What follows belongs to an exercise in optimizing a design on an open flow for small area and a short achievable clock period; a production flow would make more cautious choices. Function was checked by simulation only, so behaviour that the tests miss may differ from the original. The series may have gaps, and a smaller design here may also do less where the tests do not look.

$ cat config.mk
export PLATFORM = sky130hd
export DESIGN_NAME = pipeline
export DESIGN_NICKNAME = pipeline
export VERILOG_FILES = /design/flow/design.v
export SDC_FILE = /design/flow/constraint.sdc
export NUM_CORES = 8
export LEC_CHECK = 0
export ABC_AREA = 1
export CAP_MARGIN = 20
export CORE_MARGIN = 2
export CORE_UTILIZATION = 55
export SETUP_SLACK_MARGIN = 4.0
export SLEW_MARGIN = 20
$ cat constraint.sdc
create_clock -name core_clock -period 7.5 [get_ports {CLK}]
set_input_delay 1.5000 -clock core_clock [delete_from_list [all_inputs] [get_ports {CLK}]]
set_output_delay 1.5000 -clock core_clock [all_outputs]
set_load 0.01 [all_outputs]
$ cat design.v
module pipeline (
  input  CLK,
  input  [31:0]counter_in,
  input  [127:0]target_hash,
  input  reset,
  output reg found,
  output reg [31:0]found_word
);
function [31:0] bswap(input [31:0] x);
  bswap = {x[7:0], x[15:8], x[23:16], x[31:24]};
endfunction
function eqadd(input [31:0] a, input [31:0] b, input [31:0] k);
  reg [31:0] cy;
  begin
    cy = {(a[30:0] & b[30:0]) | ((a[30:0] | b[30:0]) & ~k[30:0]), 1'b0};
    eqadd = ((a ^ b ^ k) == cy);
  end
endfunction
reg  [4:0]  step;
reg  [1:0]  ph;
reg  [31:0] q0, q1, q2, q3, t21, er;
wire busy = (step != 5'd22);
always @(posedge CLK)
  if (reset) begin step <= 5'd0; ph <= 2'd0; end
  else if (busy) begin
    ph <= (ph == 2'd2) ? 2'd0 : ph + 2'd1;
    if (ph == 2'd2) step <= step + 5'd1;
  end
reg  [31:0] ex, kc;
reg  [2:0]  rs;
wire [31:0] s001;
add_bk u_s001 (.a(~q0), .b(q1), .s(s001));
wire [31:0] dif = ~s001;   
always @* begin
  case (step)
    5'd0: begin ex = bswap(target_hash[95:64]); kc = 32'h10325478; rs = 3'd0; end
    5'd1: begin ex = bswap(target_hash[63:32]); kc = 32'h67452303; rs = 3'd0; end
    5'd2: begin ex = bswap(target_hash[31:0]); kc = 32'hefcdab8b; rs = 3'd0; end
    5'd3: begin ex = bswap(target_hash[127:96]); kc = 32'h98badd00; rs = 3'd0; end
    5'd4: begin ex = dif; kc = 32'h14792c70; rs = 3'd4; end
    5'd5: begin ex = dif; kc = 32'hd5282d46; rs = 3'd3; end
    5'd6: begin ex = dif; kc = 32'h42c50dcc; rs = 3'd2; end
    5'd7: begin ex = dif; kc = 32'h08ac817f; rs = 3'd1; end
    5'd8: begin ex = dif; kc = 32'hb1f7ee60; rs = 3'd4; end
    5'd9: begin ex = dif; kc = 32'h5cfebced; rs = 3'd3; end
    5'd10: begin ex = dif; kc = 32'h01d31921; rs = 3'd2; end
    5'd11: begin ex = dif; kc = 32'h905781b2; rs = 3'd1; end
    5'd12: begin ex = dif; kc = 32'h7a7ba1b0; rs = 3'd4; end
    5'd13: begin ex = dif; kc = 32'h00100b84; rs = 3'd3; end
    5'd14: begin ex = dif; kc = 32'h70f3336f; rs = 3'd2; end
    5'd15: begin ex = dif; kc = 32'h9aa4a63e; rs = 3'd1; end
    5'd16: begin ex = dif; kc = 32'h036c5fc8; rs = 3'd4; end
    5'd17: begin ex = dif; kc = 32'h546bdc3a; rs = 3'd3; end
    5'd18: begin ex = dif; kc = 32'hbcd5006a; rs = 3'd2; end
    5'd19: begin ex = dif; kc = 32'h0bd6ddbd; rs = 3'd1; end
    5'd20: begin ex = dif; kc = 32'h3b53a99c; rs = 3'd5; end
    5'd21: begin ex = dif; kc = 32'he05d8309; rs = 3'd6; end
    default: begin ex = dif; kc = 32'h0; rs = 3'd0; end
  endcase
end
reg  [31:0] rot;
always @*
  case (rs)
    3'd0: rot = er;
    3'd1: rot = {er[5:0], er[31:6]};
    3'd2: rot = {er[9:0], er[31:10]};
    3'd3: rot = {er[14:0], er[31:15]};
    3'd4: rot = {er[20:0], er[31:21]};
    3'd5: rot = {er[22:0], er[31:23]};
    3'd6: rot = {er[15:0], er[31:16]};
    default: rot = er;
  endcase
always @(posedge CLK)
  if (busy & (ph == 2'd0)) er <= ex;
  else if (busy & (ph == 2'd1)) er <= rot;
wire usef = (step >= 5'd4) && (step < 5'd20);
wire [31:0] nf = usef ? ~(q2 ^ (q1 | ~q3)) : 32'hffffffff;
wire [31:0] cs_s = er ^ nf ^ kc;
wire [31:0] cs_c = {(er[30:0] & nf[30:0]) | (er[30:0] & kc[30:0]) | (nf[30:0] & kc[30:0]), 1'b0};
wire [31:0] s002;
add_bk u_s002 (.a(cs_s), .b(cs_c), .s(s002));
always @(posedge CLK)
  if (busy & (ph == 2'd2)) begin
    q0 <= q1; q1 <= q2; q2 <= q3; q3 <= s002;
  end
always @(posedge CLK)
  if ((step == 5'd21) & (ph == 2'd0)) t21 <= q0 ^ q1;
reg  [31:0] w_in;
always @(posedge CLK) w_in <= counter_in;
wire [31:0] s003;
add_sk u_s003 (.a(bswap(w_in)), .b(32'hd76aa477), .s(s003));
wire [31:0] x_00 = s003;
wire [31:0] s004;
add_sk u_s004 (.a(32'hefcdab89), .b({x_00[24:0], x_00[31:25]}), .s(s004));
reg  [31:0] b_00;
always @(posedge CLK) b_00 <= s004;
reg  [31:0] w_01;
always @(posedge CLK) w_01 <= w_in;
wire [31:0] f_01 = ((b_00 & 32'hefcdab89) | (~b_00 & 32'h98badcfe));
wire [31:0] s005;
add_sk u_s005 (.a(f_01), .b(32'hf8fa0c4c), .s(s005));
wire [31:0] x_01 = s005;
wire [31:0] s006;
add_sk u_s006 (.a(b_00), .b({x_01[19:0], x_01[31:20]}), .s(s006));
reg  [31:0] b_01;
always @(posedge CLK) b_01 <= s006;
reg  [31:0] c_01;
always @(posedge CLK) c_01 <= b_00;
reg  [31:0] w_02;
always @(posedge CLK) w_02 <= w_01;
wire [31:0] f_02 = ((b_01 & c_01) | (~b_01 & 32'hefcdab89));
wire [31:0] s007;
add_sk u_s007 (.a(f_02), .b(32'hbcdb4dd9), .s(s007));
wire [31:0] x_02 = s007;
wire [31:0] s008;
add_sk u_s008 (.a(b_01), .b({x_02[14:0], x_02[31:15]}), .s(s008));
reg  [31:0] b_02;
always @(posedge CLK) b_02 <= s008;
reg  [31:0] c_02;
always @(posedge CLK) c_02 <= b_01;
reg  [31:0] d_02;
always @(posedge CLK) d_02 <= c_01;
reg  [31:0] w_03;
always @(posedge CLK) w_03 <= w_02;
wire [31:0] f_03 = ((b_02 & c_02) | (~b_02 & d_02));
wire [31:0] s009;
add_sk u_s009 (.a(f_03), .b(32'hb18b7a77), .s(s009));
wire [31:0] x_03 = s009;
wire [31:0] s010;
add_sk u_s010 (.a(b_02), .b({x_03[9:0], x_03[31:10]}), .s(s010));
reg  [31:0] b_03;
always @(posedge CLK) b_03 <= s010;
wire [31:0] s011;
add_bk u_s011 (.a(d_02), .b(32'hf57c0faf), .s(s011));
reg  [31:0] ap_03;
always @(posedge CLK) ap_03 <= s011;
reg  [31:0] c_03;
always @(posedge CLK) c_03 <= b_02;
reg  [31:0] d_03;
always @(posedge CLK) d_03 <= c_02;
reg  [31:0] w_04;
always @(posedge CLK) w_04 <= w_03;
wire [31:0] f_04 = ((b_03 & c_03) | (~b_03 & d_03));
wire [31:0] s012;
add_sk u_s012 (.a(ap_03), .b(f_04), .s(s012));
wire [31:0] x_04 = s012;
wire [31:0] s013;
add_sk u_s013 (.a(b_03), .b({x_04[24:0], x_04[31:25]}), .s(s013));
reg  [31:0] b_04;
always @(posedge CLK) b_04 <= s013;
wire [31:0] s014;
add_bk u_s014 (.a(d_03), .b(32'h4787c62a), .s(s014));
reg  [31:0] ap_04;
always @(posedge CLK) ap_04 <= s014;
reg  [31:0] c_04;
always @(posedge CLK) c_04 <= b_03;
reg  [31:0] d_04;
always @(posedge CLK) d_04 <= c_03;
reg  [31:0] w_05;
always @(posedge CLK) w_05 <= w_04;
wire [31:0] f_05 = ((b_04 & c_04) | (~b_04 & d_04));
wire [31:0] s015;
add_sk u_s015 (.a(ap_04), .b(f_05), .s(s015));
wire [31:0] x_05 = s015;
wire [31:0] s016;
add_sk u_s016 (.a(b_04), .b({x_05[19:0], x_05[31:20]}), .s(s016));
reg  [31:0] b_05;
always @(posedge CLK) b_05 <= s016;
wire [31:0] s017;
add_bk u_s017 (.a(d_04), .b(32'ha8304613), .s(s017));
reg  [31:0] ap_05;
always @(posedge CLK) ap_05 <= s017;
reg  [31:0] c_05;
always @(posedge CLK) c_05 <= b_04;
reg  [31:0] d_05;
always @(posedge CLK) d_05 <= c_04;
reg  [31:0] w_06;
always @(posedge CLK) w_06 <= w_05;
wire [31:0] f_06 = ((b_05 & c_05) | (~b_05 & d_05));
wire [31:0] s018;
add_sk u_s018 (.a(ap_05), .b(f_06), .s(s018));
wire [31:0] x_06 = s018;
wire [31:0] s019;
add_sk u_s019 (.a(b_05), .b({x_06[14:0], x_06[31:15]}), .s(s019));
reg  [31:0] b_06;
always @(posedge CLK) b_06 <= s019;
wire [31:0] s020;
add_bk u_s020 (.a(d_05), .b(32'hfd469501), .s(s020));
reg  [31:0] ap_06;
always @(posedge CLK) ap_06 <= s020;
reg  [31:0] c_06;
always @(posedge CLK) c_06 <= b_05;
reg  [31:0] d_06;
always @(posedge CLK) d_06 <= c_05;
reg  [31:0] w_07;
always @(posedge CLK) w_07 <= w_06;
wire [31:0] f_07 = ((b_06 & c_06) | (~b_06 & d_06));
wire [31:0] s021;
add_sk u_s021 (.a(ap_06), .b(f_07), .s(s021));
wire [31:0] x_07 = s021;
wire [31:0] s022;
add_sk u_s022 (.a(b_06), .b({x_07[9:0], x_07[31:10]}), .s(s022));
reg  [31:0] b_07;
always @(posedge CLK) b_07 <= s022;
wire [31:0] s023;
add_bk u_s023 (.a(d_06), .b(32'h698098d8), .s(s023));
reg  [31:0] ap_07;
always @(posedge CLK) ap_07 <= s023;
reg  [31:0] c_07;
always @(posedge CLK) c_07 <= b_06;
reg  [31:0] d_07;
always @(posedge CLK) d_07 <= c_06;
reg  [31:0] w_08;
always @(posedge CLK) w_08 <= w_07;
wire [31:0] f_08 = ((b_07 & c_07) | (~b_07 & d_07));
wire [31:0] s024;
add_sk u_s024 (.a(ap_07), .b(f_08), .s(s024));
wire [31:0] x_08 = s024;
wire [31:0] s025;
add_sk u_s025 (.a(b_07), .b({x_08[24:0], x_08[31:25]}), .s(s025));
reg  [31:0] b_08;
always @(posedge CLK) b_08 <= s025;
wire [31:0] s026;
add_bk u_s026 (.a(d_07), .b(32'h8b44f7af), .s(s026));
reg  [31:0] ap_08;
always @(posedge CLK) ap_08 <= s026;
reg  [31:0] c_08;
always @(posedge CLK) c_08 <= b_07;
reg  [31:0] d_08;
always @(posedge CLK) d_08 <= c_07;
reg  [31:0] w_09;
always @(posedge CLK) w_09 <= w_08;
wire [31:0] f_09 = ((b_08 & c_08) | (~b_08 & d_08));
wire [31:0] s027;
add_sk u_s027 (.a(ap_08), .b(f_09), .s(s027));
wire [31:0] x_09 = s027;
wire [31:0] s028;
add_sk u_s028 (.a(b_08), .b({x_09[19:0], x_09[31:20]}), .s(s028));
reg  [31:0] b_09;
always @(posedge CLK) b_09 <= s028;
wire [31:0] s029;
add_bk u_s029 (.a(d_08), .b(32'hffff5bb1), .s(s029));
reg  [31:0] ap_09;
always @(posedge CLK) ap_09 <= s029;
reg  [31:0] c_09;
always @(posedge CLK) c_09 <= b_08;
reg  [31:0] d_09;
always @(posedge CLK) d_09 <= c_08;
reg  [31:0] w_10;
always @(posedge CLK) w_10 <= w_09;
wire [31:0] f_10 = ((b_09 & c_09) | (~b_09 & d_09));
wire [31:0] s030;
add_sk u_s030 (.a(ap_09), .b(f_10), .s(s030));
wire [31:0] x_10 = s030;
wire [31:0] s031;
add_sk u_s031 (.a(b_09), .b({x_10[14:0], x_10[31:15]}), .s(s031));
reg  [31:0] b_10;
always @(posedge CLK) b_10 <= s031;
wire [31:0] s032;
add_bk u_s032 (.a(d_09), .b(32'h895cd7be), .s(s032));
reg  [31:0] ap_10;
always @(posedge CLK) ap_10 <= s032;
reg  [31:0] c_10;
always @(posedge CLK) c_10 <= b_09;
reg  [31:0] d_10;
always @(posedge CLK) d_10 <= c_09;
reg  [31:0] w_11;
always @(posedge CLK) w_11 <= w_10;
wire [31:0] f_11 = ((b_10 & c_10) | (~b_10 & d_10));
wire [31:0] s033;
add_sk u_s033 (.a(ap_10), .b(f_11), .s(s033));
wire [31:0] x_11 = s033;
wire [31:0] s034;
add_sk u_s034 (.a(b_10), .b({x_11[9:0], x_11[31:10]}), .s(s034));
reg  [31:0] b_11;
always @(posedge CLK) b_11 <= s034;
wire [31:0] s035;
add_bk u_s035 (.a(d_10), .b(32'h6b901122), .s(s035));
reg  [31:0] ap_11;
always @(posedge CLK) ap_11 <= s035;
reg  [31:0] c_11;
always @(posedge CLK) c_11 <= b_10;
reg  [31:0] d_11;
always @(posedge CLK) d_11 <= c_10;
reg  [31:0] w_12;
always @(posedge CLK) w_12 <= w_11;
wire [31:0] f_12 = ((b_11 & c_11) | (~b_11 & d_11));
wire [31:0] s036;
add_sk u_s036 (.a(ap_11), .b(f_12), .s(s036));
wire [31:0] x_12 = s036;
wire [31:0] s037;
add_sk u_s037 (.a(b_11), .b({x_12[24:0], x_12[31:25]}), .s(s037));
reg  [31:0] b_12;
always @(posedge CLK) b_12 <= s037;
wire [31:0] s038;
add_bk u_s038 (.a(d_11), .b(32'hfd987193), .s(s038));
reg  [31:0] ap_12;
always @(posedge CLK) ap_12 <= s038;
reg  [31:0] c_12;
always @(posedge CLK) c_12 <= b_11;
reg  [31:0] d_12;
always @(posedge CLK) d_12 <= c_11;
reg  [31:0] w_13;
always @(posedge CLK) w_13 <= w_12;
wire [31:0] f_13 = ((b_12 & c_12) | (~b_12 & d_12));
wire [31:0] s039;
add_sk u_s039 (.a(ap_12), .b(f_13), .s(s039));
wire [31:0] x_13 = s039;
wire [31:0] s040;
add_sk u_s040 (.a(b_12), .b({x_13[19:0], x_13[31:20]}), .s(s040));
reg  [31:0] b_13;
always @(posedge CLK) b_13 <= s040;
wire [31:0] s041;
add_bk u_s041 (.a(d_12), .b(32'ha67943ae), .s(s041));
reg  [31:0] ap_13;
always @(posedge CLK) ap_13 <= s041;
reg  [31:0] c_13;
always @(posedge CLK) c_13 <= b_12;
reg  [31:0] d_13;
always @(posedge CLK) d_13 <= c_12;
reg  [31:0] w_14;
always @(posedge CLK) w_14 <= w_13;
wire [31:0] f_14 = ((b_13 & c_13) | (~b_13 & d_13));
wire [31:0] s042;
add_sk u_s042 (.a(ap_13), .b(f_14), .s(s042));
wire [31:0] x_14 = s042;
wire [31:0] s043;
add_sk u_s043 (.a(b_13), .b({x_14[14:0], x_14[31:15]}), .s(s043));
reg  [31:0] b_14;
always @(posedge CLK) b_14 <= s043;
wire [31:0] s044;
add_bk u_s044 (.a(d_13), .b(32'h49b40821), .s(s044));
reg  [31:0] ap_14;
always @(posedge CLK) ap_14 <= s044;
reg  [31:0] c_14;
always @(posedge CLK) c_14 <= b_13;
reg  [31:0] d_14;
always @(posedge CLK) d_14 <= c_13;
reg  [31:0] w_15;
always @(posedge CLK) w_15 <= w_14;
wire [31:0] f_15 = ((b_14 & c_14) | (~b_14 & d_14));
wire [31:0] s045;
add_sk u_s045 (.a(ap_14), .b(f_15), .s(s045));
wire [31:0] x_15 = s045;
wire [31:0] s046;
add_sk u_s046 (.a(b_14), .b({x_15[9:0], x_15[31:10]}), .s(s046));
reg  [31:0] b_15;
always @(posedge CLK) b_15 <= s046;
wire [31:0] s047;
add_bk u_s047 (.a(d_14), .b(32'hf61e25e2), .s(s047));
reg  [31:0] ap_15;
always @(posedge CLK) ap_15 <= s047;
reg  [31:0] c_15;
always @(posedge CLK) c_15 <= b_14;
reg  [31:0] d_15;
always @(posedge CLK) d_15 <= c_14;
reg  [31:0] w_16;
always @(posedge CLK) w_16 <= w_15;
wire [31:0] f_16 = ((d_15 & b_15) | (c_15 & ~d_15));
wire [31:0] s048;
add_sk u_s048 (.a(ap_15), .b(f_16), .s(s048));
wire [31:0] x_16 = s048;
wire [31:0] s049;
add_sk u_s049 (.a(b_15), .b({x_16[26:0], x_16[31:27]}), .s(s049));
reg  [31:0] b_16;
always @(posedge CLK) b_16 <= s049;
wire [31:0] s050;
add_bk u_s050 (.a(d_15), .b(32'hc040b340), .s(s050));
reg  [31:0] ap_16;
always @(posedge CLK) ap_16 <= s050;
reg  [31:0] c_16;
always @(posedge CLK) c_16 <= b_15;
reg  [31:0] d_16;
always @(posedge CLK) d_16 <= c_15;
reg  [31:0] w_17;
always @(posedge CLK) w_17 <= w_16;
wire [31:0] f_17 = ((d_16 & b_16) | (c_16 & ~d_16));
wire [31:0] s051;
add_sk u_s051 (.a(ap_16), .b(f_17), .s(s051));
wire [31:0] x_17 = s051;
wire [31:0] s052;
add_sk u_s052 (.a(b_16), .b({x_17[22:0], x_17[31:23]}), .s(s052));
reg  [31:0] b_17;
always @(posedge CLK) b_17 <= s052;
wire [31:0] s053;
add_bk u_s053 (.a(d_16), .b(32'h265e5a51), .s(s053));
reg  [31:0] ap_17;
always @(posedge CLK) ap_17 <= s053;
reg  [31:0] c_17;
always @(posedge CLK) c_17 <= b_16;
reg  [31:0] d_17;
always @(posedge CLK) d_17 <= c_16;
reg  [31:0] w_18;
always @(posedge CLK) w_18 <= w_17;
wire [31:0] f_18 = ((d_17 & b_17) | (c_17 & ~d_17));
wire [31:0] s054;
add_sk u_s054 (.a(ap_17), .b(f_18), .s(s054));
wire [31:0] x_18 = s054;
wire [31:0] s055;
add_sk u_s055 (.a(b_17), .b({x_18[17:0], x_18[31:18]}), .s(s055));
reg  [31:0] b_18;
always @(posedge CLK) b_18 <= s055;
wire [31:0] s056;
add_bk u_s056 (.a(d_17), .b(32'he9b6c7aa), .s(s056));
wire [31:0] s057;
add_sk u_s057 (.a(s056), .b(bswap(w_18)), .s(s057));
reg  [31:0] ap_18;
always @(posedge CLK) ap_18 <= s057;
reg  [31:0] c_18;
always @(posedge CLK) c_18 <= b_17;
reg  [31:0] d_18;
always @(posedge CLK) d_18 <= c_17;
reg  [31:0] w_19;
always @(posedge CLK) w_19 <= w_18;
wire [31:0] f_19 = ((d_18 & b_18) | (c_18 & ~d_18));
wire [31:0] s058;
add_sk u_s058 (.a(ap_18), .b(f_19), .s(s058));
wire [31:0] x_19 = s058;
wire [31:0] s059;
add_sk u_s059 (.a(b_18), .b({x_19[11:0], x_19[31:12]}), .s(s059));
reg  [31:0] b_19;
always @(posedge CLK) b_19 <= s059;
wire [31:0] s060;
add_bk u_s060 (.a(d_18), .b(32'hd62f105d), .s(s060));
reg  [31:0] ap_19;
always @(posedge CLK) ap_19 <= s060;
reg  [31:0] c_19;
always @(posedge CLK) c_19 <= b_18;
reg  [31:0] d_19;
always @(posedge CLK) d_19 <= c_18;
reg  [31:0] w_20;
always @(posedge CLK) w_20 <= w_19;
wire [31:0] f_20 = ((d_19 & b_19) | (c_19 & ~d_19));
wire [31:0] s061;
add_sk u_s061 (.a(ap_19), .b(f_20), .s(s061));
wire [31:0] x_20 = s061;
wire [31:0] s062;
add_sk u_s062 (.a(b_19), .b({x_20[26:0], x_20[31:27]}), .s(s062));
reg  [31:0] b_20;
always @(posedge CLK) b_20 <= s062;
wire [31:0] s063;
add_bk u_s063 (.a(d_19), .b(32'h02441453), .s(s063));
reg  [31:0] ap_20;
always @(posedge CLK) ap_20 <= s063;
reg  [31:0] c_20;
always @(posedge CLK) c_20 <= b_19;
reg  [31:0] d_20;
always @(posedge CLK) d_20 <= c_19;
reg  [31:0] w_21;
always @(posedge CLK) w_21 <= w_20;
wire [31:0] f_21 = ((d_20 & b_20) | (c_20 & ~d_20));
wire [31:0] s064;
add_sk u_s064 (.a(ap_20), .b(f_21), .s(s064));
wire [31:0] x_21 = s064;
wire [31:0] s065;
add_sk u_s065 (.a(b_20), .b({x_21[22:0], x_21[31:23]}), .s(s065));
reg  [31:0] b_21;
always @(posedge CLK) b_21 <= s065;
wire [31:0] s066;
add_bk u_s066 (.a(d_20), .b(32'hd8a1e681), .s(s066));
reg  [31:0] ap_21;
always @(posedge CLK) ap_21 <= s066;
reg  [31:0] c_21;
always @(posedge CLK) c_21 <= b_20;
reg  [31:0] d_21;
always @(posedge CLK) d_21 <= c_20;
reg  [31:0] w_22;
always @(posedge CLK) w_22 <= w_21;
wire [31:0] f_22 = ((d_21 & b_21) | (c_21 & ~d_21));
wire [31:0] s067;
add_sk u_s067 (.a(ap_21), .b(f_22), .s(s067));
wire [31:0] x_22 = s067;
wire [31:0] s068;
add_sk u_s068 (.a(b_21), .b({x_22[17:0], x_22[31:18]}), .s(s068));
reg  [31:0] b_22;
always @(posedge CLK) b_22 <= s068;
wire [31:0] s069;
add_bk u_s069 (.a(d_21), .b(32'he7d3fbc8), .s(s069));
reg  [31:0] ap_22;
always @(posedge CLK) ap_22 <= s069;
reg  [31:0] c_22;
always @(posedge CLK) c_22 <= b_21;
reg  [31:0] d_22;
always @(posedge CLK) d_22 <= c_21;
reg  [31:0] w_23;
always @(posedge CLK) w_23 <= w_22;
wire [31:0] f_23 = ((d_22 & b_22) | (c_22 & ~d_22));
wire [31:0] s070;
add_sk u_s070 (.a(ap_22), .b(f_23), .s(s070));
wire [31:0] x_23 = s070;
wire [31:0] s071;
add_sk u_s071 (.a(b_22), .b({x_23[11:0], x_23[31:12]}), .s(s071));
reg  [31:0] b_23;
always @(posedge CLK) b_23 <= s071;
wire [31:0] s072;
add_bk u_s072 (.a(d_22), .b(32'h21e1cde6), .s(s072));
reg  [31:0] ap_23;
always @(posedge CLK) ap_23 <= s072;
reg  [31:0] c_23;
always @(posedge CLK) c_23 <= b_22;
reg  [31:0] d_23;
always @(posedge CLK) d_23 <= c_22;
reg  [31:0] w_24;
always @(posedge CLK) w_24 <= w_23;
wire [31:0] f_24 = ((d_23 & b_23) | (c_23 & ~d_23));
wire [31:0] s073;
add_sk u_s073 (.a(ap_23), .b(f_24), .s(s073));
wire [31:0] x_24 = s073;
wire [31:0] s074;
add_sk u_s074 (.a(b_23), .b({x_24[26:0], x_24[31:27]}), .s(s074));
reg  [31:0] b_24;
always @(posedge CLK) b_24 <= s074;
wire [31:0] s075;
add_bk u_s075 (.a(d_23), .b(32'hc33707f6), .s(s075));
reg  [31:0] ap_24;
always @(posedge CLK) ap_24 <= s075;
reg  [31:0] c_24;
always @(posedge CLK) c_24 <= b_23;
reg  [31:0] d_24;
always @(posedge CLK) d_24 <= c_23;
reg  [31:0] w_25;
always @(posedge CLK) w_25 <= w_24;
wire [31:0] f_25 = ((d_24 & b_24) | (c_24 & ~d_24));
wire [31:0] s076;
add_sk u_s076 (.a(ap_24), .b(f_25), .s(s076));
wire [31:0] x_25 = s076;
wire [31:0] s077;
add_sk u_s077 (.a(b_24), .b({x_25[22:0], x_25[31:23]}), .s(s077));
reg  [31:0] b_25;
always @(posedge CLK) b_25 <= s077;
wire [31:0] s078;
add_bk u_s078 (.a(d_24), .b(32'hf4d50d87), .s(s078));
reg  [31:0] ap_25;
always @(posedge CLK) ap_25 <= s078;
reg  [31:0] c_25;
always @(posedge CLK) c_25 <= b_24;
reg  [31:0] d_25;
always @(posedge CLK) d_25 <= c_24;
reg  [31:0] w_26;
always @(posedge CLK) w_26 <= w_25;
wire [31:0] f_26 = ((d_25 & b_25) | (c_25 & ~d_25));
wire [31:0] s079;
add_sk u_s079 (.a(ap_25), .b(f_26), .s(s079));
wire [31:0] x_26 = s079;
wire [31:0] s080;
add_sk u_s080 (.a(b_25), .b({x_26[17:0], x_26[31:18]}), .s(s080));
reg  [31:0] b_26;
always @(posedge CLK) b_26 <= s080;
wire [31:0] s081;
add_bk u_s081 (.a(d_25), .b(32'h455a14ed), .s(s081));
reg  [31:0] ap_26;
always @(posedge CLK) ap_26 <= s081;
reg  [31:0] c_26;
always @(posedge CLK) c_26 <= b_25;
reg  [31:0] d_26;
always @(posedge CLK) d_26 <= c_25;
reg  [31:0] w_27;
always @(posedge CLK) w_27 <= w_26;
wire [31:0] f_27 = ((d_26 & b_26) | (c_26 & ~d_26));
wire [31:0] s082;
add_sk u_s082 (.a(ap_26), .b(f_27), .s(s082));
wire [31:0] x_27 = s082;
wire [31:0] s083;
add_sk u_s083 (.a(b_26), .b({x_27[11:0], x_27[31:12]}), .s(s083));
reg  [31:0] b_27;
always @(posedge CLK) b_27 <= s083;
wire [31:0] s084;
add_bk u_s084 (.a(d_26), .b(32'ha9e3e905), .s(s084));
reg  [31:0] ap_27;
always @(posedge CLK) ap_27 <= s084;
reg  [31:0] c_27;
always @(posedge CLK) c_27 <= b_26;
reg  [31:0] d_27;
always @(posedge CLK) d_27 <= c_26;
reg  [31:0] w_28;
always @(posedge CLK) w_28 <= w_27;
wire [31:0] f_28 = ((d_27 & b_27) | (c_27 & ~d_27));
wire [31:0] s085;
add_sk u_s085 (.a(ap_27), .b(f_28), .s(s085));
wire [31:0] x_28 = s085;
wire [31:0] s086;
add_sk u_s086 (.a(b_27), .b({x_28[26:0], x_28[31:27]}), .s(s086));
reg  [31:0] b_28;
always @(posedge CLK) b_28 <= s086;
wire [31:0] s087;
add_bk u_s087 (.a(d_27), .b(32'hfcefa3f8), .s(s087));
reg  [31:0] ap_28;
always @(posedge CLK) ap_28 <= s087;
reg  [31:0] c_28;
always @(posedge CLK) c_28 <= b_27;
reg  [31:0] d_28;
always @(posedge CLK) d_28 <= c_27;
reg  [31:0] w_29;
always @(posedge CLK) w_29 <= w_28;
wire [31:0] f_29 = ((d_28 & b_28) | (c_28 & ~d_28));
wire [31:0] s088;
add_sk u_s088 (.a(ap_28), .b(f_29), .s(s088));
wire [31:0] x_29 = s088;
wire [31:0] s089;
add_sk u_s089 (.a(b_28), .b({x_29[22:0], x_29[31:23]}), .s(s089));
reg  [31:0] b_29;
always @(posedge CLK) b_29 <= s089;
wire [31:0] s090;
add_bk u_s090 (.a(d_28), .b(32'h676f02d9), .s(s090));
reg  [31:0] ap_29;
always @(posedge CLK) ap_29 <= s090;
reg  [31:0] c_29;
always @(posedge CLK) c_29 <= b_28;
reg  [31:0] d_29;
always @(posedge CLK) d_29 <= c_28;
reg  [31:0] w_30;
always @(posedge CLK) w_30 <= w_29;
wire [31:0] f_30 = ((d_29 & b_29) | (c_29 & ~d_29));
wire [31:0] s091;
add_sk u_s091 (.a(ap_29), .b(f_30), .s(s091));
wire [31:0] x_30 = s091;
wire [31:0] s092;
add_sk u_s092 (.a(b_29), .b({x_30[17:0], x_30[31:18]}), .s(s092));
reg  [31:0] b_30;
always @(posedge CLK) b_30 <= s092;
wire [31:0] s093;
add_bk u_s093 (.a(d_29), .b(32'h8d2a4c8a), .s(s093));
reg  [31:0] ap_30;
always @(posedge CLK) ap_30 <= s093;
reg  [31:0] c_30;
always @(posedge CLK) c_30 <= b_29;
reg  [31:0] d_30;
always @(posedge CLK) d_30 <= c_29;
reg  [31:0] w_31;
always @(posedge CLK) w_31 <= w_30;
wire [31:0] f_31 = ((d_30 & b_30) | (c_30 & ~d_30));
wire [31:0] s094;
add_sk u_s094 (.a(ap_30), .b(f_31), .s(s094));
wire [31:0] x_31 = s094;
wire [31:0] s095;
add_sk u_s095 (.a(b_30), .b({x_31[11:0], x_31[31:12]}), .s(s095));
reg  [31:0] b_31;
always @(posedge CLK) b_31 <= s095;
wire [31:0] s096;
add_bk u_s096 (.a(d_30), .b(32'hfffa3942), .s(s096));
reg  [31:0] ap_31;
always @(posedge CLK) ap_31 <= s096;
reg  [31:0] c_31;
always @(posedge CLK) c_31 <= b_30;
reg  [31:0] d_31;
always @(posedge CLK) d_31 <= c_30;
reg  [31:0] w_32;
always @(posedge CLK) w_32 <= w_31;
wire [31:0] f_32 = (b_31 ^ c_31 ^ d_31);
wire [31:0] s097;
add_sk u_s097 (.a(ap_31), .b(f_32), .s(s097));
wire [31:0] x_32 = s097;
wire [31:0] s098;
add_sk u_s098 (.a(b_31), .b({x_32[27:0], x_32[31:28]}), .s(s098));
reg  [31:0] b_32;
always @(posedge CLK) b_32 <= s098;
wire [31:0] s099;
add_bk u_s099 (.a(d_31), .b(32'h8771f681), .s(s099));
reg  [31:0] ap_32;
always @(posedge CLK) ap_32 <= s099;
reg  [31:0] c_32;
always @(posedge CLK) c_32 <= b_31;
reg  [31:0] d_32;
always @(posedge CLK) d_32 <= c_31;
reg  [31:0] w_33;
always @(posedge CLK) w_33 <= w_32;
wire [31:0] f_33 = (b_32 ^ c_32 ^ d_32);
wire [31:0] s100;
add_sk u_s100 (.a(ap_32), .b(f_33), .s(s100));
wire [31:0] x_33 = s100;
wire [31:0] s101;
add_sk u_s101 (.a(b_32), .b({x_33[20:0], x_33[31:21]}), .s(s101));
reg  [31:0] b_33;
always @(posedge CLK) b_33 <= s101;
wire [31:0] s102;
add_bk u_s102 (.a(d_32), .b(32'h6d9d6122), .s(s102));
reg  [31:0] ap_33;
always @(posedge CLK) ap_33 <= s102;
reg  [31:0] c_33;
always @(posedge CLK) c_33 <= b_32;
reg  [31:0] d_33;
always @(posedge CLK) d_33 <= c_32;
reg  [31:0] w_34;
always @(posedge CLK) w_34 <= w_33;
wire [31:0] f_34 = (b_33 ^ c_33 ^ d_33);
wire [31:0] s103;
add_sk u_s103 (.a(ap_33), .b(f_34), .s(s103));
wire [31:0] x_34 = s103;
wire [31:0] s104;
add_sk u_s104 (.a(b_33), .b({x_34[15:0], x_34[31:16]}), .s(s104));
reg  [31:0] b_34;
always @(posedge CLK) b_34 <= s104;
wire [31:0] s105;
add_bk u_s105 (.a(d_33), .b(32'hfde5382c), .s(s105));
reg  [31:0] ap_34;
always @(posedge CLK) ap_34 <= s105;
reg  [31:0] c_34;
always @(posedge CLK) c_34 <= b_33;
reg  [31:0] d_34;
always @(posedge CLK) d_34 <= c_33;
reg  [31:0] w_35;
always @(posedge CLK) w_35 <= w_34;
wire [31:0] f_35 = (b_34 ^ c_34 ^ d_34);
wire [31:0] s106;
add_sk u_s106 (.a(ap_34), .b(f_35), .s(s106));
wire [31:0] x_35 = s106;
wire [31:0] s107;
add_sk u_s107 (.a(b_34), .b({x_35[8:0], x_35[31:9]}), .s(s107));
reg  [31:0] b_35;
always @(posedge CLK) b_35 <= s107;
wire [31:0] s108;
add_bk u_s108 (.a(d_34), .b(32'ha4beeac4), .s(s108));
reg  [31:0] ap_35;
always @(posedge CLK) ap_35 <= s108;
reg  [31:0] c_35;
always @(posedge CLK) c_35 <= b_34;
reg  [31:0] d_35;
always @(posedge CLK) d_35 <= c_34;
reg  [31:0] w_36;
always @(posedge CLK) w_36 <= w_35;
wire [31:0] f_36 = (b_35 ^ c_35 ^ d_35);
wire [31:0] s109;
add_sk u_s109 (.a(ap_35), .b(f_36), .s(s109));
wire [31:0] x_36 = s109;
wire [31:0] s110;
add_sk u_s110 (.a(b_35), .b({x_36[27:0], x_36[31:28]}), .s(s110));
reg  [31:0] b_36;
always @(posedge CLK) b_36 <= s110;
wire [31:0] s111;
add_bk u_s111 (.a(d_35), .b(32'h4bdecfa9), .s(s111));
reg  [31:0] ap_36;
always @(posedge CLK) ap_36 <= s111;
reg  [31:0] c_36;
always @(posedge CLK) c_36 <= b_35;
reg  [31:0] d_36;
always @(posedge CLK) d_36 <= c_35;
reg  [31:0] w_37;
always @(posedge CLK) w_37 <= w_36;
wire [31:0] f_37 = (b_36 ^ c_36 ^ d_36);
wire [31:0] s112;
add_sk u_s112 (.a(ap_36), .b(f_37), .s(s112));
wire [31:0] x_37 = s112;
wire [31:0] s113;
add_sk u_s113 (.a(b_36), .b({x_37[20:0], x_37[31:21]}), .s(s113));
reg  [31:0] b_37;
always @(posedge CLK) b_37 <= s113;
wire [31:0] s114;
add_bk u_s114 (.a(d_36), .b(32'hf6bb4b60), .s(s114));
reg  [31:0] ap_37;
always @(posedge CLK) ap_37 <= s114;
reg  [31:0] c_37;
always @(posedge CLK) c_37 <= b_36;
reg  [31:0] d_37;
always @(posedge CLK) d_37 <= c_36;
reg  [31:0] w_38;
always @(posedge CLK) w_38 <= w_37;
wire [31:0] f_38 = (b_37 ^ c_37 ^ d_37);
wire [31:0] s115;
add_sk u_s115 (.a(ap_37), .b(f_38), .s(s115));
wire [31:0] x_38 = s115;
wire [31:0] s116;
add_sk u_s116 (.a(b_37), .b({x_38[15:0], x_38[31:16]}), .s(s116));
reg  [31:0] b_38;
always @(posedge CLK) b_38 <= s116;
wire [31:0] s117;
add_bk u_s117 (.a(d_37), .b(32'hbebfbc70), .s(s117));
reg  [31:0] ap_38;
always @(posedge CLK) ap_38 <= s117;
reg  [31:0] c_38;
always @(posedge CLK) c_38 <= b_37;
reg  [31:0] d_38;
always @(posedge CLK) d_38 <= c_37;
reg  [31:0] w_39;
always @(posedge CLK) w_39 <= w_38;
wire [31:0] f_39 = (b_38 ^ c_38 ^ d_38);
wire [31:0] s118;
add_sk u_s118 (.a(ap_38), .b(f_39), .s(s118));
wire [31:0] x_39 = s118;
wire [31:0] s119;
add_sk u_s119 (.a(b_38), .b({x_39[8:0], x_39[31:9]}), .s(s119));
reg  [31:0] b_39;
always @(posedge CLK) b_39 <= s119;
wire [31:0] s120;
add_bk u_s120 (.a(d_38), .b(32'h289b7ec6), .s(s120));
reg  [31:0] ap_39;
always @(posedge CLK) ap_39 <= s120;
reg  [31:0] c_39;
always @(posedge CLK) c_39 <= b_38;
reg  [31:0] d_39;
always @(posedge CLK) d_39 <= c_38;
reg  [31:0] w_40;
always @(posedge CLK) w_40 <= w_39;
wire [31:0] f_40 = (b_39 ^ c_39 ^ d_39);
wire [31:0] s121;
add_sk u_s121 (.a(ap_39), .b(f_40), .s(s121));
wire [31:0] x_40 = s121;
wire [31:0] s122;
add_sk u_s122 (.a(b_39), .b({x_40[27:0], x_40[31:28]}), .s(s122));
reg  [31:0] b_40;
always @(posedge CLK) b_40 <= s122;
wire [31:0] s123;
add_bk u_s123 (.a(d_39), .b(32'heaa127fa), .s(s123));
wire [31:0] s124;
add_sk u_s124 (.a(s123), .b(bswap(w_40)), .s(s124));
reg  [31:0] ap_40;
always @(posedge CLK) ap_40 <= s124;
reg  [31:0] c_40;
always @(posedge CLK) c_40 <= b_39;
reg  [31:0] d_40;
always @(posedge CLK) d_40 <= c_39;
reg  [31:0] w_41;
always @(posedge CLK) w_41 <= w_40;
wire [31:0] f_41 = (b_40 ^ c_40 ^ d_40);
wire [31:0] s125;
add_sk u_s125 (.a(ap_40), .b(f_41), .s(s125));
wire [31:0] x_41 = s125;
wire [31:0] s126;
add_sk u_s126 (.a(b_40), .b({x_41[20:0], x_41[31:21]}), .s(s126));
reg  [31:0] b_41;
always @(posedge CLK) b_41 <= s126;
wire [31:0] s127;
add_bk u_s127 (.a(d_40), .b(32'hd4ef3085), .s(s127));
reg  [31:0] ap_41;
always @(posedge CLK) ap_41 <= s127;
reg  [31:0] c_41;
always @(posedge CLK) c_41 <= b_40;
reg  [31:0] d_41;
always @(posedge CLK) d_41 <= c_40;
reg  [31:0] w_42;
always @(posedge CLK) w_42 <= w_41;
wire [31:0] f_42 = (b_41 ^ c_41 ^ d_41);
wire [31:0] s128;
add_sk u_s128 (.a(ap_41), .b(f_42), .s(s128));
wire [31:0] x_42 = s128;
wire [31:0] s129;
add_sk u_s129 (.a(b_41), .b({x_42[15:0], x_42[31:16]}), .s(s129));
reg  [31:0] b_42;
always @(posedge CLK) b_42 <= s129;
wire [31:0] s130;
add_bk u_s130 (.a(d_41), .b(32'h04881d05), .s(s130));
reg  [31:0] ap_42;
always @(posedge CLK) ap_42 <= s130;
reg  [31:0] c_42;
always @(posedge CLK) c_42 <= b_41;
reg  [31:0] d_42;
always @(posedge CLK) d_42 <= c_41;
reg  [31:0] w_43;
always @(posedge CLK) w_43 <= w_42;
wire [31:0] f_43 = (b_42 ^ c_42 ^ d_42);
wire [31:0] s131;
add_sk u_s131 (.a(ap_42), .b(f_43), .s(s131));
wire [31:0] x_43 = s131;
wire [31:0] s132;
add_sk u_s132 (.a(b_42), .b({x_43[8:0], x_43[31:9]}), .s(s132));
reg  [31:0] b_43;
always @(posedge CLK) b_43 <= s132;
wire [31:0] s133;
add_bk u_s133 (.a(d_42), .b(32'hd9d4d039), .s(s133));
reg  [31:0] ap_43;
always @(posedge CLK) ap_43 <= s133;
reg  [31:0] c_43;
always @(posedge CLK) c_43 <= b_42;
reg  [31:0] d_43;
always @(posedge CLK) d_43 <= c_42;
reg  [31:0] w_44;
always @(posedge CLK) w_44 <= w_43;
wire [31:0] f_44 = (b_43 ^ c_43 ^ d_43);
wire [31:0] s134;
add_sk u_s134 (.a(ap_43), .b(f_44), .s(s134));
wire [31:0] x_44 = s134;
wire [31:0] s135;
add_sk u_s135 (.a(b_43), .b({x_44[27:0], x_44[31:28]}), .s(s135));
reg  [31:0] b_44;
always @(posedge CLK) b_44 <= s135;
wire [31:0] s136;
add_bk u_s136 (.a(d_43), .b(32'he6db99e5), .s(s136));
reg  [31:0] ap_44;
always @(posedge CLK) ap_44 <= s136;
reg  [31:0] c_44;
always @(posedge CLK) c_44 <= b_43;
reg  [31:0] d_44;
always @(posedge CLK) d_44 <= c_43;
reg  [31:0] w_45;
always @(posedge CLK) w_45 <= w_44;
wire [31:0] f_45 = b_44 ^ c_44 ^ d_44;
wire [31:0] s137;
add_bk u_s137 (.a(ap_44), .b(f_45), .s(s137));
reg  [31:0] x_45;
always @(posedge CLK) x_45 <= s137;
reg  [31:0] b44_k;
always @(posedge CLK) b44_k <= b_44;
reg  ok46;
always @(posedge CLK) ok46 <= eqadd(d_44, q0 ^ b_44 ^ c_44, q3);
reg  ok47;
always @(posedge CLK) ok47 <= eqadd(c_44, t21 ^ b_44, q2);
reg  ok48;
always @(posedge CLK) ok48 <= eqadd(b_44, bswap(w_45), q1);
reg  [31:0] w_46;
always @(posedge CLK) w_46 <= w_45;
always @(posedge CLK) found <= eqadd(b44_k, {x_45[20:0], x_45[31:21]}, q0) & ok46 & ok47 & ok48;
always @(posedge CLK) found_word <= w_46;
endmodule
module add_bk (input [31:0] a, input [31:0] b, output [31:0] s);
  wire [31:0] g0 = a & b;
  wire [31:0] p0 = a ^ b;
  wire g_0 = g0[1] | (p0[1] & g0[0]);
  wire g_1 = g0[3] | (p0[3] & g0[2]);
  wire p_1 = p0[3] & p0[2];
  wire g_2 = g0[5] | (p0[5] & g0[4]);
  wire p_2 = p0[5] & p0[4];
  wire g_3 = g0[7] | (p0[7] & g0[6]);
  wire p_3 = p0[7] & p0[6];
  wire g_4 = g0[9] | (p0[9] & g0[8]);
  wire p_4 = p0[9] & p0[8];
  wire g_5 = g0[11] | (p0[11] & g0[10]);
  wire p_5 = p0[11] & p0[10];
  wire g_6 = g0[13] | (p0[13] & g0[12]);
  wire p_6 = p0[13] & p0[12];
  wire g_7 = g0[15] | (p0[15] & g0[14]);
  wire p_7 = p0[15] & p0[14];
  wire g_8 = g0[17] | (p0[17] & g0[16]);
  wire p_8 = p0[17] & p0[16];
  wire g_9 = g0[19] | (p0[19] & g0[18]);
  wire p_9 = p0[19] & p0[18];
  wire g_10 = g0[21] | (p0[21] & g0[20]);
  wire p_10 = p0[21] & p0[20];
  wire g_11 = g0[23] | (p0[23] & g0[22]);
  wire p_11 = p0[23] & p0[22];
  wire g_12 = g0[25] | (p0[25] & g0[24]);
  wire p_12 = p0[25] & p0[24];
  wire g_13 = g0[27] | (p0[27] & g0[26]);
  wire p_13 = p0[27] & p0[26];
  wire g_14 = g0[29] | (p0[29] & g0[28]);
  wire p_14 = p0[29] & p0[28];
  wire g_15 = g0[31] | (p0[31] & g0[30]);
  wire p_15 = p0[31] & p0[30];
  wire g_16 = g_1 | (p_1 & g_0);
  wire g_17 = g_3 | (p_3 & g_2);
  wire p_17 = p_3 & p_2;
  wire g_18 = g_5 | (p_5 & g_4);
  wire p_18 = p_5 & p_4;
  wire g_19 = g_7 | (p_7 & g_6);
  wire p_19 = p_7 & p_6;
  wire g_20 = g_9 | (p_9 & g_8);
  wire p_20 = p_9 & p_8;
  wire g_21 = g_11 | (p_11 & g_10);
  wire p_21 = p_11 & p_10;
  wire g_22 = g_13 | (p_13 & g_12);
  wire p_22 = p_13 & p_12;
  wire g_23 = g_15 | (p_15 & g_14);
  wire p_23 = p_15 & p_14;
  wire g_24 = g_17 | (p_17 & g_16);
  wire g_25 = g_19 | (p_19 & g_18);
  wire p_25 = p_19 & p_18;
  wire g_26 = g_21 | (p_21 & g_20);
  wire p_26 = p_21 & p_20;
  wire g_27 = g_23 | (p_23 & g_22);
  wire p_27 = p_23 & p_22;
  wire g_28 = g_25 | (p_25 & g_24);
  wire g_29 = g_27 | (p_27 & g_26);
  wire p_29 = p_27 & p_26;
  wire g_30 = g_29 | (p_29 & g_28);
  wire g_31 = g_26 | (p_26 & g_28);
  wire g_32 = g_18 | (p_18 & g_24);
  wire g_33 = g_20 | (p_20 & g_28);
  wire g_34 = g_22 | (p_22 & g_31);
  wire g_35 = g_2 | (p_2 & g_16);
  wire g_36 = g_4 | (p_4 & g_24);
  wire g_37 = g_6 | (p_6 & g_32);
  wire g_38 = g_8 | (p_8 & g_28);
  wire g_39 = g_10 | (p_10 & g_33);
  wire g_40 = g_12 | (p_12 & g_31);
  wire g_41 = g_14 | (p_14 & g_34);
  wire g_42 = g0[2] | (p0[2] & g_0);
  wire g_43 = g0[4] | (p0[4] & g_16);
  wire g_44 = g0[6] | (p0[6] & g_35);
  wire g_45 = g0[8] | (p0[8] & g_24);
  wire g_46 = g0[10] | (p0[10] & g_36);
  wire g_47 = g0[12] | (p0[12] & g_32);
  wire g_48 = g0[14] | (p0[14] & g_37);
  wire g_49 = g0[16] | (p0[16] & g_28);
  wire g_50 = g0[18] | (p0[18] & g_38);
  wire g_51 = g0[20] | (p0[20] & g_33);
  wire g_52 = g0[22] | (p0[22] & g_39);
  wire g_53 = g0[24] | (p0[24] & g_31);
  wire g_54 = g0[26] | (p0[26] & g_40);
  wire g_55 = g0[28] | (p0[28] & g_34);
  wire g_56 = g0[30] | (p0[30] & g_41);
  wire [31:0] c;
  assign c[0] = 1'b0;
  assign c[1] = g0[0];
  assign c[2] = g_0;
  assign c[3] = g_42;
  assign c[4] = g_16;
  assign c[5] = g_43;
  assign c[6] = g_35;
  assign c[7] = g_44;
  assign c[8] = g_24;
  assign c[9] = g_45;
  assign c[10] = g_36;
  assign c[11] = g_46;
  assign c[12] = g_32;
  assign c[13] = g_47;
  assign c[14] = g_37;
  assign c[15] = g_48;
  assign c[16] = g_28;
  assign c[17] = g_49;
  assign c[18] = g_38;
  assign c[19] = g_50;
  assign c[20] = g_33;
  assign c[21] = g_51;
  assign c[22] = g_39;
  assign c[23] = g_52;
  assign c[24] = g_31;
  assign c[25] = g_53;
  assign c[26] = g_40;
  assign c[27] = g_54;
  assign c[28] = g_34;
  assign c[29] = g_55;
  assign c[30] = g_41;
  assign c[31] = g_56;
  assign s = p0 ^ c;
endmodule
module add_sk (input [31:0] a, input [31:0] b, output [31:0] s);
  wire [31:0] g0 = a & b;
  wire [31:0] p0 = a ^ b;
  wire g_0 = g0[1] | (p0[1] & g0[0]);
  wire g_1 = g0[3] | (p0[3] & g0[2]);
  wire p_1 = p0[3] & p0[2];
  wire g_2 = g0[5] | (p0[5] & g0[4]);
  wire p_2 = p0[5] & p0[4];
  wire g_3 = g0[7] | (p0[7] & g0[6]);
  wire p_3 = p0[7] & p0[6];
  wire g_4 = g0[9] | (p0[9] & g0[8]);
  wire p_4 = p0[9] & p0[8];
  wire g_5 = g0[11] | (p0[11] & g0[10]);
  wire p_5 = p0[11] & p0[10];
  wire g_6 = g0[13] | (p0[13] & g0[12]);
  wire p_6 = p0[13] & p0[12];
  wire g_7 = g0[15] | (p0[15] & g0[14]);
  wire p_7 = p0[15] & p0[14];
  wire g_8 = g0[17] | (p0[17] & g0[16]);
  wire p_8 = p0[17] & p0[16];
  wire g_9 = g0[19] | (p0[19] & g0[18]);
  wire p_9 = p0[19] & p0[18];
  wire g_10 = g0[21] | (p0[21] & g0[20]);
  wire p_10 = p0[21] & p0[20];
  wire g_11 = g0[23] | (p0[23] & g0[22]);
  wire p_11 = p0[23] & p0[22];
  wire g_12 = g0[25] | (p0[25] & g0[24]);
  wire p_12 = p0[25] & p0[24];
  wire g_13 = g0[27] | (p0[27] & g0[26]);
  wire p_13 = p0[27] & p0[26];
  wire g_14 = g0[29] | (p0[29] & g0[28]);
  wire p_14 = p0[29] & p0[28];
  wire g_15 = g0[31] | (p0[31] & g0[30]);
  wire p_15 = p0[31] & p0[30];
  wire g_16 = g0[2] | (p0[2] & g_0);
  wire g_17 = g_1 | (p_1 & g_0);
  wire g_18 = g0[6] | (p0[6] & g_2);
  wire p_18 = p0[6] & p_2;
  wire g_19 = g_3 | (p_3 & g_2);
  wire p_19 = p_3 & p_2;
  wire g_20 = g0[10] | (p0[10] & g_4);
  wire p_20 = p0[10] & p_4;
  wire g_21 = g_5 | (p_5 & g_4);
  wire p_21 = p_5 & p_4;
  wire g_22 = g0[14] | (p0[14] & g_6);
  wire p_22 = p0[14] & p_6;
  wire g_23 = g_7 | (p_7 & g_6);
  wire p_23 = p_7 & p_6;
  wire g_24 = g0[18] | (p0[18] & g_8);
  wire p_24 = p0[18] & p_8;
  wire g_25 = g_9 | (p_9 & g_8);
  wire p_25 = p_9 & p_8;
  wire g_26 = g0[22] | (p0[22] & g_10);
  wire p_26 = p0[22] & p_10;
  wire g_27 = g_11 | (p_11 & g_10);
  wire p_27 = p_11 & p_10;
  wire g_28 = g0[26] | (p0[26] & g_12);
  wire p_28 = p0[26] & p_12;
  wire g_29 = g_13 | (p_13 & g_12);
  wire p_29 = p_13 & p_12;
  wire g_30 = g0[30] | (p0[30] & g_14);
  wire p_30 = p0[30] & p_14;
  wire g_31 = g_15 | (p_15 & g_14);
  wire p_31 = p_15 & p_14;
  wire g_32 = g0[4] | (p0[4] & g_17);
  wire g_33 = g_2 | (p_2 & g_17);
  wire g_34 = g_18 | (p_18 & g_17);
  wire g_35 = g_19 | (p_19 & g_17);
  wire g_36 = g0[12] | (p0[12] & g_21);
  wire p_36 = p0[12] & p_21;
  wire g_37 = g_6 | (p_6 & g_21);
  wire p_37 = p_6 & p_21;
  wire g_38 = g_22 | (p_22 & g_21);
  wire p_38 = p_22 & p_21;
  wire g_39 = g_23 | (p_23 & g_21);
  wire p_39 = p_23 & p_21;
  wire g_40 = g0[20] | (p0[20] & g_25);
  wire p_40 = p0[20] & p_25;
  wire g_41 = g_10 | (p_10 & g_25);
  wire p_41 = p_10 & p_25;
  wire g_42 = g_26 | (p_26 & g_25);
  wire p_42 = p_26 & p_25;
  wire g_43 = g_27 | (p_27 & g_25);
  wire p_43 = p_27 & p_25;
  wire g_44 = g0[28] | (p0[28] & g_29);
  wire p_44 = p0[28] & p_29;
  wire g_45 = g_14 | (p_14 & g_29);
  wire p_45 = p_14 & p_29;
  wire g_46 = g_30 | (p_30 & g_29);
  wire p_46 = p_30 & p_29;
  wire g_47 = g_31 | (p_31 & g_29);
  wire p_47 = p_31 & p_29;
  wire g_48 = g0[8] | (p0[8] & g_35);
  wire g_49 = g_4 | (p_4 & g_35);
  wire g_50 = g_20 | (p_20 & g_35);
  wire g_51 = g_21 | (p_21 & g_35);
  wire g_52 = g_36 | (p_36 & g_35);
  wire g_53 = g_37 | (p_37 & g_35);
  wire g_54 = g_38 | (p_38 & g_35);
  wire g_55 = g_39 | (p_39 & g_35);
  wire g_56 = g0[24] | (p0[24] & g_43);
  wire p_56 = p0[24] & p_43;
  wire g_57 = g_12 | (p_12 & g_43);
  wire p_57 = p_12 & p_43;
  wire g_58 = g_28 | (p_28 & g_43);
  wire p_58 = p_28 & p_43;
  wire g_59 = g_29 | (p_29 & g_43);
  wire p_59 = p_29 & p_43;
  wire g_60 = g_44 | (p_44 & g_43);
  wire p_60 = p_44 & p_43;
  wire g_61 = g_45 | (p_45 & g_43);
  wire p_61 = p_45 & p_43;
  wire g_62 = g_46 | (p_46 & g_43);
  wire p_62 = p_46 & p_43;
  wire g_63 = g_47 | (p_47 & g_43);
  wire p_63 = p_47 & p_43;
  wire g_64 = g0[16] | (p0[16] & g_55);
  wire g_65 = g_8 | (p_8 & g_55);
  wire g_66 = g_24 | (p_24 & g_55);
  wire g_67 = g_25 | (p_25 & g_55);
  wire g_68 = g_40 | (p_40 & g_55);
  wire g_69 = g_41 | (p_41 & g_55);
  wire g_70 = g_42 | (p_42 & g_55);
  wire g_71 = g_43 | (p_43 & g_55);
  wire g_72 = g_56 | (p_56 & g_55);
  wire g_73 = g_57 | (p_57 & g_55);
  wire g_74 = g_58 | (p_58 & g_55);
  wire g_75 = g_59 | (p_59 & g_55);
  wire g_76 = g_60 | (p_60 & g_55);
  wire g_77 = g_61 | (p_61 & g_55);
  wire g_78 = g_62 | (p_62 & g_55);
  wire g_79 = g_63 | (p_63 & g_55);
  wire [31:0] c;
  assign c[0] = 1'b0;
  assign c[1] = g0[0];
  assign c[2] = g_0;
  assign c[3] = g_16;
  assign c[4] = g_17;
  assign c[5] = g_32;
  assign c[6] = g_33;
  assign c[7] = g_34;
  assign c[8] = g_35;
  assign c[9] = g_48;
  assign c[10] = g_49;
  assign c[11] = g_50;
  assign c[12] = g_51;
  assign c[13] = g_52;
  assign c[14] = g_53;
  assign c[15] = g_54;
  assign c[16] = g_55;
  assign c[17] = g_64;
  assign c[18] = g_65;
  assign c[19] = g_66;
  assign c[20] = g_67;
  assign c[21] = g_68;
  assign c[22] = g_69;
  assign c[23] = g_70;
  assign c[24] = g_71;
  assign c[25] = g_72;
  assign c[26] = g_73;
  assign c[27] = g_74;
  assign c[28] = g_75;
  assign c[29] = g_76;
  assign c[30] = g_77;
  assign c[31] = g_78;
  assign s = p0 ^ c;
endmodule
$ cat flow/run.sh
#!/bin/bash
# Layout flow: the standard ORFS flow, with Yosys's full/half-adder
# extraction turned off (the RTL already spells out its adders as prefix
# networks) and more antenna-repair rounds after detailed routing.
set -euo pipefail
bash standard.sh ADDER_MAP_FILE= MAX_REPAIR_ANTENNAS_ITER_DRT=10 finish > standard.log 2>&1
$ cat standard.sh
#!/bin/bash
# synth_recipe.tcl (not shown) runs the flow's synth.tcl, then flattens the netlist and writes it again
# the make line also repeats each setting of config.mk as NAME=value (left out here)
make -C /OpenROAD-flow-scripts/flow DESIGN_CONFIG=/design/flow/config.mk WORK_HOME=/design/flow/orfs CLKGATE_MAP_FILE= SYNTH_SCRIPT=/design/flow/synth_recipe.tcl "${@:-finish}"
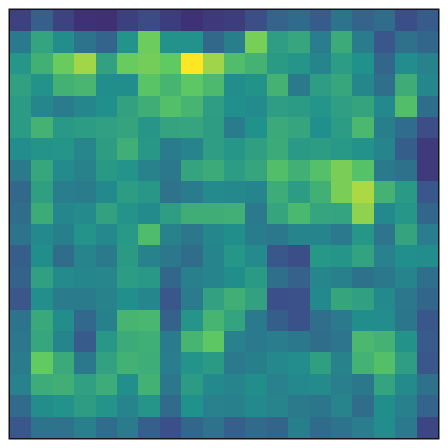
Fig. 1. Signal metal coverage by tile (run 1).
20 x 20 tiles, from dark purple (low) to yellow (high), scaled to the fullest tile. Values are wire area over tile area, all layers added.
- mean over tiles: 0.36
- tiles over half the peak: 42%
- fullest tile: 0.76

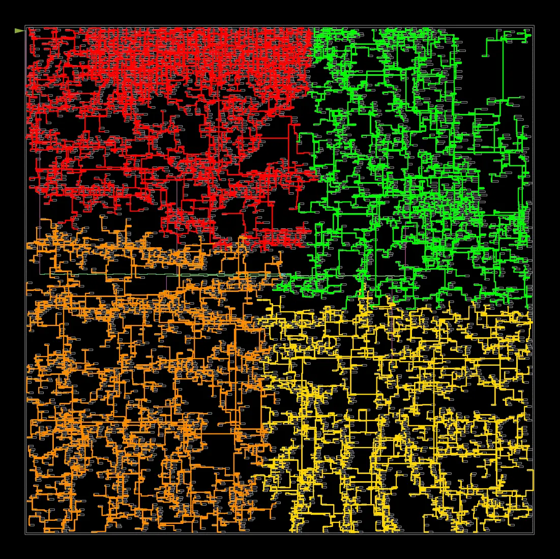
Fig. 2. The clock tree on the layout (run 1).
H-tree depth: 6
clk root buf: clkbuf_16
Clock Sinks: 7371

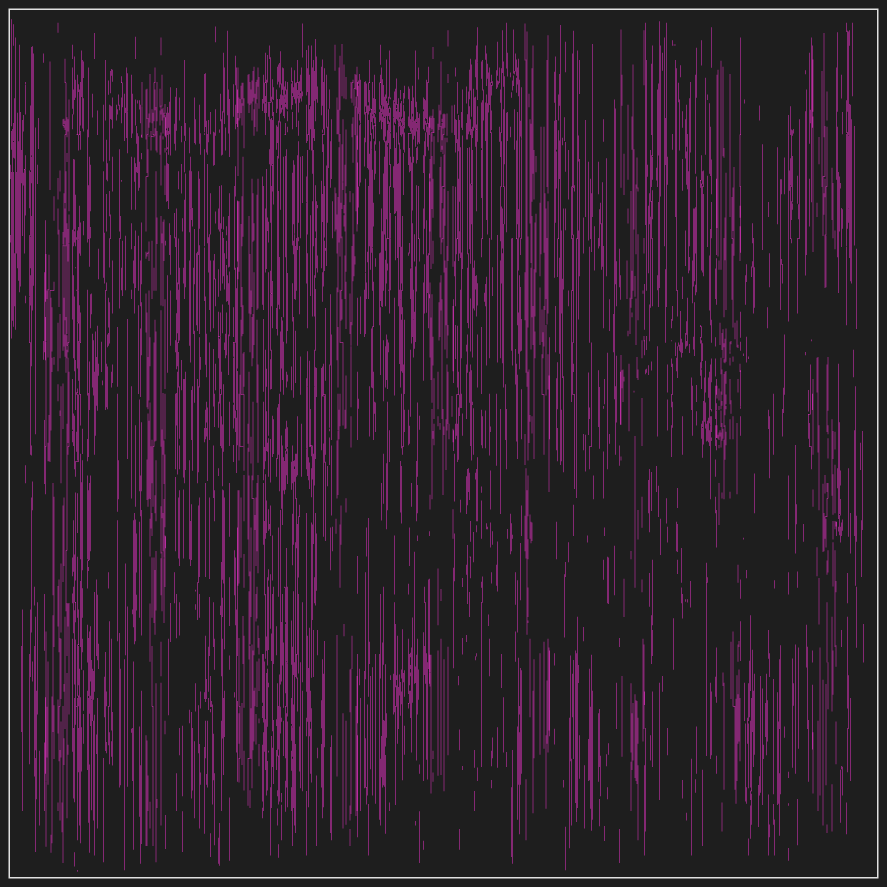
Fig. 3. Metal 4 (run 1).
- nets with wire on the layer: 2080
- longest straight run: 409 µm
- main direction: vertical
- wire length on this layer: 126 mm
- share of all routed wire: 9.3%

-- run 1: cells by family after synthesis --
kind of cell | after synthesis | share of synthesized area
muxes | 34 | 0.000973
xor gates and xnor gates | 2638 | 0.0660
AOI/OAI and AO/OA | 4386 | 0.0721
DFF | 7371 | 0.423
buffers and inverters | 7627 | 0.0828
and+or+nand+nor | 30000 | 0.356
adders and majority gates | 1 | 0.0000283
-- run 1: metrics by stage --
stage	worst slack (ns)	hold WS [ns]	instance area, µm²	std cells
4_1_cts	3.90	0.291	398000	62300
5_1_grt	3.40	0.285	425000	63300
2_1_floorplan	3.84	0.310	354000	52100
3_3_place_gp	2.61	0.309	365000	60700
6_report	3.54	0.296	425000	63300
3_5_place_dp	2.83	0.312	365000	60700
-- run 1: final cells by class --
type / count / area (µm²) / share of cell area
Timing Repair inverter: 2 / 25.0 / 0.0000588
Clock inverter: 417 / 6020 / 0.0142
Clock buffer: 957 / 20700 / 0.0487
Sequential cell: 7371 / 152000 / 0.358
Inverter: 7487 / 28300 / 0.0664
Tap cell: 8584 / 10700 / 0.0253
Antenna cell: 98 / 245 / 0.000577
Multi-Input combinational cell: 37100 / 196000 / 0.461
Timing Repair Buffer: 1275 / 11000 / 0.0259
-- run 1: worst paths after layout --
| path | startpoint | end | slack (ns) | depth (start not counted) |
|---|---|---|---|---|
| min reg2reg | w_08[5] | w_09[5] | 0.30 | 0 |
| min | w_08[5] | w_09[5] | 0.30 | 0 |
| max | b_18[24] | b_19[31] | 3.54 | 21 |
| max reg2reg | b_18[24] | b_19[31] | 3.54 | 21 |
-- run 1: cells in the mapped netlist, types with 19 or more instances --
cell	number
nand2_1	19000
nor2_4	20
edfxtp_1	192
dfxtp_1	7179
a21boi_1	24
o21ai_0	1338
or2_0	36
nand2_4	58
and2_1	52
nor2_1	4239
nand3b_1	444
or2_1	220
a221oi_1	42
o211ai_1	89
xnor2_1	763
o21a_1	67
nor2_2	172
a22oi_1	32
o22ai_1	75
a21oi_2	60
nor3_1	312
a31oi_1	91
a21boi_0	345
inv_2	140
a2111oi_0	19
buf_6	74
or2_2	741
nor4_1	55
nand4_1	130
o21bai_1	47
a22o_1	27
clkbuf_1	37
mux2i_1	31
o21ai_2	64
a21oi_1	1469
nand3_1	3906
nand2_2	474
inv_1	7335
nand3_2	82
xor2_1	1847
o21ai_1	252
a21o_1	266
-- run 1: worst max-delay path, delay by kind of cell, from the launching register on --
kind            cells  cell delay (ns)
flops               1             0.38
compound gates      2             0.38
simple gates       17             2.76
buf+inv             2             0.30
-- run 1: repair_timing --
item	in CTS	in global routing
setup endpoints to repair	1199	1371
pin swaps	168	1171
resized for setup	1550	6089
buffers inserted	176	881
gates cloned	25	56
-- run 1: routing by layer --
| layer | vias up | global-route usage |
|---|---|---|
| li1 | 165000 | - |
| met1 | 158000 | 0.443 |
| met2 | 16700 | 0.624 |
| met3 | 5504 | 0.0643 |
| met4 | 60 | 0.287 |
| met5 | - | 0 |
==> qor.yml, run 1 <==
fin_setup_tns_ns: 0
synth_edf_count: 192
grt_pass1_vias: 312000
grt-ovfl-total: 0
met3_wirelength_mm: 114
grt_pass1_wl_mm: 1870
mostFrequentLayoutCell: "nand2_1"
tightestPinTransition_ns: 1.11
wl_met1_mm: 499
finalCriticalPeriod_ns: 3.96
dieArea_um2: 650000
cpMaxStageDelayCell: "nor2_1"
area_delta_synth_final_pct: 20.2
place.gp.congestion: 1.04
core_um2: 641000
worst_hold_path_type: "flop to flop"
cts_tree: "built"
cts_inserted_buffers: 742
endpoint_kind: "flop"
rows: 294
mostFrequentLayoutCells: "nand2_1, inv_1, dfxtp_1, nand3_1, nor2_1"
skew_ns: 0.116
highest_layer: "met5"
fin_crit_sh: 0.527
yosysTopAreaCell: "dfxtp_1"
required_ns: 8.60
cap_violations: 0
syn_inst: 52100
yosysWarnings: 1
status: "complete, no violations"
synth_nets: 52200
start_util: 0.552
routed_wl_mm: 1350
initialDrtViolationCount: 34800
clkTransAtPathRegs_ns: 0.08
crit_path_start_kind: "flop"
synth_top_area_frac: 0.406
clock_latency_ns: 1.23
avgSynthCellArea_um2: 6.79
async_flop_share: 0
die_h_um: 806
hold_viol_final: 0
wl_met2_mm: 608
place_hpwl_mm: 1040
cts-hold-fix-buffers: 0
ios: 195
cp_max_fo: 8
critical_path_class: "flop to flop"
post_drt_via_cell_ratio: 5.45
Fig. 4: run 1, clock distribution
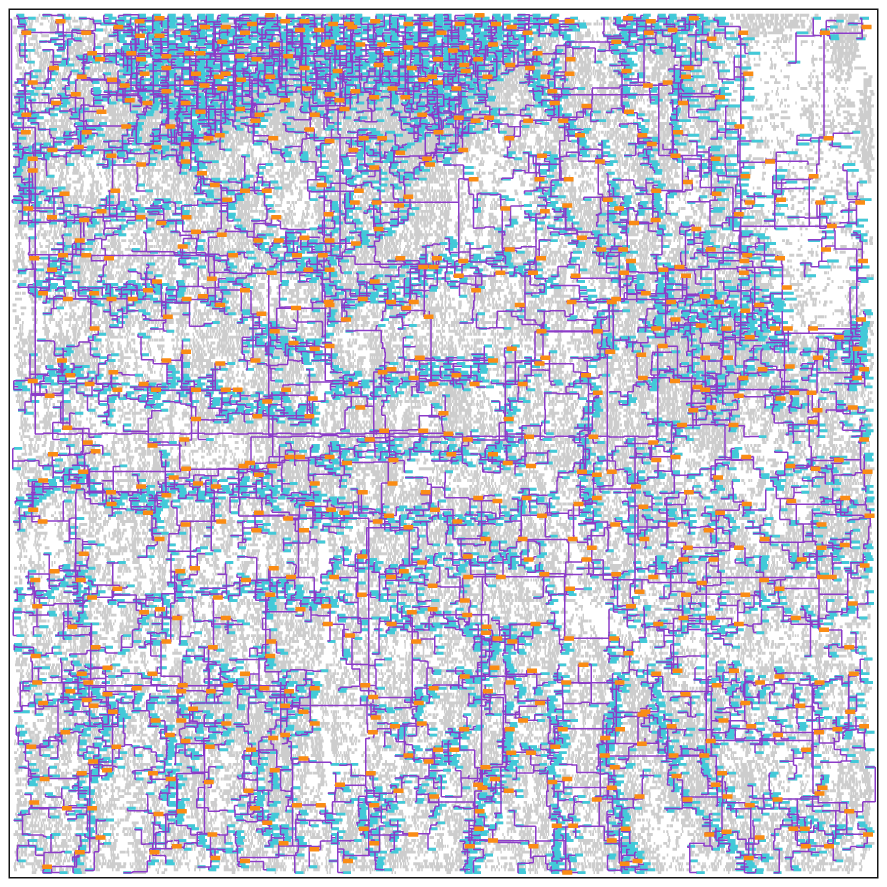

--- run 2 (diff from run 1) ---
==> flow/run.sh (replaced) <==
#!/bin/bash
# Layout flow: the standard ORFS flow, with Yosys's full/half-adder
# extraction turned off (the RTL already spells out its adders as prefix
# networks), larger clock-tree sink clusters without dummy loads, and more
# antenna-repair rounds after detailed routing.
set -euo pipefail
bash standard.sh ADDER_MAP_FILE= MAX_REPAIR_ANTENNAS_ITER_DRT=10 \
  "CTS_ARGS=-sink_clustering_enable -repair_clock_nets -dont_use_dummy_load -sink_clustering_size 24 -sink_clustering_max_diameter 80" \
  finish > standard.log 2>&1
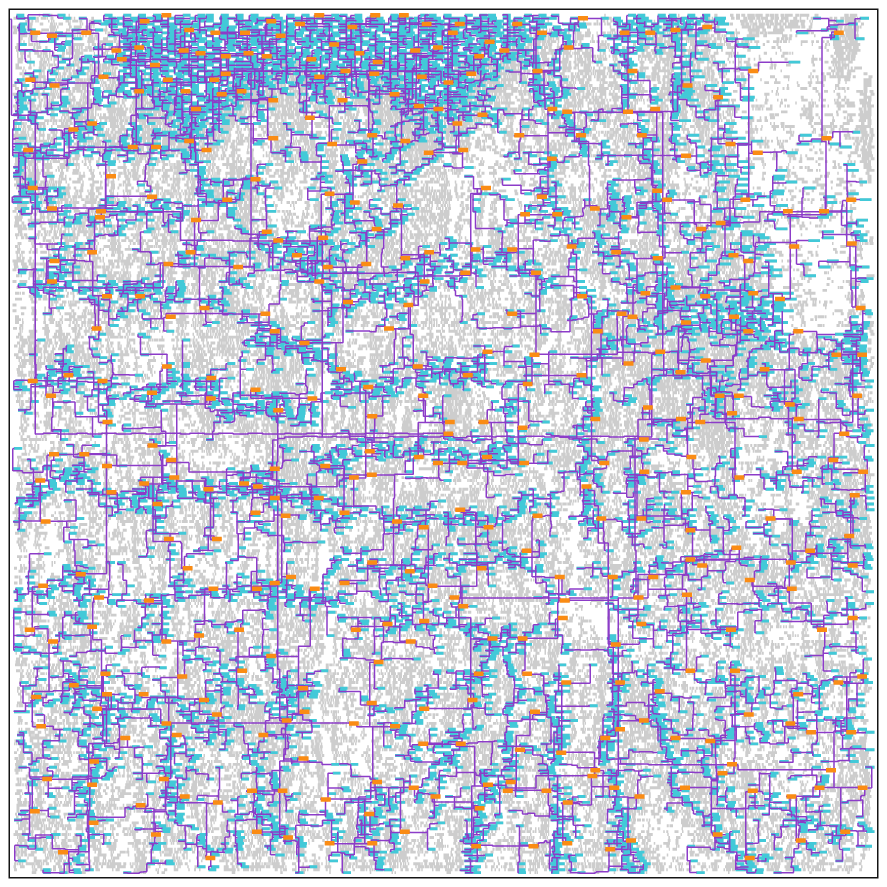
Fig. 5. Clock distribution (run 2).
- cyan: flip-flops (count 7371)
- purple: clock wires (length 79.8 mm)
- orange: cells driving clock nets (count 428)
- flops lie: spread over the die

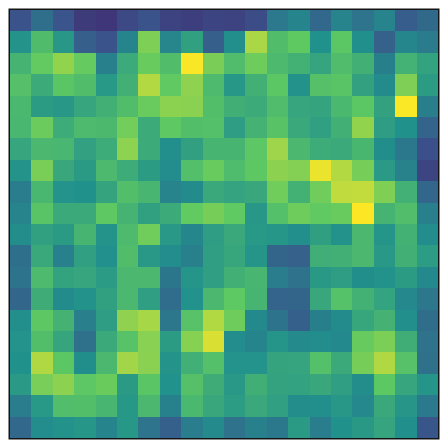
Fig. 6. Signal metal coverage by tile (run 2).
20 x 20 tiles, from dark purple (low) to yellow (high), scaled to the fullest tile. Values are wire area over tile area, all layers added.
- tiles over half the peak: 72%
- fullest tile: 0.60
- mean over tiles: 0.35

==> run 2 against run 1 <==
Compared with the run above:
- synthesized cell count stayed put
- count of clock-buffer cells in the layout is 529 lower
- fmax up 8.1%
- flip-flop and latch count unchanged
- setup slack better by 0.30 ns
- non-clock buffer count down 30
- highest routed layer unchanged
==> qor.yml, run 2 <==
status: "complete, no violations"
cp_max_fo: 7  # -1
place_hpwl_mm: 1040  # unchanged
cts_tree: "built"
core_um2: 641000  # unchanged
crit_arrival_ns: 4.71
ios: 195  # unchanged
yosysMostFrequentCell: "nand2_1"
syn_inst: 52100  # unchanged
die_w_um: 806
cts_inserted_buffers: 428  # -42%
cts.sinks: 7371  # unchanged
synthTopCellsByArea: "dfxtp_1, nand2_1, inv_1, nand3_1, xor2_1"
cap_violations: 0  # unchanged
worst_hold_path_type: "flop to flop"
fin_crit_sh: 0.488  # -0.0394
synth_nets: 52200  # unchanged
synth_edf_count: 192  # unchanged
synth_seq_area_share: 0.423
fin_nets: 53800
hold_viol_final: 0  # unchanged
place.gp.congestion: 1.04  # unchanged
ys_types: 90
grt_pass1_wl_mm: 1820  # -2.4%
vias: 339000
portBuffers: 194
clock_path_buffers: 4
die_h_um: 806  # unchanged
skew_ns: 0.119  # +0.00312 ns
crit_path_start_kind: "flop"
clock_latency_ns: 1.16  # -0.07 ns
initialDrtViolationCount: 32600  # -6.4%
grt_max_degree: 80
dieArea_um2: 650000  # unchanged
post_drt_via_cell_ratio: 5.43  # -0.39%
synth_top_area_frac: 0.406  # unchanged
wire_per_inst_um: 21.0
yosysTopAreaCell: "dfxtp_1"
ctsHtreeMaxLevel: 5  # -1
timing.hold.ws_ns: 0.281  # -0.0147 ns
drc: 0
synth.ff_latch_count: 7371
synth.cell_area_um2: 354000
antenna_found_initial: 102
clock-root-buffer: "clkbuf_16"
setup_viol: 0
ant_nets: 0
routed_wl_mm: 1310  # -2.8%
grt_pass1_vias: 304000  # -2.7%
grt-ovfl-total: 0  # unchanged
endpoint_kind: "flop"
rsz0062_at_grt: "true"
fin_setup_tns_ns: 0  # unchanged
mostFrequentLayoutCell: "nand2_1"
area_delta_synth_final_pct: 15.4
ys.flop_type: "dfxtp_1"
required_ns: 8.55  # -0.05 ns
fill_cells: 56500
mostFrequentLayoutCells: "nand2_1, inv_1, dfxtp_1, nand3_1, nor2_1"
max_freq_mhz: 273
tightestPinTransition_ns: 1.08  # -0.0250 ns
rows: 294  # unchanged
critical_path_class: "flop to flop"
finalCriticalPeriod_ns: 3.66  # -0.295 ns
drive_above_1_share: 0.163
async_flop_share: 0  # unchanged
avgSynthCellArea_um2: 6.79  # unchanged
synth_common_cells: "nand2_1, inv_1, dfxtp_1"
slew_viol_final: 0
yosysWarnings: 1  # unchanged
slew_headroom: 0.279
start_util: 0.552  # unchanged
clkTransAtPathRegs_ns: 0.09  # about the same
dr.pass1.iters: 9
grt.total_usage: 0.370
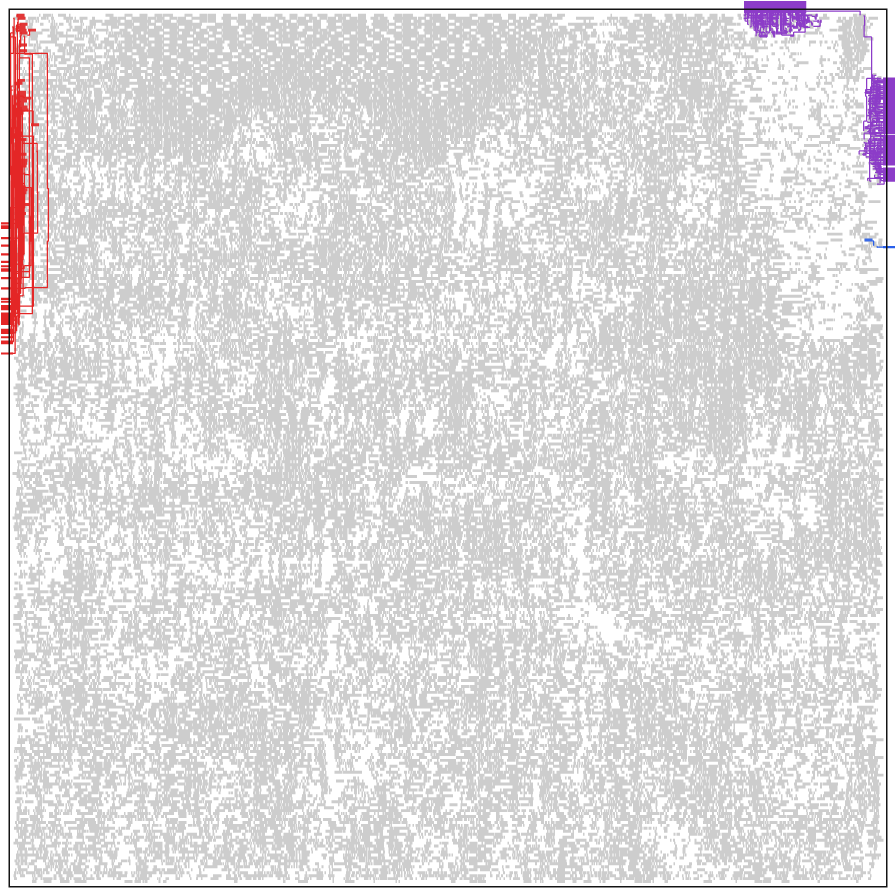
Fig. 7. I/O nets highlighted (run 2).
- blue: `found` (bits 1; direction output; end cells 1; buffers 1; wire 13.6 µm)
- red: `counter_in` (bits 32; direction input; end cells 32; buffers 32; wire 6230 µm)
- purple: `target_hash` (bits 128; direction input; end cells 78; buffers 128; wire 3230 µm)

==> run 2: cell counts after synthesis <==
No cell type changed its count.
==> run 2: timing repair <==
action	4_1_cts	5_1_grt
resized for setup	1476	5983
hold buffers	0	0
pin swaps	142	1168
cloned	20	61
setup endpoints to repair	1172	1395
endpoints found under the hold margin	0	0
setup buffers	150	877
==> run 2: cells by family (layout without fill, tap and decap cells) <==
| group | count (synthesis) | after routing | share of synthesized area |
|---|---|---|---|
| compound gates | 4386 | 4386 | 0.0721 |
| xor+xnor | 2638 | 2638 | 0.0660 |
| fa+ha+maj | 1 | 1 | 0.0000283 |
| buf+inv | 7627 | 9162 | 0.0828 |
| flops | 7371 | 7371 | 0.423 |
| mux | 34 | 34 | 0.000973 |
| other cells | 0 | 75 | 0 |
| simple gates | 30000 | 30100 | 0.356 |
==> run 2: path summary, 6_finish.rpt <==
check                 from  endpoint  slack, ns  cells after the start
hold reg to reg   w_08[21]  w_09[21]       0.28                      0
setup reg to reg   b_18[5]  b_19[31]       3.84                     21
setup / recovery   b_18[5]  b_19[31]       3.84                     21
hold / removal    w_08[21]  w_09[21]       0.28                      0
==> run 2: metrics by stage <==
step | instances | util | cell area (µm²) | worst slack (ns)
global route | 62300 | 0.637 | 408000 | 3.55
finish | 62300 | 0.637 | 408000 | 3.84
detailed placement | 60700 | 0.570 | 365000 | 2.83
CTS | 61300 | 0.596 | 382000 | 3.97
global placement | 60700 | 0.570 | 365000 | 2.61
floorplan | 52100 | - | 354000 | 3.84
==> run 2: routing by layer <==
layer	global-route usage	wire length (µm)	vias up	part of all wire
li1	-	-	164000	-
met1	0.439	494000	155000	0.38
met2	0.614	595000	15000	0.45
met3	0.0547	103000	4572	0.079
met4	0.268	117000	48	0.089
met5	0	302	-	0.00023
==> run 2: final cells by class <==
type	count	area, µm²	area share
repair inverters	2	25.0	0.0000613
multi-input cells	37100	196000	0.479
flip-flops and latches	7371	152000	0.373
repair buffers	1245	10700	0.0262
diodes	75	188	0.000460
well taps	8584	10700	0.0263
inverters	7487	28200	0.0691
clock buffers	428	10700	0.0262
==> run 2: critical path, stage by stage, from the launching register on <==
cell and delay (ns):
dfxtp_2 0.38, inv_1 0.11, nand2_1 0.10, o21ai_2 0.12
or2_2 0.32, nand2_2 0.11, o21ai_1 0.11, a21oi_2 0.22
nand2_4 0.13, nand3_1 0.11, nand2_1 0.09, xor2_2 0.18
or2_2 0.31, nand2_1 0.07, nand2_1 0.08, o21ai_0 0.54
inv_1 0.20, nand2_1 0.15, a21oi_2 0.05, nand2_1 0.08
nand2_1 0.05, nand2_1 0.11
Fig. 8: run 2, metal 4
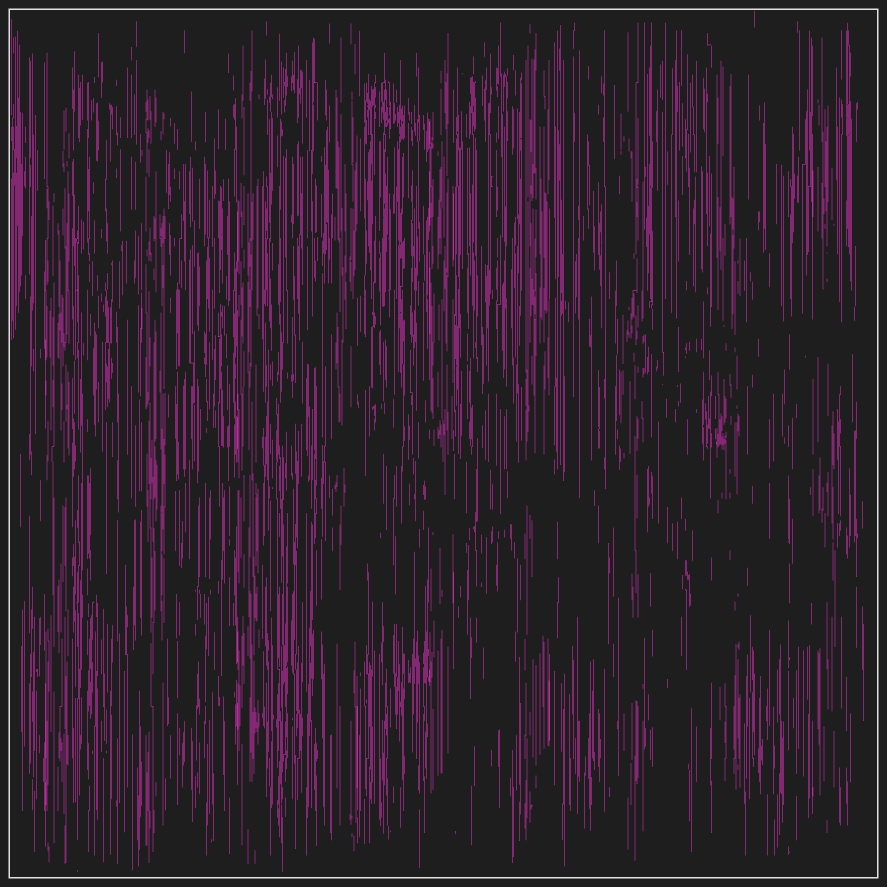

--- run 3 (diff from run 2) ---
--- a/config.mk
+++ b/config.mk
@@ -10,4 +10,5 @@
 export CORE_MARGIN = 2
 export CORE_UTILIZATION = 55
+export PLACE_DENSITY = 0.68
 export SETUP_SLACK_MARGIN = 4.0
 export SLEW_MARGIN = 20
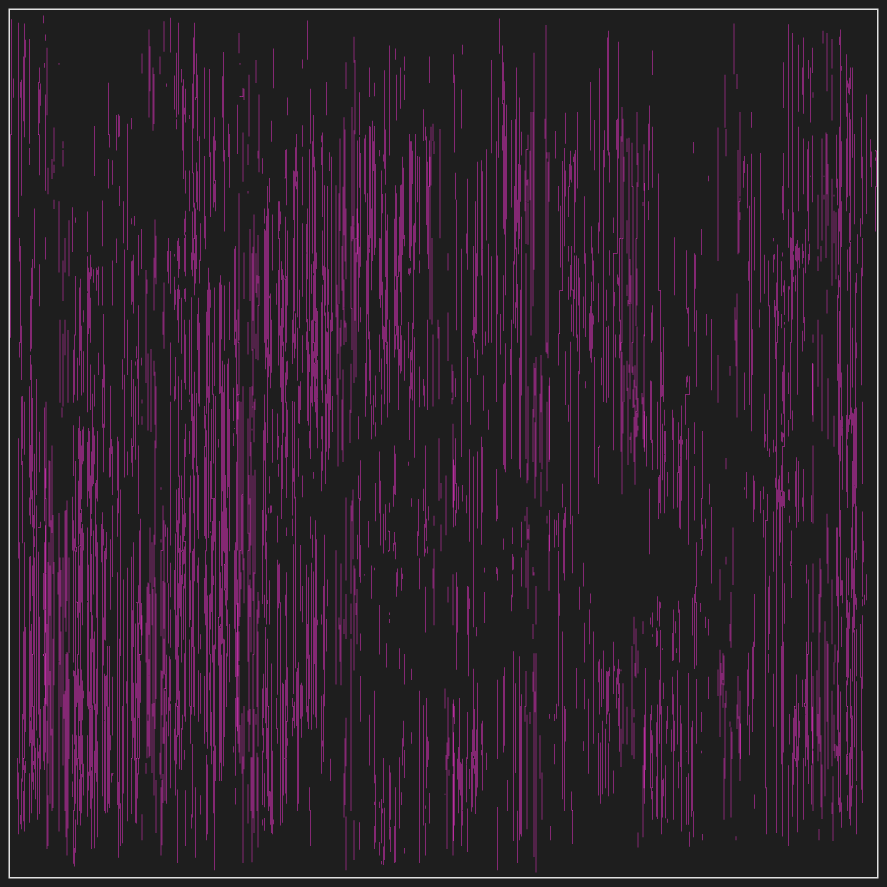
Fig. 9. Metal 4 (run 3).
- share of all routed wire: 8.5%
- nets with wire on the layer: 1651
- wire length on this layer: 113 mm
- main direction: vertical
- longest straight run: 456 µm

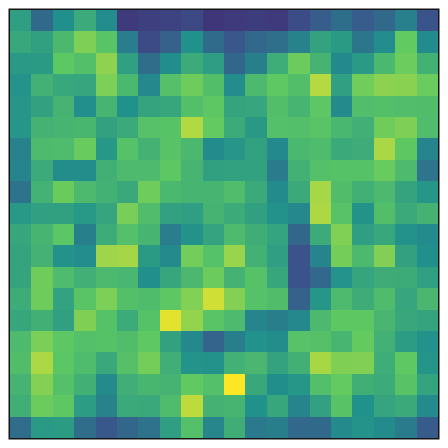
Fig. 10. Signal metal coverage by tile (run 3).
20 x 20 tiles, from dark purple (low) to yellow (high), scaled to the fullest tile. Values are wire area over tile area, all layers added.
- mean over tiles: 0.36
- tiles over half the peak: 78%
- fullest tile: 0.60

==> run 3 against run 2 <==
Compared with the run above:
- still clean
- clock skew decreased by 0.014 ns
- register-to-register slack better by 0.06 ns
- flip-flop and latch count unchanged
- cell area is 0.83% higher
- critical endpoint is now b_22[20]
==> qor.yml, run 3 <==
status: "complete, no violations"
tightestPinTransition_ns: 1.27  # +0.188 ns
synth_seq_area_share: 0.423  # unchanged
dr.pass1.iters: 9  # unchanged
fin_crit_sh: 0.480  # -0.00786
portBuffers: 194  # unchanged
slew_headroom: 0.154  # -0.125
grt_pass1_wl_mm: 1860  # +2.0%
cts.sinks: 7371  # unchanged
max_freq_mhz: 278  # +1.6%
vias: 340000  # +0.41%
grt_max_degree: 131  # +64%
start_util: 0.552  # unchanged
synth.cell_area_um2: 354000  # unchanged
crit_arrival_ns: 4.52  # -0.19 ns
ant_nets: 0  # unchanged
slew_viol_final: 0  # unchanged
cap_violations: 0  # unchanged
setup_slack_ns: 3.90  # +0.0589 ns
min_from: "w_10[26]"
rsz0062_at_grt: "true"
synthMuxAreaShare: 0.000973  # unchanged
place_ws_ns: 3.05  # +0.220 ns
hold_path_end: "w_11[26]"
place.gp.congestion: 1.07  # +3.2%
core_um2: 641000  # unchanged
cts-hold-fix-buffers: 0  # unchanged
place_hpwl_mm: 1060  # +2.4%
grt-ovfl-total: 0  # unchanged
fill_cells: 56500  # -0.12%
cts_inserted_buffers: 425  # -0.70%
synth_nets: 52200  # unchanged
yosysMostFrequentCell: "nand2_1"
syn_inst: 52100  # unchanged
async_flop_share: 0  # unchanged
finalCriticalPeriod_ns: 3.60  # -0.0589 ns
post_drt_via_cell_ratio: 5.45  # +0.25%
setup_viol: 0  # unchanged
synth-simple-area-share: 0.356  # unchanged
initialDrtViolationCount: 34000  # +4.2%
die_w_um: 806  # unchanged
endpoint_kind: "flop"
ys.flop_type: "dfxtp_1"
r2r-start: "c_21[14]"
required_ns: 8.42  # -0.13 ns
clock_latency_ns: 1.16  # about the same
synth_fa_ha_area_frac: 0.0000283  # unchanged
routed_wl_mm: 1340  # +2.0%
fin_nets: 53900  # +0.12%
cts_tree: "built"
ys_types: 90  # unchanged
ios: 195  # unchanged
hold_path_depth: 0  # unchanged
synth_top_area_frac: 0.406  # unchanged
hold_viol_final: 0  # unchanged
dieArea_um2: 650000  # unchanged
cp_max_fo: 8  # +1
grt.total_usage: 0.379  # +0.00939
crit_path_start_kind: "flop"
r2r_end: "b_22[20]"
die_h_um: 806  # unchanged
worst_hold_path_type: "flop to flop"
synth_edf_count: 192  # unchanged
drive_above_1_share: 0.173  # +0.0101
antenna_found_initial: 115  # +13%
drc: 0  # unchanged
rows: 294  # unchanged
clock_path_buffers: 4  # unchanged
fin_setup_tns_ns: 0  # unchanged
clock-root-buffer: "clkbuf_16"
synth_top_family_by_area: "simple AND/OR/NAND/NOR gates"
critical_path_class: "flop to flop"
ctsHtreeMaxLevel: 5  # unchanged
synth_common_cells: "nand2_1, inv_1, dfxtp_1"
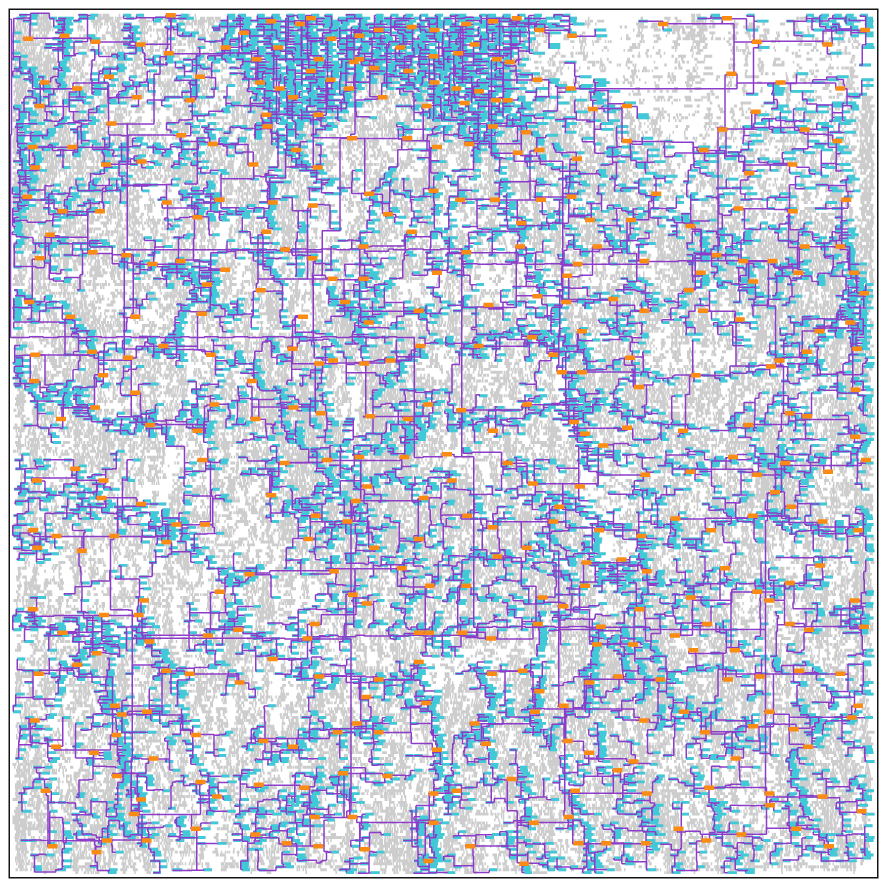
Fig. 11. Clock distribution (run 3).
- cyan: flip-flops (count 7371)
- orange: cells driving clock nets (count 425)
- purple: clock wires (length 79.5 mm)
- flops lie: spread over the die
- routed clock nets: 426

run 3: worst max path at each step:
stage | endpoint | depth (start not counted) | startpoint
3_3_place_gp | q3[31] | 26 | step[1]
4_1_cts | ap_13[31] | 24 | d_12[2]
5_1_grt | b_22[20] | 23 | d_21[14]
2_1_floorplan | step[4] | 13 | step[3]
3_5_place_dp | q3[31] | 27 | step[4]
6_report | b_22[20] | 23 | c_21[14]
run 3: kinds of logic (layout without fill, tap and decap cells):
logic type	after synthesis	in the layout
AO/OA/AOI/OAI	4386	4386
adder cells (fa/ha/maj)	1	1
AND/OR/NAND/NOR	30000	30100
flip-flops	7371	7371
multiplexers	34	34
other	0	108
buffers and inverters	7627	9229
XOR/XNOR	2638	2638
run 3: final cells by class:
type | instances | area [µm²] | share of cell area
multi-input combinational | 37100 | 198000 | 0.480
sequential | 7371 | 153000 | 0.371
inverter | 7487 | 28300 | 0.0686
timing repair buffer | 1314 | 11500 | 0.0280
tap | 8584 | 10700 | 0.0261
clock buffer | 425 | 10600 | 0.0258
antenna | 108 | 270 | 0.000656
timing repair inverter | 3 | 33.8 | 0.0000820
run 3: through the flow:
stage               utilization  hold WS, ns  cells  cell area (µm²)
floorplan                     -        0.310  52100           354000
global placement          0.570        0.310  60700           365000
detailed placement        0.570        0.312  60700           365000
CTS                       0.598        0.221  61300           383000
global route              0.642        0.237  62400           412000
finish                    0.643        0.247  62400           412000
run 3: metal layers:
layer,vias up,part of all wire,global-route usage
li1,164000,-,-
met1,156000,0.38,0.467
met2,15600,0.44,0.609
met3,4225,0.089,0.0667
met4,40,0.085,0.255
met5,-,0.00019,0
run 3: critical path: stages (launching register included):
cell	delay [ns]
dfxtp_1	0.36
o21ai_2	0.40
nand2_1	0.12
nand2_2	0.11
inv_1	0.07
nand2_2	0.12
o21ai_2	0.09
a21oi_4	0.23
buf_12	0.15
nand2_8	0.08
nand3_1	0.10
nand3b_1	0.10
nand2_2	0.17
nor2_1	0.09
inv_1	0.07
nand2_1	0.10
nor2_2	0.17
nand2_1	0.16
nor2_4	0.18
nand2_8	0.11
nand2_8	0.14
nand2_1	0.08
nand3b_1	0.09
nand2_1	0.09
run 3: timing repair:
item,4_1_cts,5_1_grt
pin swaps,185,1244
buffers inserted,174,924
cloned,27,54
setup endpoints to repair,1269,1378
resized for setup,1834,6463
Fig. 12: run 3, I/O nets highlighted
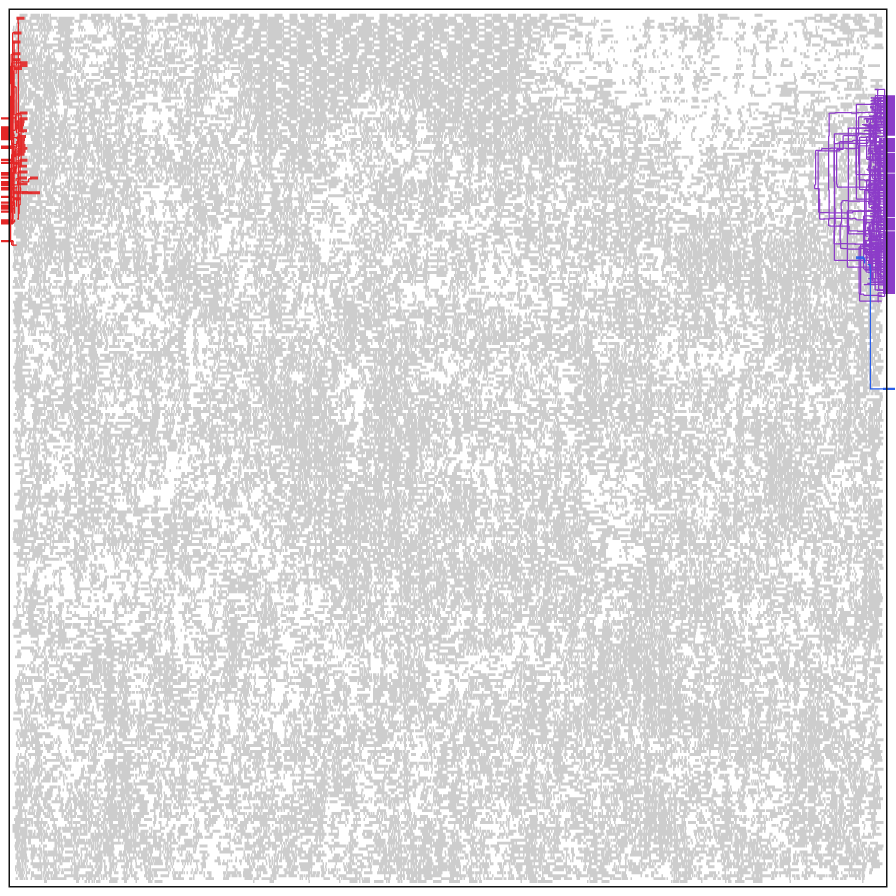

--- run 4 (diff from run 3) ---
--- a/config.mk
+++ b/config.mk
@@ -10,5 +10,4 @@
 export CORE_MARGIN = 2
 export CORE_UTILIZATION = 55
-export PLACE_DENSITY = 0.68
-export SETUP_SLACK_MARGIN = 4.0
+export SETUP_SLACK_MARGIN = 3.6
 export SLEW_MARGIN = 20
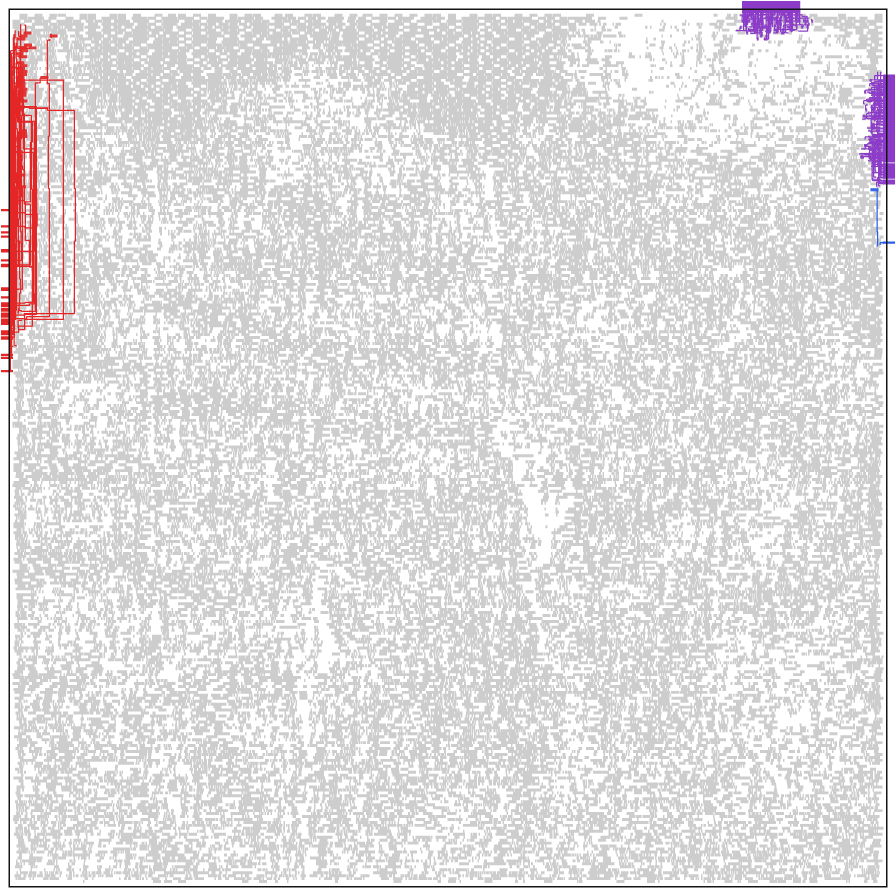
Fig. 13. I/O nets highlighted (run 4).
- red: `counter_in` (bits 32; direction input; end cells 32; buffers 32; wire 7330 µm)
- purple: `target_hash` (bits 128; direction input; end cells 78; buffers 128; wire 2990 µm)
- blue: `found` (bits 1; direction output; end cells 1; buffers 1; wire 60.0 µm)

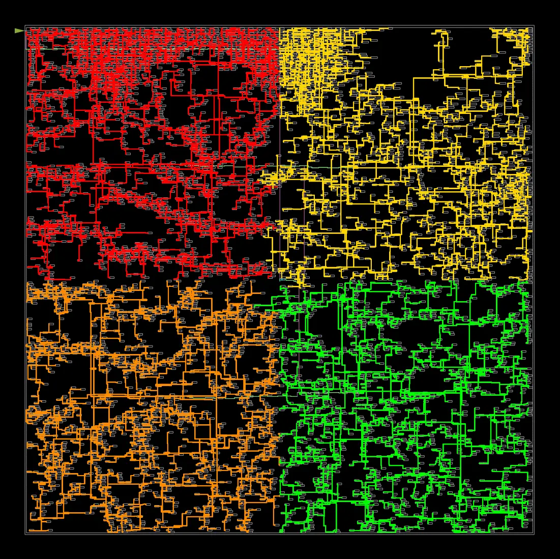
Fig. 14. The clock tree on the layout (run 4).
H-tree depth: 5
TritonCTS Buffers: 430

==> run 4 against run 3 <==
Compared with the run above:
- still clean on timing, DRC and antenna
- count of clock-buffer cells in the layout up 5
- synthesized cell count unchanged
- first-iteration DRC count down 7.5%
- worst hold slack better by 0.023 ns
- flip-flop and latch count unchanged
- die area unchanged
- cell area down 7.0%
- non-clock buffer count down 935
- critical endpoint is now b_41[18]
- highest routed layer unchanged
==> qor.yml, run 4 <==
worst_hold_path_type: "flop to flop"
hold_path_end: "d_39[6]"
post_drt_via_cell_ratio: 5.34  # -2.0%
core_um2: 641000  # unchanged
setup_viol: 0  # unchanged
required_ns: 8.44  # +0.02 ns
rrSetupSlack_ns: 3.64
wire_per_inst_um: 20.3
dpl_cell_area_um2: 365000  # about the same
r2r-start: "b_40[10]"
die_h_um: 806  # unchanged
min_from: "c_38[6]"
synth_top_family_by_area: "simple AND/OR/NAND/NOR gates"
ys_types: 90  # unchanged
place.gp.congestion: 1.05  # -2.5%
antenna_found_initial: 110  # -4.3%
area_delta_synth_final_pct: 8.22
synth_nets: 52200  # unchanged
slowest_delay_ns: 0.47  # +0.07 ns
synth.ff_latch_count: 7371
initialDrtViolationCount: 31400  # -7.5%
place_hpwl_mm: 1030  # -3.4%
slew_viol_final: 0  # unchanged
clock_path_buffers: 4  # unchanged
clock_latency_ns: 1.16  # about the same
synth-xor-area-share: 0.0660
critical_path_class: "flop to flop"
drive_above_1_share: 0.0686  # -0.105
yosysTopAreaCell: "dfxtp_1"
cts-hold-fix-buffers: 0  # unchanged
ios: 195  # unchanged
drc: 0  # unchanged
ant_nets: 0  # unchanged
routed_wl_mm: 1240  # -6.8%
cp_max_fo: 16  # +8
syn_inst: 52100  # unchanged
grt-ovfl-total: 0  # unchanged
grt_pass1_vias: 296000
status: "complete, no violations"
multiInputGateArea_um2: 179000  # -9.3%
crit_top_cell: "nand2_1"
finish.utilization: 0.597  # -0.0452
avgSynthCellArea_um2: 6.79
mostFrequentLayoutCell: "nand2_1"
worst-path-buf-inv: 0  # -3
slew_headroom: 0.263  # +0.110
synth_top_area_frac: 0.406  # unchanged
yosysWarnings: 1
clkTransAtPathRegs_ns: 0.10
grt_max_degree: 67  # -49%
fill_cells: 59500  # +5.3%
clock-root-buffer: "clkbuf_16"
portBuffers: 194  # unchanged
synthMuxAreaShare: 0.000973  # unchanged
async_flop_share: 0  # unchanged
synthTopCellsByArea: "dfxtp_1, nand2_1, inv_1, nand3_1, xor2_1"
die_w_um: 806  # unchanged
finalCriticalPeriod_ns: 3.86  # +0.257 ns
synth-simple-area-share: 0.356  # unchanged
synth_common_cells: "nand2_1, inv_1, dfxtp_1"
grt_pass1_wl_mm: 1780  # -4.4%
ys.flop_type: "dfxtp_1"
critPathTopFamily: "simple AND/OR/NAND/NOR gates"
skew_ns: 0.156
r2r_end: "b_41[18]"
synth_fa_ha_area_frac: 0.0000283  # unchanged
yosysMostFrequentCell: "nand2_1"
dieArea_um2: 650000  # unchanged
ff_latch_area_um2: 150000  # -1.6%
rows: 294  # unchanged
hold_viol_final: 0  # unchanged
endpoint_kind: "flop"
max_freq_mhz: 259  # -6.7%
crit_arrival_ns: 4.80  # +0.28 ns
r2r_cells: 23
synth_compound_gate_area_share: 0.0721
cap_violations: 0  # unchanged
crit_path_start_kind: "flop"
finish.instance_area_um2: 383000  # -7.0%
synth.cell_area_um2: 354000  # unchanged
fin_crit_sh: 0.515  # +0.0343
crit_chain: "nor2_1 -> o21ai_0 -> nand3_1 -> nand2_1 -> nor2_1 -> nand2_1 -> nand2_2 -> a21oi_4 -> nand2_4 -> nand2_1 -> nand2_1 -> nand2_1 -> nand3_1 -> o21ai_2 -> nand2_1 -> nand2_2 -> nand2_1 -> nand2_4 -> nand2_2 -> nand2_8 -> nand2_1 -> nand3_1 -> nand2_1"
fin_setup_tns_ns: 0  # unchanged
cpMaxStageDelayCell: "dfxtp_2"
vias: 328000  # -3.6%
hold_path_depth: 0  # unchanged
dr.pass1.iters: 14  # +5
mostFrequentLayoutCells: "nand2_1, inv_1, dfxtp_1, nor2_1, nand3_1"
synth_seq_area_share: 0.423  # unchanged
cts_tree: "built"
synth_edf_count: 192  # unchanged
grt.total_usage: 0.361  # -0.0182
rsz0062_at_grt: "true"
fin_nets: 52900  # -1.8%
tightestPinTransition_ns: 1.10  # -0.171 ns
cts.sinks: 7371  # unchanged
start_util: 0.552  # unchanged
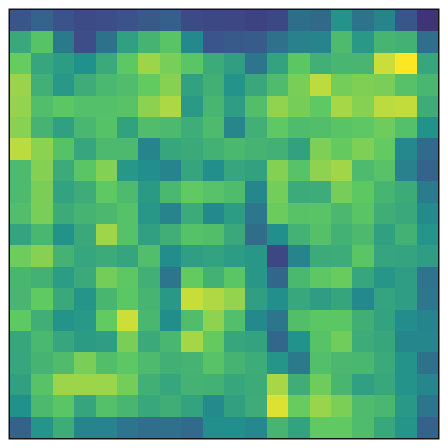
Fig. 15. Signal metal coverage by tile (run 4).
20 x 20 tiles, from dark purple (low) to yellow (high), scaled to the fullest tile. Values are wire area over tile area, all layers added.
- fullest tile: 0.54
- tiles over half the peak: 80%
- mean over tiles: 0.33

run 4: changes by cell type in the layout (fill, tap and decap cells not counted), moves of 420 or more:
cell     before    now
buf_4      1010    160
dfxtp_4     456     26
dfxtp_2    1086    373
nand2_2    1682    594
nor2_1     3397   4110
nand2_1   17333  18788
dfxtp_1    5637   6780
nor2_2      674    254
run 4: final cells by class:
cell class	instances	share of cell area
sequential	7371	0.392
clock buffer	430	0.0281
multi-input combinational	37100	0.469
timing repair buffer	379	0.00933
inverter	7487	0.0735
tap	8584	0.0281
antenna	69	0.000451
run 4: per-stage QoR:
stage | setup WS, ns | std cells | hold WS (ns)
finish | 3.64 | 61400 | 0.270
global route | 3.45 | 61400 | 0.257
CTS | 3.55 | 61200 | 0.261
detailed placement | 2.98 | 60700 | 0.312
global placement | 2.92 | 60700 | 0.310
floorplan | 3.77 | 52100 | 0.310
run 4: kinds of logic (layout without fill, tap and decap cells):
logic type,Yosys count,count (layout)
mux,34,34
buf+inv,7627,8296
compound gates,4386,4386
xor+xnor,2638,2638
fa+ha+maj,1,1
simple gates,30000,30000
other cells,0,69
flops,7371,7371
run 4: how the worst max path moves through the flow:
stage	from	endpoint	slack [ns]	cells after the start
6_report	b_40[10]	b_41[18]	3.64	23
5_1_grt	c_21[10]	b_22[23]	3.45	24
4_1_cts	step[0]	q3[31]	3.55	26
3_5_place_dp	step[3]	q3[31]	2.98	26
3_3_place_gp	step[3]	q3[31]	2.92	28
2_1_floorplan	step[3]	er[0]	3.77	10
run 4: what timing repair did:
item	4_1_cts	5_1_grt
gates resized for setup	163	1383
endpoints found under the setup margin	476	1094
cloned	0	22
pin swaps	7	119
setup buffers	11	147
run 4: per-layer routing:
| metal | global-route usage | part of all wire |
|---|---|---|
| met2 | 0.583 | 0.44 |
| met3 | 0.0608 | 0.086 |
| met1 | 0.454 | 0.40 |
| met5 | 0 | 0.00021 |
| met4 | 0.218 | 0.073 |
Fig. 16: run 4, metal 4
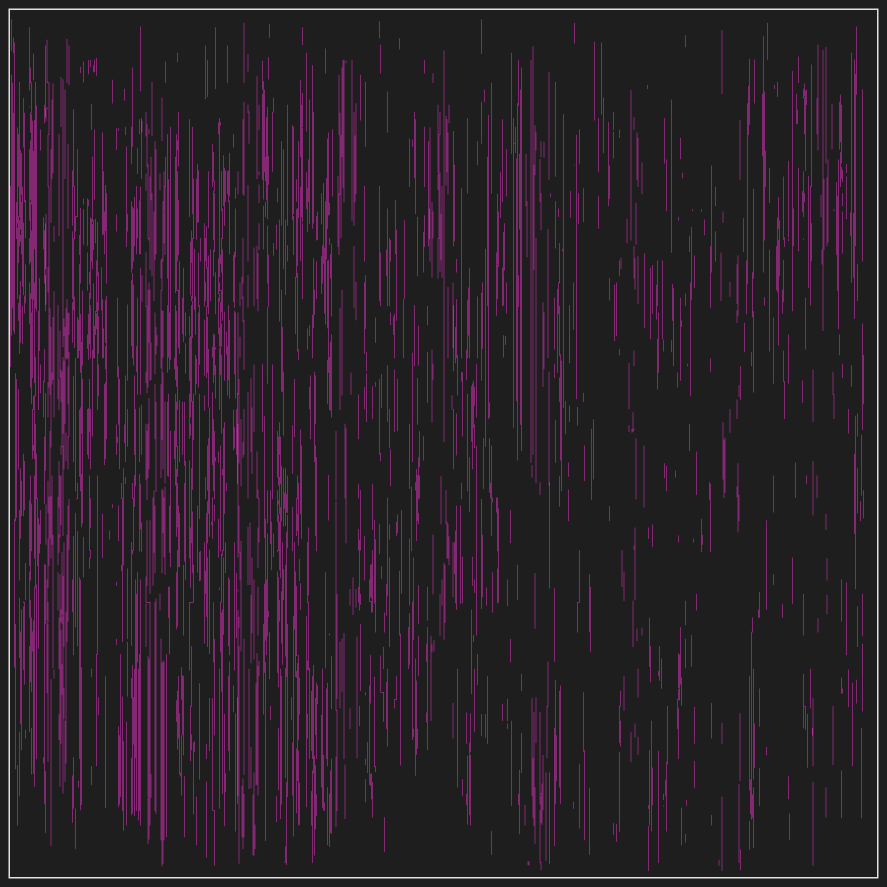

--- run 5 (diff from run 4) ---
--- a/config.mk
+++ b/config.mk
@@ -10,4 +10,4 @@
 export CORE_MARGIN = 2
 export CORE_UTILIZATION = 55
-export SETUP_SLACK_MARGIN = 3.6
+export SETUP_SLACK_MARGIN = 3.2
 export SLEW_MARGIN = 20
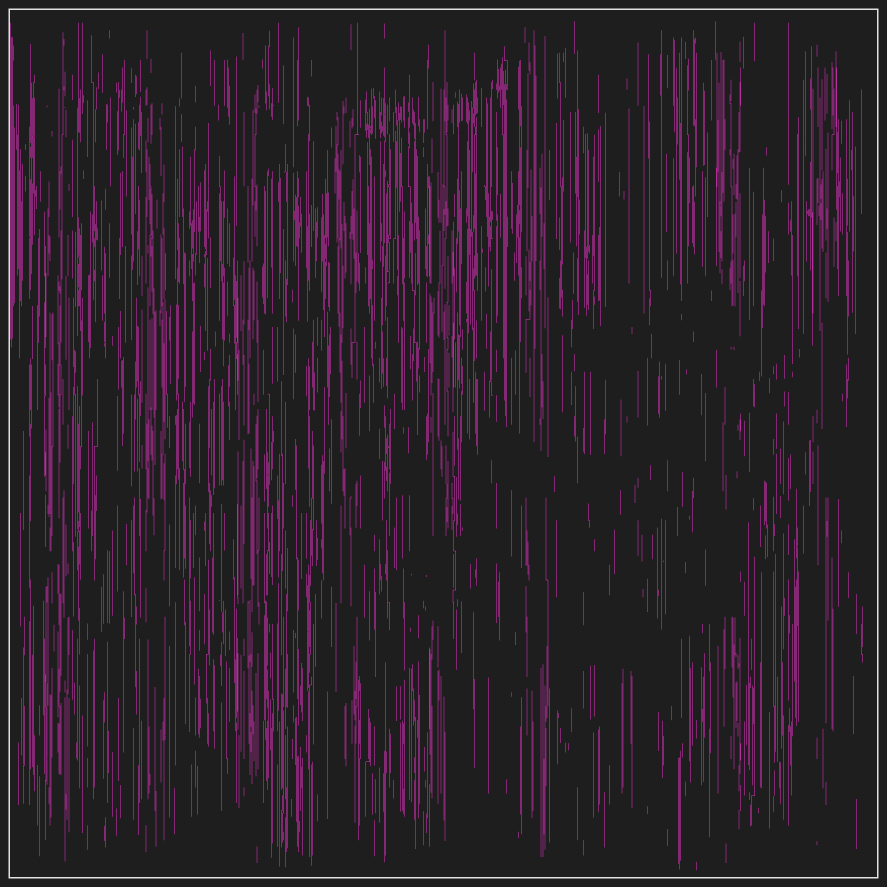
Fig. 17. Metal 4 (run 5).
- longest straight run: 383 µm
- main direction: vertical
- nets with wire on the layer: 1407
- wire length on this layer: 104 mm

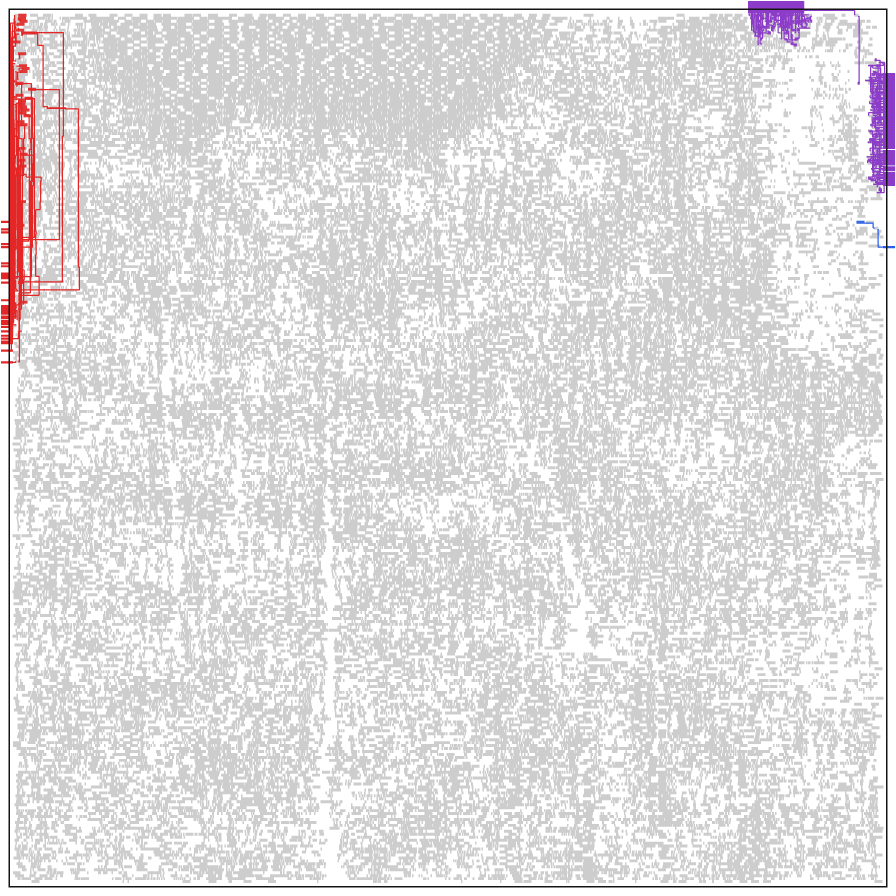
Fig. 18. I/O nets highlighted (run 5).
- red: `counter_in` (bits 32; direction input; end cells 32; buffers 32; wire 6550 µm)
- blue: `found` (bits 1; direction output; end cells 1; buffers 1; wire 37.2 µm)
- purple: `target_hash` (bits 128; direction input; end cells 78; buffers 128; wire 2970 µm)

==> run 5 against run 4 <==
Compared with the run above:
- critical path depth shrank 3
- largest cell class unchanged
- routed wire length shrank 0.18%
- still clean on timing, DRC and antenna
- global-route usage grew 0.48 points
- register-to-register slack lost 0.33 ns
- setup slack lost 0.33 ns
- synthesized area is the same
- count of clock-buffer cells in the layout shrank 6
- fmax shrank 8.0%
- first-iteration DRC count shrank 4.9%
==> qor.yml, run 5 <==
clock_path_buffers: 4  # unchanged
grt_max_degree: 72  # +7.5%
grt_pass1_wl_mm: 1800  # +1.5%
r2r_end: "b_42[28]"
min_from: "w_32[28]"
r2r_cells: 20  # -13%
clock_latency_ns: 1.17  # about the same
yosysWarnings: 1  # unchanged
status: "complete, no violations"
skew_ns: 0.136  # -0.0200 ns
yosysMostFrequentCell: "nand2_1"
die_w_um: 806  # unchanged
synth.ff_latch_count: 7371  # unchanged
initialDrtViolationCount: 29900  # -4.9%
fin_setup_tns_ns: 0  # unchanged
endpoint_kind: "flop"
wire_per_inst_um: 20.3  # about the same
setup_viol: 0  # unchanged
cap_violations: 0  # unchanged
fin_crit_sh: 0.559  # +0.0446
synth_common_cells: "nand2_1, inv_1, dfxtp_1"
crit_top_cell: "nand2_1"
place_hpwl_mm: 1040  # +0.84%
dr.pass1.iters: 14  # unchanged
rows: 294  # unchanged
max_freq_mhz: 238  # -8.0%
finalCriticalPeriod_ns: 4.19  # +0.335 ns
cp_max_fo: 6  # -10
mostFrequentLayoutCells: "nand2_1, inv_1, dfxtp_1, nor2_1, nand3_1"
cts_tree: "built"
crit_path_start_kind: "flop"
grt_pass1_vias: 300000  # +1.6%
yosysTopAreaCell: "dfxtp_1"
ios: 195  # unchanged
critPathTopFamily: "simple AND/OR/NAND/NOR gates"
grt-ovfl-total: 0  # unchanged
slowest_delay_ns: 0.54  # +0.07 ns
r2r-start: "b_41[1]"
async_flop_share: 0  # unchanged
place_ws_ns: 2.63  # -0.347 ns
setup_slack_ns: 3.31  # -0.335 ns
post_drt_via_cell_ratio: 5.33  # -0.23%
synthTopCellsByArea: "dfxtp_1, nand2_1, inv_1, nand3_1, xor2_1"
rrSetupSlack_ns: 3.31  # -0.33 ns
synth_edf_count: 192  # unchanged
synth_seq_area_share: 0.423  # unchanged
hold_viol_final: 0  # unchanged
cpMaxStageDelayCell: "a31oi_1"
routed_wl_mm: 1240  # -0.18%
crit_arrival_ns: 5.13  # +0.33 ns
rsz0062_at_grt: "false"
grt.total_usage: 0.366  # +0.00480
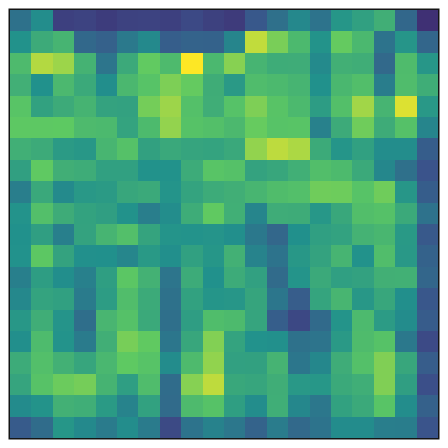
Fig. 19. Signal metal coverage by tile (run 5).
20 x 20 tiles, from dark purple (low) to yellow (high), scaled to the fullest tile. Values are wire area over tile area, all layers added.
- fullest tile: 0.59
- tiles over half the peak: 69%
- mean over tiles: 0.33

-- run 5: cell count changes in the layout (fill, tap and decap cells not counted), moves of 52 or more --
cell / previous run / this run
nand2_1: 18788 / 18975
a21oi_1: 1376 / 1463
nor2_2: 254 / 183
nor2_1: 4110 / 4225
dfxtp_2: 373 / 51
buf_4: 160 / 35
nand3_1: 3845 / 3897
nand2_2: 594 / 464
o21ai_0: 1238 / 1314
dfxtp_1: 6780 / 7127
-- run 5: stage by stage --
step	util	cells	hold slack, ns	cell area, µm²
final	0.588	61200	0.263	377000
after global routing	0.588	61200	0.237	377000
after CTS	0.587	61100	0.241	376000
after detailed placement	0.570	60700	0.312	365000
after global placement	0.570	60700	0.310	365000
after floorplan	-	52100	0.310	354000
-- run 5: layout make-up --
cell class                 count  area share
multi-input combinational  37100       0.466
sequential                  7371       0.397
antenna                       84    0.000557
clock buffer                 424      0.0281
inverter                    7487      0.0746
timing repair buffer         231     0.00594
tap                         8584      0.0285
-- run 5: metal layers --
metal | track usage | up-vias | part of all wire
met3 | 0.0503 | 3672 | 0.073
li1 | - | 161000 | -
met1 | 0.438 | 148000 | 0.39
met4 | 0.252 | 32 | 0.084
met5 | 0 | - | 0.00017
met2 | 0.611 | 13100 | 0.46
-- run 5: worst register-to-register path, delay by kind of cell, from the launching register on --
kind                      cells  cell delay (ns)
AOI/OAI and AO/OA             3             0.94
xor gates and xnor gates      1             0.42
buffers and inverters         4             0.52
DFF                           1             0.39
and+or+nand+nor              12             1.78
-- run 5: kinds of logic after synthesis --
kind of cell / after synthesis / synth area share
AO/OA/AOI/OAI: 4386 / 0.0721
AND/OR/NAND/NOR: 30000 / 0.356
adder cells (fa/ha/maj): 1 / 0.0000283
buffers and inverters: 7627 / 0.0828
flip-flops: 7371 / 0.423
multiplexers: 34 / 0.000973
XOR/XNOR: 2638 / 0.0660
-- run 5: what timing repair did --
item | CTS | global route
setup endpoints to repair | 32 | 508
hold buffers | 0 | 0
gates resized for setup | 18 | 209
pin swaps | 3 | 13
cloned | 1 | 0
setup buffers | 3 | 14
-- run 5: worst max path at each step --
| stage | endpoint | slack, ns | cells after the start |
|---|---|---|---|
| 5_1_grt | b_40[17] | 3.18 | 27 |
| 6_report | b_42[28] | 3.31 | 20 |
| 4_1_cts | q3[27] | 3.20 | 23 |
| 2_1_floorplan | t21[0] | 3.57 | 7 |
| 3_5_place_dp | q3[31] | 2.63 | 27 |
| 3_3_place_gp | q3[27] | 2.47 | 25 |
Fig. 20: run 5, the clock tree on the layout
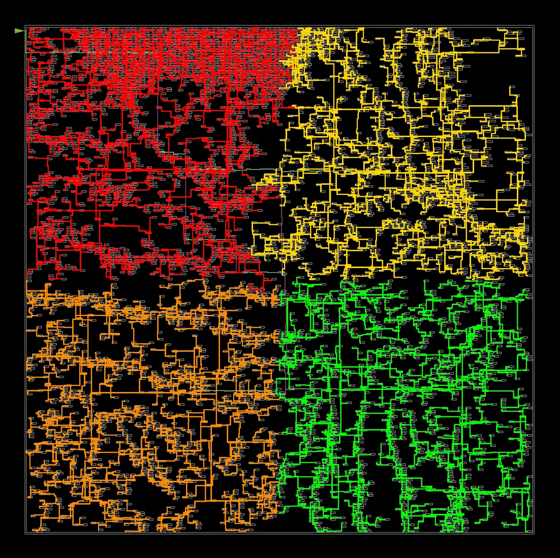

--- run 6 (diff from run 5) ---
--- a/design.v
+++ b/design.v
@@ -885,19 +885,7 @@
 wire [31:0] f_45 = b_44 ^ c_44 ^ d_44;
 wire [31:0] s137;
-add_bk u_s137 (.a(ap_44), .b(f_45), .s(s137));
-reg  [31:0] x_45;
-always @(posedge CLK) x_45 <= s137;
-reg  [31:0] b44_k;
-always @(posedge CLK) b44_k <= b_44;
-reg  ok46;
-always @(posedge CLK) ok46 <= eqadd(d_44, q0 ^ b_44 ^ c_44, q3);
-reg  ok47;
-always @(posedge CLK) ok47 <= eqadd(c_44, t21 ^ b_44, q2);
-reg  ok48;
-always @(posedge CLK) ok48 <= eqadd(b_44, bswap(w_45), q1);
-reg  [31:0] w_46;
-always @(posedge CLK) w_46 <= w_45;
-always @(posedge CLK) found <= eqadd(b44_k, {x_45[20:0], x_45[31:21]}, q0) & ok46 & ok47 & ok48;
-always @(posedge CLK) found_word <= w_46;
+add_sk u_s137 (.a(ap_44), .b(f_45), .s(s137));
+always @(posedge CLK) found <= eqadd(b_44, {s137[20:0], s137[31:21]}, q0) & eqadd(d_44, q0 ^ b_44 ^ c_44, q3) & eqadd(c_44, t21 ^ b_44, q2) & eqadd(b_44, bswap(w_45), q1);
+always @(posedge CLK) found_word <= w_45;
 endmodule
 module add_bk (input [31:0] a, input [31:0] b, output [31:0] s);
--- a/config.mk
+++ b/config.mk
@@ -10,4 +10,5 @@
 export CORE_MARGIN = 2
 export CORE_UTILIZATION = 55
-export SETUP_SLACK_MARGIN = 3.2
+export PLACE_DENSITY = 0.68
+export SETUP_SLACK_MARGIN = 3.6
 export SLEW_MARGIN = 20
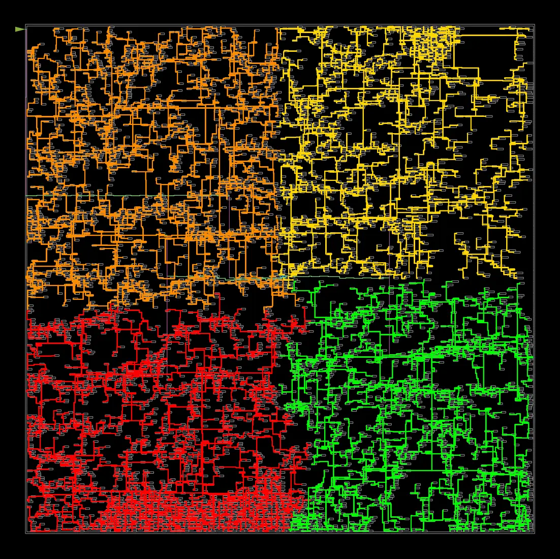
Fig. 21. The clock tree on the layout (run 6).
Seq cells: 7272
Clock Sinks: 7272
TritonCTS Buffers: 431

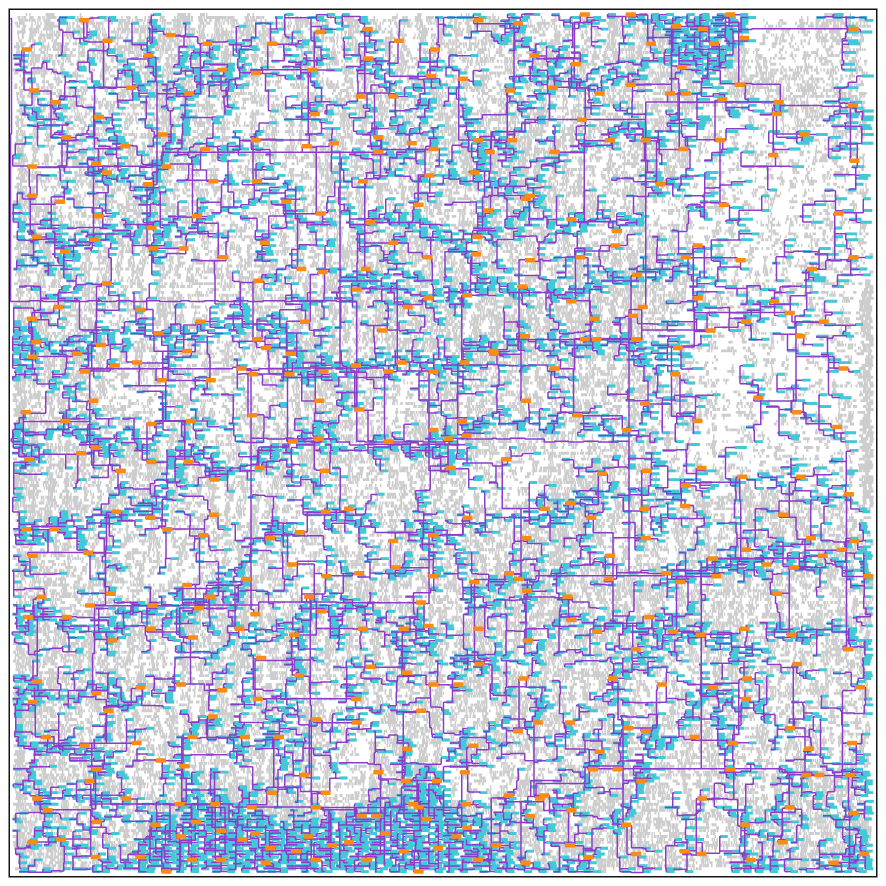
Fig. 22. Clock distribution (run 6).
- orange: cells driving clock nets (count 431)
- cyan: flip-flops (count 7272)
- purple: clock wires (length 79.9 mm)
- flops lie: spread over the die
- routed clock nets: 432

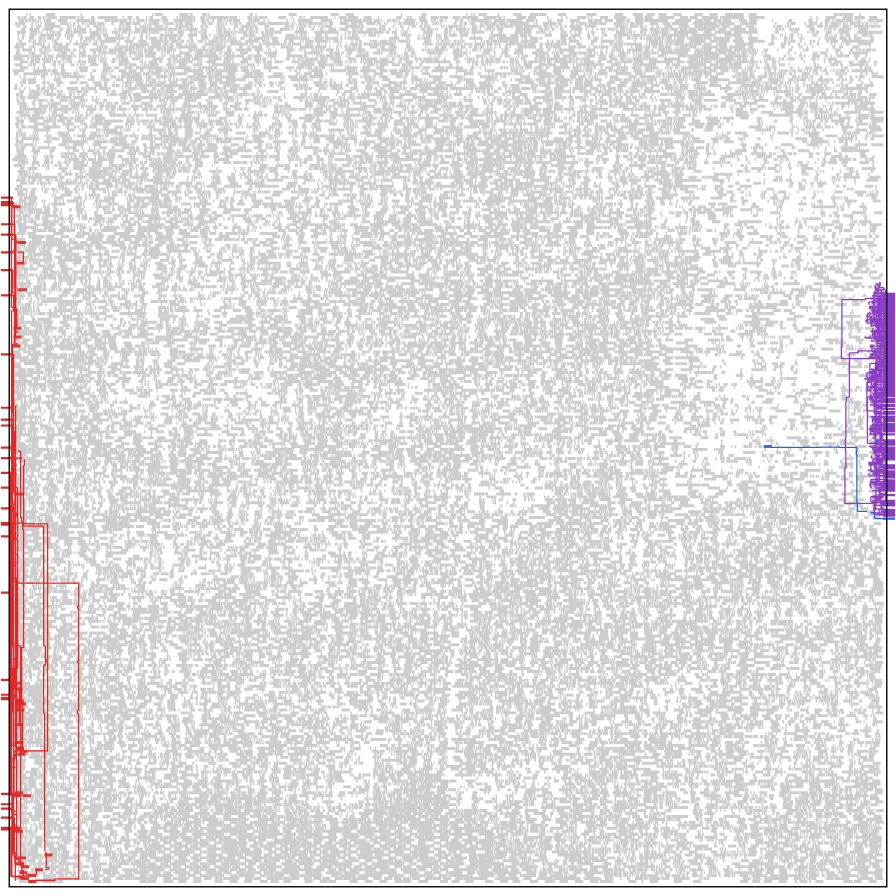
Fig. 23. I/O nets highlighted (run 6).
- purple: `target_hash` (bits 128; direction input; end cells 74; buffers 128; wire 3540 µm)
- blue: `found` (bits 1; direction output; end cells 1; buffers 1; wire 168 µm)
- red: `counter_in` (bits 32; direction input; end cells 32; buffers 32; wire 5880 µm)

==> run 6 against run 5 <==
Compared with the run above:
- global-route usage up 1.8 points
- cell area up 1.4%
- first-iteration DRC count up 3.2%
- highest routed layer unchanged
- still clean on timing, DRC and antenna
==> qor.yml, run 6 <==
synthTopCellsByArea: "dfxtp_1, nand2_1, inv_1, nand3_1, xor2_1"
cts_tree: "built"
clock_path_buffers: 4  # unchanged
finish.utilization: 0.597  # +0.00882
grt_pass1_wl_mm: 1860  # +3.3%
fin_setup_tns_ns: 0  # unchanged
setup.worst_path.start: "b_44[25]"
grt_pass1_vias: 304000  # +1.4%
dr.pass1.iters: 15  # +1
r2r_cells: 18  # -10%
place.gp.congestion: 1.08
fin_crit_sh: 0.516  # -0.0433
grt-ovfl-total: 0  # unchanged
clock_latency_ns: 1.16  # about the same
finalCriticalPeriod_ns: 3.87  # -0.325 ns
crit_top_cell: "nor2_2"
initialDrtViolationCount: 30800  # +3.2%
rows: 294  # unchanged
wire_per_inst_um: 21.1  # +4.1%
slowest_delay_ns: 0.43  # -0.11 ns
grt.met3_usage: 0.0542  # +0.00392
cap_violations: 0  # unchanged
async_flop_share: 0  # unchanged
ios: 195  # unchanged
synth_common_cells: "nand2_1, inv_1, dfxtp_1"
cp_max_fo: 7  # +1
portBuffers: 194
mostFrequentLayoutCells: "nand2_1, inv_1, dfxtp_1, nor2_1, nand3_1"
hold_viol_final: 0  # unchanged
use_met1: 0.413  # -0.0248
critPathTopFamily: "simple AND/OR/NAND/NOR gates"
grt-busiest-layer: "met2"
endpoint_kind: "flop"
crit_path_start_kind: "flop"
crit_arrival_ns: 4.85  # -0.28 ns
yosysMostFrequentCell: "nand2_1"
tightestPinTransition_ns: 1.29
synth_seq_area_share: 0.418  # -0.00483
setup_slack_ns: 3.63  # +0.325 ns
area_delta_synth_final_pct: 8.34
max_freq_mhz: 258  # +8.4%
rsz0062_at_grt: "true"
grt.total_usage: 0.384  # +0.0177
routed_wl_mm: 1310  # +5.4%
skew_ns: 0.144  # +0.00788 ns
die_w_um: 805  # about the same
post_drt_via_cell_ratio: 5.35  # +0.51%
yosysTopAreaCell: "dfxtp_1"
synth_edf_count: 192  # unchanged
cts-hold-fix-buffers: 0  # unchanged
met2_usage: 0.651  # +0.0396
rrSetupSlack_ns: 3.63  # +0.32 ns
yosysWarnings: 1  # unchanged
status: "complete, no violations"
setup_viol: 0  # unchanged
ys_types: 87
ctsHtreeMaxLevel: 5
r2r-start: "b_44[25]"
cpMaxStageDelayCell: "dfxtp_4"
critPathCapture: "found"
path_depth: 18  # -10%
synth.ff_latch_count: 7272  # -1.3%
r2r_end: "found"
place_ws_ns: 2.87  # +0.240 ns
==> run 6: metal layers <==
layer	up-vias	wire length, µm
met3	4694	91200
met4	36	151000
li1	163000	-
met2	13900	602000
met5	-	232
met1	150000	465000
==> run 6: layout make-up <==
cell class              count  area, µm²  area share
diodes                    197        493     0.00129
clock buffers             431      10800      0.0282
inverters                7601      28600      0.0747
multi-input cells       37500     180000       0.471
flip-flops and latches   7272     148000       0.387
well taps                8584      10700      0.0281
repair buffers            372       3460     0.00905
repair inverters            1       5.00   0.0000131
==> run 6: repair_timing <==
| action | CTS | global route |
|---|---|---|
| resized for setup | 154 | 1467 |
| endpoints found under the setup margin | 437 | 1102 |
| gates cloned | 1 | 19 |
| pin swaps | 2 | 129 |
| hold endpoints to repair | 0 | 0 |
| buffers inserted | 3 | 134 |
==> run 6: kinds of logic after synthesis <==
group	share of synthesized area
AND/OR/NAND/NOR	0.362
buffers and inverters	0.0844
flip-flops	0.418
adder cells (fa/ha/maj)	0.000117
XOR/XNOR	0.0647
AO/OA/AOI/OAI	0.0698
multiplexers	0.00114
==> run 6: how the worst min path moves through the flow <==
stage / endpoint / slack, ns / from / depth (start not counted)
6_report: w_15[2] / 0.26 / w_14[2] / 0
5_1_grt: w_44[1] / 0.26 / w_43[1] / 0
4_1_cts: w_44[1] / 0.25 / w_43[1] / 0
3_5_place_dp: w_03[31] / 0.31 / w_02[31] / 0
3_3_place_gp: w_02[25] / 0.31 / w_01[25] / 0
2_1_floorplan: w_02[0] / 0.31 / w_01[0] / 0
==> run 6: metrics by stage <==
stage / std cells / hold slack, ns / area [µm²]
floorplan: 52500 / 0.310 / 353000
global placement: 61200 / 0.310 / 365000
detailed placement: 61200 / 0.312 / 365000
CTS: 61600 / 0.247 / 376000
global route: 61900 / 0.263 / 382000
finish: 62000 / 0.259 / 383000
Fig. 24: run 6, metal 4
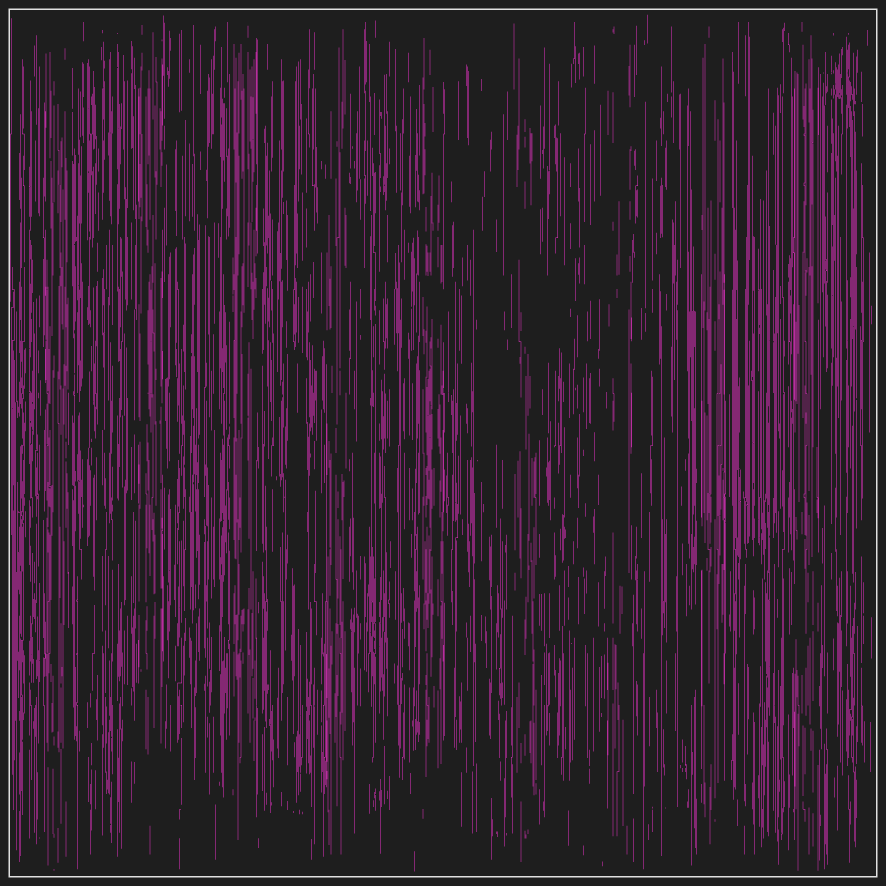

--- run 7 (diff from run 6) ---
--- a/flow/run.sh
+++ b/flow/run.sh
@@ -5,5 +5,5 @@
 # antenna-repair rounds after detailed routing.
 set -euo pipefail
-bash standard.sh ADDER_MAP_FILE= MAX_REPAIR_ANTENNAS_ITER_DRT=10 \
+bash standard.sh ADDER_MAP_FILE= MAX_REPAIR_ANTENNAS_ITER_DRT=10 ENABLE_RESISTANCE_AWARE=1 \
   "CTS_ARGS=-sink_clustering_enable -repair_clock_nets -dont_use_dummy_load -sink_clustering_size 24 -sink_clustering_max_diameter 80" \
   finish > standard.log 2>&1
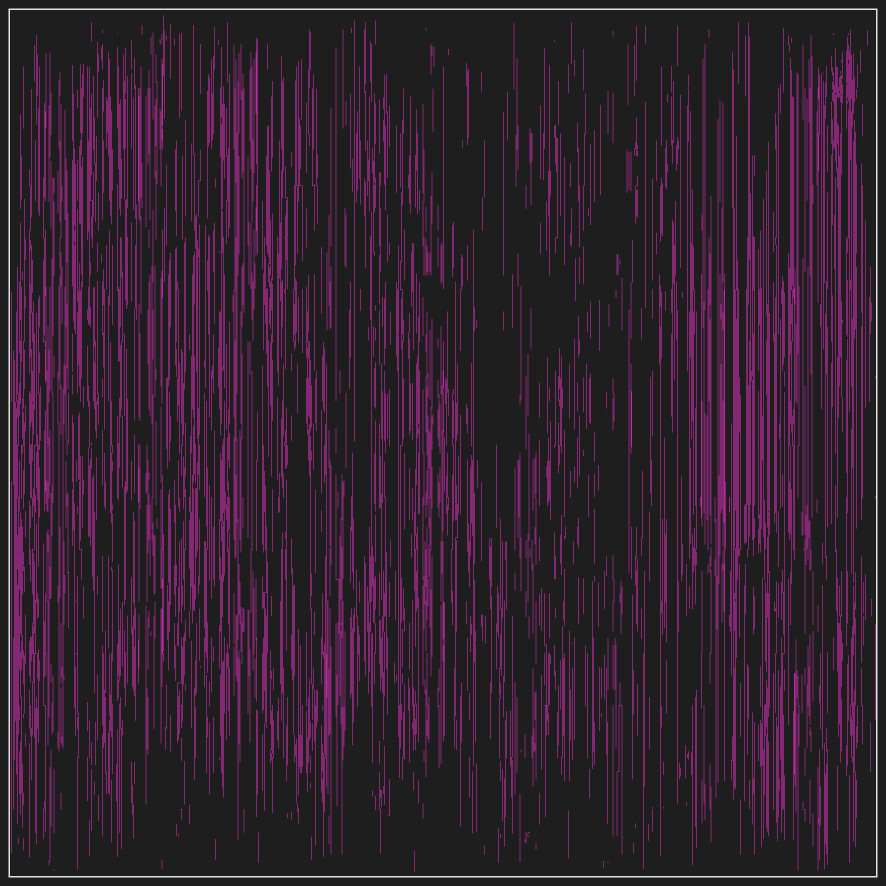
Fig. 25. Metal 4 (run 7).
- share of all routed wire: 11%
- wire length on this layer: 145 mm
- main direction: vertical
- longest straight run: 642 µm

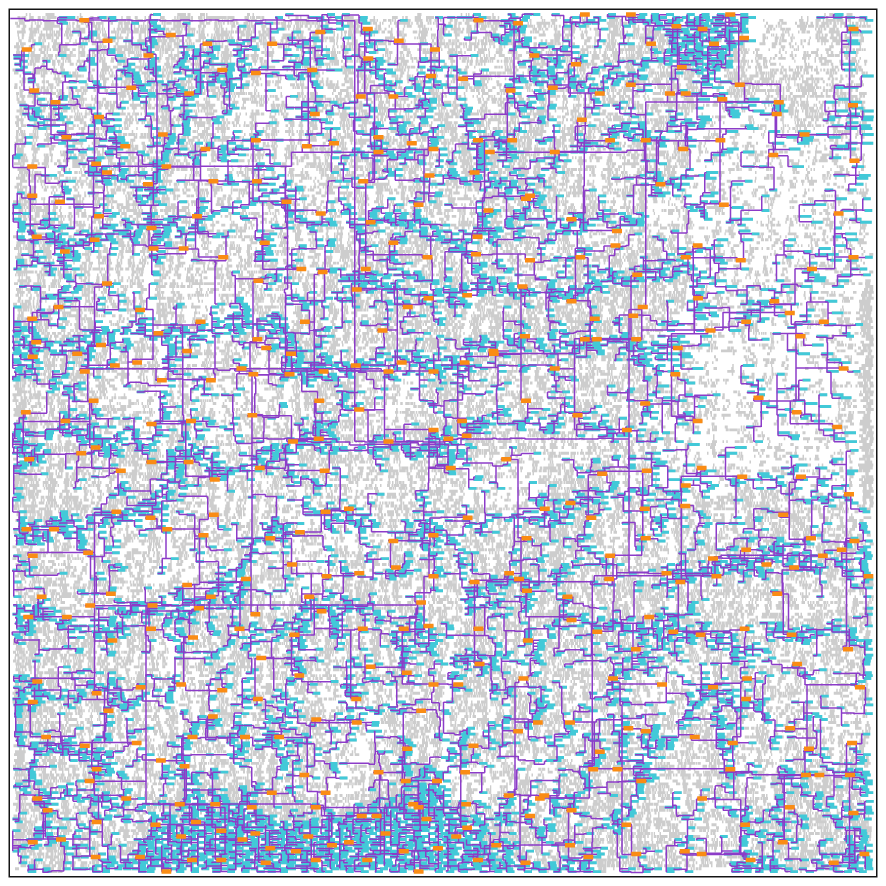
Fig. 26. Clock distribution (run 7).
- cyan: flip-flops (count 7272)
- orange: cells driving clock nets (count 431)
- purple: clock wires (length 79.4 mm)
- routed clock nets: 432

==> run 7 against run 6 <==
Compared with the run above:
- register-to-register slack got worse by 0.04 ns
- setup slack got worse by 0.045 ns
- utilization barely moved
- routed wire length barely moved
- fmax fell by 1.1%
- sequential share of layout area barely moved
- first-iteration DRC count rose by 1.1%
- critical path type unchanged
- critical endpoint is now er[15]
- largest cell class unchanged
==> qor.yml, run 7 <==
status: "complete, no violations"
synth-xor-area-share: 0.0647  # unchanged
hold_viol_final: 0  # unchanged
drc: 0
vias: 332000
slew_viol_final: 0
synthTopCellsByArea: "dfxtp_1, nand2_1, inv_1, nand3_1, xor2_1"
yosysWarnings: 1  # unchanged
setup_viol: 0  # unchanged
die_h_um: 805
mostFrequentLayoutCells: "nand2_1, inv_1, dfxtp_1, nor2_1, nand3_1"
dr.pass1.iters: 12  # -3
slew_headroom: 0.139
rows: 294  # unchanged
antenna_found_initial: 120
initialDrtViolationCount: 31200  # +1.1%
setup_slack_ns: 3.59  # -0.0449 ns
finish.utilization: 0.597  # about the same
rsz0062_at_grt: "true"
wire_per_inst_um: 21.1  # about the same
synth_compound_gate_area_share: 0.0698  # unchanged
synth_seq_area_share: 0.418  # unchanged
post_drt_via_cell_ratio: 5.36  # about the same
synth.cell_area_um2: 353000
required_ns: 8.27
start_util: 0.551
synth-simple-area-share: 0.362  # unchanged
cp_max_fo: 18  # +11
yosysTopAreaCell: "dfxtp_1"
syn_inst: 52500
max_freq_mhz: 256  # -1.1%
dieArea_um2: 648000
synth_top_area_frac: 0.401
yosysMostFrequentCell: "nand2_1"
fin_setup_tns_ns: 0  # unchanged
place_hpwl_mm: 1090
cts_inserted_buffers: 431  # unchanged
portBuffers: 194  # unchanged
crit_path_start_kind: "flop"
grt_max_degree: 64
synth_top_family_by_area: "simple AND/OR/NAND/NOR gates"
timing.hold.ws_ns: 0.254  # -0.00493 ns
cap_violations: 0  # unchanged
drive_above_1_share: 0.0665
avgSynthCellArea_um2: 6.72
clock_latency_ns: 1.15  # about the same
die_w_um: 805  # unchanged
synth_edf_count: 192  # unchanged
finish.instance_area_um2: 382000  # about the same
area_delta_synth_final_pct: 8.30  # about the same
synth_common_cells: "nand2_1, inv_1, dfxtp_1"
finalCriticalPeriod_ns: 3.91  # +0.0449 ns
ant_nets: 0
fin_nets: 53400
crit_arrival_ns: 4.69  # -0.16 ns
clkTransAtPathRegs_ns: 0.09
synth_nets: 52700
endpoint_kind: "flop"
place.gp.congestion: 1.08  # unchanged
synthMuxAreaShare: 0.00114  # unchanged
place_ws_ns: 2.87  # unchanged
mostFrequentLayoutCell: "nand2_1"
grt-ovfl-total: 0  # unchanged
fin_crit_sh: 0.522  # +0.00598
clock-root-buffer: "clkbuf_16"
grt_pass1_wl_mm: 1860  # -0.10%
clock_path_buffers: 4  # unchanged
dpl_cell_area_um2: 365000  # unchanged
dp.cells: 61200  # unchanged
ys.flop_type: "dfxtp_1"
core_um2: 640000
cts_tree: "built"
grt.total_usage: 0.383  # -0.000387
cts-hold-fix-buffers: 0  # unchanged
routed_wl_mm: 1310  # about the same
grt_pass1_vias: 304000  # +0.018%
synth_fa_ha_area_frac: 0.000117  # unchanged
skew_ns: 0.130  # -0.0148 ns
ctsHtreeMaxLevel: 5  # unchanged
critical_path_class: "flop to flop"
worst_hold_path_type: "flop to flop"
tightestPinTransition_ns: 1.29  # +0.00470 ns
ys_types: 87  # unchanged
cts.sinks: 7272  # unchanged
stdcell_count: 62000  # -0.0097%
ios: 195  # unchanged
async_flop_share: 0  # unchanged
synth.ff_latch_count: 7272  # unchanged
fill_cells: 59600
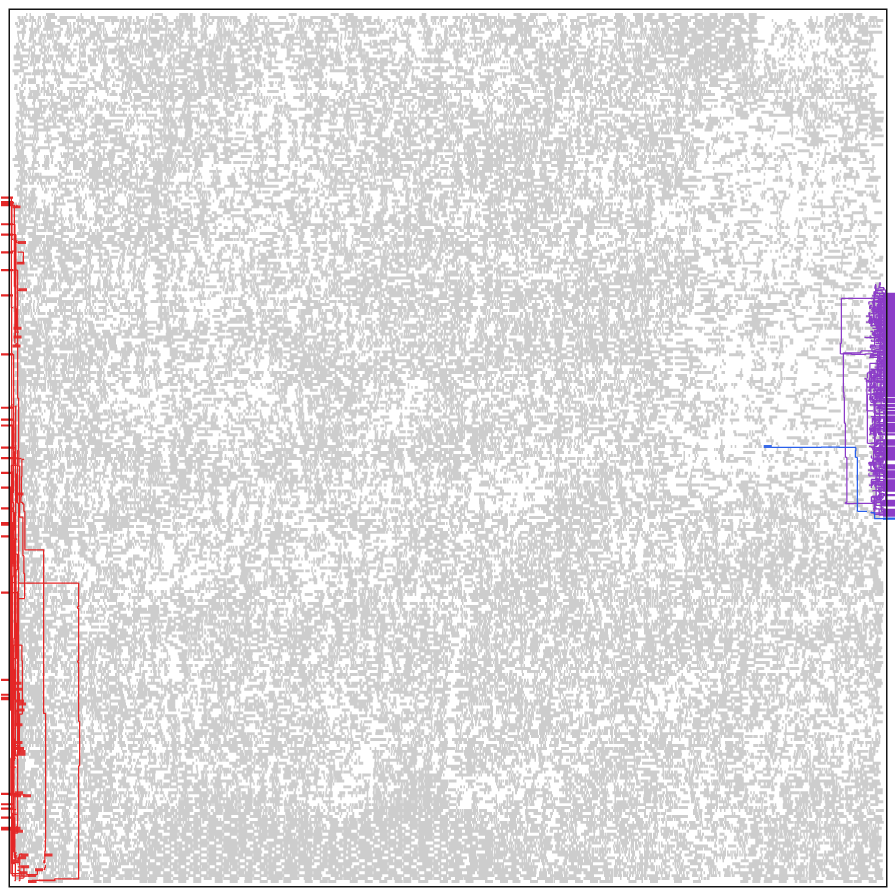
Fig. 27. I/O nets highlighted (run 7).
- blue: `found` (bits 1; direction output; end cells 1; buffers 1; wire 168 µm)
- red: `counter_in` (bits 32; direction input; end cells 32; buffers 32; wire 5840 µm)
- purple: `target_hash` (bits 128; direction input; end cells 74; buffers 128; wire 3520 µm)

run 7: changes by cell type in the layout (fill, tap and decap cells not counted), sizes merged:
| cell | delta |
|---|---|
| inv | +1 |
| clkinv | -1 |
| buf | -6 |
| nand2 | +1 |
| diode | -1 |
run 7: logic make-up after synthesis:
| logic type | Yosys count |
|---|---|
| simple gates | 30600 |
| buf+inv | 7769 |
| flops | 7272 |
| compound gates | 4288 |
| xor+xnor | 2591 |
| mux | 40 |
| fa+ha+maj | 4 |
run 7: path summary, 6_finish.rpt:
check             startpoint  endpoint  slack (ns)  depth (start not counted)
setup / recovery     step[0]    er[15]        3.59                          9
setup reg to reg     step[0]    er[15]        3.59                          9
hold reg to reg      w_43[1]   w_44[1]        0.25                          0
hold / removal       w_43[1]   w_44[1]        0.25                          0
run 7: critical path, stage by stage (launching register included):
cell and delay (ns):
dfxtp_2 0.41, inv_1 0.10, nand2_1 0.14, nor2_4 0.08
nand2_2 0.16, inv_1 0.39, buf_4 0.38, a221oi_1 0.95
a21boi_0 0.85, o22ai_1 0.13
run 7: cell type report:
cell class | instances | area [µm²] | share of cell area
inverters | 7601 | 28600 | 0.0747
well taps | 8584 | 10700 | 0.0281
repair inverters | 1 | 5.00 | 0.0000131
flip-flops and latches | 7272 | 148000 | 0.387
repair buffers | 366 | 3370 | 0.00881
multi-input cells | 37500 | 180000 | 0.471
clock buffers | 431 | 10800 | 0.0282
diodes | 196 | 490 | 0.00128
run 7: timing repair:
item                                    in CTS  in global routing
cloned                                       1                 20
resized for setup                          154               1444
setup buffers                                3                128
endpoints found under the setup margin     437               1103
pin swaps                                    2                120
run 7: per-layer routing:
| layer | global-route usage | vias to the layer above | part of all wire |
|---|---|---|---|
| met2 | 0.652 | 14200 | 0.46 |
| met5 | 0 | - | 0.00016 |
| met3 | 0.0544 | 4506 | 0.070 |
| met4 | 0.357 | 32 | 0.11 |
| li1 | - | 163000 | - |
| met1 | 0.412 | 150000 | 0.35 |
Fig. 28: run 7, signal metal coverage by tile
20 x 20 tiles, from dark purple (low) to yellow (high), scaled to the fullest tile. Values are wire area over tile area, all layers added.
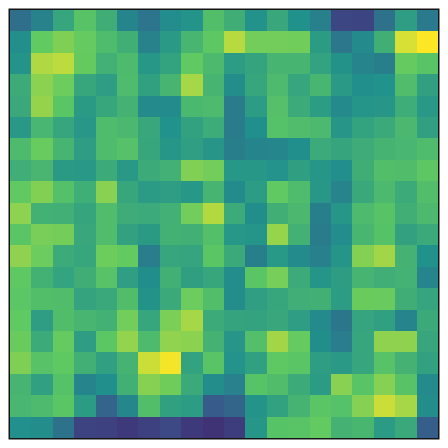

--- run 8 (diff from run 7) ---
--- a/config.mk
+++ b/config.mk
@@ -11,4 +11,4 @@
 export CORE_UTILIZATION = 55
 export PLACE_DENSITY = 0.68
-export SETUP_SLACK_MARGIN = 3.6
+export SETUP_SLACK_MARGIN = 3.8
 export SLEW_MARGIN = 20
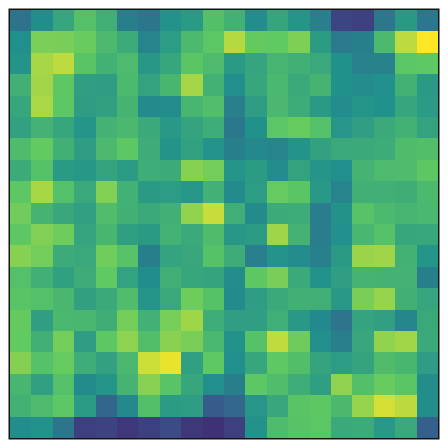
Fig. 29. Signal metal coverage by tile (run 8).
20 x 20 tiles, from dark purple (low) to yellow (high), scaled to the fullest tile. Values are wire area over tile area, all layers added.
- tiles over half the peak: 82%
- fullest tile: 0.58
- mean over tiles: 0.36

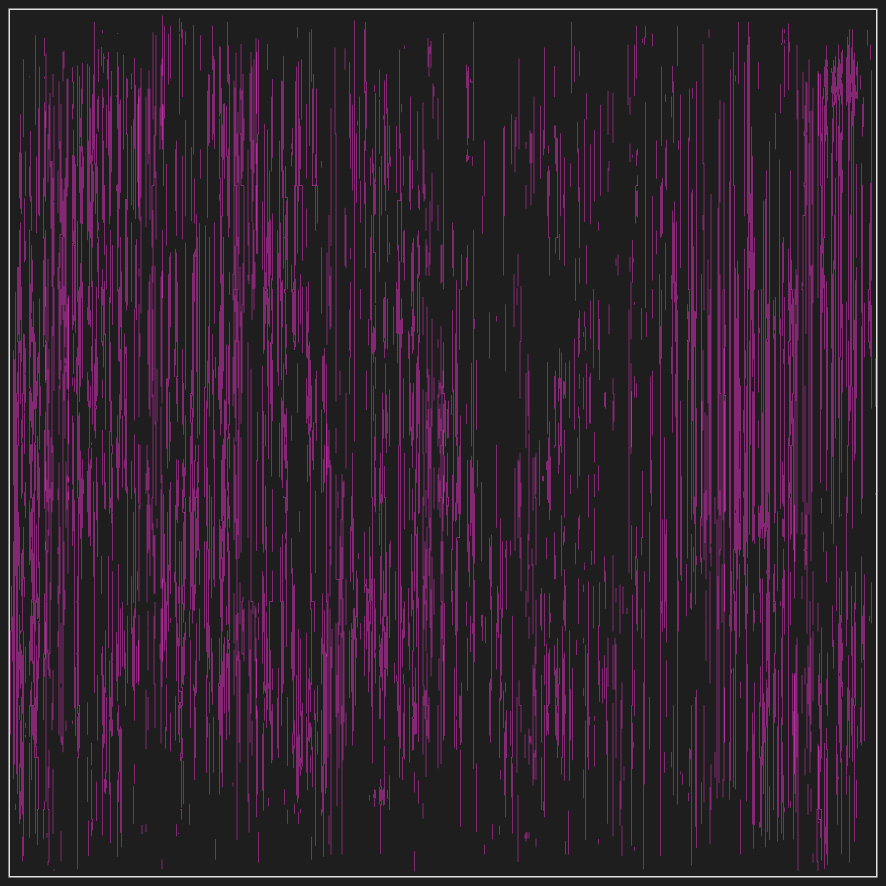
Fig. 30. Metal 4 (run 8).
- main direction: vertical
- nets with wire on the layer: 1816
- share of all routed wire: 11%
- wire length on this layer: 146 mm

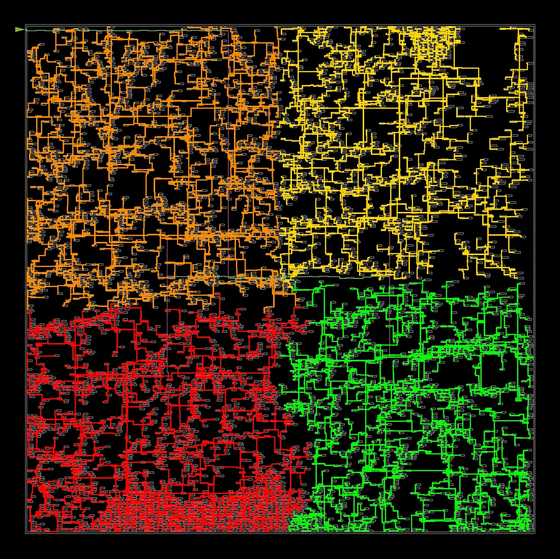
Fig. 31. The clock tree on the layout (run 8).

==> run 8 against run 7 <==
Compared with the run above:
- fmax up 4.8%
- worst hold slack worse by 0.0011 ns
- flip-flop and latch count unchanged
==> qor.yml, run 8 <==
ys_types: 87  # unchanged
drc: 0  # unchanged
finalCriticalPeriod_ns: 3.73  # -0.181 ns
fin_nets: 53700  # +0.58%
yosysWarnings: 1  # unchanged
core_um2: 640000  # unchanged
clock_latency_ns: 1.16  # about the same
async_flop_share: 0  # unchanged
dr.pass1.iters: 10  # -2
yosysTopAreaCell: "dfxtp_1"
grt-ovfl-total: 0  # unchanged
ios: 195  # unchanged
ctsHtreeMaxLevel: 5  # unchanged
r2r_end: "found"
wire_per_inst_um: 21.3  # +0.63%
fin_setup_tns_ns: 0  # unchanged
routed_wl_mm: 1320  # +1.1%
r2r_cells: 20  # +11
cts_tree: "built"
area_delta_synth_final_pct: 10.7
avgSynthCellArea_um2: 6.72  # unchanged
setup_slack_ns: 3.77  # +0.181 ns
synth_seq_area_share: 0.418  # unchanged
ff_latch_area_um2: 149000  # +0.64%
critPathCapture: "found"
clkTransAtPathRegs_ns: 0.10  # about the same
mostFrequentLayoutCells: "nand2_1, inv_1, dfxtp_1, nand3_1, nor2_1"
critical_path_class: "flop to flop"
cts-hold-fix-buffers: 0  # unchanged
endpoint_kind: "flop"
status: "complete, no violations"
synth_edf_count: 192  # unchanged
stdcell_count: 62300  # +0.49%
setup.worst_path.start: "b_44[19]"
synth.cell_area_um2: 353000  # unchanged
antenna_found_initial: 113  # -5.8%
slowest_delay_ns: 0.48  # -0.47 ns
start_util: 0.551  # unchanged
hold_path_depth: 0  # unchanged
initialDrtViolationCount: 31900  # +2.4%
die_h_um: 805  # unchanged
clock_path_buffers: 4  # unchanged
required_ns: 8.49  # +0.22 ns
cts.sinks: 7272  # unchanged
path_depth: 20  # +11
crit_arrival_ns: 4.72  # +0.03 ns
place_ws_ns: 2.87  # unchanged
timing.hold.ws_ns: 0.253  # -0.00114 ns
setup_viol: 0  # unchanged
dpl_cell_area_um2: 365000  # unchanged
ant_nets: 0  # unchanged
cp_max_fo: 6  # -12
synth.ff_latch_count: 7272  # unchanged
cpMaxStageDelayCell: "dfxtp_4"
portBuffers: 194  # unchanged
dp.cells: 61200  # unchanged
drive_above_1_share: 0.0991  # +0.0326
finish.instance_area_um2: 391000  # +2.2%
synth_common_cells: "nand2_1, inv_1, dfxtp_1"
mostFrequentLayoutCell: "nand2_1"
place.gp.congestion: 1.08  # unchanged
worst_hold_path_type: "flop to flop"
crit_path_start_kind: "flop"
min_from: "b_25[0]"
max_freq_mhz: 268  # +4.8%
multiInputGateArea_um2: 185000  # +2.8%
rsz0062_at_grt: "true"
vias: 335000  # +0.96%
hold_viol_final: 0  # unchanged
syn_inst: 52500  # unchanged
tightestPinTransition_ns: 1.31  # +0.0167 ns
grt.total_usage: 0.384  # +0.000929
slew_viol_final: 0  # unchanged
skew_ns: 0.143  # +0.0139 ns
-- run 8: cell types whose count changed in the layout (fill, tap and decap cells not counted), sizes merged, moves of 3 or more --
cell,change
buf,+293
clkdlybuf4s50,-10
clkinvlp,+3
diode,-8
dlygate4sd2,+8
inv,-3
nand2,+15
-- run 8: how the worst min path moves through the flow --
| stage | slack [ns] | endpoint |
|---|---|---|
| after floorplan | 0.31 | w_02[0] |
| after global placement | 0.31 | w_02[25] |
| after detailed placement | 0.31 | w_03[31] |
| after CTS | 0.25 | w_44[1] |
| after global routing | 0.25 | w_44[1] |
| final | 0.25 | c_26[0] |
-- run 8: final cells by class --
type,instances,area share
inverters,7601,0.0731
diodes,188,0.00120
repair buffers,658,0.0149
well taps,8584,0.0275
clock buffers,431,0.0276
flip-flops and latches,7272,0.381
repair inverters,2,0.0000416
multi-input cells,37500,0.474
-- run 8: logic make-up (layout without fill, tap and decap cells) --
| family | count (synthesis) | in the layout | synth area share |
|---|---|---|---|
| buf+inv | 7769 | 8692 | 0.0844 |
| compound gates | 4288 | 4288 | 0.0698 |
| other cells | 0 | 188 | 0 |
| flops | 7272 | 7272 | 0.418 |
| mux | 40 | 40 | 0.00114 |
| xor+xnor | 2591 | 2591 | 0.0647 |
| simple gates | 30600 | 30600 | 0.362 |
| fa+ha+maj | 4 | 4 | 0.000117 |
-- run 8: what timing repair did --
action | 4_1_cts | 5_1_grt
endpoints found under the setup margin | 884 | 1307
resized for setup | 615 | 3039
buffers inserted | 37 | 387
pin swaps | 35 | 393
cloned | 6 | 33
-- run 8: metal layers --
layer,routed length (µm),global-route usage
met2,617000,0.654
met1,468000,0.412
met3,92800,0.0552
met5,198,0
met4,146000,0.356
-- run 8: worst register-to-register path: stages, from the launching register on --
cell,delay [ns]
dfxtp_4,0.48
inv_1,0.11
nand2_1,0.08
nand2_1,0.06
xor2_1,0.16
xor2_1,0.15
nor2_1,0.21
nand4_1,0.30
nor2_2,0.27
nand2_1,0.09
nor2_2,0.17
nand2_2,0.11
nor2_4,0.15
nand3_4,0.09
nor2_2,0.10
nand3_1,0.10
nor2_1,0.13
nand4_1,0.34
nor2_2,0.29
nand4_1,0.12
nor2_1,0.15
Fig. 32: run 8, I/O nets highlighted
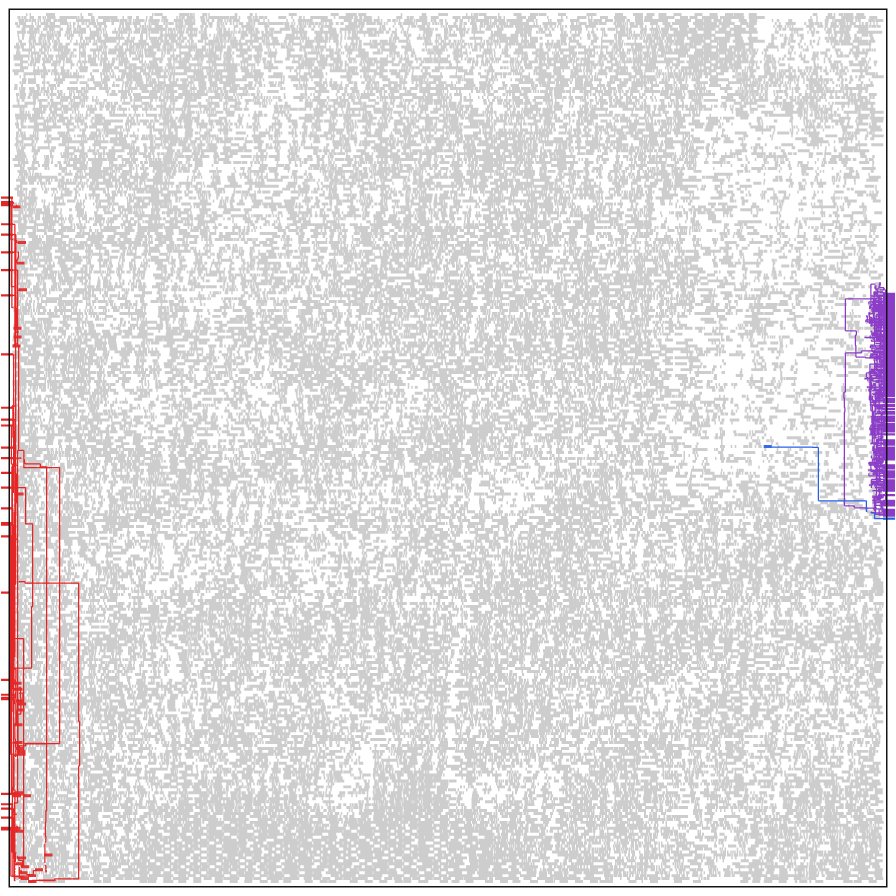

--- run 9 (diff from run 8) ---
--- a/config.mk
+++ b/config.mk
@@ -11,4 +11,4 @@
 export CORE_UTILIZATION = 55
 export PLACE_DENSITY = 0.68
-export SETUP_SLACK_MARGIN = 3.8
+export SETUP_SLACK_MARGIN = 3.7
 export SLEW_MARGIN = 20
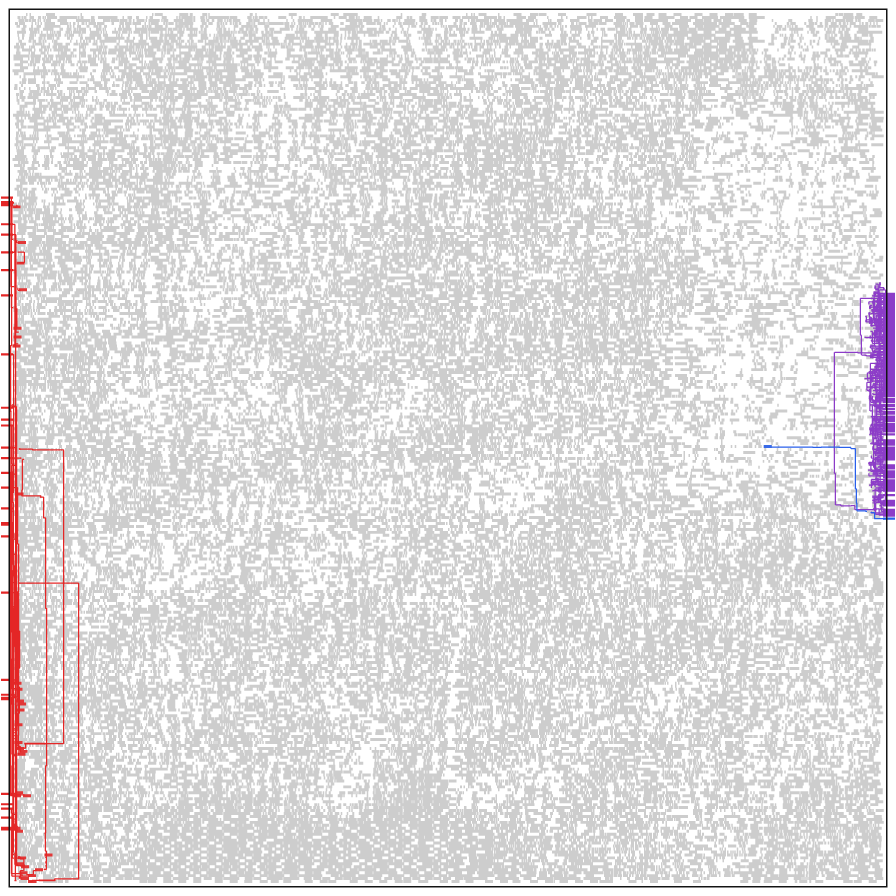
Fig. 33. I/O nets highlighted (run 9).
- red: `counter_in` (bits 32; direction input; end cells 32; buffers 32; wire 5840 µm)
- purple: `target_hash` (bits 128; direction input; end cells 74; buffers 128; wire 3480 µm)
- blue: `found` (bits 1; direction output; end cells 1; buffers 1; wire 167 µm)

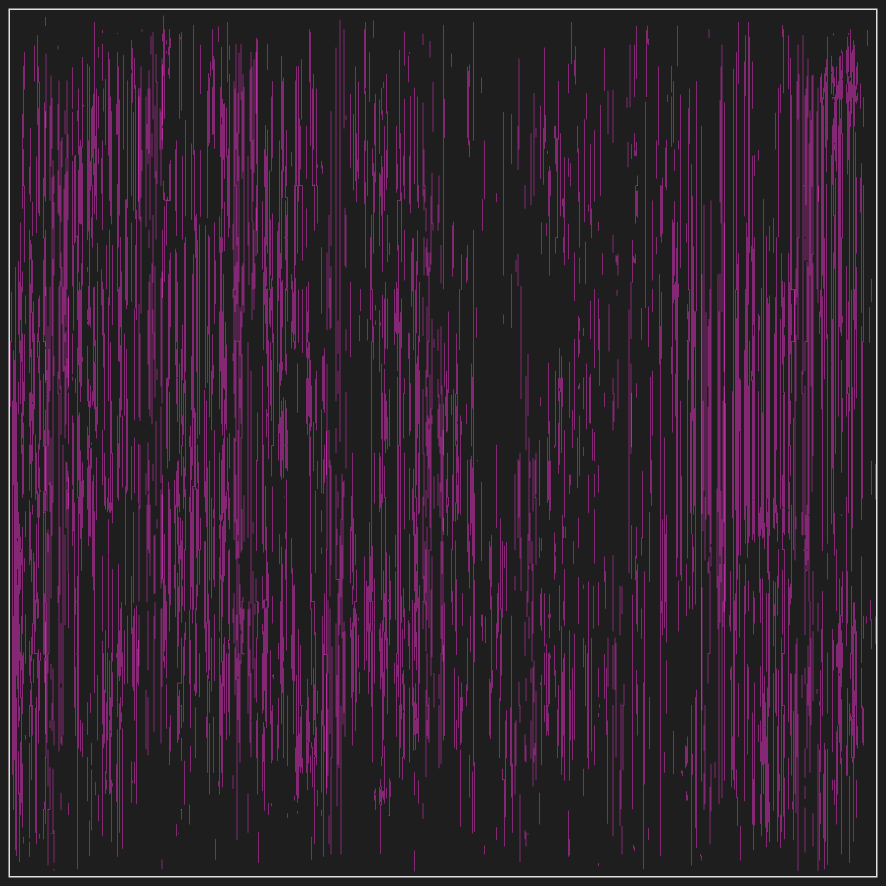
Fig. 34. Metal 4 (run 9).
- main direction: vertical
- wire length on this layer: 146 mm

==> run 9 against run 8 <==
Compared with the run above:
- count of clock-buffer cells in the layout unchanged
- global-route usage about the same
- utilization fell by 0.81 points
- clock skew down 0.0069 ns
- largest cell class unchanged
==> qor.yml, run 9 <==
place.gp.congestion: 1.08  # unchanged
fin_setup_tns_ns: 0  # unchanged
timing.hold.ws_ns: 0.251  # -0.00143 ns
clock_latency_ns: 1.16  # about the same
clkTransAtPathRegs_ns: 0.09  # about the same
synth_seq_area_share: 0.418  # unchanged
portBuffers: 194  # unchanged
ys_types: 87  # unchanged
multiInputGateArea_um2: 182000  # -1.6%
slew_viol_final: 0  # unchanged
cp_max_fo: 18  # +12
routed_wl_mm: 1320  # -0.54%
ant_nets: 0  # unchanged
critical_path_class: "flop to flop"
mostFrequentLayoutCells: "nand2_1, inv_1, dfxtp_1, nor2_1, nand3_1"
drive_above_1_share: 0.0793  # -0.0198
wire_per_inst_um: 21.2  # -0.25%
endpoint_kind: "flop"
setup_viol: 0  # unchanged
mostFrequentLayoutCell: "nand2_1"
grt.total_usage: 0.384  # -0.000415
cts_tree: "built"
grt-ovfl-total: 0  # unchanged
dp.cells: 61200  # unchanged
antenna_found_initial: 111  # -1.8%
clock_path_buffers: 4  # unchanged
synth_common_cells: "nand2_1, inv_1, dfxtp_1"
start_util: 0.551  # unchanged
fin_nets: 53500  # -0.37%
dpl_cell_area_um2: 365000  # unchanged
core_um2: 640000  # unchanged
max_freq_mhz: 261  # -2.7%
crit_path_start_kind: "flop"
area_delta_synth_final_pct: 9.24
synth_edf_count: 192  # unchanged
syn_inst: 52500  # unchanged
synth.ff_latch_count: 7272  # unchanged
worst_hold_path_type: "flop to flop"
setup_slack_ns: 3.66  # -0.105 ns
cts-hold-fix-buffers: 0  # unchanged
stdcell_count: 62100  # -0.29%
ff_latch_area_um2: 149000  # -0.38%
skew_ns: 0.137  # -0.00688 ns
status: "complete, no violations"
ios: 195  # unchanged
finish.instance_area_um2: 386000  # -1.3%
drc: 0  # unchanged
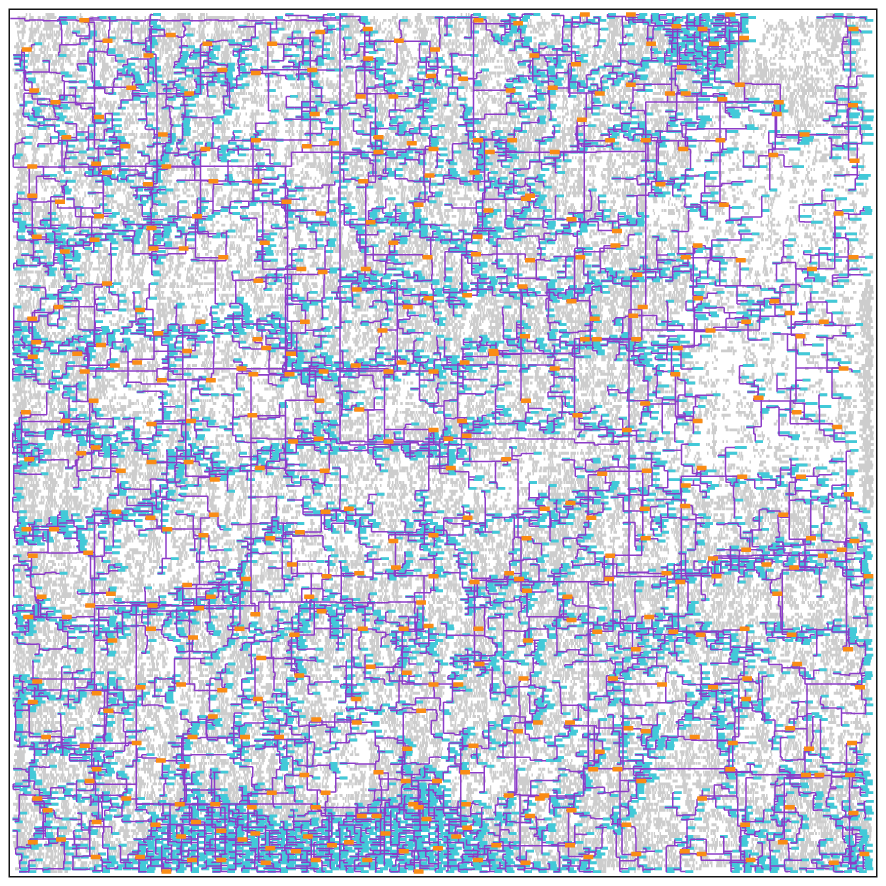
Fig. 35. Clock distribution (run 9).
- orange: cells driving clock nets (count 431)
- cyan: flip-flops (count 7272)
- purple: clock wires (length 79.4 mm)
- routed clock nets: 432

run 9: changes by cell type in the layout (fill, tap and decap cells not counted), sizes merged:
cell | before | now
inv | 7588 | 7590
diode | 188 | 207
clkinvlp | 7 | 5
nand2 | 20048 | 20038
clkbuf | 433 | 436
buf | 462 | 270
dlymetal6s2s | 2 | 0
dlygate4sd2 | 8 | 2
clkdlybuf4s50 | 184 | 192
run 9: worst paths after layout:
kind / from / to / depth (start not counted)
worst max-delay path: step[0] / er[15] / 9
worst min-delay path: w_43[1] / w_44[1] / 0
worst max register to register: step[0] / er[15] / 9
worst min register to register: w_43[1] / w_44[1] / 0
run 9: what timing repair did:
| item | in CTS | in global routing |
|---|---|---|
| gates cloned | 3 | 27 |
| resized for setup | 326 | 2090 |
| setup buffers | 14 | 219 |
| pin swaps | 13 | 203 |
| setup endpoints to repair | 668 | 1227 |
run 9: layout make-up:
cell class,count,area share
Multi-Input combinational cell,37500,0.473
Antenna cell,207,0.00134
Timing Repair inverter,2,0.0000422
Timing Repair Buffer,469,0.0108
Tap cell,8584,0.0278
Clock buffer,431,0.0280
Sequential cell,7272,0.385
Inverter,7601,0.0741
run 9: routing by layer:
layer  up-vias  track usage  share of wire
met2     14400        0.653           0.46
met5         -            0        0.00015
met4        32        0.356           0.11
met3      4558       0.0551          0.070
li1     163000            -              -
met1    151000        0.412           0.35
run 9: critical path, cell delays in order, from the launching register on:
cell	delay [ns]
dfxtp_2	0.43
inv_1	0.10
nand2_1	0.15
nor2_4	0.08
nand2_2	0.16
inv_1	0.39
buf_4	0.38
a221oi_1	1.07
a21boi_1	0.63
o22ai_1	0.13
run 9: cell families after synthesis:
logic type	count (synthesis)	share of synthesized area
AOI/OAI and AO/OA	4288	0.0698
buffers and inverters	7769	0.0844
muxes	40	0.00114
xor gates and xnor gates	2591	0.0647
adders and majority gates	4	0.000117
and+or+nand+nor	30600	0.362
DFF	7272	0.418
Fig. 36: run 9, the clock tree on the layout
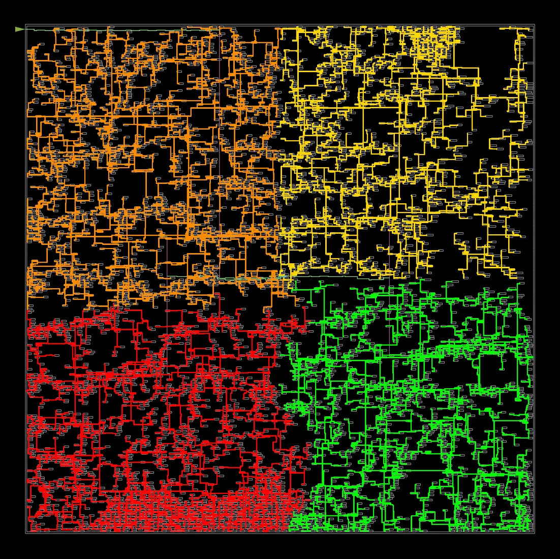

--- run 10 (diff from run 9) ---
--- a/config.mk
+++ b/config.mk
@@ -11,4 +11,4 @@
 export CORE_UTILIZATION = 55
 export PLACE_DENSITY = 0.68
-export SETUP_SLACK_MARGIN = 3.7
+export SETUP_SLACK_MARGIN = 3.75
 export SLEW_MARGIN = 20
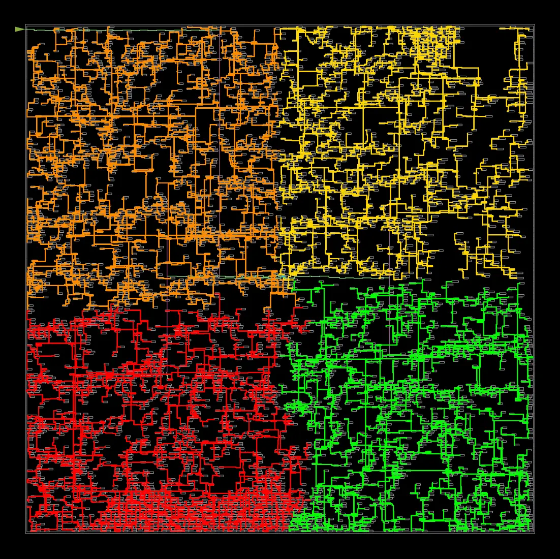
Fig. 37. The clock tree on the layout (run 10).

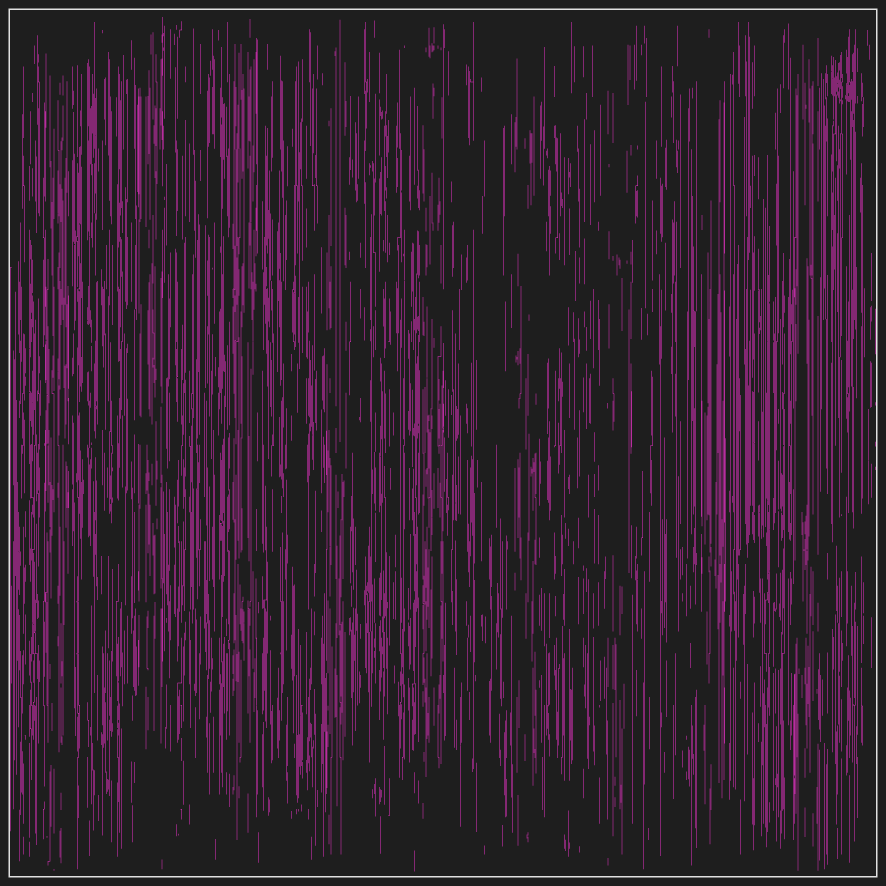
Fig. 38. Metal 4 (run 10).
- main direction: vertical
- wire length on this layer: 145 mm
- nets with wire on the layer: 1818

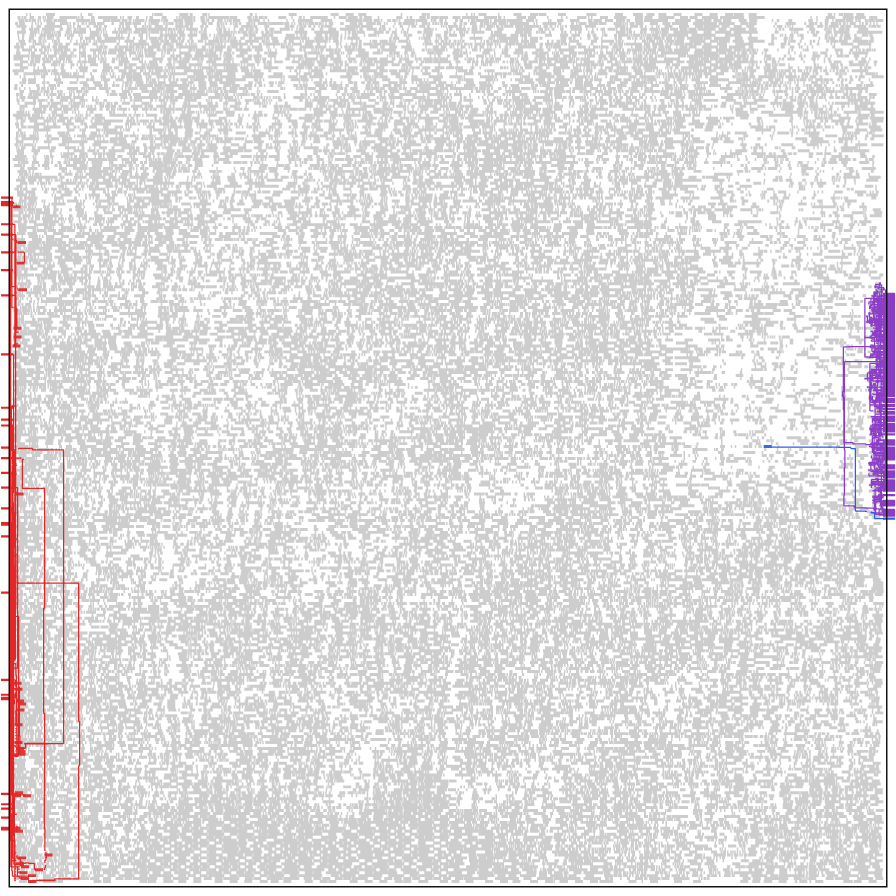
Fig. 39. I/O nets highlighted (run 10).
- blue: `found` (bits 1; direction output; end cells 1; buffers 1; wire 166 µm)
- purple: `target_hash` (bits 128; direction input; end cells 74; buffers 128; wire 3550 µm)
- red: `counter_in` (bits 32; direction input; end cells 32; buffers 32; wire 5820 µm)

==> run 10 against run 9 <==
Compared with the run above:
- utilization increased by 0.37 points
- global-route usage barely moved
- die area unchanged
- register-to-register slack improved by 0.04 ns
- count of clock-buffer cells in the layout stayed put
- final cell count up 0.14%
- synthesized cell count unchanged
==> qor.yml, run 10 <==
status: "complete, no violations"
mostFrequentLayoutCells: "nand2_1, inv_1, dfxtp_1, nand3_1, nor2_1"
finalCriticalPeriod_ns: 3.80
syn_inst: 52500  # unchanged
fin_setup_tns_ns: 0  # unchanged
portBuffers: 194  # unchanged
crit_arrival_ns: 4.58
setup_slack_ns: 3.70  # +0.0425 ns
slew_headroom: 0.108
grt_pass1_vias: 305000
slew_viol_final: 0  # unchanged
die_w_um: 805
place_ws_ns: 2.87
core_um2: 640000  # unchanged
endpoint_kind: "flop"
dieArea_um2: 648000
cpMaxStageDelayCell: "a221oi_1"
clkTransAtPathRegs_ns: 0.09  # about the same
grt_pass1_wl_mm: 1870
wire_per_inst_um: 21.2  # +0.15%
synth_nets: 52700
crit_chain: "inv_1 -> nand2_1 -> nor2_4 -> nand2_2 -> inv_1 -> buf_4 -> a221oi_1 -> a21boi_1 -> o22ai_1"
skew_ns: 0.134  # -0.00276 ns
fin_nets: 53600  # +0.18%
worst_hold_path_type: "flop to flop"
cts_tree: "built"
grt.total_usage: 0.384  # about the same
crit_top_cell: "inv_1"
drc: 0  # unchanged
ios: 195  # unchanged
yosysMostFrequentCell: "nand2_1"
post_drt_via_cell_ratio: 5.38
tightestPinTransition_ns: 1.34
avgSynthCellArea_um2: 6.72
antenna_found_initial: 114  # +2.7%
critPathTopFamily: "compound AO/OA/AOI/OAI gates"
cts.sinks: 7272
synth.ff_latch_count: 7272  # unchanged
routed_wl_mm: 1320  # +0.29%
ant_nets: 0  # unchanged
clock_latency_ns: 1.16  # about the same
synthTopCellsByArea: "dfxtp_1, nand2_1, inv_1, nand3_1, xor2_1"
place_hpwl_mm: 1090
synth_seq_area_share: 0.418  # unchanged
synth_edf_count: 192  # unchanged
clock_path_buffers: 4  # unchanged
synth_common_cells: "nand2_1, inv_1, dfxtp_1"
ys_types: 87  # unchanged
place.gp.congestion: 1.08  # unchanged
rsz0062_at_grt: "true"
slowest_delay_ns: 1.09  # +0.02 ns
clock-root-buffer: "clkbuf_16"
cts_inserted_buffers: 431
area_delta_synth_final_pct: 9.91
dr.pass1.iters: 14
required_ns: 8.28
worst-path-buf-inv: 3  # unchanged
cap_violations: 0
die_h_um: 805
dpl_cell_area_um2: 365000  # unchanged
cp_max_fo: 18  # unchanged
start_util: 0.551  # unchanged
fin_crit_sh: 0.506
async_flop_share: 0
grt-ovfl-total: 0  # unchanged
finish.utilization: 0.606
drive_above_1_share: 0.0879  # +0.00862
ctsHtreeMaxLevel: 5
hold_viol_final: 0
yosysTopAreaCell: "dfxtp_1"
finish.instance_area_um2: 388000  # +0.61%
vias: 334000
ys.flop_type: "dfxtp_1"
initialDrtViolationCount: 31900
grt_max_degree: 64
synth.cell_area_um2: 353000
synth_top_area_frac: 0.401
mostFrequentLayoutCell: "nand2_1"
critical_path_class: "flop to flop"
max_freq_mhz: 263  # +1.1%
yosysWarnings: 1
rows: 294
crit_path_start_kind: "flop"
setup_viol: 0  # unchanged
run 10: path summary, 6_finish.rpt:
path,slack [ns],depth (start not counted),startpoint,endpoint
hold reg to reg,0.25,0,b_25[0],c_26[0]
setup reg to reg,3.70,9,step[0],er[15]
setup / recovery,3.70,9,step[0],er[15]
hold / removal,0.25,0,b_25[0],c_26[0]
run 10: cell families after synthesis:
| kind of cell | count (synthesis) | share of synthesized area |
|---|---|---|
| simple gates | 30600 | 0.362 |
| buf+inv | 7769 | 0.0844 |
| flops | 7272 | 0.418 |
| compound gates | 4288 | 0.0698 |
| xor+xnor | 2591 | 0.0647 |
| mux | 40 | 0.00114 |
| fa+ha+maj | 4 | 0.000117 |
run 10: final cells by class:
type,count,area [µm²]
Antenna cell,200,500
Clock buffer,431,10800
Fill cell,59100,252000
Inverter,7601,28600
Multi-Input combinational cell,37500,184000
Sequential cell,7272,149000
Tap cell,8584,10700
Timing Repair Buffer,555,4990
Timing Repair inverter,2,16.3
run 10: worst register-to-register path: stages (launching register included):
cell      delay [ns]
dfxtp_4         0.40
inv_1           0.09
nand2_1         0.14
nor2_4          0.08
nand2_2         0.16
inv_1           0.39
buf_4           0.41
a221oi_1        1.10
a21boi_1        0.63
o22ai_1         0.14
run 10: repair_timing:
action | in CTS | in global routing
pin swaps | 19 | 284
endpoints found under the hold margin | 0 | 0
setup endpoints to repair | 770 | 1271
gates cloned | 5 | 34
setup buffers | 22 | 299
gates resized for setup | 464 | 2476
hold buffers | 0 | 0
run 10: metal layers:
| layer | share of wire | up-vias | GRT usage |
|---|---|---|---|
| li1 | - | 163000 | - |
| met1 | 0.35 | 152000 | 0.413 |
| met2 | 0.47 | 14600 | 0.653 |
| met3 | 0.070 | 4616 | 0.0546 |
| met4 | 0.11 | 36 | 0.357 |
| met5 | 0.00017 | - | 0 |
run 10: through the flow:
step | instances | hold WS, ns
after floorplan | 52500 | 0.310
after global routing | 62100 | 0.248
after CTS | 61600 | 0.247
after detailed placement | 61200 | 0.312
final | 62200 | 0.252
after global placement | 61200 | 0.310
Fig. 40: run 10, clock distribution
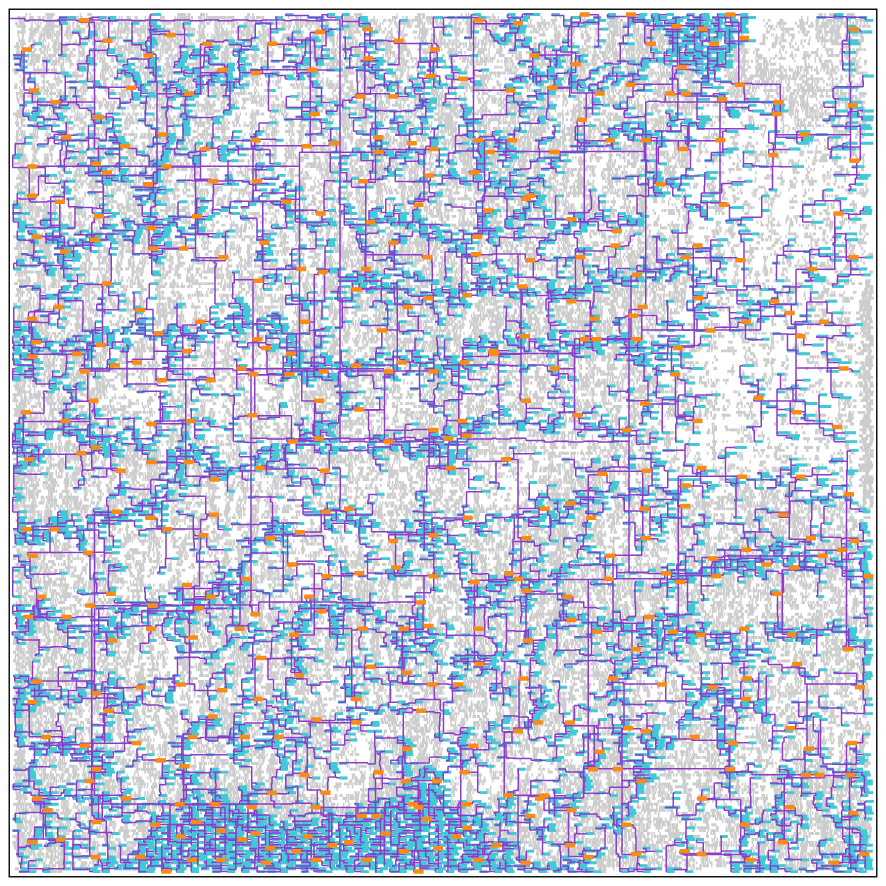

--- run 11 (diff from run 10) ---
--- a/flow/run.sh
+++ b/flow/run.sh
@@ -6,4 +6,4 @@
 set -euo pipefail
 bash standard.sh ADDER_MAP_FILE= MAX_REPAIR_ANTENNAS_ITER_DRT=10 ENABLE_RESISTANCE_AWARE=1 \
-  "CTS_ARGS=-sink_clustering_enable -repair_clock_nets -dont_use_dummy_load -sink_clustering_size 24 -sink_clustering_max_diameter 80" \
+  "CTS_ARGS=-sink_clustering_enable -repair_clock_nets -dont_use_dummy_load -sink_clustering_size 20 -sink_clustering_max_diameter 70" \
   finish > standard.log 2>&1
--- a/config.mk
+++ b/config.mk
@@ -11,4 +11,4 @@
 export CORE_UTILIZATION = 55
 export PLACE_DENSITY = 0.68
-export SETUP_SLACK_MARGIN = 3.75
+export SETUP_SLACK_MARGIN = 3.7
 export SLEW_MARGIN = 20
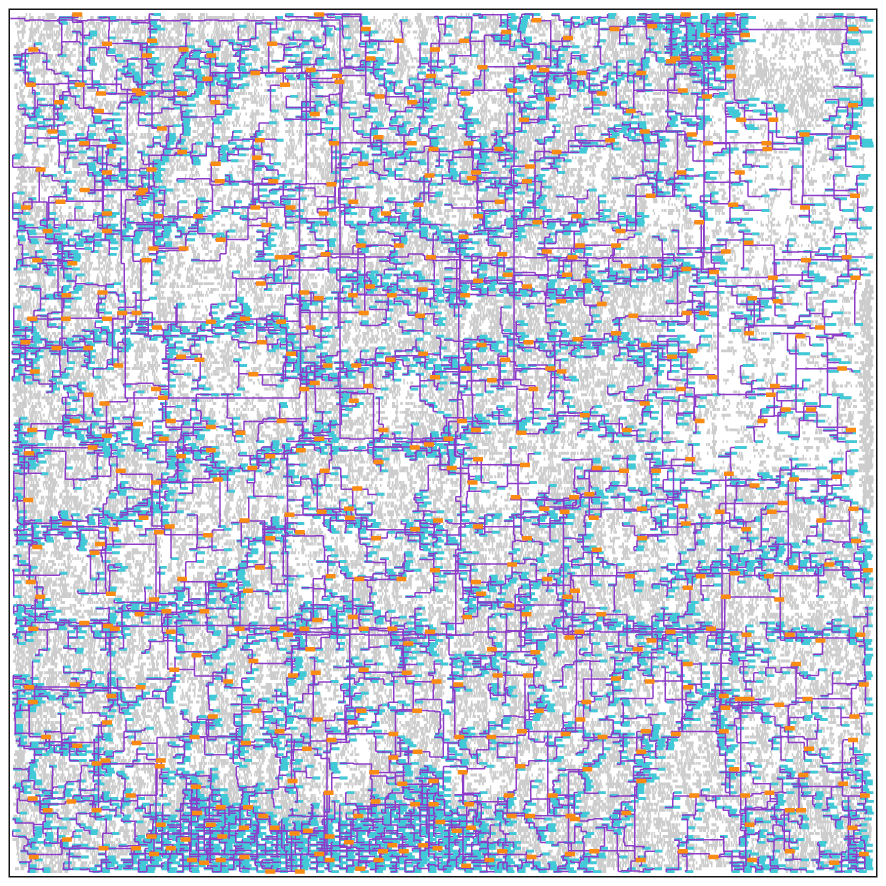
Fig. 41. Clock distribution (run 11).
- orange: cells driving clock nets (count 546)
- cyan: flip-flops (count 7272)
- purple: clock wires (length 82.0 mm)
- routed clock nets: 547

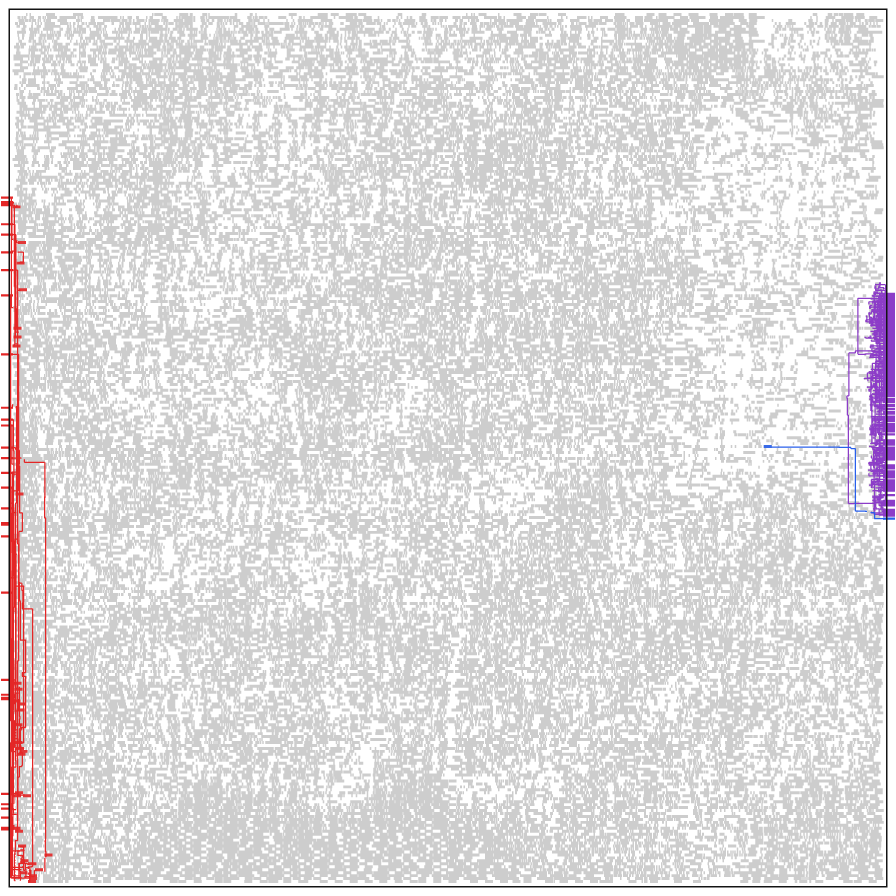
Fig. 42. I/O nets highlighted (run 11).
- blue: `found` (bits 1; direction output; end cells 1; buffers 1; wire 166 µm)
- purple: `target_hash` (bits 128; direction input; end cells 74; buffers 128; wire 3490 µm)
- red: `counter_in` (bits 32; direction input; end cells 32; buffers 32; wire 5920 µm)

==> run 11 against run 10 <==
Compared with the run above:
- final cell count increased by 0.11%
- cell area increased by 0.15%
- sequential share of layout area decreased by 0.15 points
- flip-flop and latch count unchanged
- worst hold slack improved by 0.047 ns
- routed wire length about the same
==> qor.yml, run 11 <==
dr.pass1.iters: 13  # -1
ant_nets: 0  # unchanged
rsz0062_at_grt: "true"
worst_hold_path_type: "flop to flop"
grt_max_degree: 64  # unchanged
drc: 0  # unchanged
synth_nets: 52700  # unchanged
cpMaxStageDelayCell: "dfxtp_2"
portBuffers: 194  # unchanged
endpoint_kind: "flop"
required_ns: 8.53  # +0.25 ns
synth_top_area_frac: 0.401  # unchanged
crit_top_cell: "nor2_2"
crit_path_start_kind: "flop"
critPathTopFamily: "simple AND/OR/NAND/NOR gates"
mostFrequentLayoutCells: "nand2_1, inv_1, dfxtp_1, nor2_1, nand3_1"
antenna_found_initial: 126  # +11%
rows: 294  # unchanged
tightestPinTransition_ns: 1.29  # -0.0456 ns
vias: 335000  # +0.12%
status: "complete, no violations"
yosysTopAreaCell: "dfxtp_1"
place_hpwl_mm: 1090  # unchanged
synth_common_cells: "nand2_1, inv_1, dfxtp_1"
grt_pass1_vias: 307000  # +0.54%
setup_viol: 0  # unchanged
yosysWarnings: 1  # unchanged
cts.sinks: 7272  # unchanged
worst-path-buf-inv: 1  # -2
start_util: 0.551  # unchanged
place.gp.congestion: 1.08  # unchanged
core_um2: 640000  # unchanged
fin_setup_tns_ns: 0  # unchanged
hold_viol_final: 0  # unchanged
area_delta_synth_final_pct: 10.1
ys_types: 87  # unchanged
grt_pass1_wl_mm: 1870  # +0.36%
synth_seq_area_share: 0.418  # unchanged
synth.ff_latch_count: 7272  # unchanged
clock_latency_ns: 1.16  # about the same
synth_edf_count: 192  # unchanged
skew_ns: 0.103  # -0.0307 ns
cap_violations: 0  # unchanged
cts_tree: "built"
rrSetupSlack_ns: 3.70  # about the same
slowest_delay_ns: 0.50  # -0.59 ns
slew_headroom: 0.138  # +0.0292
crit_chain: "inv_1 -> nand2_1 -> nand2_1 -> xor2_1 -> xor2_1 -> nor2_1 -> nand4_1 -> nor2_2 -> nand2_1 -> nor2_2 -> nand2_2 -> nor2_4 -> nand3_4 -> nor2_2 -> nand3_1 -> nor2_1 -> nand4_1 -> nor2_2 -> nand4_1 -> nor2_1"
dieArea_um2: 648000  # unchanged
die_w_um: 805  # unchanged
ys.flop_type: "dfxtp_1"
initialDrtViolationCount: 31700  # -0.58%
die_h_um: 805  # unchanged
mostFrequentLayoutCell: "nand2_1"
synthTopCellsByArea: "dfxtp_1, nand2_1, inv_1, nand3_1, xor2_1"
async_flop_share: 0  # unchanged
max_freq_mhz: 263  # about the same
drive_above_1_share: 0.0804  # -0.00750
slew_viol_final: 0  # unchanged
finish.utilization: 0.607  # +0.000893
synth.cell_area_um2: 353000  # unchanged
clkTransAtPathRegs_ns: 0.08  # about the same
ios: 195  # unchanged
routed_wl_mm: 1320  # about the same
grt.total_usage: 0.385  # +0.00118
grt-ovfl-total: 0  # unchanged
syn_inst: 52500  # unchanged
critical_path_class: "flop to flop"
finalCriticalPeriod_ns: 3.80  # +0.00190 ns
fin_crit_sh: 0.506  # about the same
wire_per_inst_um: 21.2  # -0.13%
crit_arrival_ns: 4.83  # +0.25 ns
yosysMostFrequentCell: "nand2_1"
cp_max_fo: 5  # -13
post_drt_via_cell_ratio: 5.38  # about the same
fin_nets: 53600  # +0.058%
clock-root-buffer: "clkbuf_16"
clock_path_buffers: 4  # unchanged
avgSynthCellArea_um2: 6.72  # unchanged
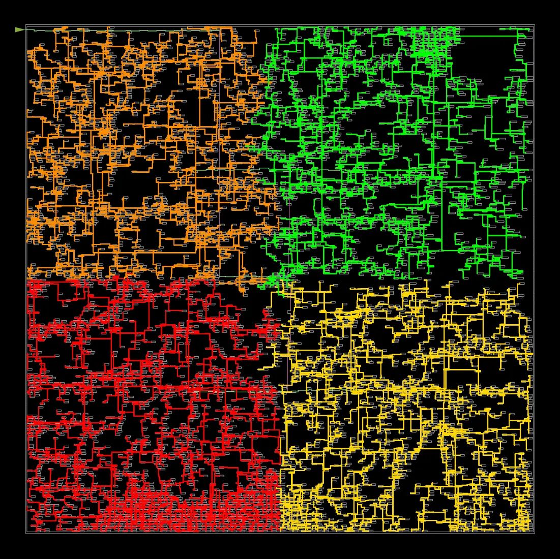
Fig. 43. The clock tree on the layout (run 11).
TritonCTS Buffers: 546
H-tree depth: 6

==> run 11: cell counts after synthesis <==
No cell type changed its count.
==> run 11: stage by stage <==
step	hold slack, ns	setup slack, ns	instance area, µm²	std cells
4_1_cts	0.284	3.51	380000	61700
6_report	0.299	3.70	389000	62300
3_3_place_gp	0.310	2.87	365000	61200
5_1_grt	0.280	3.55	388000	62200
2_1_floorplan	0.310	3.83	353000	52500
3_5_place_dp	0.312	2.87	365000	61200
==> run 11: final cells by class <==
type | count | area [µm²]
antenna | 239 | 598
timing repair inverter | 2 | 16.3
inverter | 7601 | 28600
sequential | 7272 | 148000
timing repair buffer | 484 | 4470
tap | 8584 | 10700
fill | 59000 | 252000
clock buffer | 546 | 13700
multi-input combinational | 37500 | 182000
==> run 11: logic make-up after synthesis <==
family,share of synthesized area
AO/OA/AOI/OAI,0.0698
XOR/XNOR,0.0647
adder cells (fa/ha/maj),0.000117
buffers and inverters,0.0844
flip-flops,0.418
multiplexers,0.00114
AND/OR/NAND/NOR,0.362
==> run 11: final timing paths <==
path,start,end,depth (start not counted)
setup / recovery,b_44[18],found,20
hold / removal,w_05[7],w_06[7],0
setup reg to reg,b_44[18],found,20
hold reg to reg,w_05[7],w_06[7],0
==> run 11: timing repair <==
item                                    CTS  global route
hold buffers                              0             0
endpoints found under the setup margin  684          1212
setup buffers                            10           240
cloned                                    1            25
pin swaps                                11           196
endpoints found under the hold margin     0             0
resized for setup                       327          1990
==> run 11: metal layers <==
layer | wire (µm) | share of wire | global-route usage | up-vias
li1 | - | - | - | 164000
met1 | 464000 | 0.35 | 0.412 | 152000
met2 | 610000 | 0.46 | 0.654 | 14700
met3 | 95800 | 0.073 | 0.0595 | 4863
met4 | 149000 | 0.11 | 0.359 | 32
met5 | 256 | 0.00019 | 0.000365 | -
Fig. 44: run 11, signal metal coverage by tile
20 x 20 tiles, from dark purple (low) to yellow (high), scaled to the fullest tile. Values are wire area over tile area, all layers added.
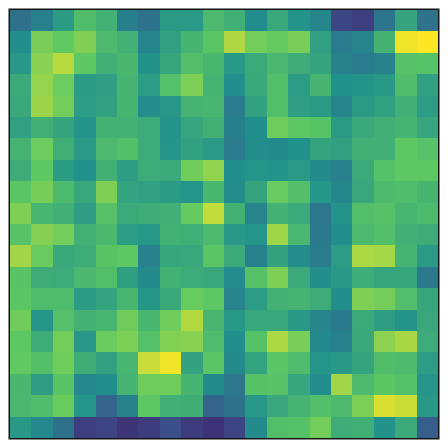

--- run 12 (diff from run 11) ---
--- a/design.v
+++ b/design.v
@@ -791,18 +791,29 @@
 reg  [31:0] w_40;
 always @(posedge CLK) w_40 <= w_39;
-wire [31:0] f_40 = (b_39 ^ c_39 ^ d_39);
+wire [31:0] wsy = bswap(w_40);
 wire [31:0] s121;
-add_sk u_s121 (.a(ap_39), .b(f_40), .s(s121));
-wire [31:0] x_40 = s121;
+add_sk u_s121 (.a(~q1), .b(wsy), .s(s121));
+wire [31:0] y44_n = ~s121;
+wire [31:0] t43 = t21 ^ y44_n;
 wire [31:0] s122;
-add_sk u_s122 (.a(b_39), .b({x_40[27:0], x_40[31:28]}), .s(s122));
-reg  [31:0] b_40;
-always @(posedge CLK) b_40 <= s122;
+add_sk u_s122 (.a(~q2), .b(t43), .s(s122));
+reg  [31:0] y43_b;
+always @(posedge CLK) y43_b <= ~s122;
+reg  [31:0] y44_b;
+always @(posedge CLK) y44_b <= y44_n;
+wire [31:0] f_40 = (b_39 ^ c_39 ^ d_39);
 wire [31:0] s123;
-add_bk u_s123 (.a(d_39), .b(32'heaa127fa), .s(s123));
+add_sk u_s123 (.a(ap_39), .b(f_40), .s(s123));
+wire [31:0] x_40 = s123;
 wire [31:0] s124;
-add_sk u_s124 (.a(s123), .b(bswap(w_40)), .s(s124));
+add_sk u_s124 (.a(b_39), .b({x_40[27:0], x_40[31:28]}), .s(s124));
+reg  [31:0] b_40;
+always @(posedge CLK) b_40 <= s124;
+wire [31:0] s125;
+add_bk u_s125 (.a(d_39), .b(32'heaa127fa), .s(s125));
+wire [31:0] s126;
+add_sk u_s126 (.a(s125), .b(bswap(w_40)), .s(s126));
 reg  [31:0] ap_40;
-always @(posedge CLK) ap_40 <= s124;
+always @(posedge CLK) ap_40 <= s126;
 reg  [31:0] c_40;
 always @(posedge CLK) c_40 <= b_39;
@@ -811,16 +822,25 @@
 reg  [31:0] w_41;
 always @(posedge CLK) w_41 <= w_40;
+wire [31:0] t42 = q0 ^ y44_b ^ y43_b;
+wire [31:0] s127;
+add_bk u_s127 (.a(~q3), .b(t42), .s(s127));
+reg  [31:0] y42_c;
+always @(posedge CLK) y42_c <= ~s127;
+reg  [31:0] y43_c;
+always @(posedge CLK) y43_c <= y43_b;
+reg  [31:0] y44_c;
+always @(posedge CLK) y44_c <= y44_b;
 wire [31:0] f_41 = (b_40 ^ c_40 ^ d_40);
-wire [31:0] s125;
-add_sk u_s125 (.a(ap_40), .b(f_41), .s(s125));
-wire [31:0] x_41 = s125;
-wire [31:0] s126;
-add_sk u_s126 (.a(b_40), .b({x_41[20:0], x_41[31:21]}), .s(s126));
+wire [31:0] s128;
+add_sk u_s128 (.a(ap_40), .b(f_41), .s(s128));
+wire [31:0] x_41 = s128;
+wire [31:0] s129;
+add_sk u_s129 (.a(b_40), .b({x_41[20:0], x_41[31:21]}), .s(s129));
 reg  [31:0] b_41;
-always @(posedge CLK) b_41 <= s126;
-wire [31:0] s127;
-add_bk u_s127 (.a(d_40), .b(32'hd4ef3085), .s(s127));
+always @(posedge CLK) b_41 <= s129;
+wire [31:0] s130;
+add_bk u_s130 (.a(d_40), .b(32'hd4ef3085), .s(s130));
 reg  [31:0] ap_41;
-always @(posedge CLK) ap_41 <= s127;
+always @(posedge CLK) ap_41 <= s130;
 reg  [31:0] c_41;
 always @(posedge CLK) c_41 <= b_40;
@@ -829,63 +849,27 @@
 reg  [31:0] w_42;
 always @(posedge CLK) w_42 <= w_41;
-wire [31:0] f_42 = (b_41 ^ c_41 ^ d_41);
-wire [31:0] s128;
-add_sk u_s128 (.a(ap_41), .b(f_42), .s(s128));
-wire [31:0] x_42 = s128;
-wire [31:0] s129;
-add_sk u_s129 (.a(b_41), .b({x_42[15:0], x_42[31:16]}), .s(s129));
-reg  [31:0] b_42;
-always @(posedge CLK) b_42 <= s129;
-wire [31:0] s130;
-add_bk u_s130 (.a(d_41), .b(32'h04881d05), .s(s130));
-reg  [31:0] ap_42;
-always @(posedge CLK) ap_42 <= s130;
-reg  [31:0] c_42;
-always @(posedge CLK) c_42 <= b_41;
-reg  [31:0] d_42;
-always @(posedge CLK) d_42 <= c_41;
-reg  [31:0] w_43;
-always @(posedge CLK) w_43 <= w_42;
-wire [31:0] f_43 = (b_42 ^ c_42 ^ d_42);
+wire [31:0] f_42 = b_41 ^ c_41 ^ d_41;
 wire [31:0] s131;
-add_sk u_s131 (.a(ap_42), .b(f_43), .s(s131));
-wire [31:0] x_43 = s131;
+add_sk u_s131 (.a(ap_41), .b(f_42), .s(s131));
+wire [31:0] f_43 = y42_c ^ b_41 ^ c_41;
+wire [31:0] k_43 = 32'h04881d05;
+wire [31:0] ss_43 = d_41 ^ f_43 ^ k_43;
+wire [31:0] sc_43 = {(d_41[30:0] & f_43[30:0]) | (d_41[30:0] & k_43[30:0]) | (f_43[30:0] & k_43[30:0]), 1'b0};
 wire [31:0] s132;
-add_sk u_s132 (.a(b_42), .b({x_43[8:0], x_43[31:9]}), .s(s132));
-reg  [31:0] b_43;
-always @(posedge CLK) b_43 <= s132;
+add_sk u_s132 (.a(ss_43), .b(sc_43), .s(s132));
+wire [31:0] f_44 = y43_c ^ y42_c ^ b_41;
+wire [31:0] k_44 = 32'hd9d4d039;
+wire [31:0] ss_44 = c_41 ^ f_44 ^ k_44;
+wire [31:0] sc_44 = {(c_41[30:0] & f_44[30:0]) | (c_41[30:0] & k_44[30:0]) | (f_44[30:0] & k_44[30:0]), 1'b0};
 wire [31:0] s133;
-add_bk u_s133 (.a(d_42), .b(32'hd9d4d039), .s(s133));
-reg  [31:0] ap_43;
-always @(posedge CLK) ap_43 <= s133;
-reg  [31:0] c_43;
-always @(posedge CLK) c_43 <= b_42;
-reg  [31:0] d_43;
-always @(posedge CLK) d_43 <= c_42;
-reg  [31:0] w_44;
-always @(posedge CLK) w_44 <= w_43;
-wire [31:0] f_44 = (b_43 ^ c_43 ^ d_43);
+add_sk u_s133 (.a(ss_44), .b(sc_44), .s(s133));
+wire [31:0] f_45 = y44_c ^ y43_c ^ y42_c;
+wire [31:0] k_45 = 32'he6db99e5;
+wire [31:0] ss_45 = b_41 ^ f_45 ^ k_45;
+wire [31:0] sc_45 = {(b_41[30:0] & f_45[30:0]) | (b_41[30:0] & k_45[30:0]) | (f_45[30:0] & k_45[30:0]), 1'b0};
 wire [31:0] s134;
-add_sk u_s134 (.a(ap_43), .b(f_44), .s(s134));
-wire [31:0] x_44 = s134;
-wire [31:0] s135;
-add_sk u_s135 (.a(b_43), .b({x_44[27:0], x_44[31:28]}), .s(s135));
-reg  [31:0] b_44;
-always @(posedge CLK) b_44 <= s135;
-wire [31:0] s136;
-add_bk u_s136 (.a(d_43), .b(32'he6db99e5), .s(s136));
-reg  [31:0] ap_44;
-always @(posedge CLK) ap_44 <= s136;
-reg  [31:0] c_44;
-always @(posedge CLK) c_44 <= b_43;
-reg  [31:0] d_44;
-always @(posedge CLK) d_44 <= c_43;
-reg  [31:0] w_45;
-always @(posedge CLK) w_45 <= w_44;
-wire [31:0] f_45 = b_44 ^ c_44 ^ d_44;
-wire [31:0] s137;
-add_sk u_s137 (.a(ap_44), .b(f_45), .s(s137));
-always @(posedge CLK) found <= eqadd(b_44, {s137[20:0], s137[31:21]}, q0) & eqadd(d_44, q0 ^ b_44 ^ c_44, q3) & eqadd(c_44, t21 ^ b_44, q2) & eqadd(b_44, bswap(w_45), q1);
-always @(posedge CLK) found_word <= w_45;
+add_sk u_s134 (.a(ss_45), .b(sc_45), .s(s134));
+always @(posedge CLK) found <= eqadd(b_41, {s131[15:0], s131[31:16]}, y42_c) & eqadd(y42_c, {s132[8:0], s132[31:9]}, y43_c) & eqadd(y43_c, {s133[27:0], s133[31:28]}, y44_c) & eqadd(y44_c, {s134[20:0], s134[31:21]}, q0);
+always @(posedge CLK) found_word <= w_42;
 endmodule
 module add_bk (input [31:0] a, input [31:0] b, output [31:0] s);
--- a/flow/run.sh
+++ b/flow/run.sh
@@ -6,4 +6,4 @@
 set -euo pipefail
 bash standard.sh ADDER_MAP_FILE= MAX_REPAIR_ANTENNAS_ITER_DRT=10 ENABLE_RESISTANCE_AWARE=1 \
-  "CTS_ARGS=-sink_clustering_enable -repair_clock_nets -dont_use_dummy_load -sink_clustering_size 20 -sink_clustering_max_diameter 70" \
+  "CTS_ARGS=-sink_clustering_enable -repair_clock_nets -dont_use_dummy_load -sink_clustering_size 24 -sink_clustering_max_diameter 80" \
   finish > standard.log 2>&1
--- a/config.mk
+++ b/config.mk
@@ -11,4 +11,4 @@
 export CORE_UTILIZATION = 55
 export PLACE_DENSITY = 0.68
-export SETUP_SLACK_MARGIN = 3.7
+export SETUP_SLACK_MARGIN = 3.6
 export SLEW_MARGIN = 20
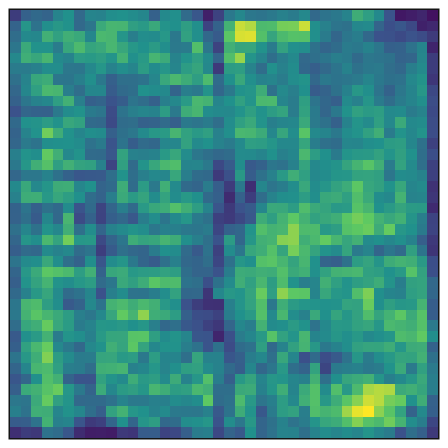
Fig. 45. Signal metal coverage by tile (run 12).
40 x 40 tiles, from dark purple (low) to yellow (high), scaled to the fullest tile. Values are wire area over tile area, all layers added.
- mean over tiles: 0.35
- fullest tile: 0.74
- tiles over half the peak: 42%

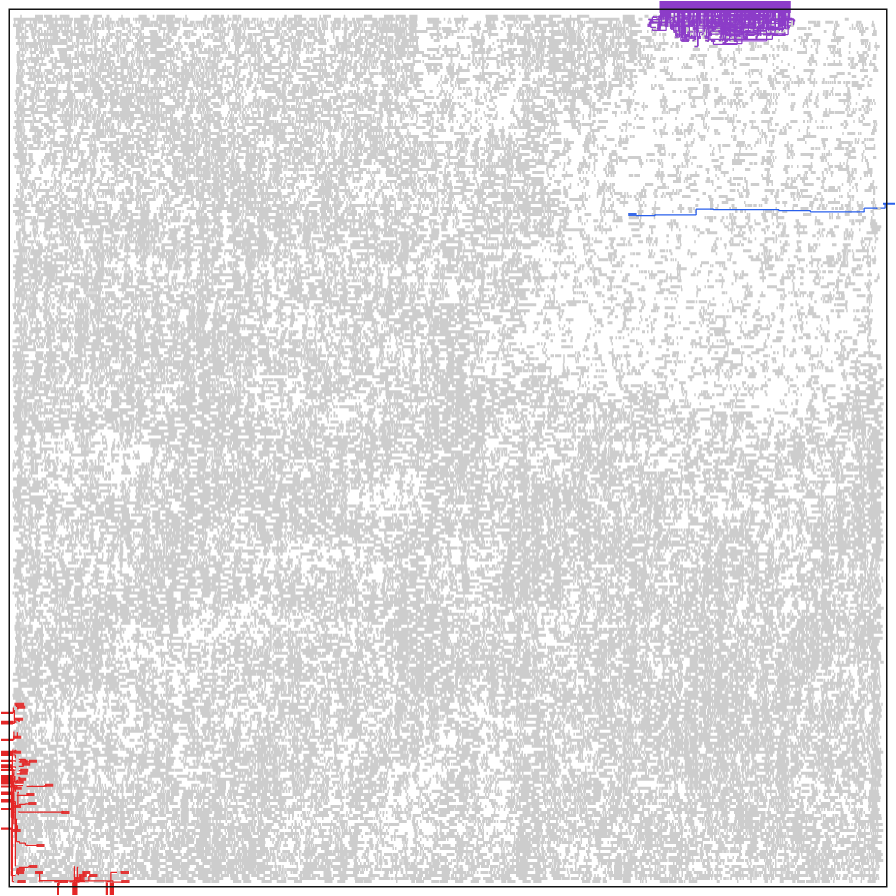
Fig. 46. I/O nets highlighted (run 12).
- red: `counter_in` (bits 32; direction input; end cells 32; buffers 32; wire 961 µm)
- purple: `target_hash` (bits 128; direction input; end cells 74; buffers 128; wire 4110 µm)
- blue: `found` (bits 1; direction output; end cells 1; buffers 1; wire 239 µm)

==> run 12 against run 11 <==
Compared with the run above:
- still clean on timing, DRC and antenna
- fmax down 3.9%
- final cell count down 3.9%
- via count down 2.9%
- cell area down 3.3%
- first-iteration DRC count up 7.7%
- clock skew up 0.012 ns
- highest routed layer unchanged
- flip-flop and latch count down 320
- synthesized cell count down 3.6%
==> qor.yml, run 12 <==
die_w_um: 793  # -1.5%
initialDrtViolationCount: 34100  # +7.7%
ctsHtreeMaxLevel: 5  # -1
mostFrequentLayoutCells: "nand2_1, inv_1, dfxtp_1, nor2_1, nand3_1"
async_flop_share: 0  # unchanged
routed_wl_mm: 1280  # -3.3%
use_met1: 0.490  # +0.0778
fin_crit_sh: 0.527  # +0.0206
r2r-start: "c_41[29]"
rrSetupSlack_ns: 3.55  # -0.15 ns
start_util: 0.552  # +0.00109
grt-busiest-layer: "met2"
finalCriticalPeriod_ns: 3.95  # +0.155 ns
ios: 195  # unchanged
yosysWarnings: 1  # unchanged
met2_usage: 0.608  # -0.0459
hold_path_depth: 0  # unchanged
critical_path_class: "flop to flop"
grt_max_degree: 57  # -11%
synth.ff_latch_count: 6952  # -4.4%
hold_viol_final: 0  # unchanged
r2r_end: "found"
drc: 0  # unchanged
rows: 289  # -1.7%
slew_viol_final: 0  # unchanged
yosysTopAreaCell: "dfxtp_1"
grt-ovfl-total: 0  # unchanged
clock_path_buffers: 4  # unchanged
cts_inserted_buffers: 407  # -25%
synth.cell_area_um2: 343000  # -3.0%
avgSynthCellArea_um2: 6.76  # +0.66%
status: "complete, no violations"
grt_pass1_wl_mm: 1810  # -3.4%
synth_top_area_frac: 0.395  # -0.00638
grt.met3_usage: 0.0684  # +0.00889
dieArea_um2: 629000  # -3.0%
yosysMostFrequentCell: "nand2_1"
mostFrequentLayoutCell: "nand2_1"
max_freq_mhz: 253  # -3.9%
core_um2: 620000  # -3.2%
endpoint_kind: "flop"
place.gp.congestion: 1.07  # -1.1%
min_from: "w_33[9]"
cp_max_fo: 4  # -1
slew_headroom: 0.0762  # -0.0615
dr.pass1.iters: 11  # -2
synthTopCellsByArea: "dfxtp_1, nand2_1, inv_1, nand3_1, xor2_1"
portBuffers: 194  # unchanged
worst_hold_path_type: "flop to flop"
die_h_um: 793  # -1.5%
ant_nets: 0  # unchanged
fill_cells: 56700  # -4.0%
vias: 325000  # -2.9%
ys_types: 99  # +14%
crit_path_start_kind: "flop"
skew_ns: 0.115  # +0.0119 ns
synth_edf_count: 192  # unchanged
synth_nets: 50800  # -3.6%
syn_inst: 50600  # -3.6%
area_delta_synth_final_pct: 9.72
cts.sinks: 6952  # -4.4%
fin_nets: 51600  # -3.7%
post_drt_via_cell_ratio: 5.43  # +0.99%
clock_latency_ns: 1.12  # -0.04 ns
stdcell_count: 59900  # -3.9%
rsz0062_at_grt: "true"
required_ns: 8.50  # -0.03 ns
place_hpwl_mm: 1060  # -2.9%
crit_arrival_ns: 4.96  # +0.13 ns
grt.total_usage: 0.384  # -0.00177
r2r_cells: 22  # +10%
cts-hold-fix-buffers: 0  # unchanged
dp.cells: 59000  # -3.5%
cap_violations: 0  # unchanged
antenna_found_initial: 127  # +0.79%
drive_above_1_share: 0.0950  # +0.0146
synth_seq_area_share: 0.412  # -0.00588
hold_path_end: "w_34[9]"
tightestPinTransition_ns: 1.37  # +0.0795 ns
synth_common_cells: "nand2_1, inv_1, dfxtp_1"
setup_viol: 0  # unchanged
clkTransAtPathRegs_ns: 0.09  # about the same
wire_per_inst_um: 21.3  # +0.60%
ys.flop_type: "dfxtp_1"
fin_setup_tns_ns: 0  # unchanged
grt_pass1_vias: 294000  # -4.3%
cts_tree: "built"
clock-root-buffer: "clkbuf_16"
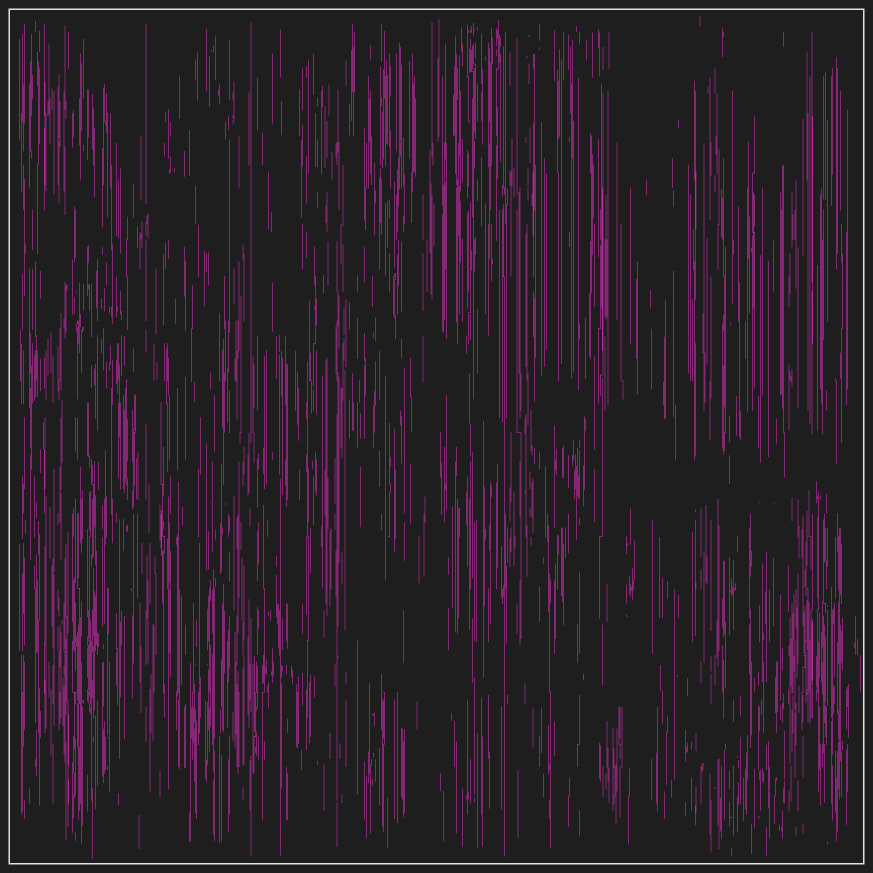
Fig. 47. Metal 4 (run 12).
- nets with wire on the layer: 1297
- share of all routed wire: 7.2%
- main direction: vertical
- wire length on this layer: 91.3 mm

## run 12: cell count changes after synthesis, moves of 98 or more
cell     previous run  this run
nand2_1         19517     18312
inv_1            7473      7132
dfxtp_1          7080      6760
nand2_2           457       612
nand3_1          4035      3888
nor2_1           4204      4064
xnor2_1           764       896
nor2_2            135       233
## run 12: cells by family after synthesis
family	synth area share
AND/OR/NAND/NOR	0.364
flip-flops	0.412
multiplexers	0.00260
buffers and inverters	0.0838
XOR/XNOR	0.0696
AO/OA/AOI/OAI	0.0685
adder cells (fa/ha/maj)	0.0000621
## run 12: layout make-up
cell class / instances / area, µm² / area share
flip-flops and latches: 6952 / 142000 / 0.378
well taps: 8293 / 10400 / 0.0276
multi-input cells: 36300 / 181000 / 0.481
clock buffers: 407 / 10200 / 0.0271
diodes: 105 / 263 / 0.000699
inverters: 7326 / 27600 / 0.0734
repair buffers: 515 / 4670 / 0.0124
## run 12: critical path, cell delays in order (launching register included)
cell and delay (ns):
dfxtp_1 0.43, xnor2_1 0.51, xor2_1 0.63, nor2_1 0.13, inv_1 0.08, nand2_1 0.08
nor2_1 0.19, nand2_1 0.10, nor2_1 0.14, nand3_1 0.15, nand2_1 0.10, nand2_1 0.08
nand2_1 0.07, nand3_1 0.10, nand2_1 0.08, nand2_1 0.05, nand2_1 0.10, nand3_1 0.13
nor2_2 0.25, nand3_1 0.16, nor2_4 0.16, nand3_1 0.10, nor2_1 0.08
## run 12: per-stage QoR
stage | utilization | instance area (µm²) | setup slack [ns] | hold WS [ns]
after global placement | 0.571 | 354000 | 1.93 | 0.310
after floorplan | - | 343000 | 3.83 | 0.310
after global routing | 0.606 | 376000 | 3.42 | 0.259
after CTS | 0.591 | 367000 | 3.47 | 0.236
final | 0.606 | 376000 | 3.55 | 0.246
after detailed placement | 0.571 | 354000 | 2.03 | 0.312
## run 12: what timing repair did
item | CTS | global route
gates cloned | 2 | 26
resized for setup | 558 | 2058
endpoints found under the hold margin | 0 | 0
pin swaps | 24 | 240
setup endpoints to repair | 532 | 1037
buffers inserted | 42 | 227
## run 12: worst max path at each step
stage,from,to,slack (ns)
after floorplan,step[3],er[0],3.83
after global placement,y42_c[5],found,1.93
after detailed placement,y42_c[5],found,2.03
after CTS,b_41[17],found,3.47
after global routing,y44_c[10],found,3.42
final,c_41[29],found,3.55
## run 12: metal layers
layer	vias to the layer above	part of all wire
li1	158000	-
met1	149000	0.40
met2	15000	0.44
met3	3371	0.093
met4	32	0.072
met5	-	0.00016
Fig. 48: run 12, the clock tree on the layout
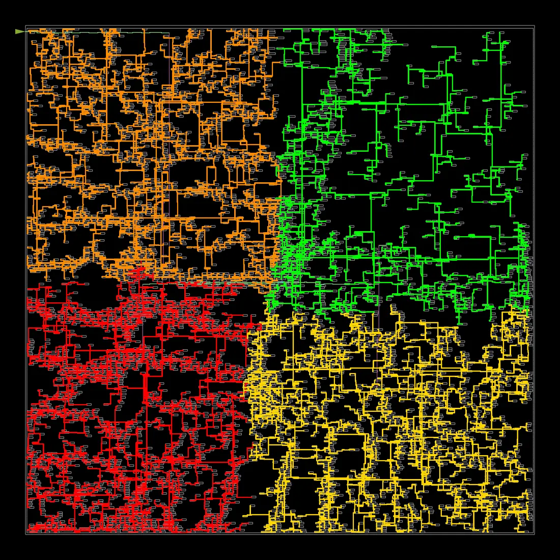

--- run 13 (diff from run 12) ---
--- a/config.mk
+++ b/config.mk
@@ -11,4 +11,4 @@
 export CORE_UTILIZATION = 55
 export PLACE_DENSITY = 0.68
-export SETUP_SLACK_MARGIN = 3.6
+export SETUP_SLACK_MARGIN = 3.9
 export SLEW_MARGIN = 20
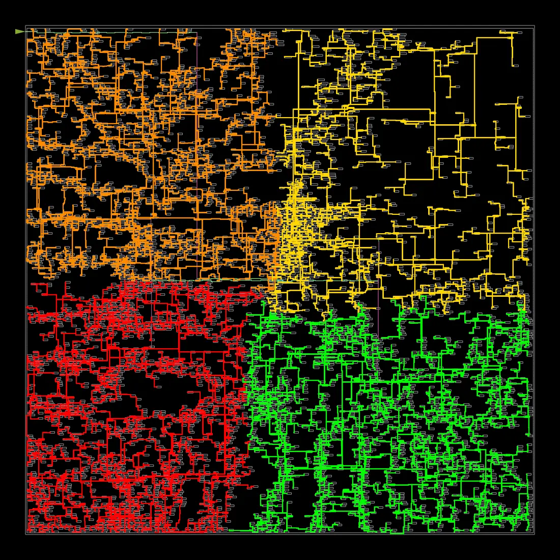
Fig. 49. The clock tree on the layout (run 13).
H-tree depth: 5
TritonCTS Buffers: 403
Clock Sinks: 6952
Seq cells: 6952

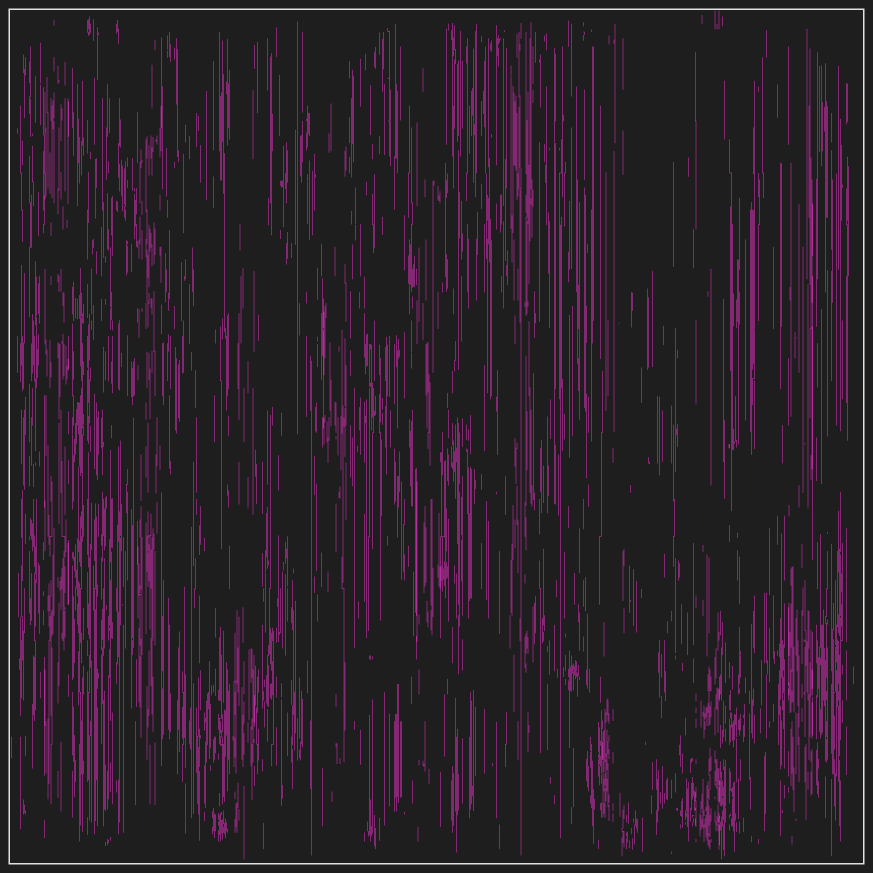
Fig. 50. Metal 4 (run 13).
- main direction: vertical
- wire length on this layer: 93.5 mm
- nets with wire on the layer: 1729
- share of all routed wire: 6.9%

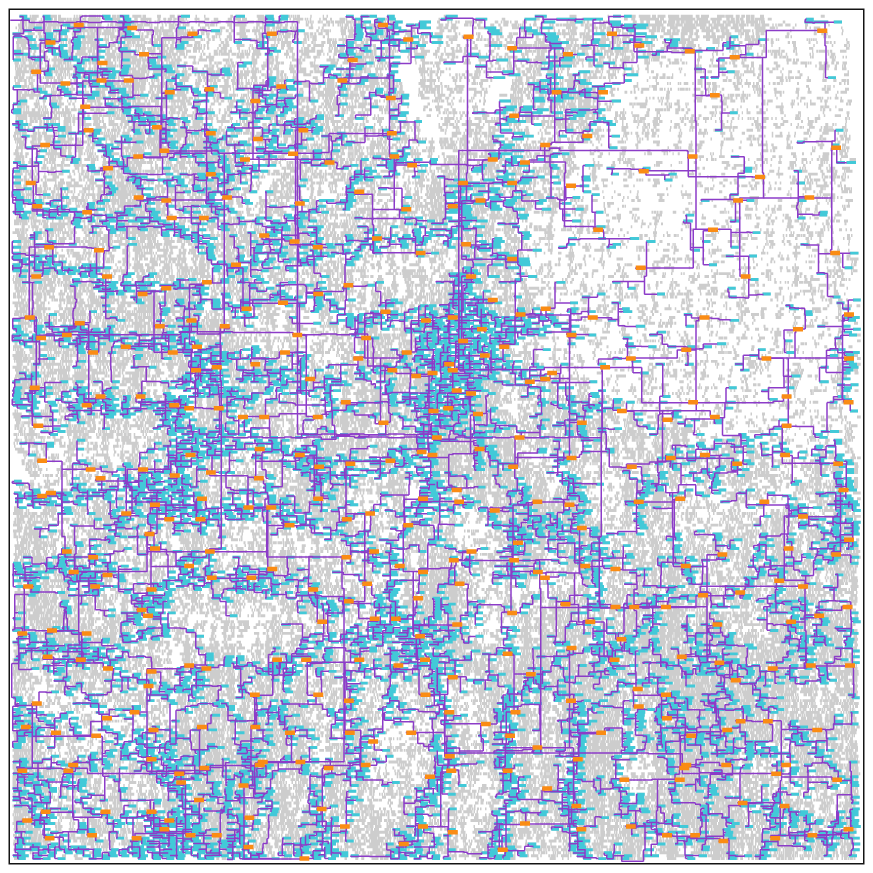
Fig. 51. Clock distribution (run 13).
- orange: cells driving clock nets (count 403)
- purple: clock wires (length 74.2 mm)
- cyan: flip-flops (count 6952)
- routed clock nets: 404

==> run 13 against run 12 <==
Compared with the run above:
- critical path type unchanged
- non-clock buffer count rose by 1081
- highest routed layer unchanged
- utilization rose by 4.8 points
- via count rose by 4.2%
==> qor.yml, run 13 <==
status: "complete, no violations"
grt_pass1_vias: 299000  # +1.9%
finalCriticalPeriod_ns: 3.83  # -0.125 ns
grt-ovfl-total: 0  # unchanged
ios: 195  # unchanged
fin_setup_tns_ns: 0  # unchanged
drc: 0  # unchanged
critical_path_class: "flop to flop"
crit_arrival_ns: 4.82  # -0.14 ns
synthTopCellsByArea: "dfxtp_1, nand2_1, inv_1, nand3_1, xor2_1"
slowest_delay_ns: 0.33  # -0.30 ns
finish.utilization: 0.654  # +0.0476
fin_nets: 52700  # +2.2%
portBuffers: 194  # unchanged
dp.cells: 59000  # -0.0085%
area_delta_synth_final_pct: 18.3
dr.pass1.iters: 14  # +3
mostFrequentLayoutCell: "nand2_1"
stdcell_count: 61000  # +1.9%
mostFrequentLayoutCells: "nand2_1, inv_1, dfxtp_1, nand3_1, nor2_1"
grt.total_usage: 0.392  # +0.00862
clock_path_buffers: 4  # unchanged
drive_above_1_share: 0.193  # +0.0983
grt_pass1_wl_mm: 1850  # +2.2%
wire_per_inst_um: 22.2  # +4.1%
synth_seq_area_share: 0.412  # unchanged
syn_inst: 50600  # unchanged
synth_edf_count: 192  # unchanged
cp_max_fo: 8  # +4
rsz0062_at_grt: "true"
synth_nets: 50800  # unchanged
clock-root-buffer: "clkbuf_16"
initialDrtViolationCount: 40700  # +19%
hold_viol_final: 0  # unchanged
slew_headroom: 0.0804  # +0.00425
slew_viol_final: 0  # unchanged
die_h_um: 793  # unchanged
critPathTopFamily: "simple AND/OR/NAND/NOR gates"
post_drt_via_cell_ratio: 5.55  # +2.3%
ys.flop_type: "dfxtp_1"
max_freq_mhz: 261  # +3.3%
routed_wl_mm: 1350  # +6.1%
yosysTopAreaCell: "dfxtp_1"
crit_top_cell: "nand2_1"
core_um2: 620000  # unchanged
yosysMostFrequentCell: "nand2_1"
==> run 13: timing repair <==
| action | in CTS | in global routing |
|---|---|---|
| gates cloned | 26 | 49 |
| gates resized for setup | 2184 | 6450 |
| endpoints found under the setup margin | 1135 | 1286 |
| pin swaps | 238 | 1479 |
| hold endpoints to repair | 0 | 0 |
| setup buffers | 274 | 1077 |
==> run 13: cell type report <==
class	instances	area, µm²
tap	8293	10400
clock buffer	403	10100
antenna	127	318
fill	52400	215000
sequential	6952	144000
multi-input combinational	36300	199000
inverter	7326	27700
timing repair buffer	1596	14000
==> run 13: routing by layer <==
layer	global-route usage	vias up	routed length (µm)	share of wire
met4	0.230	32	93500	0.069
met3	0.0757	4298	133000	0.099
li1	-	160000	-	-
met2	0.618	18000	599000	0.44
met5	0	-	487	0.00036
met1	0.502	156000	528000	0.39
==> run 13: metrics by stage <==
stage          setup WS [ns]  cell area (µm²)  hold slack, ns
6_report                3.67           405000           0.246
3_3_place_gp            2.12           354000           0.309
5_1_grt                 3.53           405000           0.269
4_1_cts                 3.74           374000           0.287
3_5_place_dp            2.18           354000           0.312
2_1_floorplan           3.87           343000           0.310
==> run 13: worst paths after layout <==
path                            startpoint        to  slack [ns]  depth (start not counted)
worst max-delay path               b_11[2]  b_12[30]        3.67                         26
worst max register to register     b_11[2]  b_12[30]        3.67                         26
worst min register to register     w_41[8]   w_42[8]        0.25                          0
worst min-delay path               w_41[8]   w_42[8]        0.25                          0
==> run 13: cell families (layout without fill, tap and decap cells) <==
logic type	Yosys count	after routing	synth area share
adder cells (fa/ha/maj)	2	2	0.0000621
other	0	127	0
multiplexers	89	89	0.00260
flip-flops	6952	6952	0.412
AO/OA/AOI/OAI	4066	4066	0.0685
buffers and inverters	7467	9325	0.0838
XOR/XNOR	2697	2697	0.0696
AND/OR/NAND/NOR	29400	29400	0.364
Fig. 52: run 13, signal metal coverage by tile
40 x 40 tiles, from dark purple (low) to yellow (high), scaled to the fullest tile. Values are wire area over tile area, all layers added.
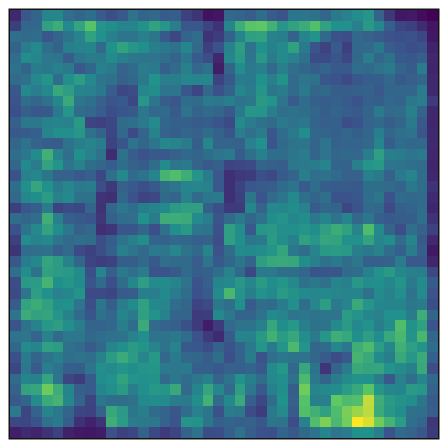

--- run 14 (diff from run 13) ---
--- a/config.mk
+++ b/config.mk
@@ -11,4 +11,4 @@
 export CORE_UTILIZATION = 55
 export PLACE_DENSITY = 0.68
-export SETUP_SLACK_MARGIN = 3.9
+export SETUP_SLACK_MARGIN = 3.8
 export SLEW_MARGIN = 20
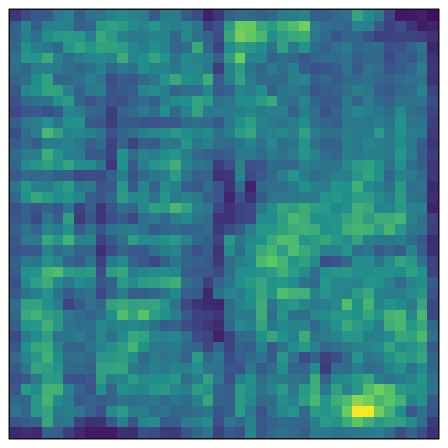
Fig. 53. Signal metal coverage by tile (run 14).
40 x 40 tiles, from dark purple (low) to yellow (high), scaled to the fullest tile. Values are wire area over tile area, all layers added.
- fullest tile: 0.88
- tiles over half the peak: 24%
- mean over tiles: 0.36

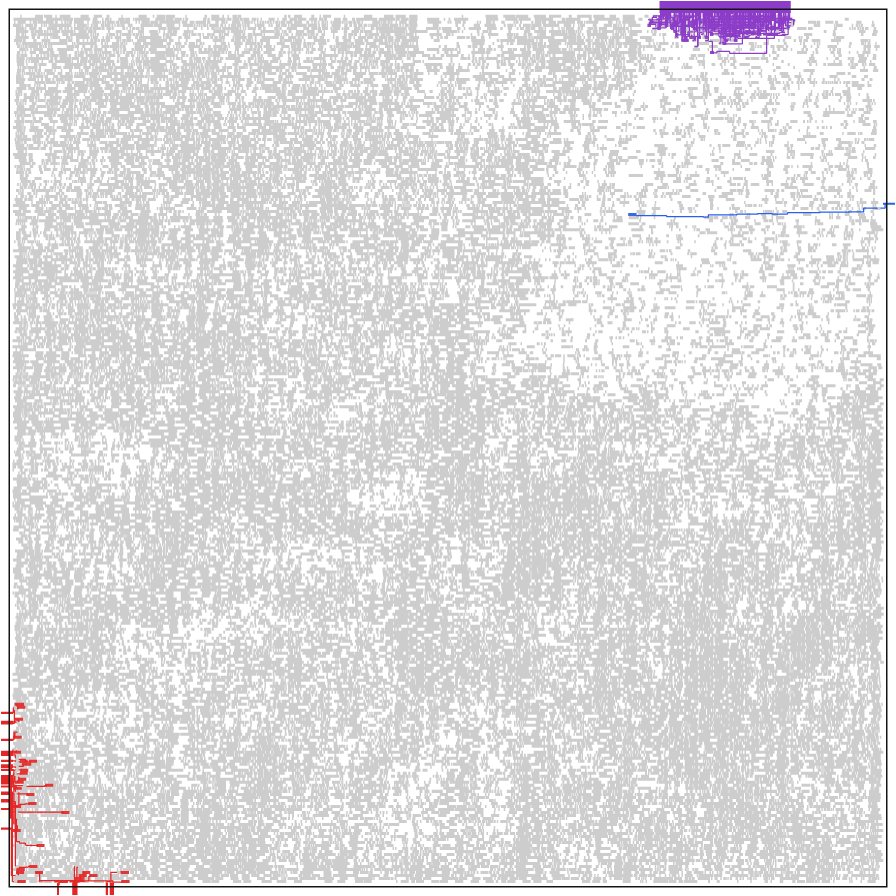
Fig. 54. I/O nets highlighted (run 14).
- red: `counter_in` (bits 32; direction input; end cells 32; buffers 32; wire 960 µm)
- blue: `found` (bits 1; direction output; end cells 1; buffers 1; wire 237 µm)
- purple: `target_hash` (bits 128; direction input; end cells 74; buffers 128; wire 4070 µm)

==> run 14 against run 13 <==
Compared with the run above:
- still clean on timing, DRC and antenna
- register-to-register slack improved by 0.02 ns
- final cell count down 0.96%
- synthesized cell count stayed put
- non-clock buffer count down 566
- synthesized area is the same
- flip-flop and latch count unchanged
- cell area down 3.8%
- via count fell by 2.3%
- critical endpoint is now found
- highest routed layer unchanged
==> qor.yml, run 14 <==
status: "complete, no violations"
hold_viol_final: 0  # unchanged
max_freq_mhz: 263  # +0.63%
finalCriticalPeriod_ns: 3.80  # -0.0239 ns
vias: 331000
required_ns: 8.51
dieArea_um2: 629000
clock_latency_ns: 1.13
critical_path_class: "flop to flop"
path_depth: 28  # +7.7%
wire_per_inst_um: 21.6  # -2.5%
synth_common_cells: "nand2_1, inv_1, dfxtp_1"
timing.hold.ws_ns: 0.248  # +0.00184 ns
cts_tree: "built"
rsz0062_at_grt: "true"
routed_wl_mm: 1310  # -3.5%
ys_types: 99
synth_edf_count: 192  # unchanged
cts.sinks: 6952  # unchanged
synth_seq_area_share: 0.412  # unchanged
mostFrequentLayoutCells: "nand2_1, inv_1, dfxtp_1, nand3_1, nor2_1"
fin_nets: 52200  # -1.1%
ios: 195  # unchanged
area_delta_synth_final_pct: 13.9
grt-ovfl-total: 0  # unchanged
syn_inst: 50600  # unchanged
dpl_cell_area_um2: 354000  # about the same
mostFrequentLayoutCell: "nand2_1"
critPathTopFamily: "simple AND/OR/NAND/NOR gates"
endpoint_kind: "flop"
initialDrtViolationCount: 36900  # -9.4%
drc: 0  # unchanged
ctsHtreeMaxLevel: 5  # unchanged
antenna_found_initial: 127
synth_nets: 50800  # unchanged
synth_top_area_frac: 0.395
ant_nets: 0
slew_headroom: 0.0839  # +0.00350
cap_violations: 0
grt.total_usage: 0.385  # -0.00690
slew_viol_final: 0  # unchanged
clock-root-buffer: "clkbuf_16"
ys.flop_type: "dfxtp_1"
dr.pass1.iters: 15  # +1
drive_above_1_share: 0.143  # -0.0499
crit_top_cell: "nand2_1"
r2r_cells: 28  # +7.7%
place.gp.congestion: 1.07
yosysTopAreaCell: "dfxtp_1"
post_drt_via_cell_ratio: 5.48  # -1.3%
avgSynthCellArea_um2: 6.76
cts_inserted_buffers: 407  # +0.99%
start_util: 0.552
crit_path_start_kind: "flop"
grt_pass1_wl_mm: 1820  # -1.7%
grt_max_degree: 57
setup_viol: 0
setup_slack_ns: 3.70  # +0.0239 ns
tightestPinTransition_ns: 1.36
core_um2: 620000  # unchanged
synthTopCellsByArea: "dfxtp_1, nand2_1, inv_1, nand3_1, xor2_1"
grt_pass1_vias: 295000  # -1.4%
cts-hold-fix-buffers: 0
fin_setup_tns_ns: 0  # unchanged
cp_max_fo: 4  # -4
die_h_um: 793  # unchanged
yosysMostFrequentCell: "nand2_1"
clkTransAtPathRegs_ns: 0.09
cpMaxStageDelayCell: "dfxtp_2"
synth.ff_latch_count: 6952
slowest_delay_ns: 0.36  # +0.03 ns
place_hpwl_mm: 1060
yosysWarnings: 1
finish.instance_area_um2: 390000  # -3.8%
place_ws_ns: 2.03  # -0.157 ns
hold_path_depth: 0  # unchanged
fin_crit_sh: 0.507
crit_arrival_ns: 4.81  # about the same
async_flop_share: 0
clock_path_buffers: 4  # unchanged
portBuffers: 194  # unchanged
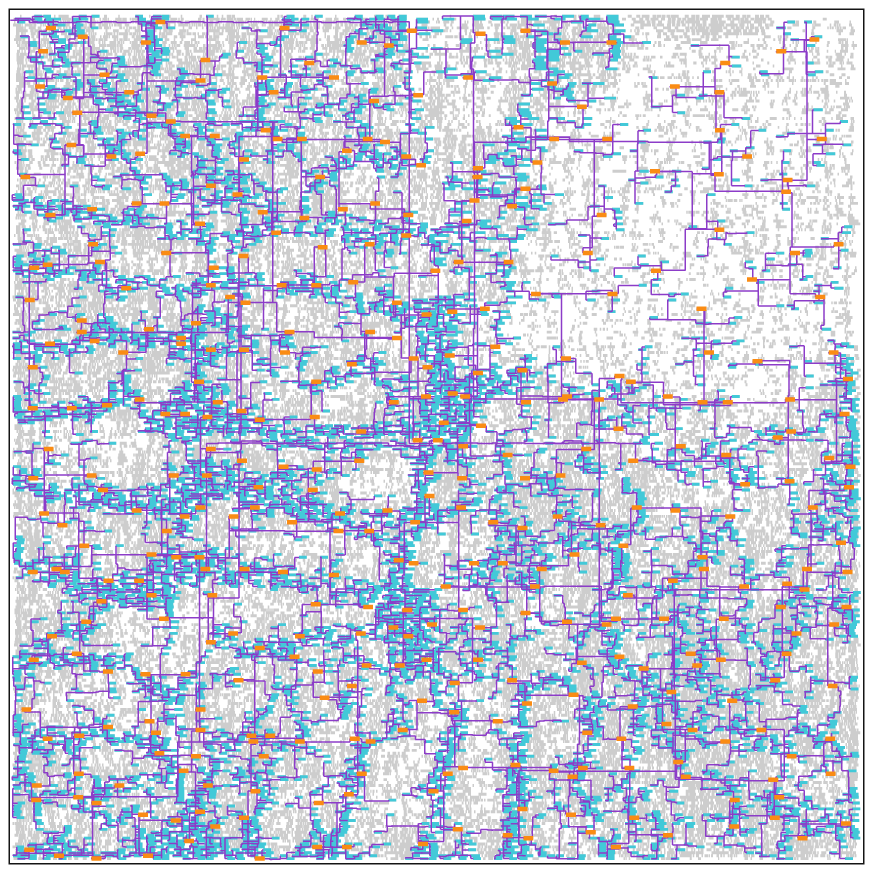
Fig. 55. Clock distribution (run 14).
- cyan: flip-flops (count 6952)
- purple: clock wires (length 74.4 mm)
- orange: cells driving clock nets (count 407)
- flops lie: spread over the die
- routed clock nets: 408

## run 14: kinds of logic (layout without fill, tap and decap cells)
family | Yosys count | count (layout) | synth area share
and+or+nand+nor | 29400 | 29400 | 0.364
buffers and inverters | 7467 | 8763 | 0.0838
DFF | 6952 | 6952 | 0.412
AOI/OAI and AO/OA | 4066 | 4067 | 0.0685
xor gates and xnor gates | 2697 | 2697 | 0.0696
muxes | 89 | 89 | 0.00260
adders and majority gates | 2 | 2 | 0.0000621
other | 0 | 115 | 0
## run 14: metal layers
| layer | share of wire | wire, µm | global-route usage | vias up |
|---|---|---|---|---|
| met5 | 0.00020 | 256 | 0 | - |
| met4 | 0.071 | 93000 | 0.235 | 36 |
| met3 | 0.096 | 125000 | 0.0714 | 3671 |
| met2 | 0.44 | 575000 | 0.609 | 16500 |
| met1 | 0.39 | 515000 | 0.490 | 152000 |
| li1 | - | - | - | 159000 |
## run 14: path summary, 6_finish.rpt
path	from	to	slack (ns)
setup / recovery	y44_c[8]	found	3.70
hold / removal	w_33[9]	w_34[9]	0.25
setup reg to reg	y44_c[8]	found	3.70
hold reg to reg	w_33[9]	w_34[9]	0.25
## run 14: area by class of cell
type | instances | area (µm²)
Timing Repair Buffer | 1030 | 9070
Antenna cell | 115 | 288
Multi-Input combinational cell | 36300 | 189000
Fill cell | 54900 | 230000
Sequential cell | 6952 | 143000
Inverter | 7326 | 27600
Tap cell | 8293 | 10400
Clock buffer | 407 | 10200
## run 14: repair_timing
item / CTS / global route
endpoints found under the setup margin: 915 / 1220
pin swaps: 80 / 764
cloned: 8 / 53
endpoints found under the hold margin: 0 / 0
gates resized for setup: 1256 / 4305
setup buffers: 101 / 680
## run 14: metrics by stage
stage | util | std cells
global route | 0.629 | 60300
finish | 0.629 | 60400
detailed placement | 0.571 | 59000
floorplan | - | 50600
global placement | 0.571 | 59000
CTS | 0.596 | 59600
## run 14: worst reg2reg max path, delay by kind of cell (launching register included)
family	cells	cell delay, ns
buffers and inverters	2	0.33
and+or+nand+nor	26	3.04
DFF	1	0.36
Fig. 56: run 14, the clock tree on the layout
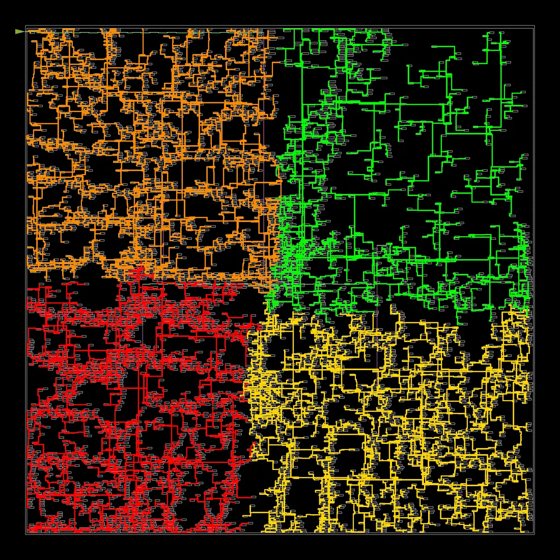

--- run 15 (diff from run 14) ---
--- a/flow/run.sh
+++ b/flow/run.sh
@@ -6,4 +6,4 @@
 set -euo pipefail
 bash standard.sh ADDER_MAP_FILE= MAX_REPAIR_ANTENNAS_ITER_DRT=10 ENABLE_RESISTANCE_AWARE=1 \
-  "CTS_ARGS=-sink_clustering_enable -repair_clock_nets -dont_use_dummy_load -sink_clustering_size 24 -sink_clustering_max_diameter 80" \
+  "CTS_ARGS=-sink_clustering_enable -repair_clock_nets -dont_use_dummy_load -sink_clustering_size 28 -sink_clustering_max_diameter 90" \
   finish > standard.log 2>&1
--- a/config.mk
+++ b/config.mk
@@ -9,6 +9,6 @@
 export CAP_MARGIN = 20
 export CORE_MARGIN = 2
-export CORE_UTILIZATION = 55
-export PLACE_DENSITY = 0.68
-export SETUP_SLACK_MARGIN = 3.8
+export CORE_UTILIZATION = 60
+export PLACE_DENSITY = 0.7
+export SETUP_SLACK_MARGIN = 3.6
 export SLEW_MARGIN = 20
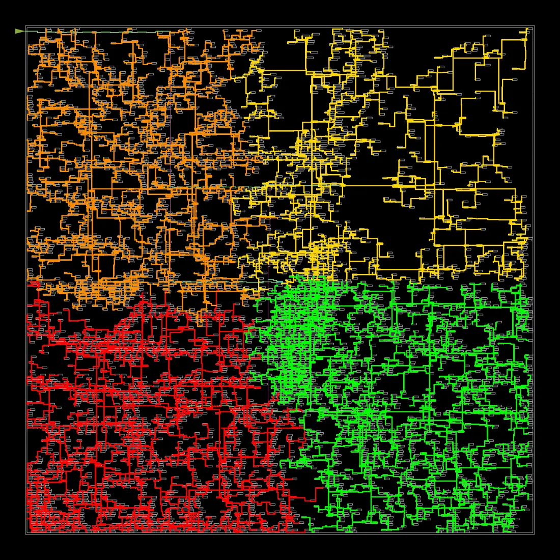
Fig. 57. The clock tree on the layout (run 15).
TritonCTS Buffers: 316

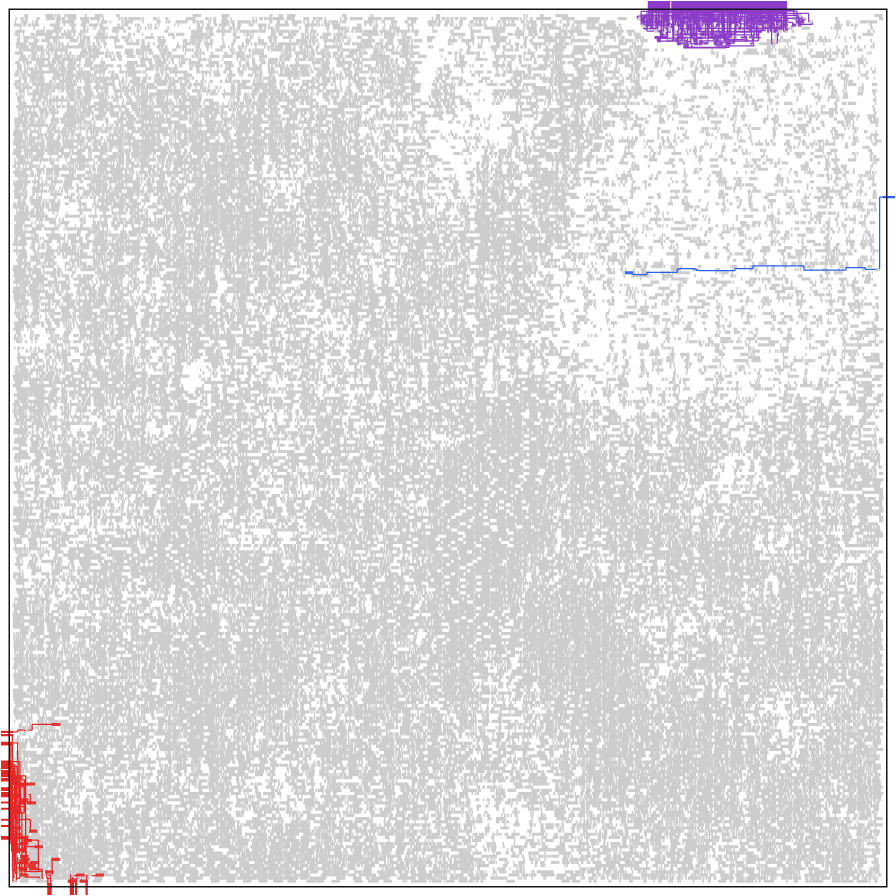
Fig. 58. I/O nets highlighted (run 15).
- blue: `found` (bits 1; direction output; end cells 1; buffers 1; wire 297 µm)
- red: `counter_in` (bits 32; direction input; end cells 32; buffers 32; wire 2000 µm)
- purple: `target_hash` (bits 128; direction input; end cells 74; buffers 128; wire 4480 µm)

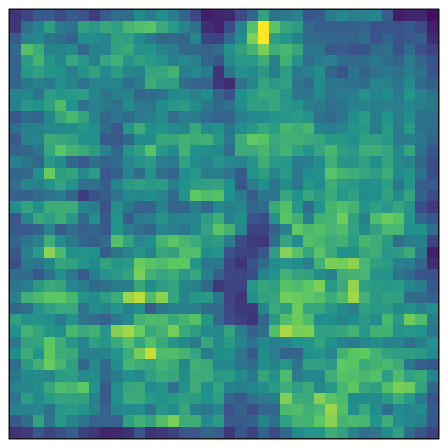
Fig. 59. Signal metal coverage by tile (run 15).
38 x 38 tiles, from dark purple (low) to yellow (high), scaled to the fullest tile. Values are wire area over tile area, all layers added.
- tiles over half the peak: 44%
- mean over tiles: 0.39
- fullest tile: 0.82
- emptiest ninth of the die: upper right

==> run 15 against run 14 <==
Compared with the run above:
- fmax down 4.6%
- flip-flop and latch count unchanged
- register-to-register slack worse by 0.18 ns
- synthesized cell count unchanged
- non-clock buffer count down 424
==> qor.yml, run 15 <==
slew_headroom: 0.146  # +0.0625
max_freq_mhz: 251  # -4.6%
drive_above_1_share: 0.0978  # -0.0456
ctsHtreeMaxLevel: 5  # unchanged
cp_max_fo: 4  # unchanged
fin_nets: 51600  # -1.0%
synth_common_cells: "nand2_1, inv_1, dfxtp_1"
critical_path_class: "flop to flop"
grt_max_degree: 94  # +65%
grt.total_usage: 0.414  # +0.0285
synth_edf_count: 192  # unchanged
yosysTopAreaCell: "dfxtp_1"
cpMaxStageDelayCell: "o21ai_0"
timing.hold.ws_ns: 0.270  # +0.0218 ns
cap_violations: 0  # unchanged
slowest_delay_ns: 0.74  # +0.38 ns
place_hpwl_mm: 1050  # -1.4%
drc: 0  # unchanged
ios: 195  # unchanged
syn_inst: 50600  # unchanged
die_h_um: 760  # -4.2%
clkTransAtPathRegs_ns: 0.11  # +0.02 ns
met3_wirelength_mm: 145  # +16%
yosysWarnings: 1  # unchanged
finish.instance_area_um2: 375000  # -4.0%
cts_tree: "built"
ys.flop_type: "dfxtp_1"
setup_slack_ns: 3.52  # -0.182 ns
cts.sinks: 6952  # unchanged
vias: 332000  # +0.44%
crit_top_cell: "nand3_1"
endpoint_kind: "flop"
post_drt_via_cell_ratio: 5.62  # +2.6%
dieArea_um2: 577000  # -8.3%
clock-root-buffer: "clkbuf_16"
wire_per_inst_um: 21.7  # about the same
setup_viol: 0  # unchanged
dpl_cell_area_um2: 353000  # -0.26%
initialDrtViolationCount: 41200  # +12%
avgSynthCellArea_um2: 6.76  # unchanged
synth_seq_area_share: 0.412  # unchanged
mostFrequentLayoutCells: "nand2_1, inv_1, dfxtp_1, nor2_1, nand3_1"
routed_wl_mm: 1280  # -2.1%
grt_pass1_wl_mm: 1810  # -0.17%
setup.worst_path.start: "c_41[20]"
status: "complete, no violations"
clock_path_buffers: 4  # unchanged
async_flop_share: 0  # unchanged
fin_crit_sh: 0.531  # +0.0242
antenna_found_initial: 120  # -5.5%
rrSetupSlack_ns: 3.52  # -0.18 ns
synth.ff_latch_count: 6952  # unchanged
critPathCapture: "found"
mostFrequentLayoutCell: "nand2_1"
grt-ovfl-total: 0  # unchanged
crit_path_start_kind: "flop"
place.gp.congestion: 1.11  # +3.8%
ant_nets: 0  # unchanged
start_util: 0.602  # +0.0499
fill_cells: 48300  # -12%
synth_top_area_frac: 0.395  # unchanged
area_delta_synth_final_pct: 9.36
[run 15: cell counts after synthesis]
No cell type changed its count.
[run 15: worst register-to-register path, delay by kind of cell, from the launching register on]
family,cells,cell delay (ns)
AND/OR/NAND/NOR,12,1.95
XOR/XNOR,2,0.40
AO/OA/AOI/OAI,3,1.13
flip-flops,1,0.41
[run 15: worst min path at each step]
stage	end	slack (ns)	depth (start not counted)	start
after floorplan	found_word[0]	0.31	0	w_42[0]
after global placement	w_33[10]	0.31	0	w_32[10]
after detailed placement	w_36[6]	0.31	0	w_35[6]
after CTS	w_21[25]	0.25	0	w_20[25]
after global routing	w_21[25]	0.24	0	w_20[25]
final	w_21[25]	0.27	0	w_20[25]
[run 15: what timing repair did]
item                       in CTS  in global routing
gates resized for setup       564               2300
pin swaps                      34                270
hold buffers                    0                  0
setup buffers                  44                313
setup endpoints to repair     643               1084
gates cloned                    0                 34
[run 15: cell type report]
cell class | count | area [µm²] | share of cell area
multi-input combinational | 36300 | 182000 | 0.485
sequential | 6952 | 142000 | 0.379
inverter | 7326 | 27600 | 0.0736
tap | 7533 | 9430 | 0.0252
clock buffer | 316 | 7910 | 0.0211
timing repair buffer | 606 | 5540 | 0.0148
antenna | 119 | 298 | 0.000795
[run 15: cells by family after synthesis]
| group | count (synthesis) | share of synthesized area |
|---|---|---|
| AOI/OAI and AO/OA | 4066 | 0.0685 |
| xor gates and xnor gates | 2697 | 0.0696 |
| muxes | 89 | 0.00260 |
| and+or+nand+nor | 29400 | 0.364 |
| adders and majority gates | 2 | 0.0000621 |
| buffers and inverters | 7467 | 0.0838 |
| DFF | 6952 | 0.412 |
[run 15: metal layers]
layer / global-route usage / vias to the layer above
li1: - / 158000
met1: 0.520 / 152000
met2: 0.643 / 18600
met3: 0.0968 / 4443
met4: 0.259 / 58
met5: 0 / -
[run 15: metrics by stage]
step                      utilization  cells
final                           0.659  59100
after global routing            0.658  59100
after CTS                       0.639  58600
after detailed placement        0.621  58300
after global placement          0.621  58300
after floorplan                     -  50600

## Gallery

Clock distribution.
picture 1
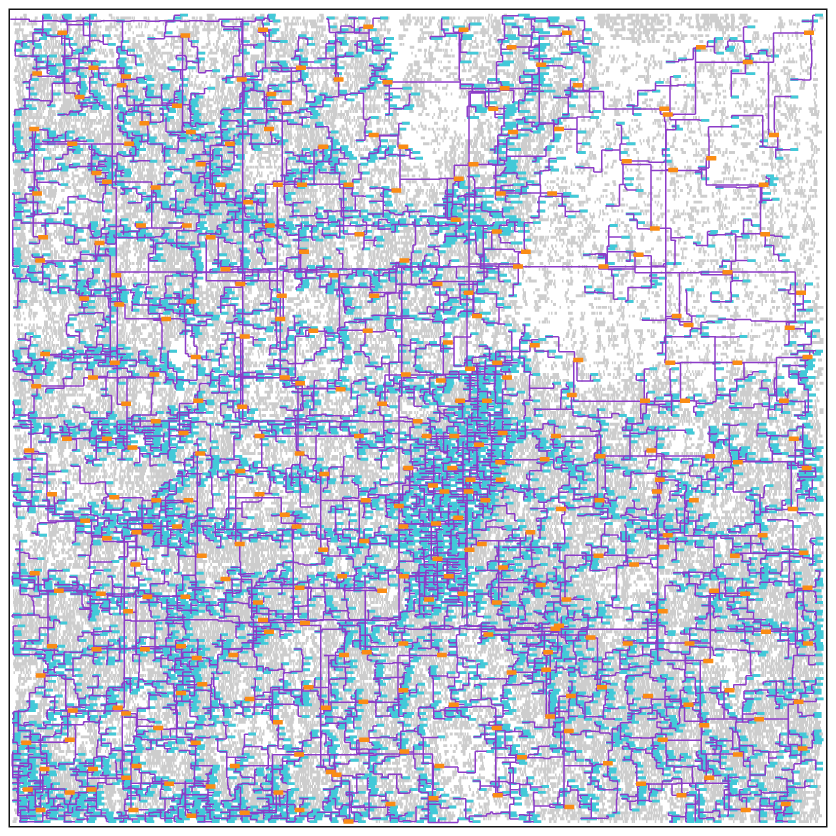
picture 2
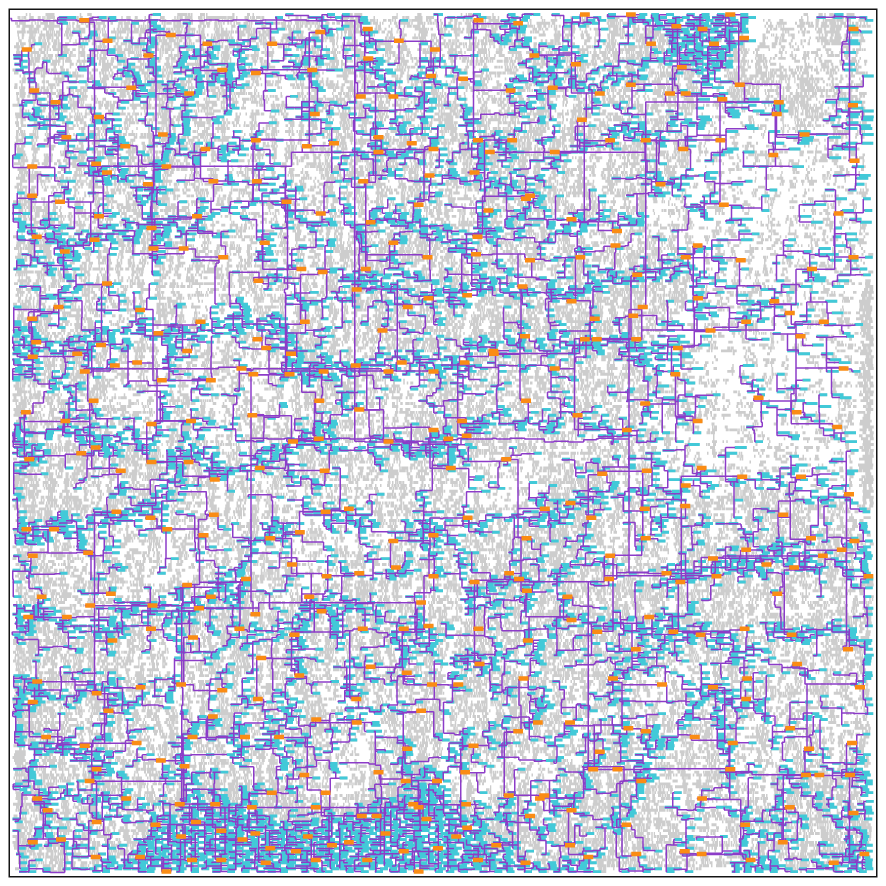
picture 3
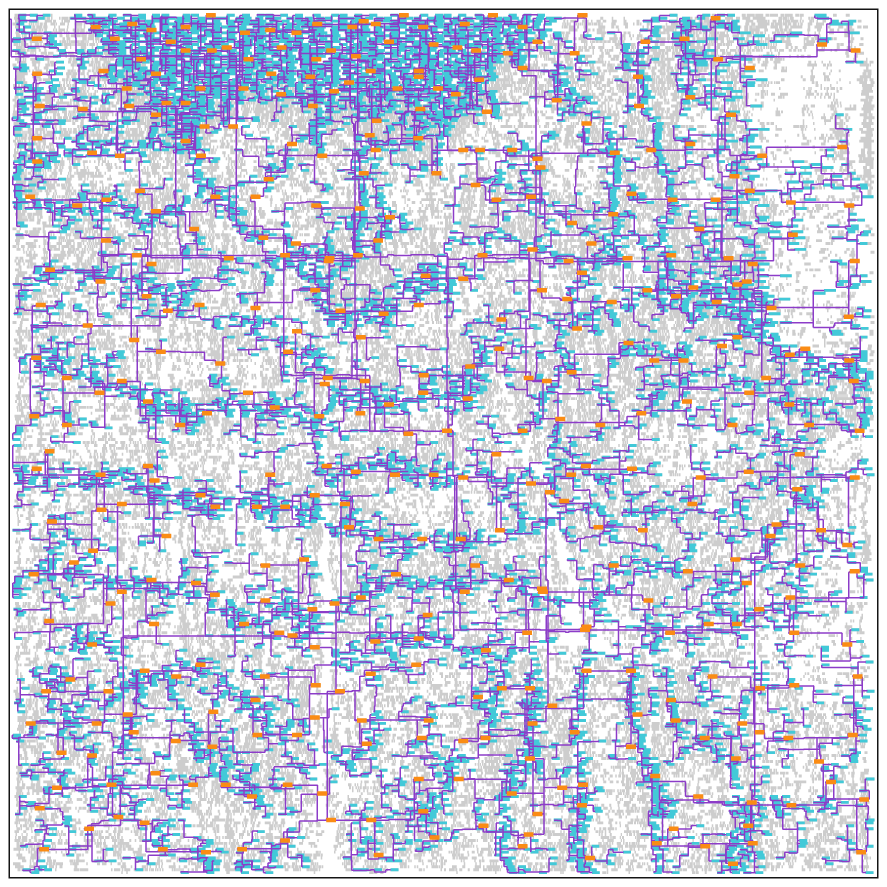
picture 4
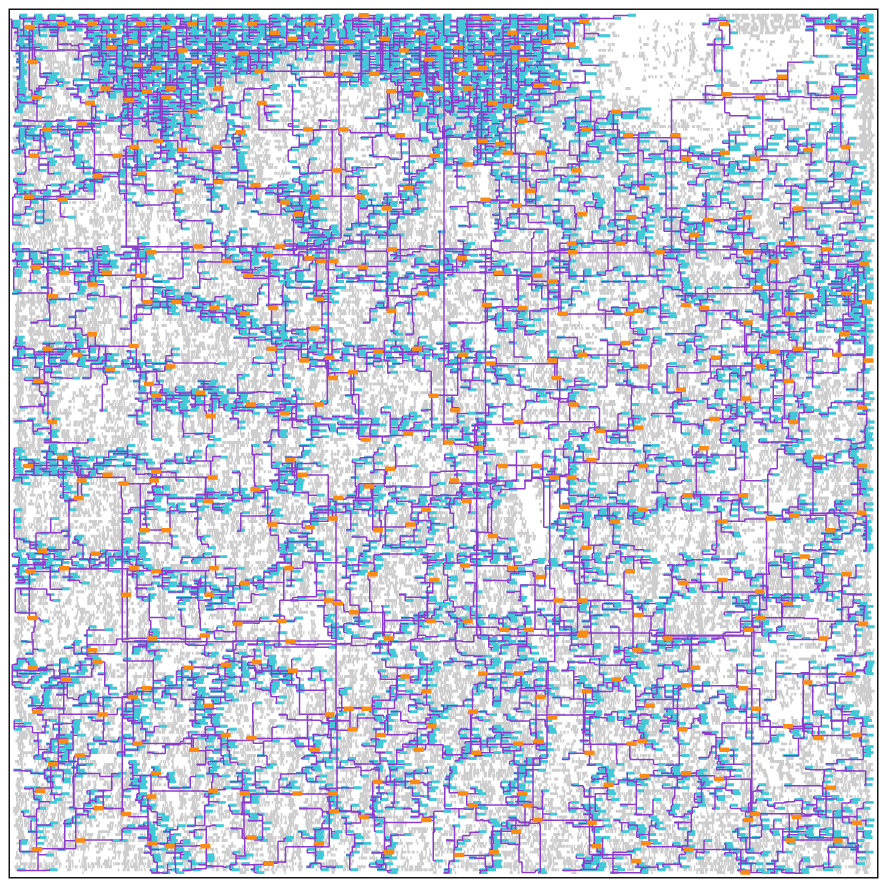
run 4 -> picture 4
run 8 -> picture 2
run 5 -> picture 3
run 15 -> picture 1

Key to picture 3:
- purple: clock wires (length 80.0 mm)
- orange: cells driving clock nets (count 424)
- cyan: flip-flops (count 7371)
- flops lie: spread over the die
- routed clock nets: 425

[what the ideal ports hide]
No port has a modelled driver above. Below, the same layouts with a new extraction and two added sets of constraints. Step 1, drivers: a clkbuf_16 drives CLK and a buf_2 each remaining input, both assumed. Step 2 times the ports against the registers' clock, not the clock port: input delays grow and output delays shrink by t, the midpoint of the rising clock arrivals with the driver on. Slacks: ideal / step 1 / step 2; pairs: ideal / step 1.
| run | t, ns | setup slack, ns | worst register clock-pin slew, ns | cell pins on the clock port's net |
|---|---|---|---|---|
| run 1 | 1.335 | 3.544 / 3.544 / 3.544 | 0.08 / 0.08 | 1 |
| run 2 | 1.259 | 3.840 / 3.840 / 3.607 | 0.10 / 0.10 | 1 |
| run 3 | 1.250 | 3.899 / 3.899 / 3.576 | 0.10 / 0.10 | 1 |
| run 4 | 1.235 | 3.641 / 3.641 / 3.577 | 0.10 / 0.10 | 1 |
| run 5 | 1.246 | 3.306 / 3.306 / 3.306 | 0.11 / 0.11 | 1 |
| run 6 | 1.233 | 3.631 / 3.514 / 3.292 | 0.10 / 0.10 | 1 |
| run 7 | 1.240 | 3.586 / 3.528 / 3.184 | 0.10 / 0.10 | 1 |
| run 8 | 1.247 | 3.767 / 3.718 / 3.512 | 0.11 / 0.11 | 1 |
| run 9 | 1.245 | 3.662 / 3.558 / 3.284 | 0.10 / 0.10 | 1 |
| run 10 | 1.250 | 3.704 / 3.592 / 3.266 | 0.10 / 0.10 | 1 |
| run 11 | 1.276 | 3.703 / 3.611 / 3.435 | 0.09 / 0.09 | 1 |
| run 12 | 1.236 | 3.548 / 3.521 / 3.150 | 0.10 / 0.10 | 1 |
| run 13 | 1.226 | 3.673 / 3.673 / 3.345 | 0.11 / 0.11 | 1 |
| run 14 | 1.239 | 3.697 / 3.564 / 3.098 | 0.11 / 0.11 | 1 |
| run 15 | 1.193 | 3.515 / 3.515 / 3.168 | 0.12 / 0.12 | 1 |
After both steps every run listed still meets setup and hold. For run 14, which loses most, drivers alone change the setup slack by -0.133 ns; drivers and shift together by -0.599 ns.
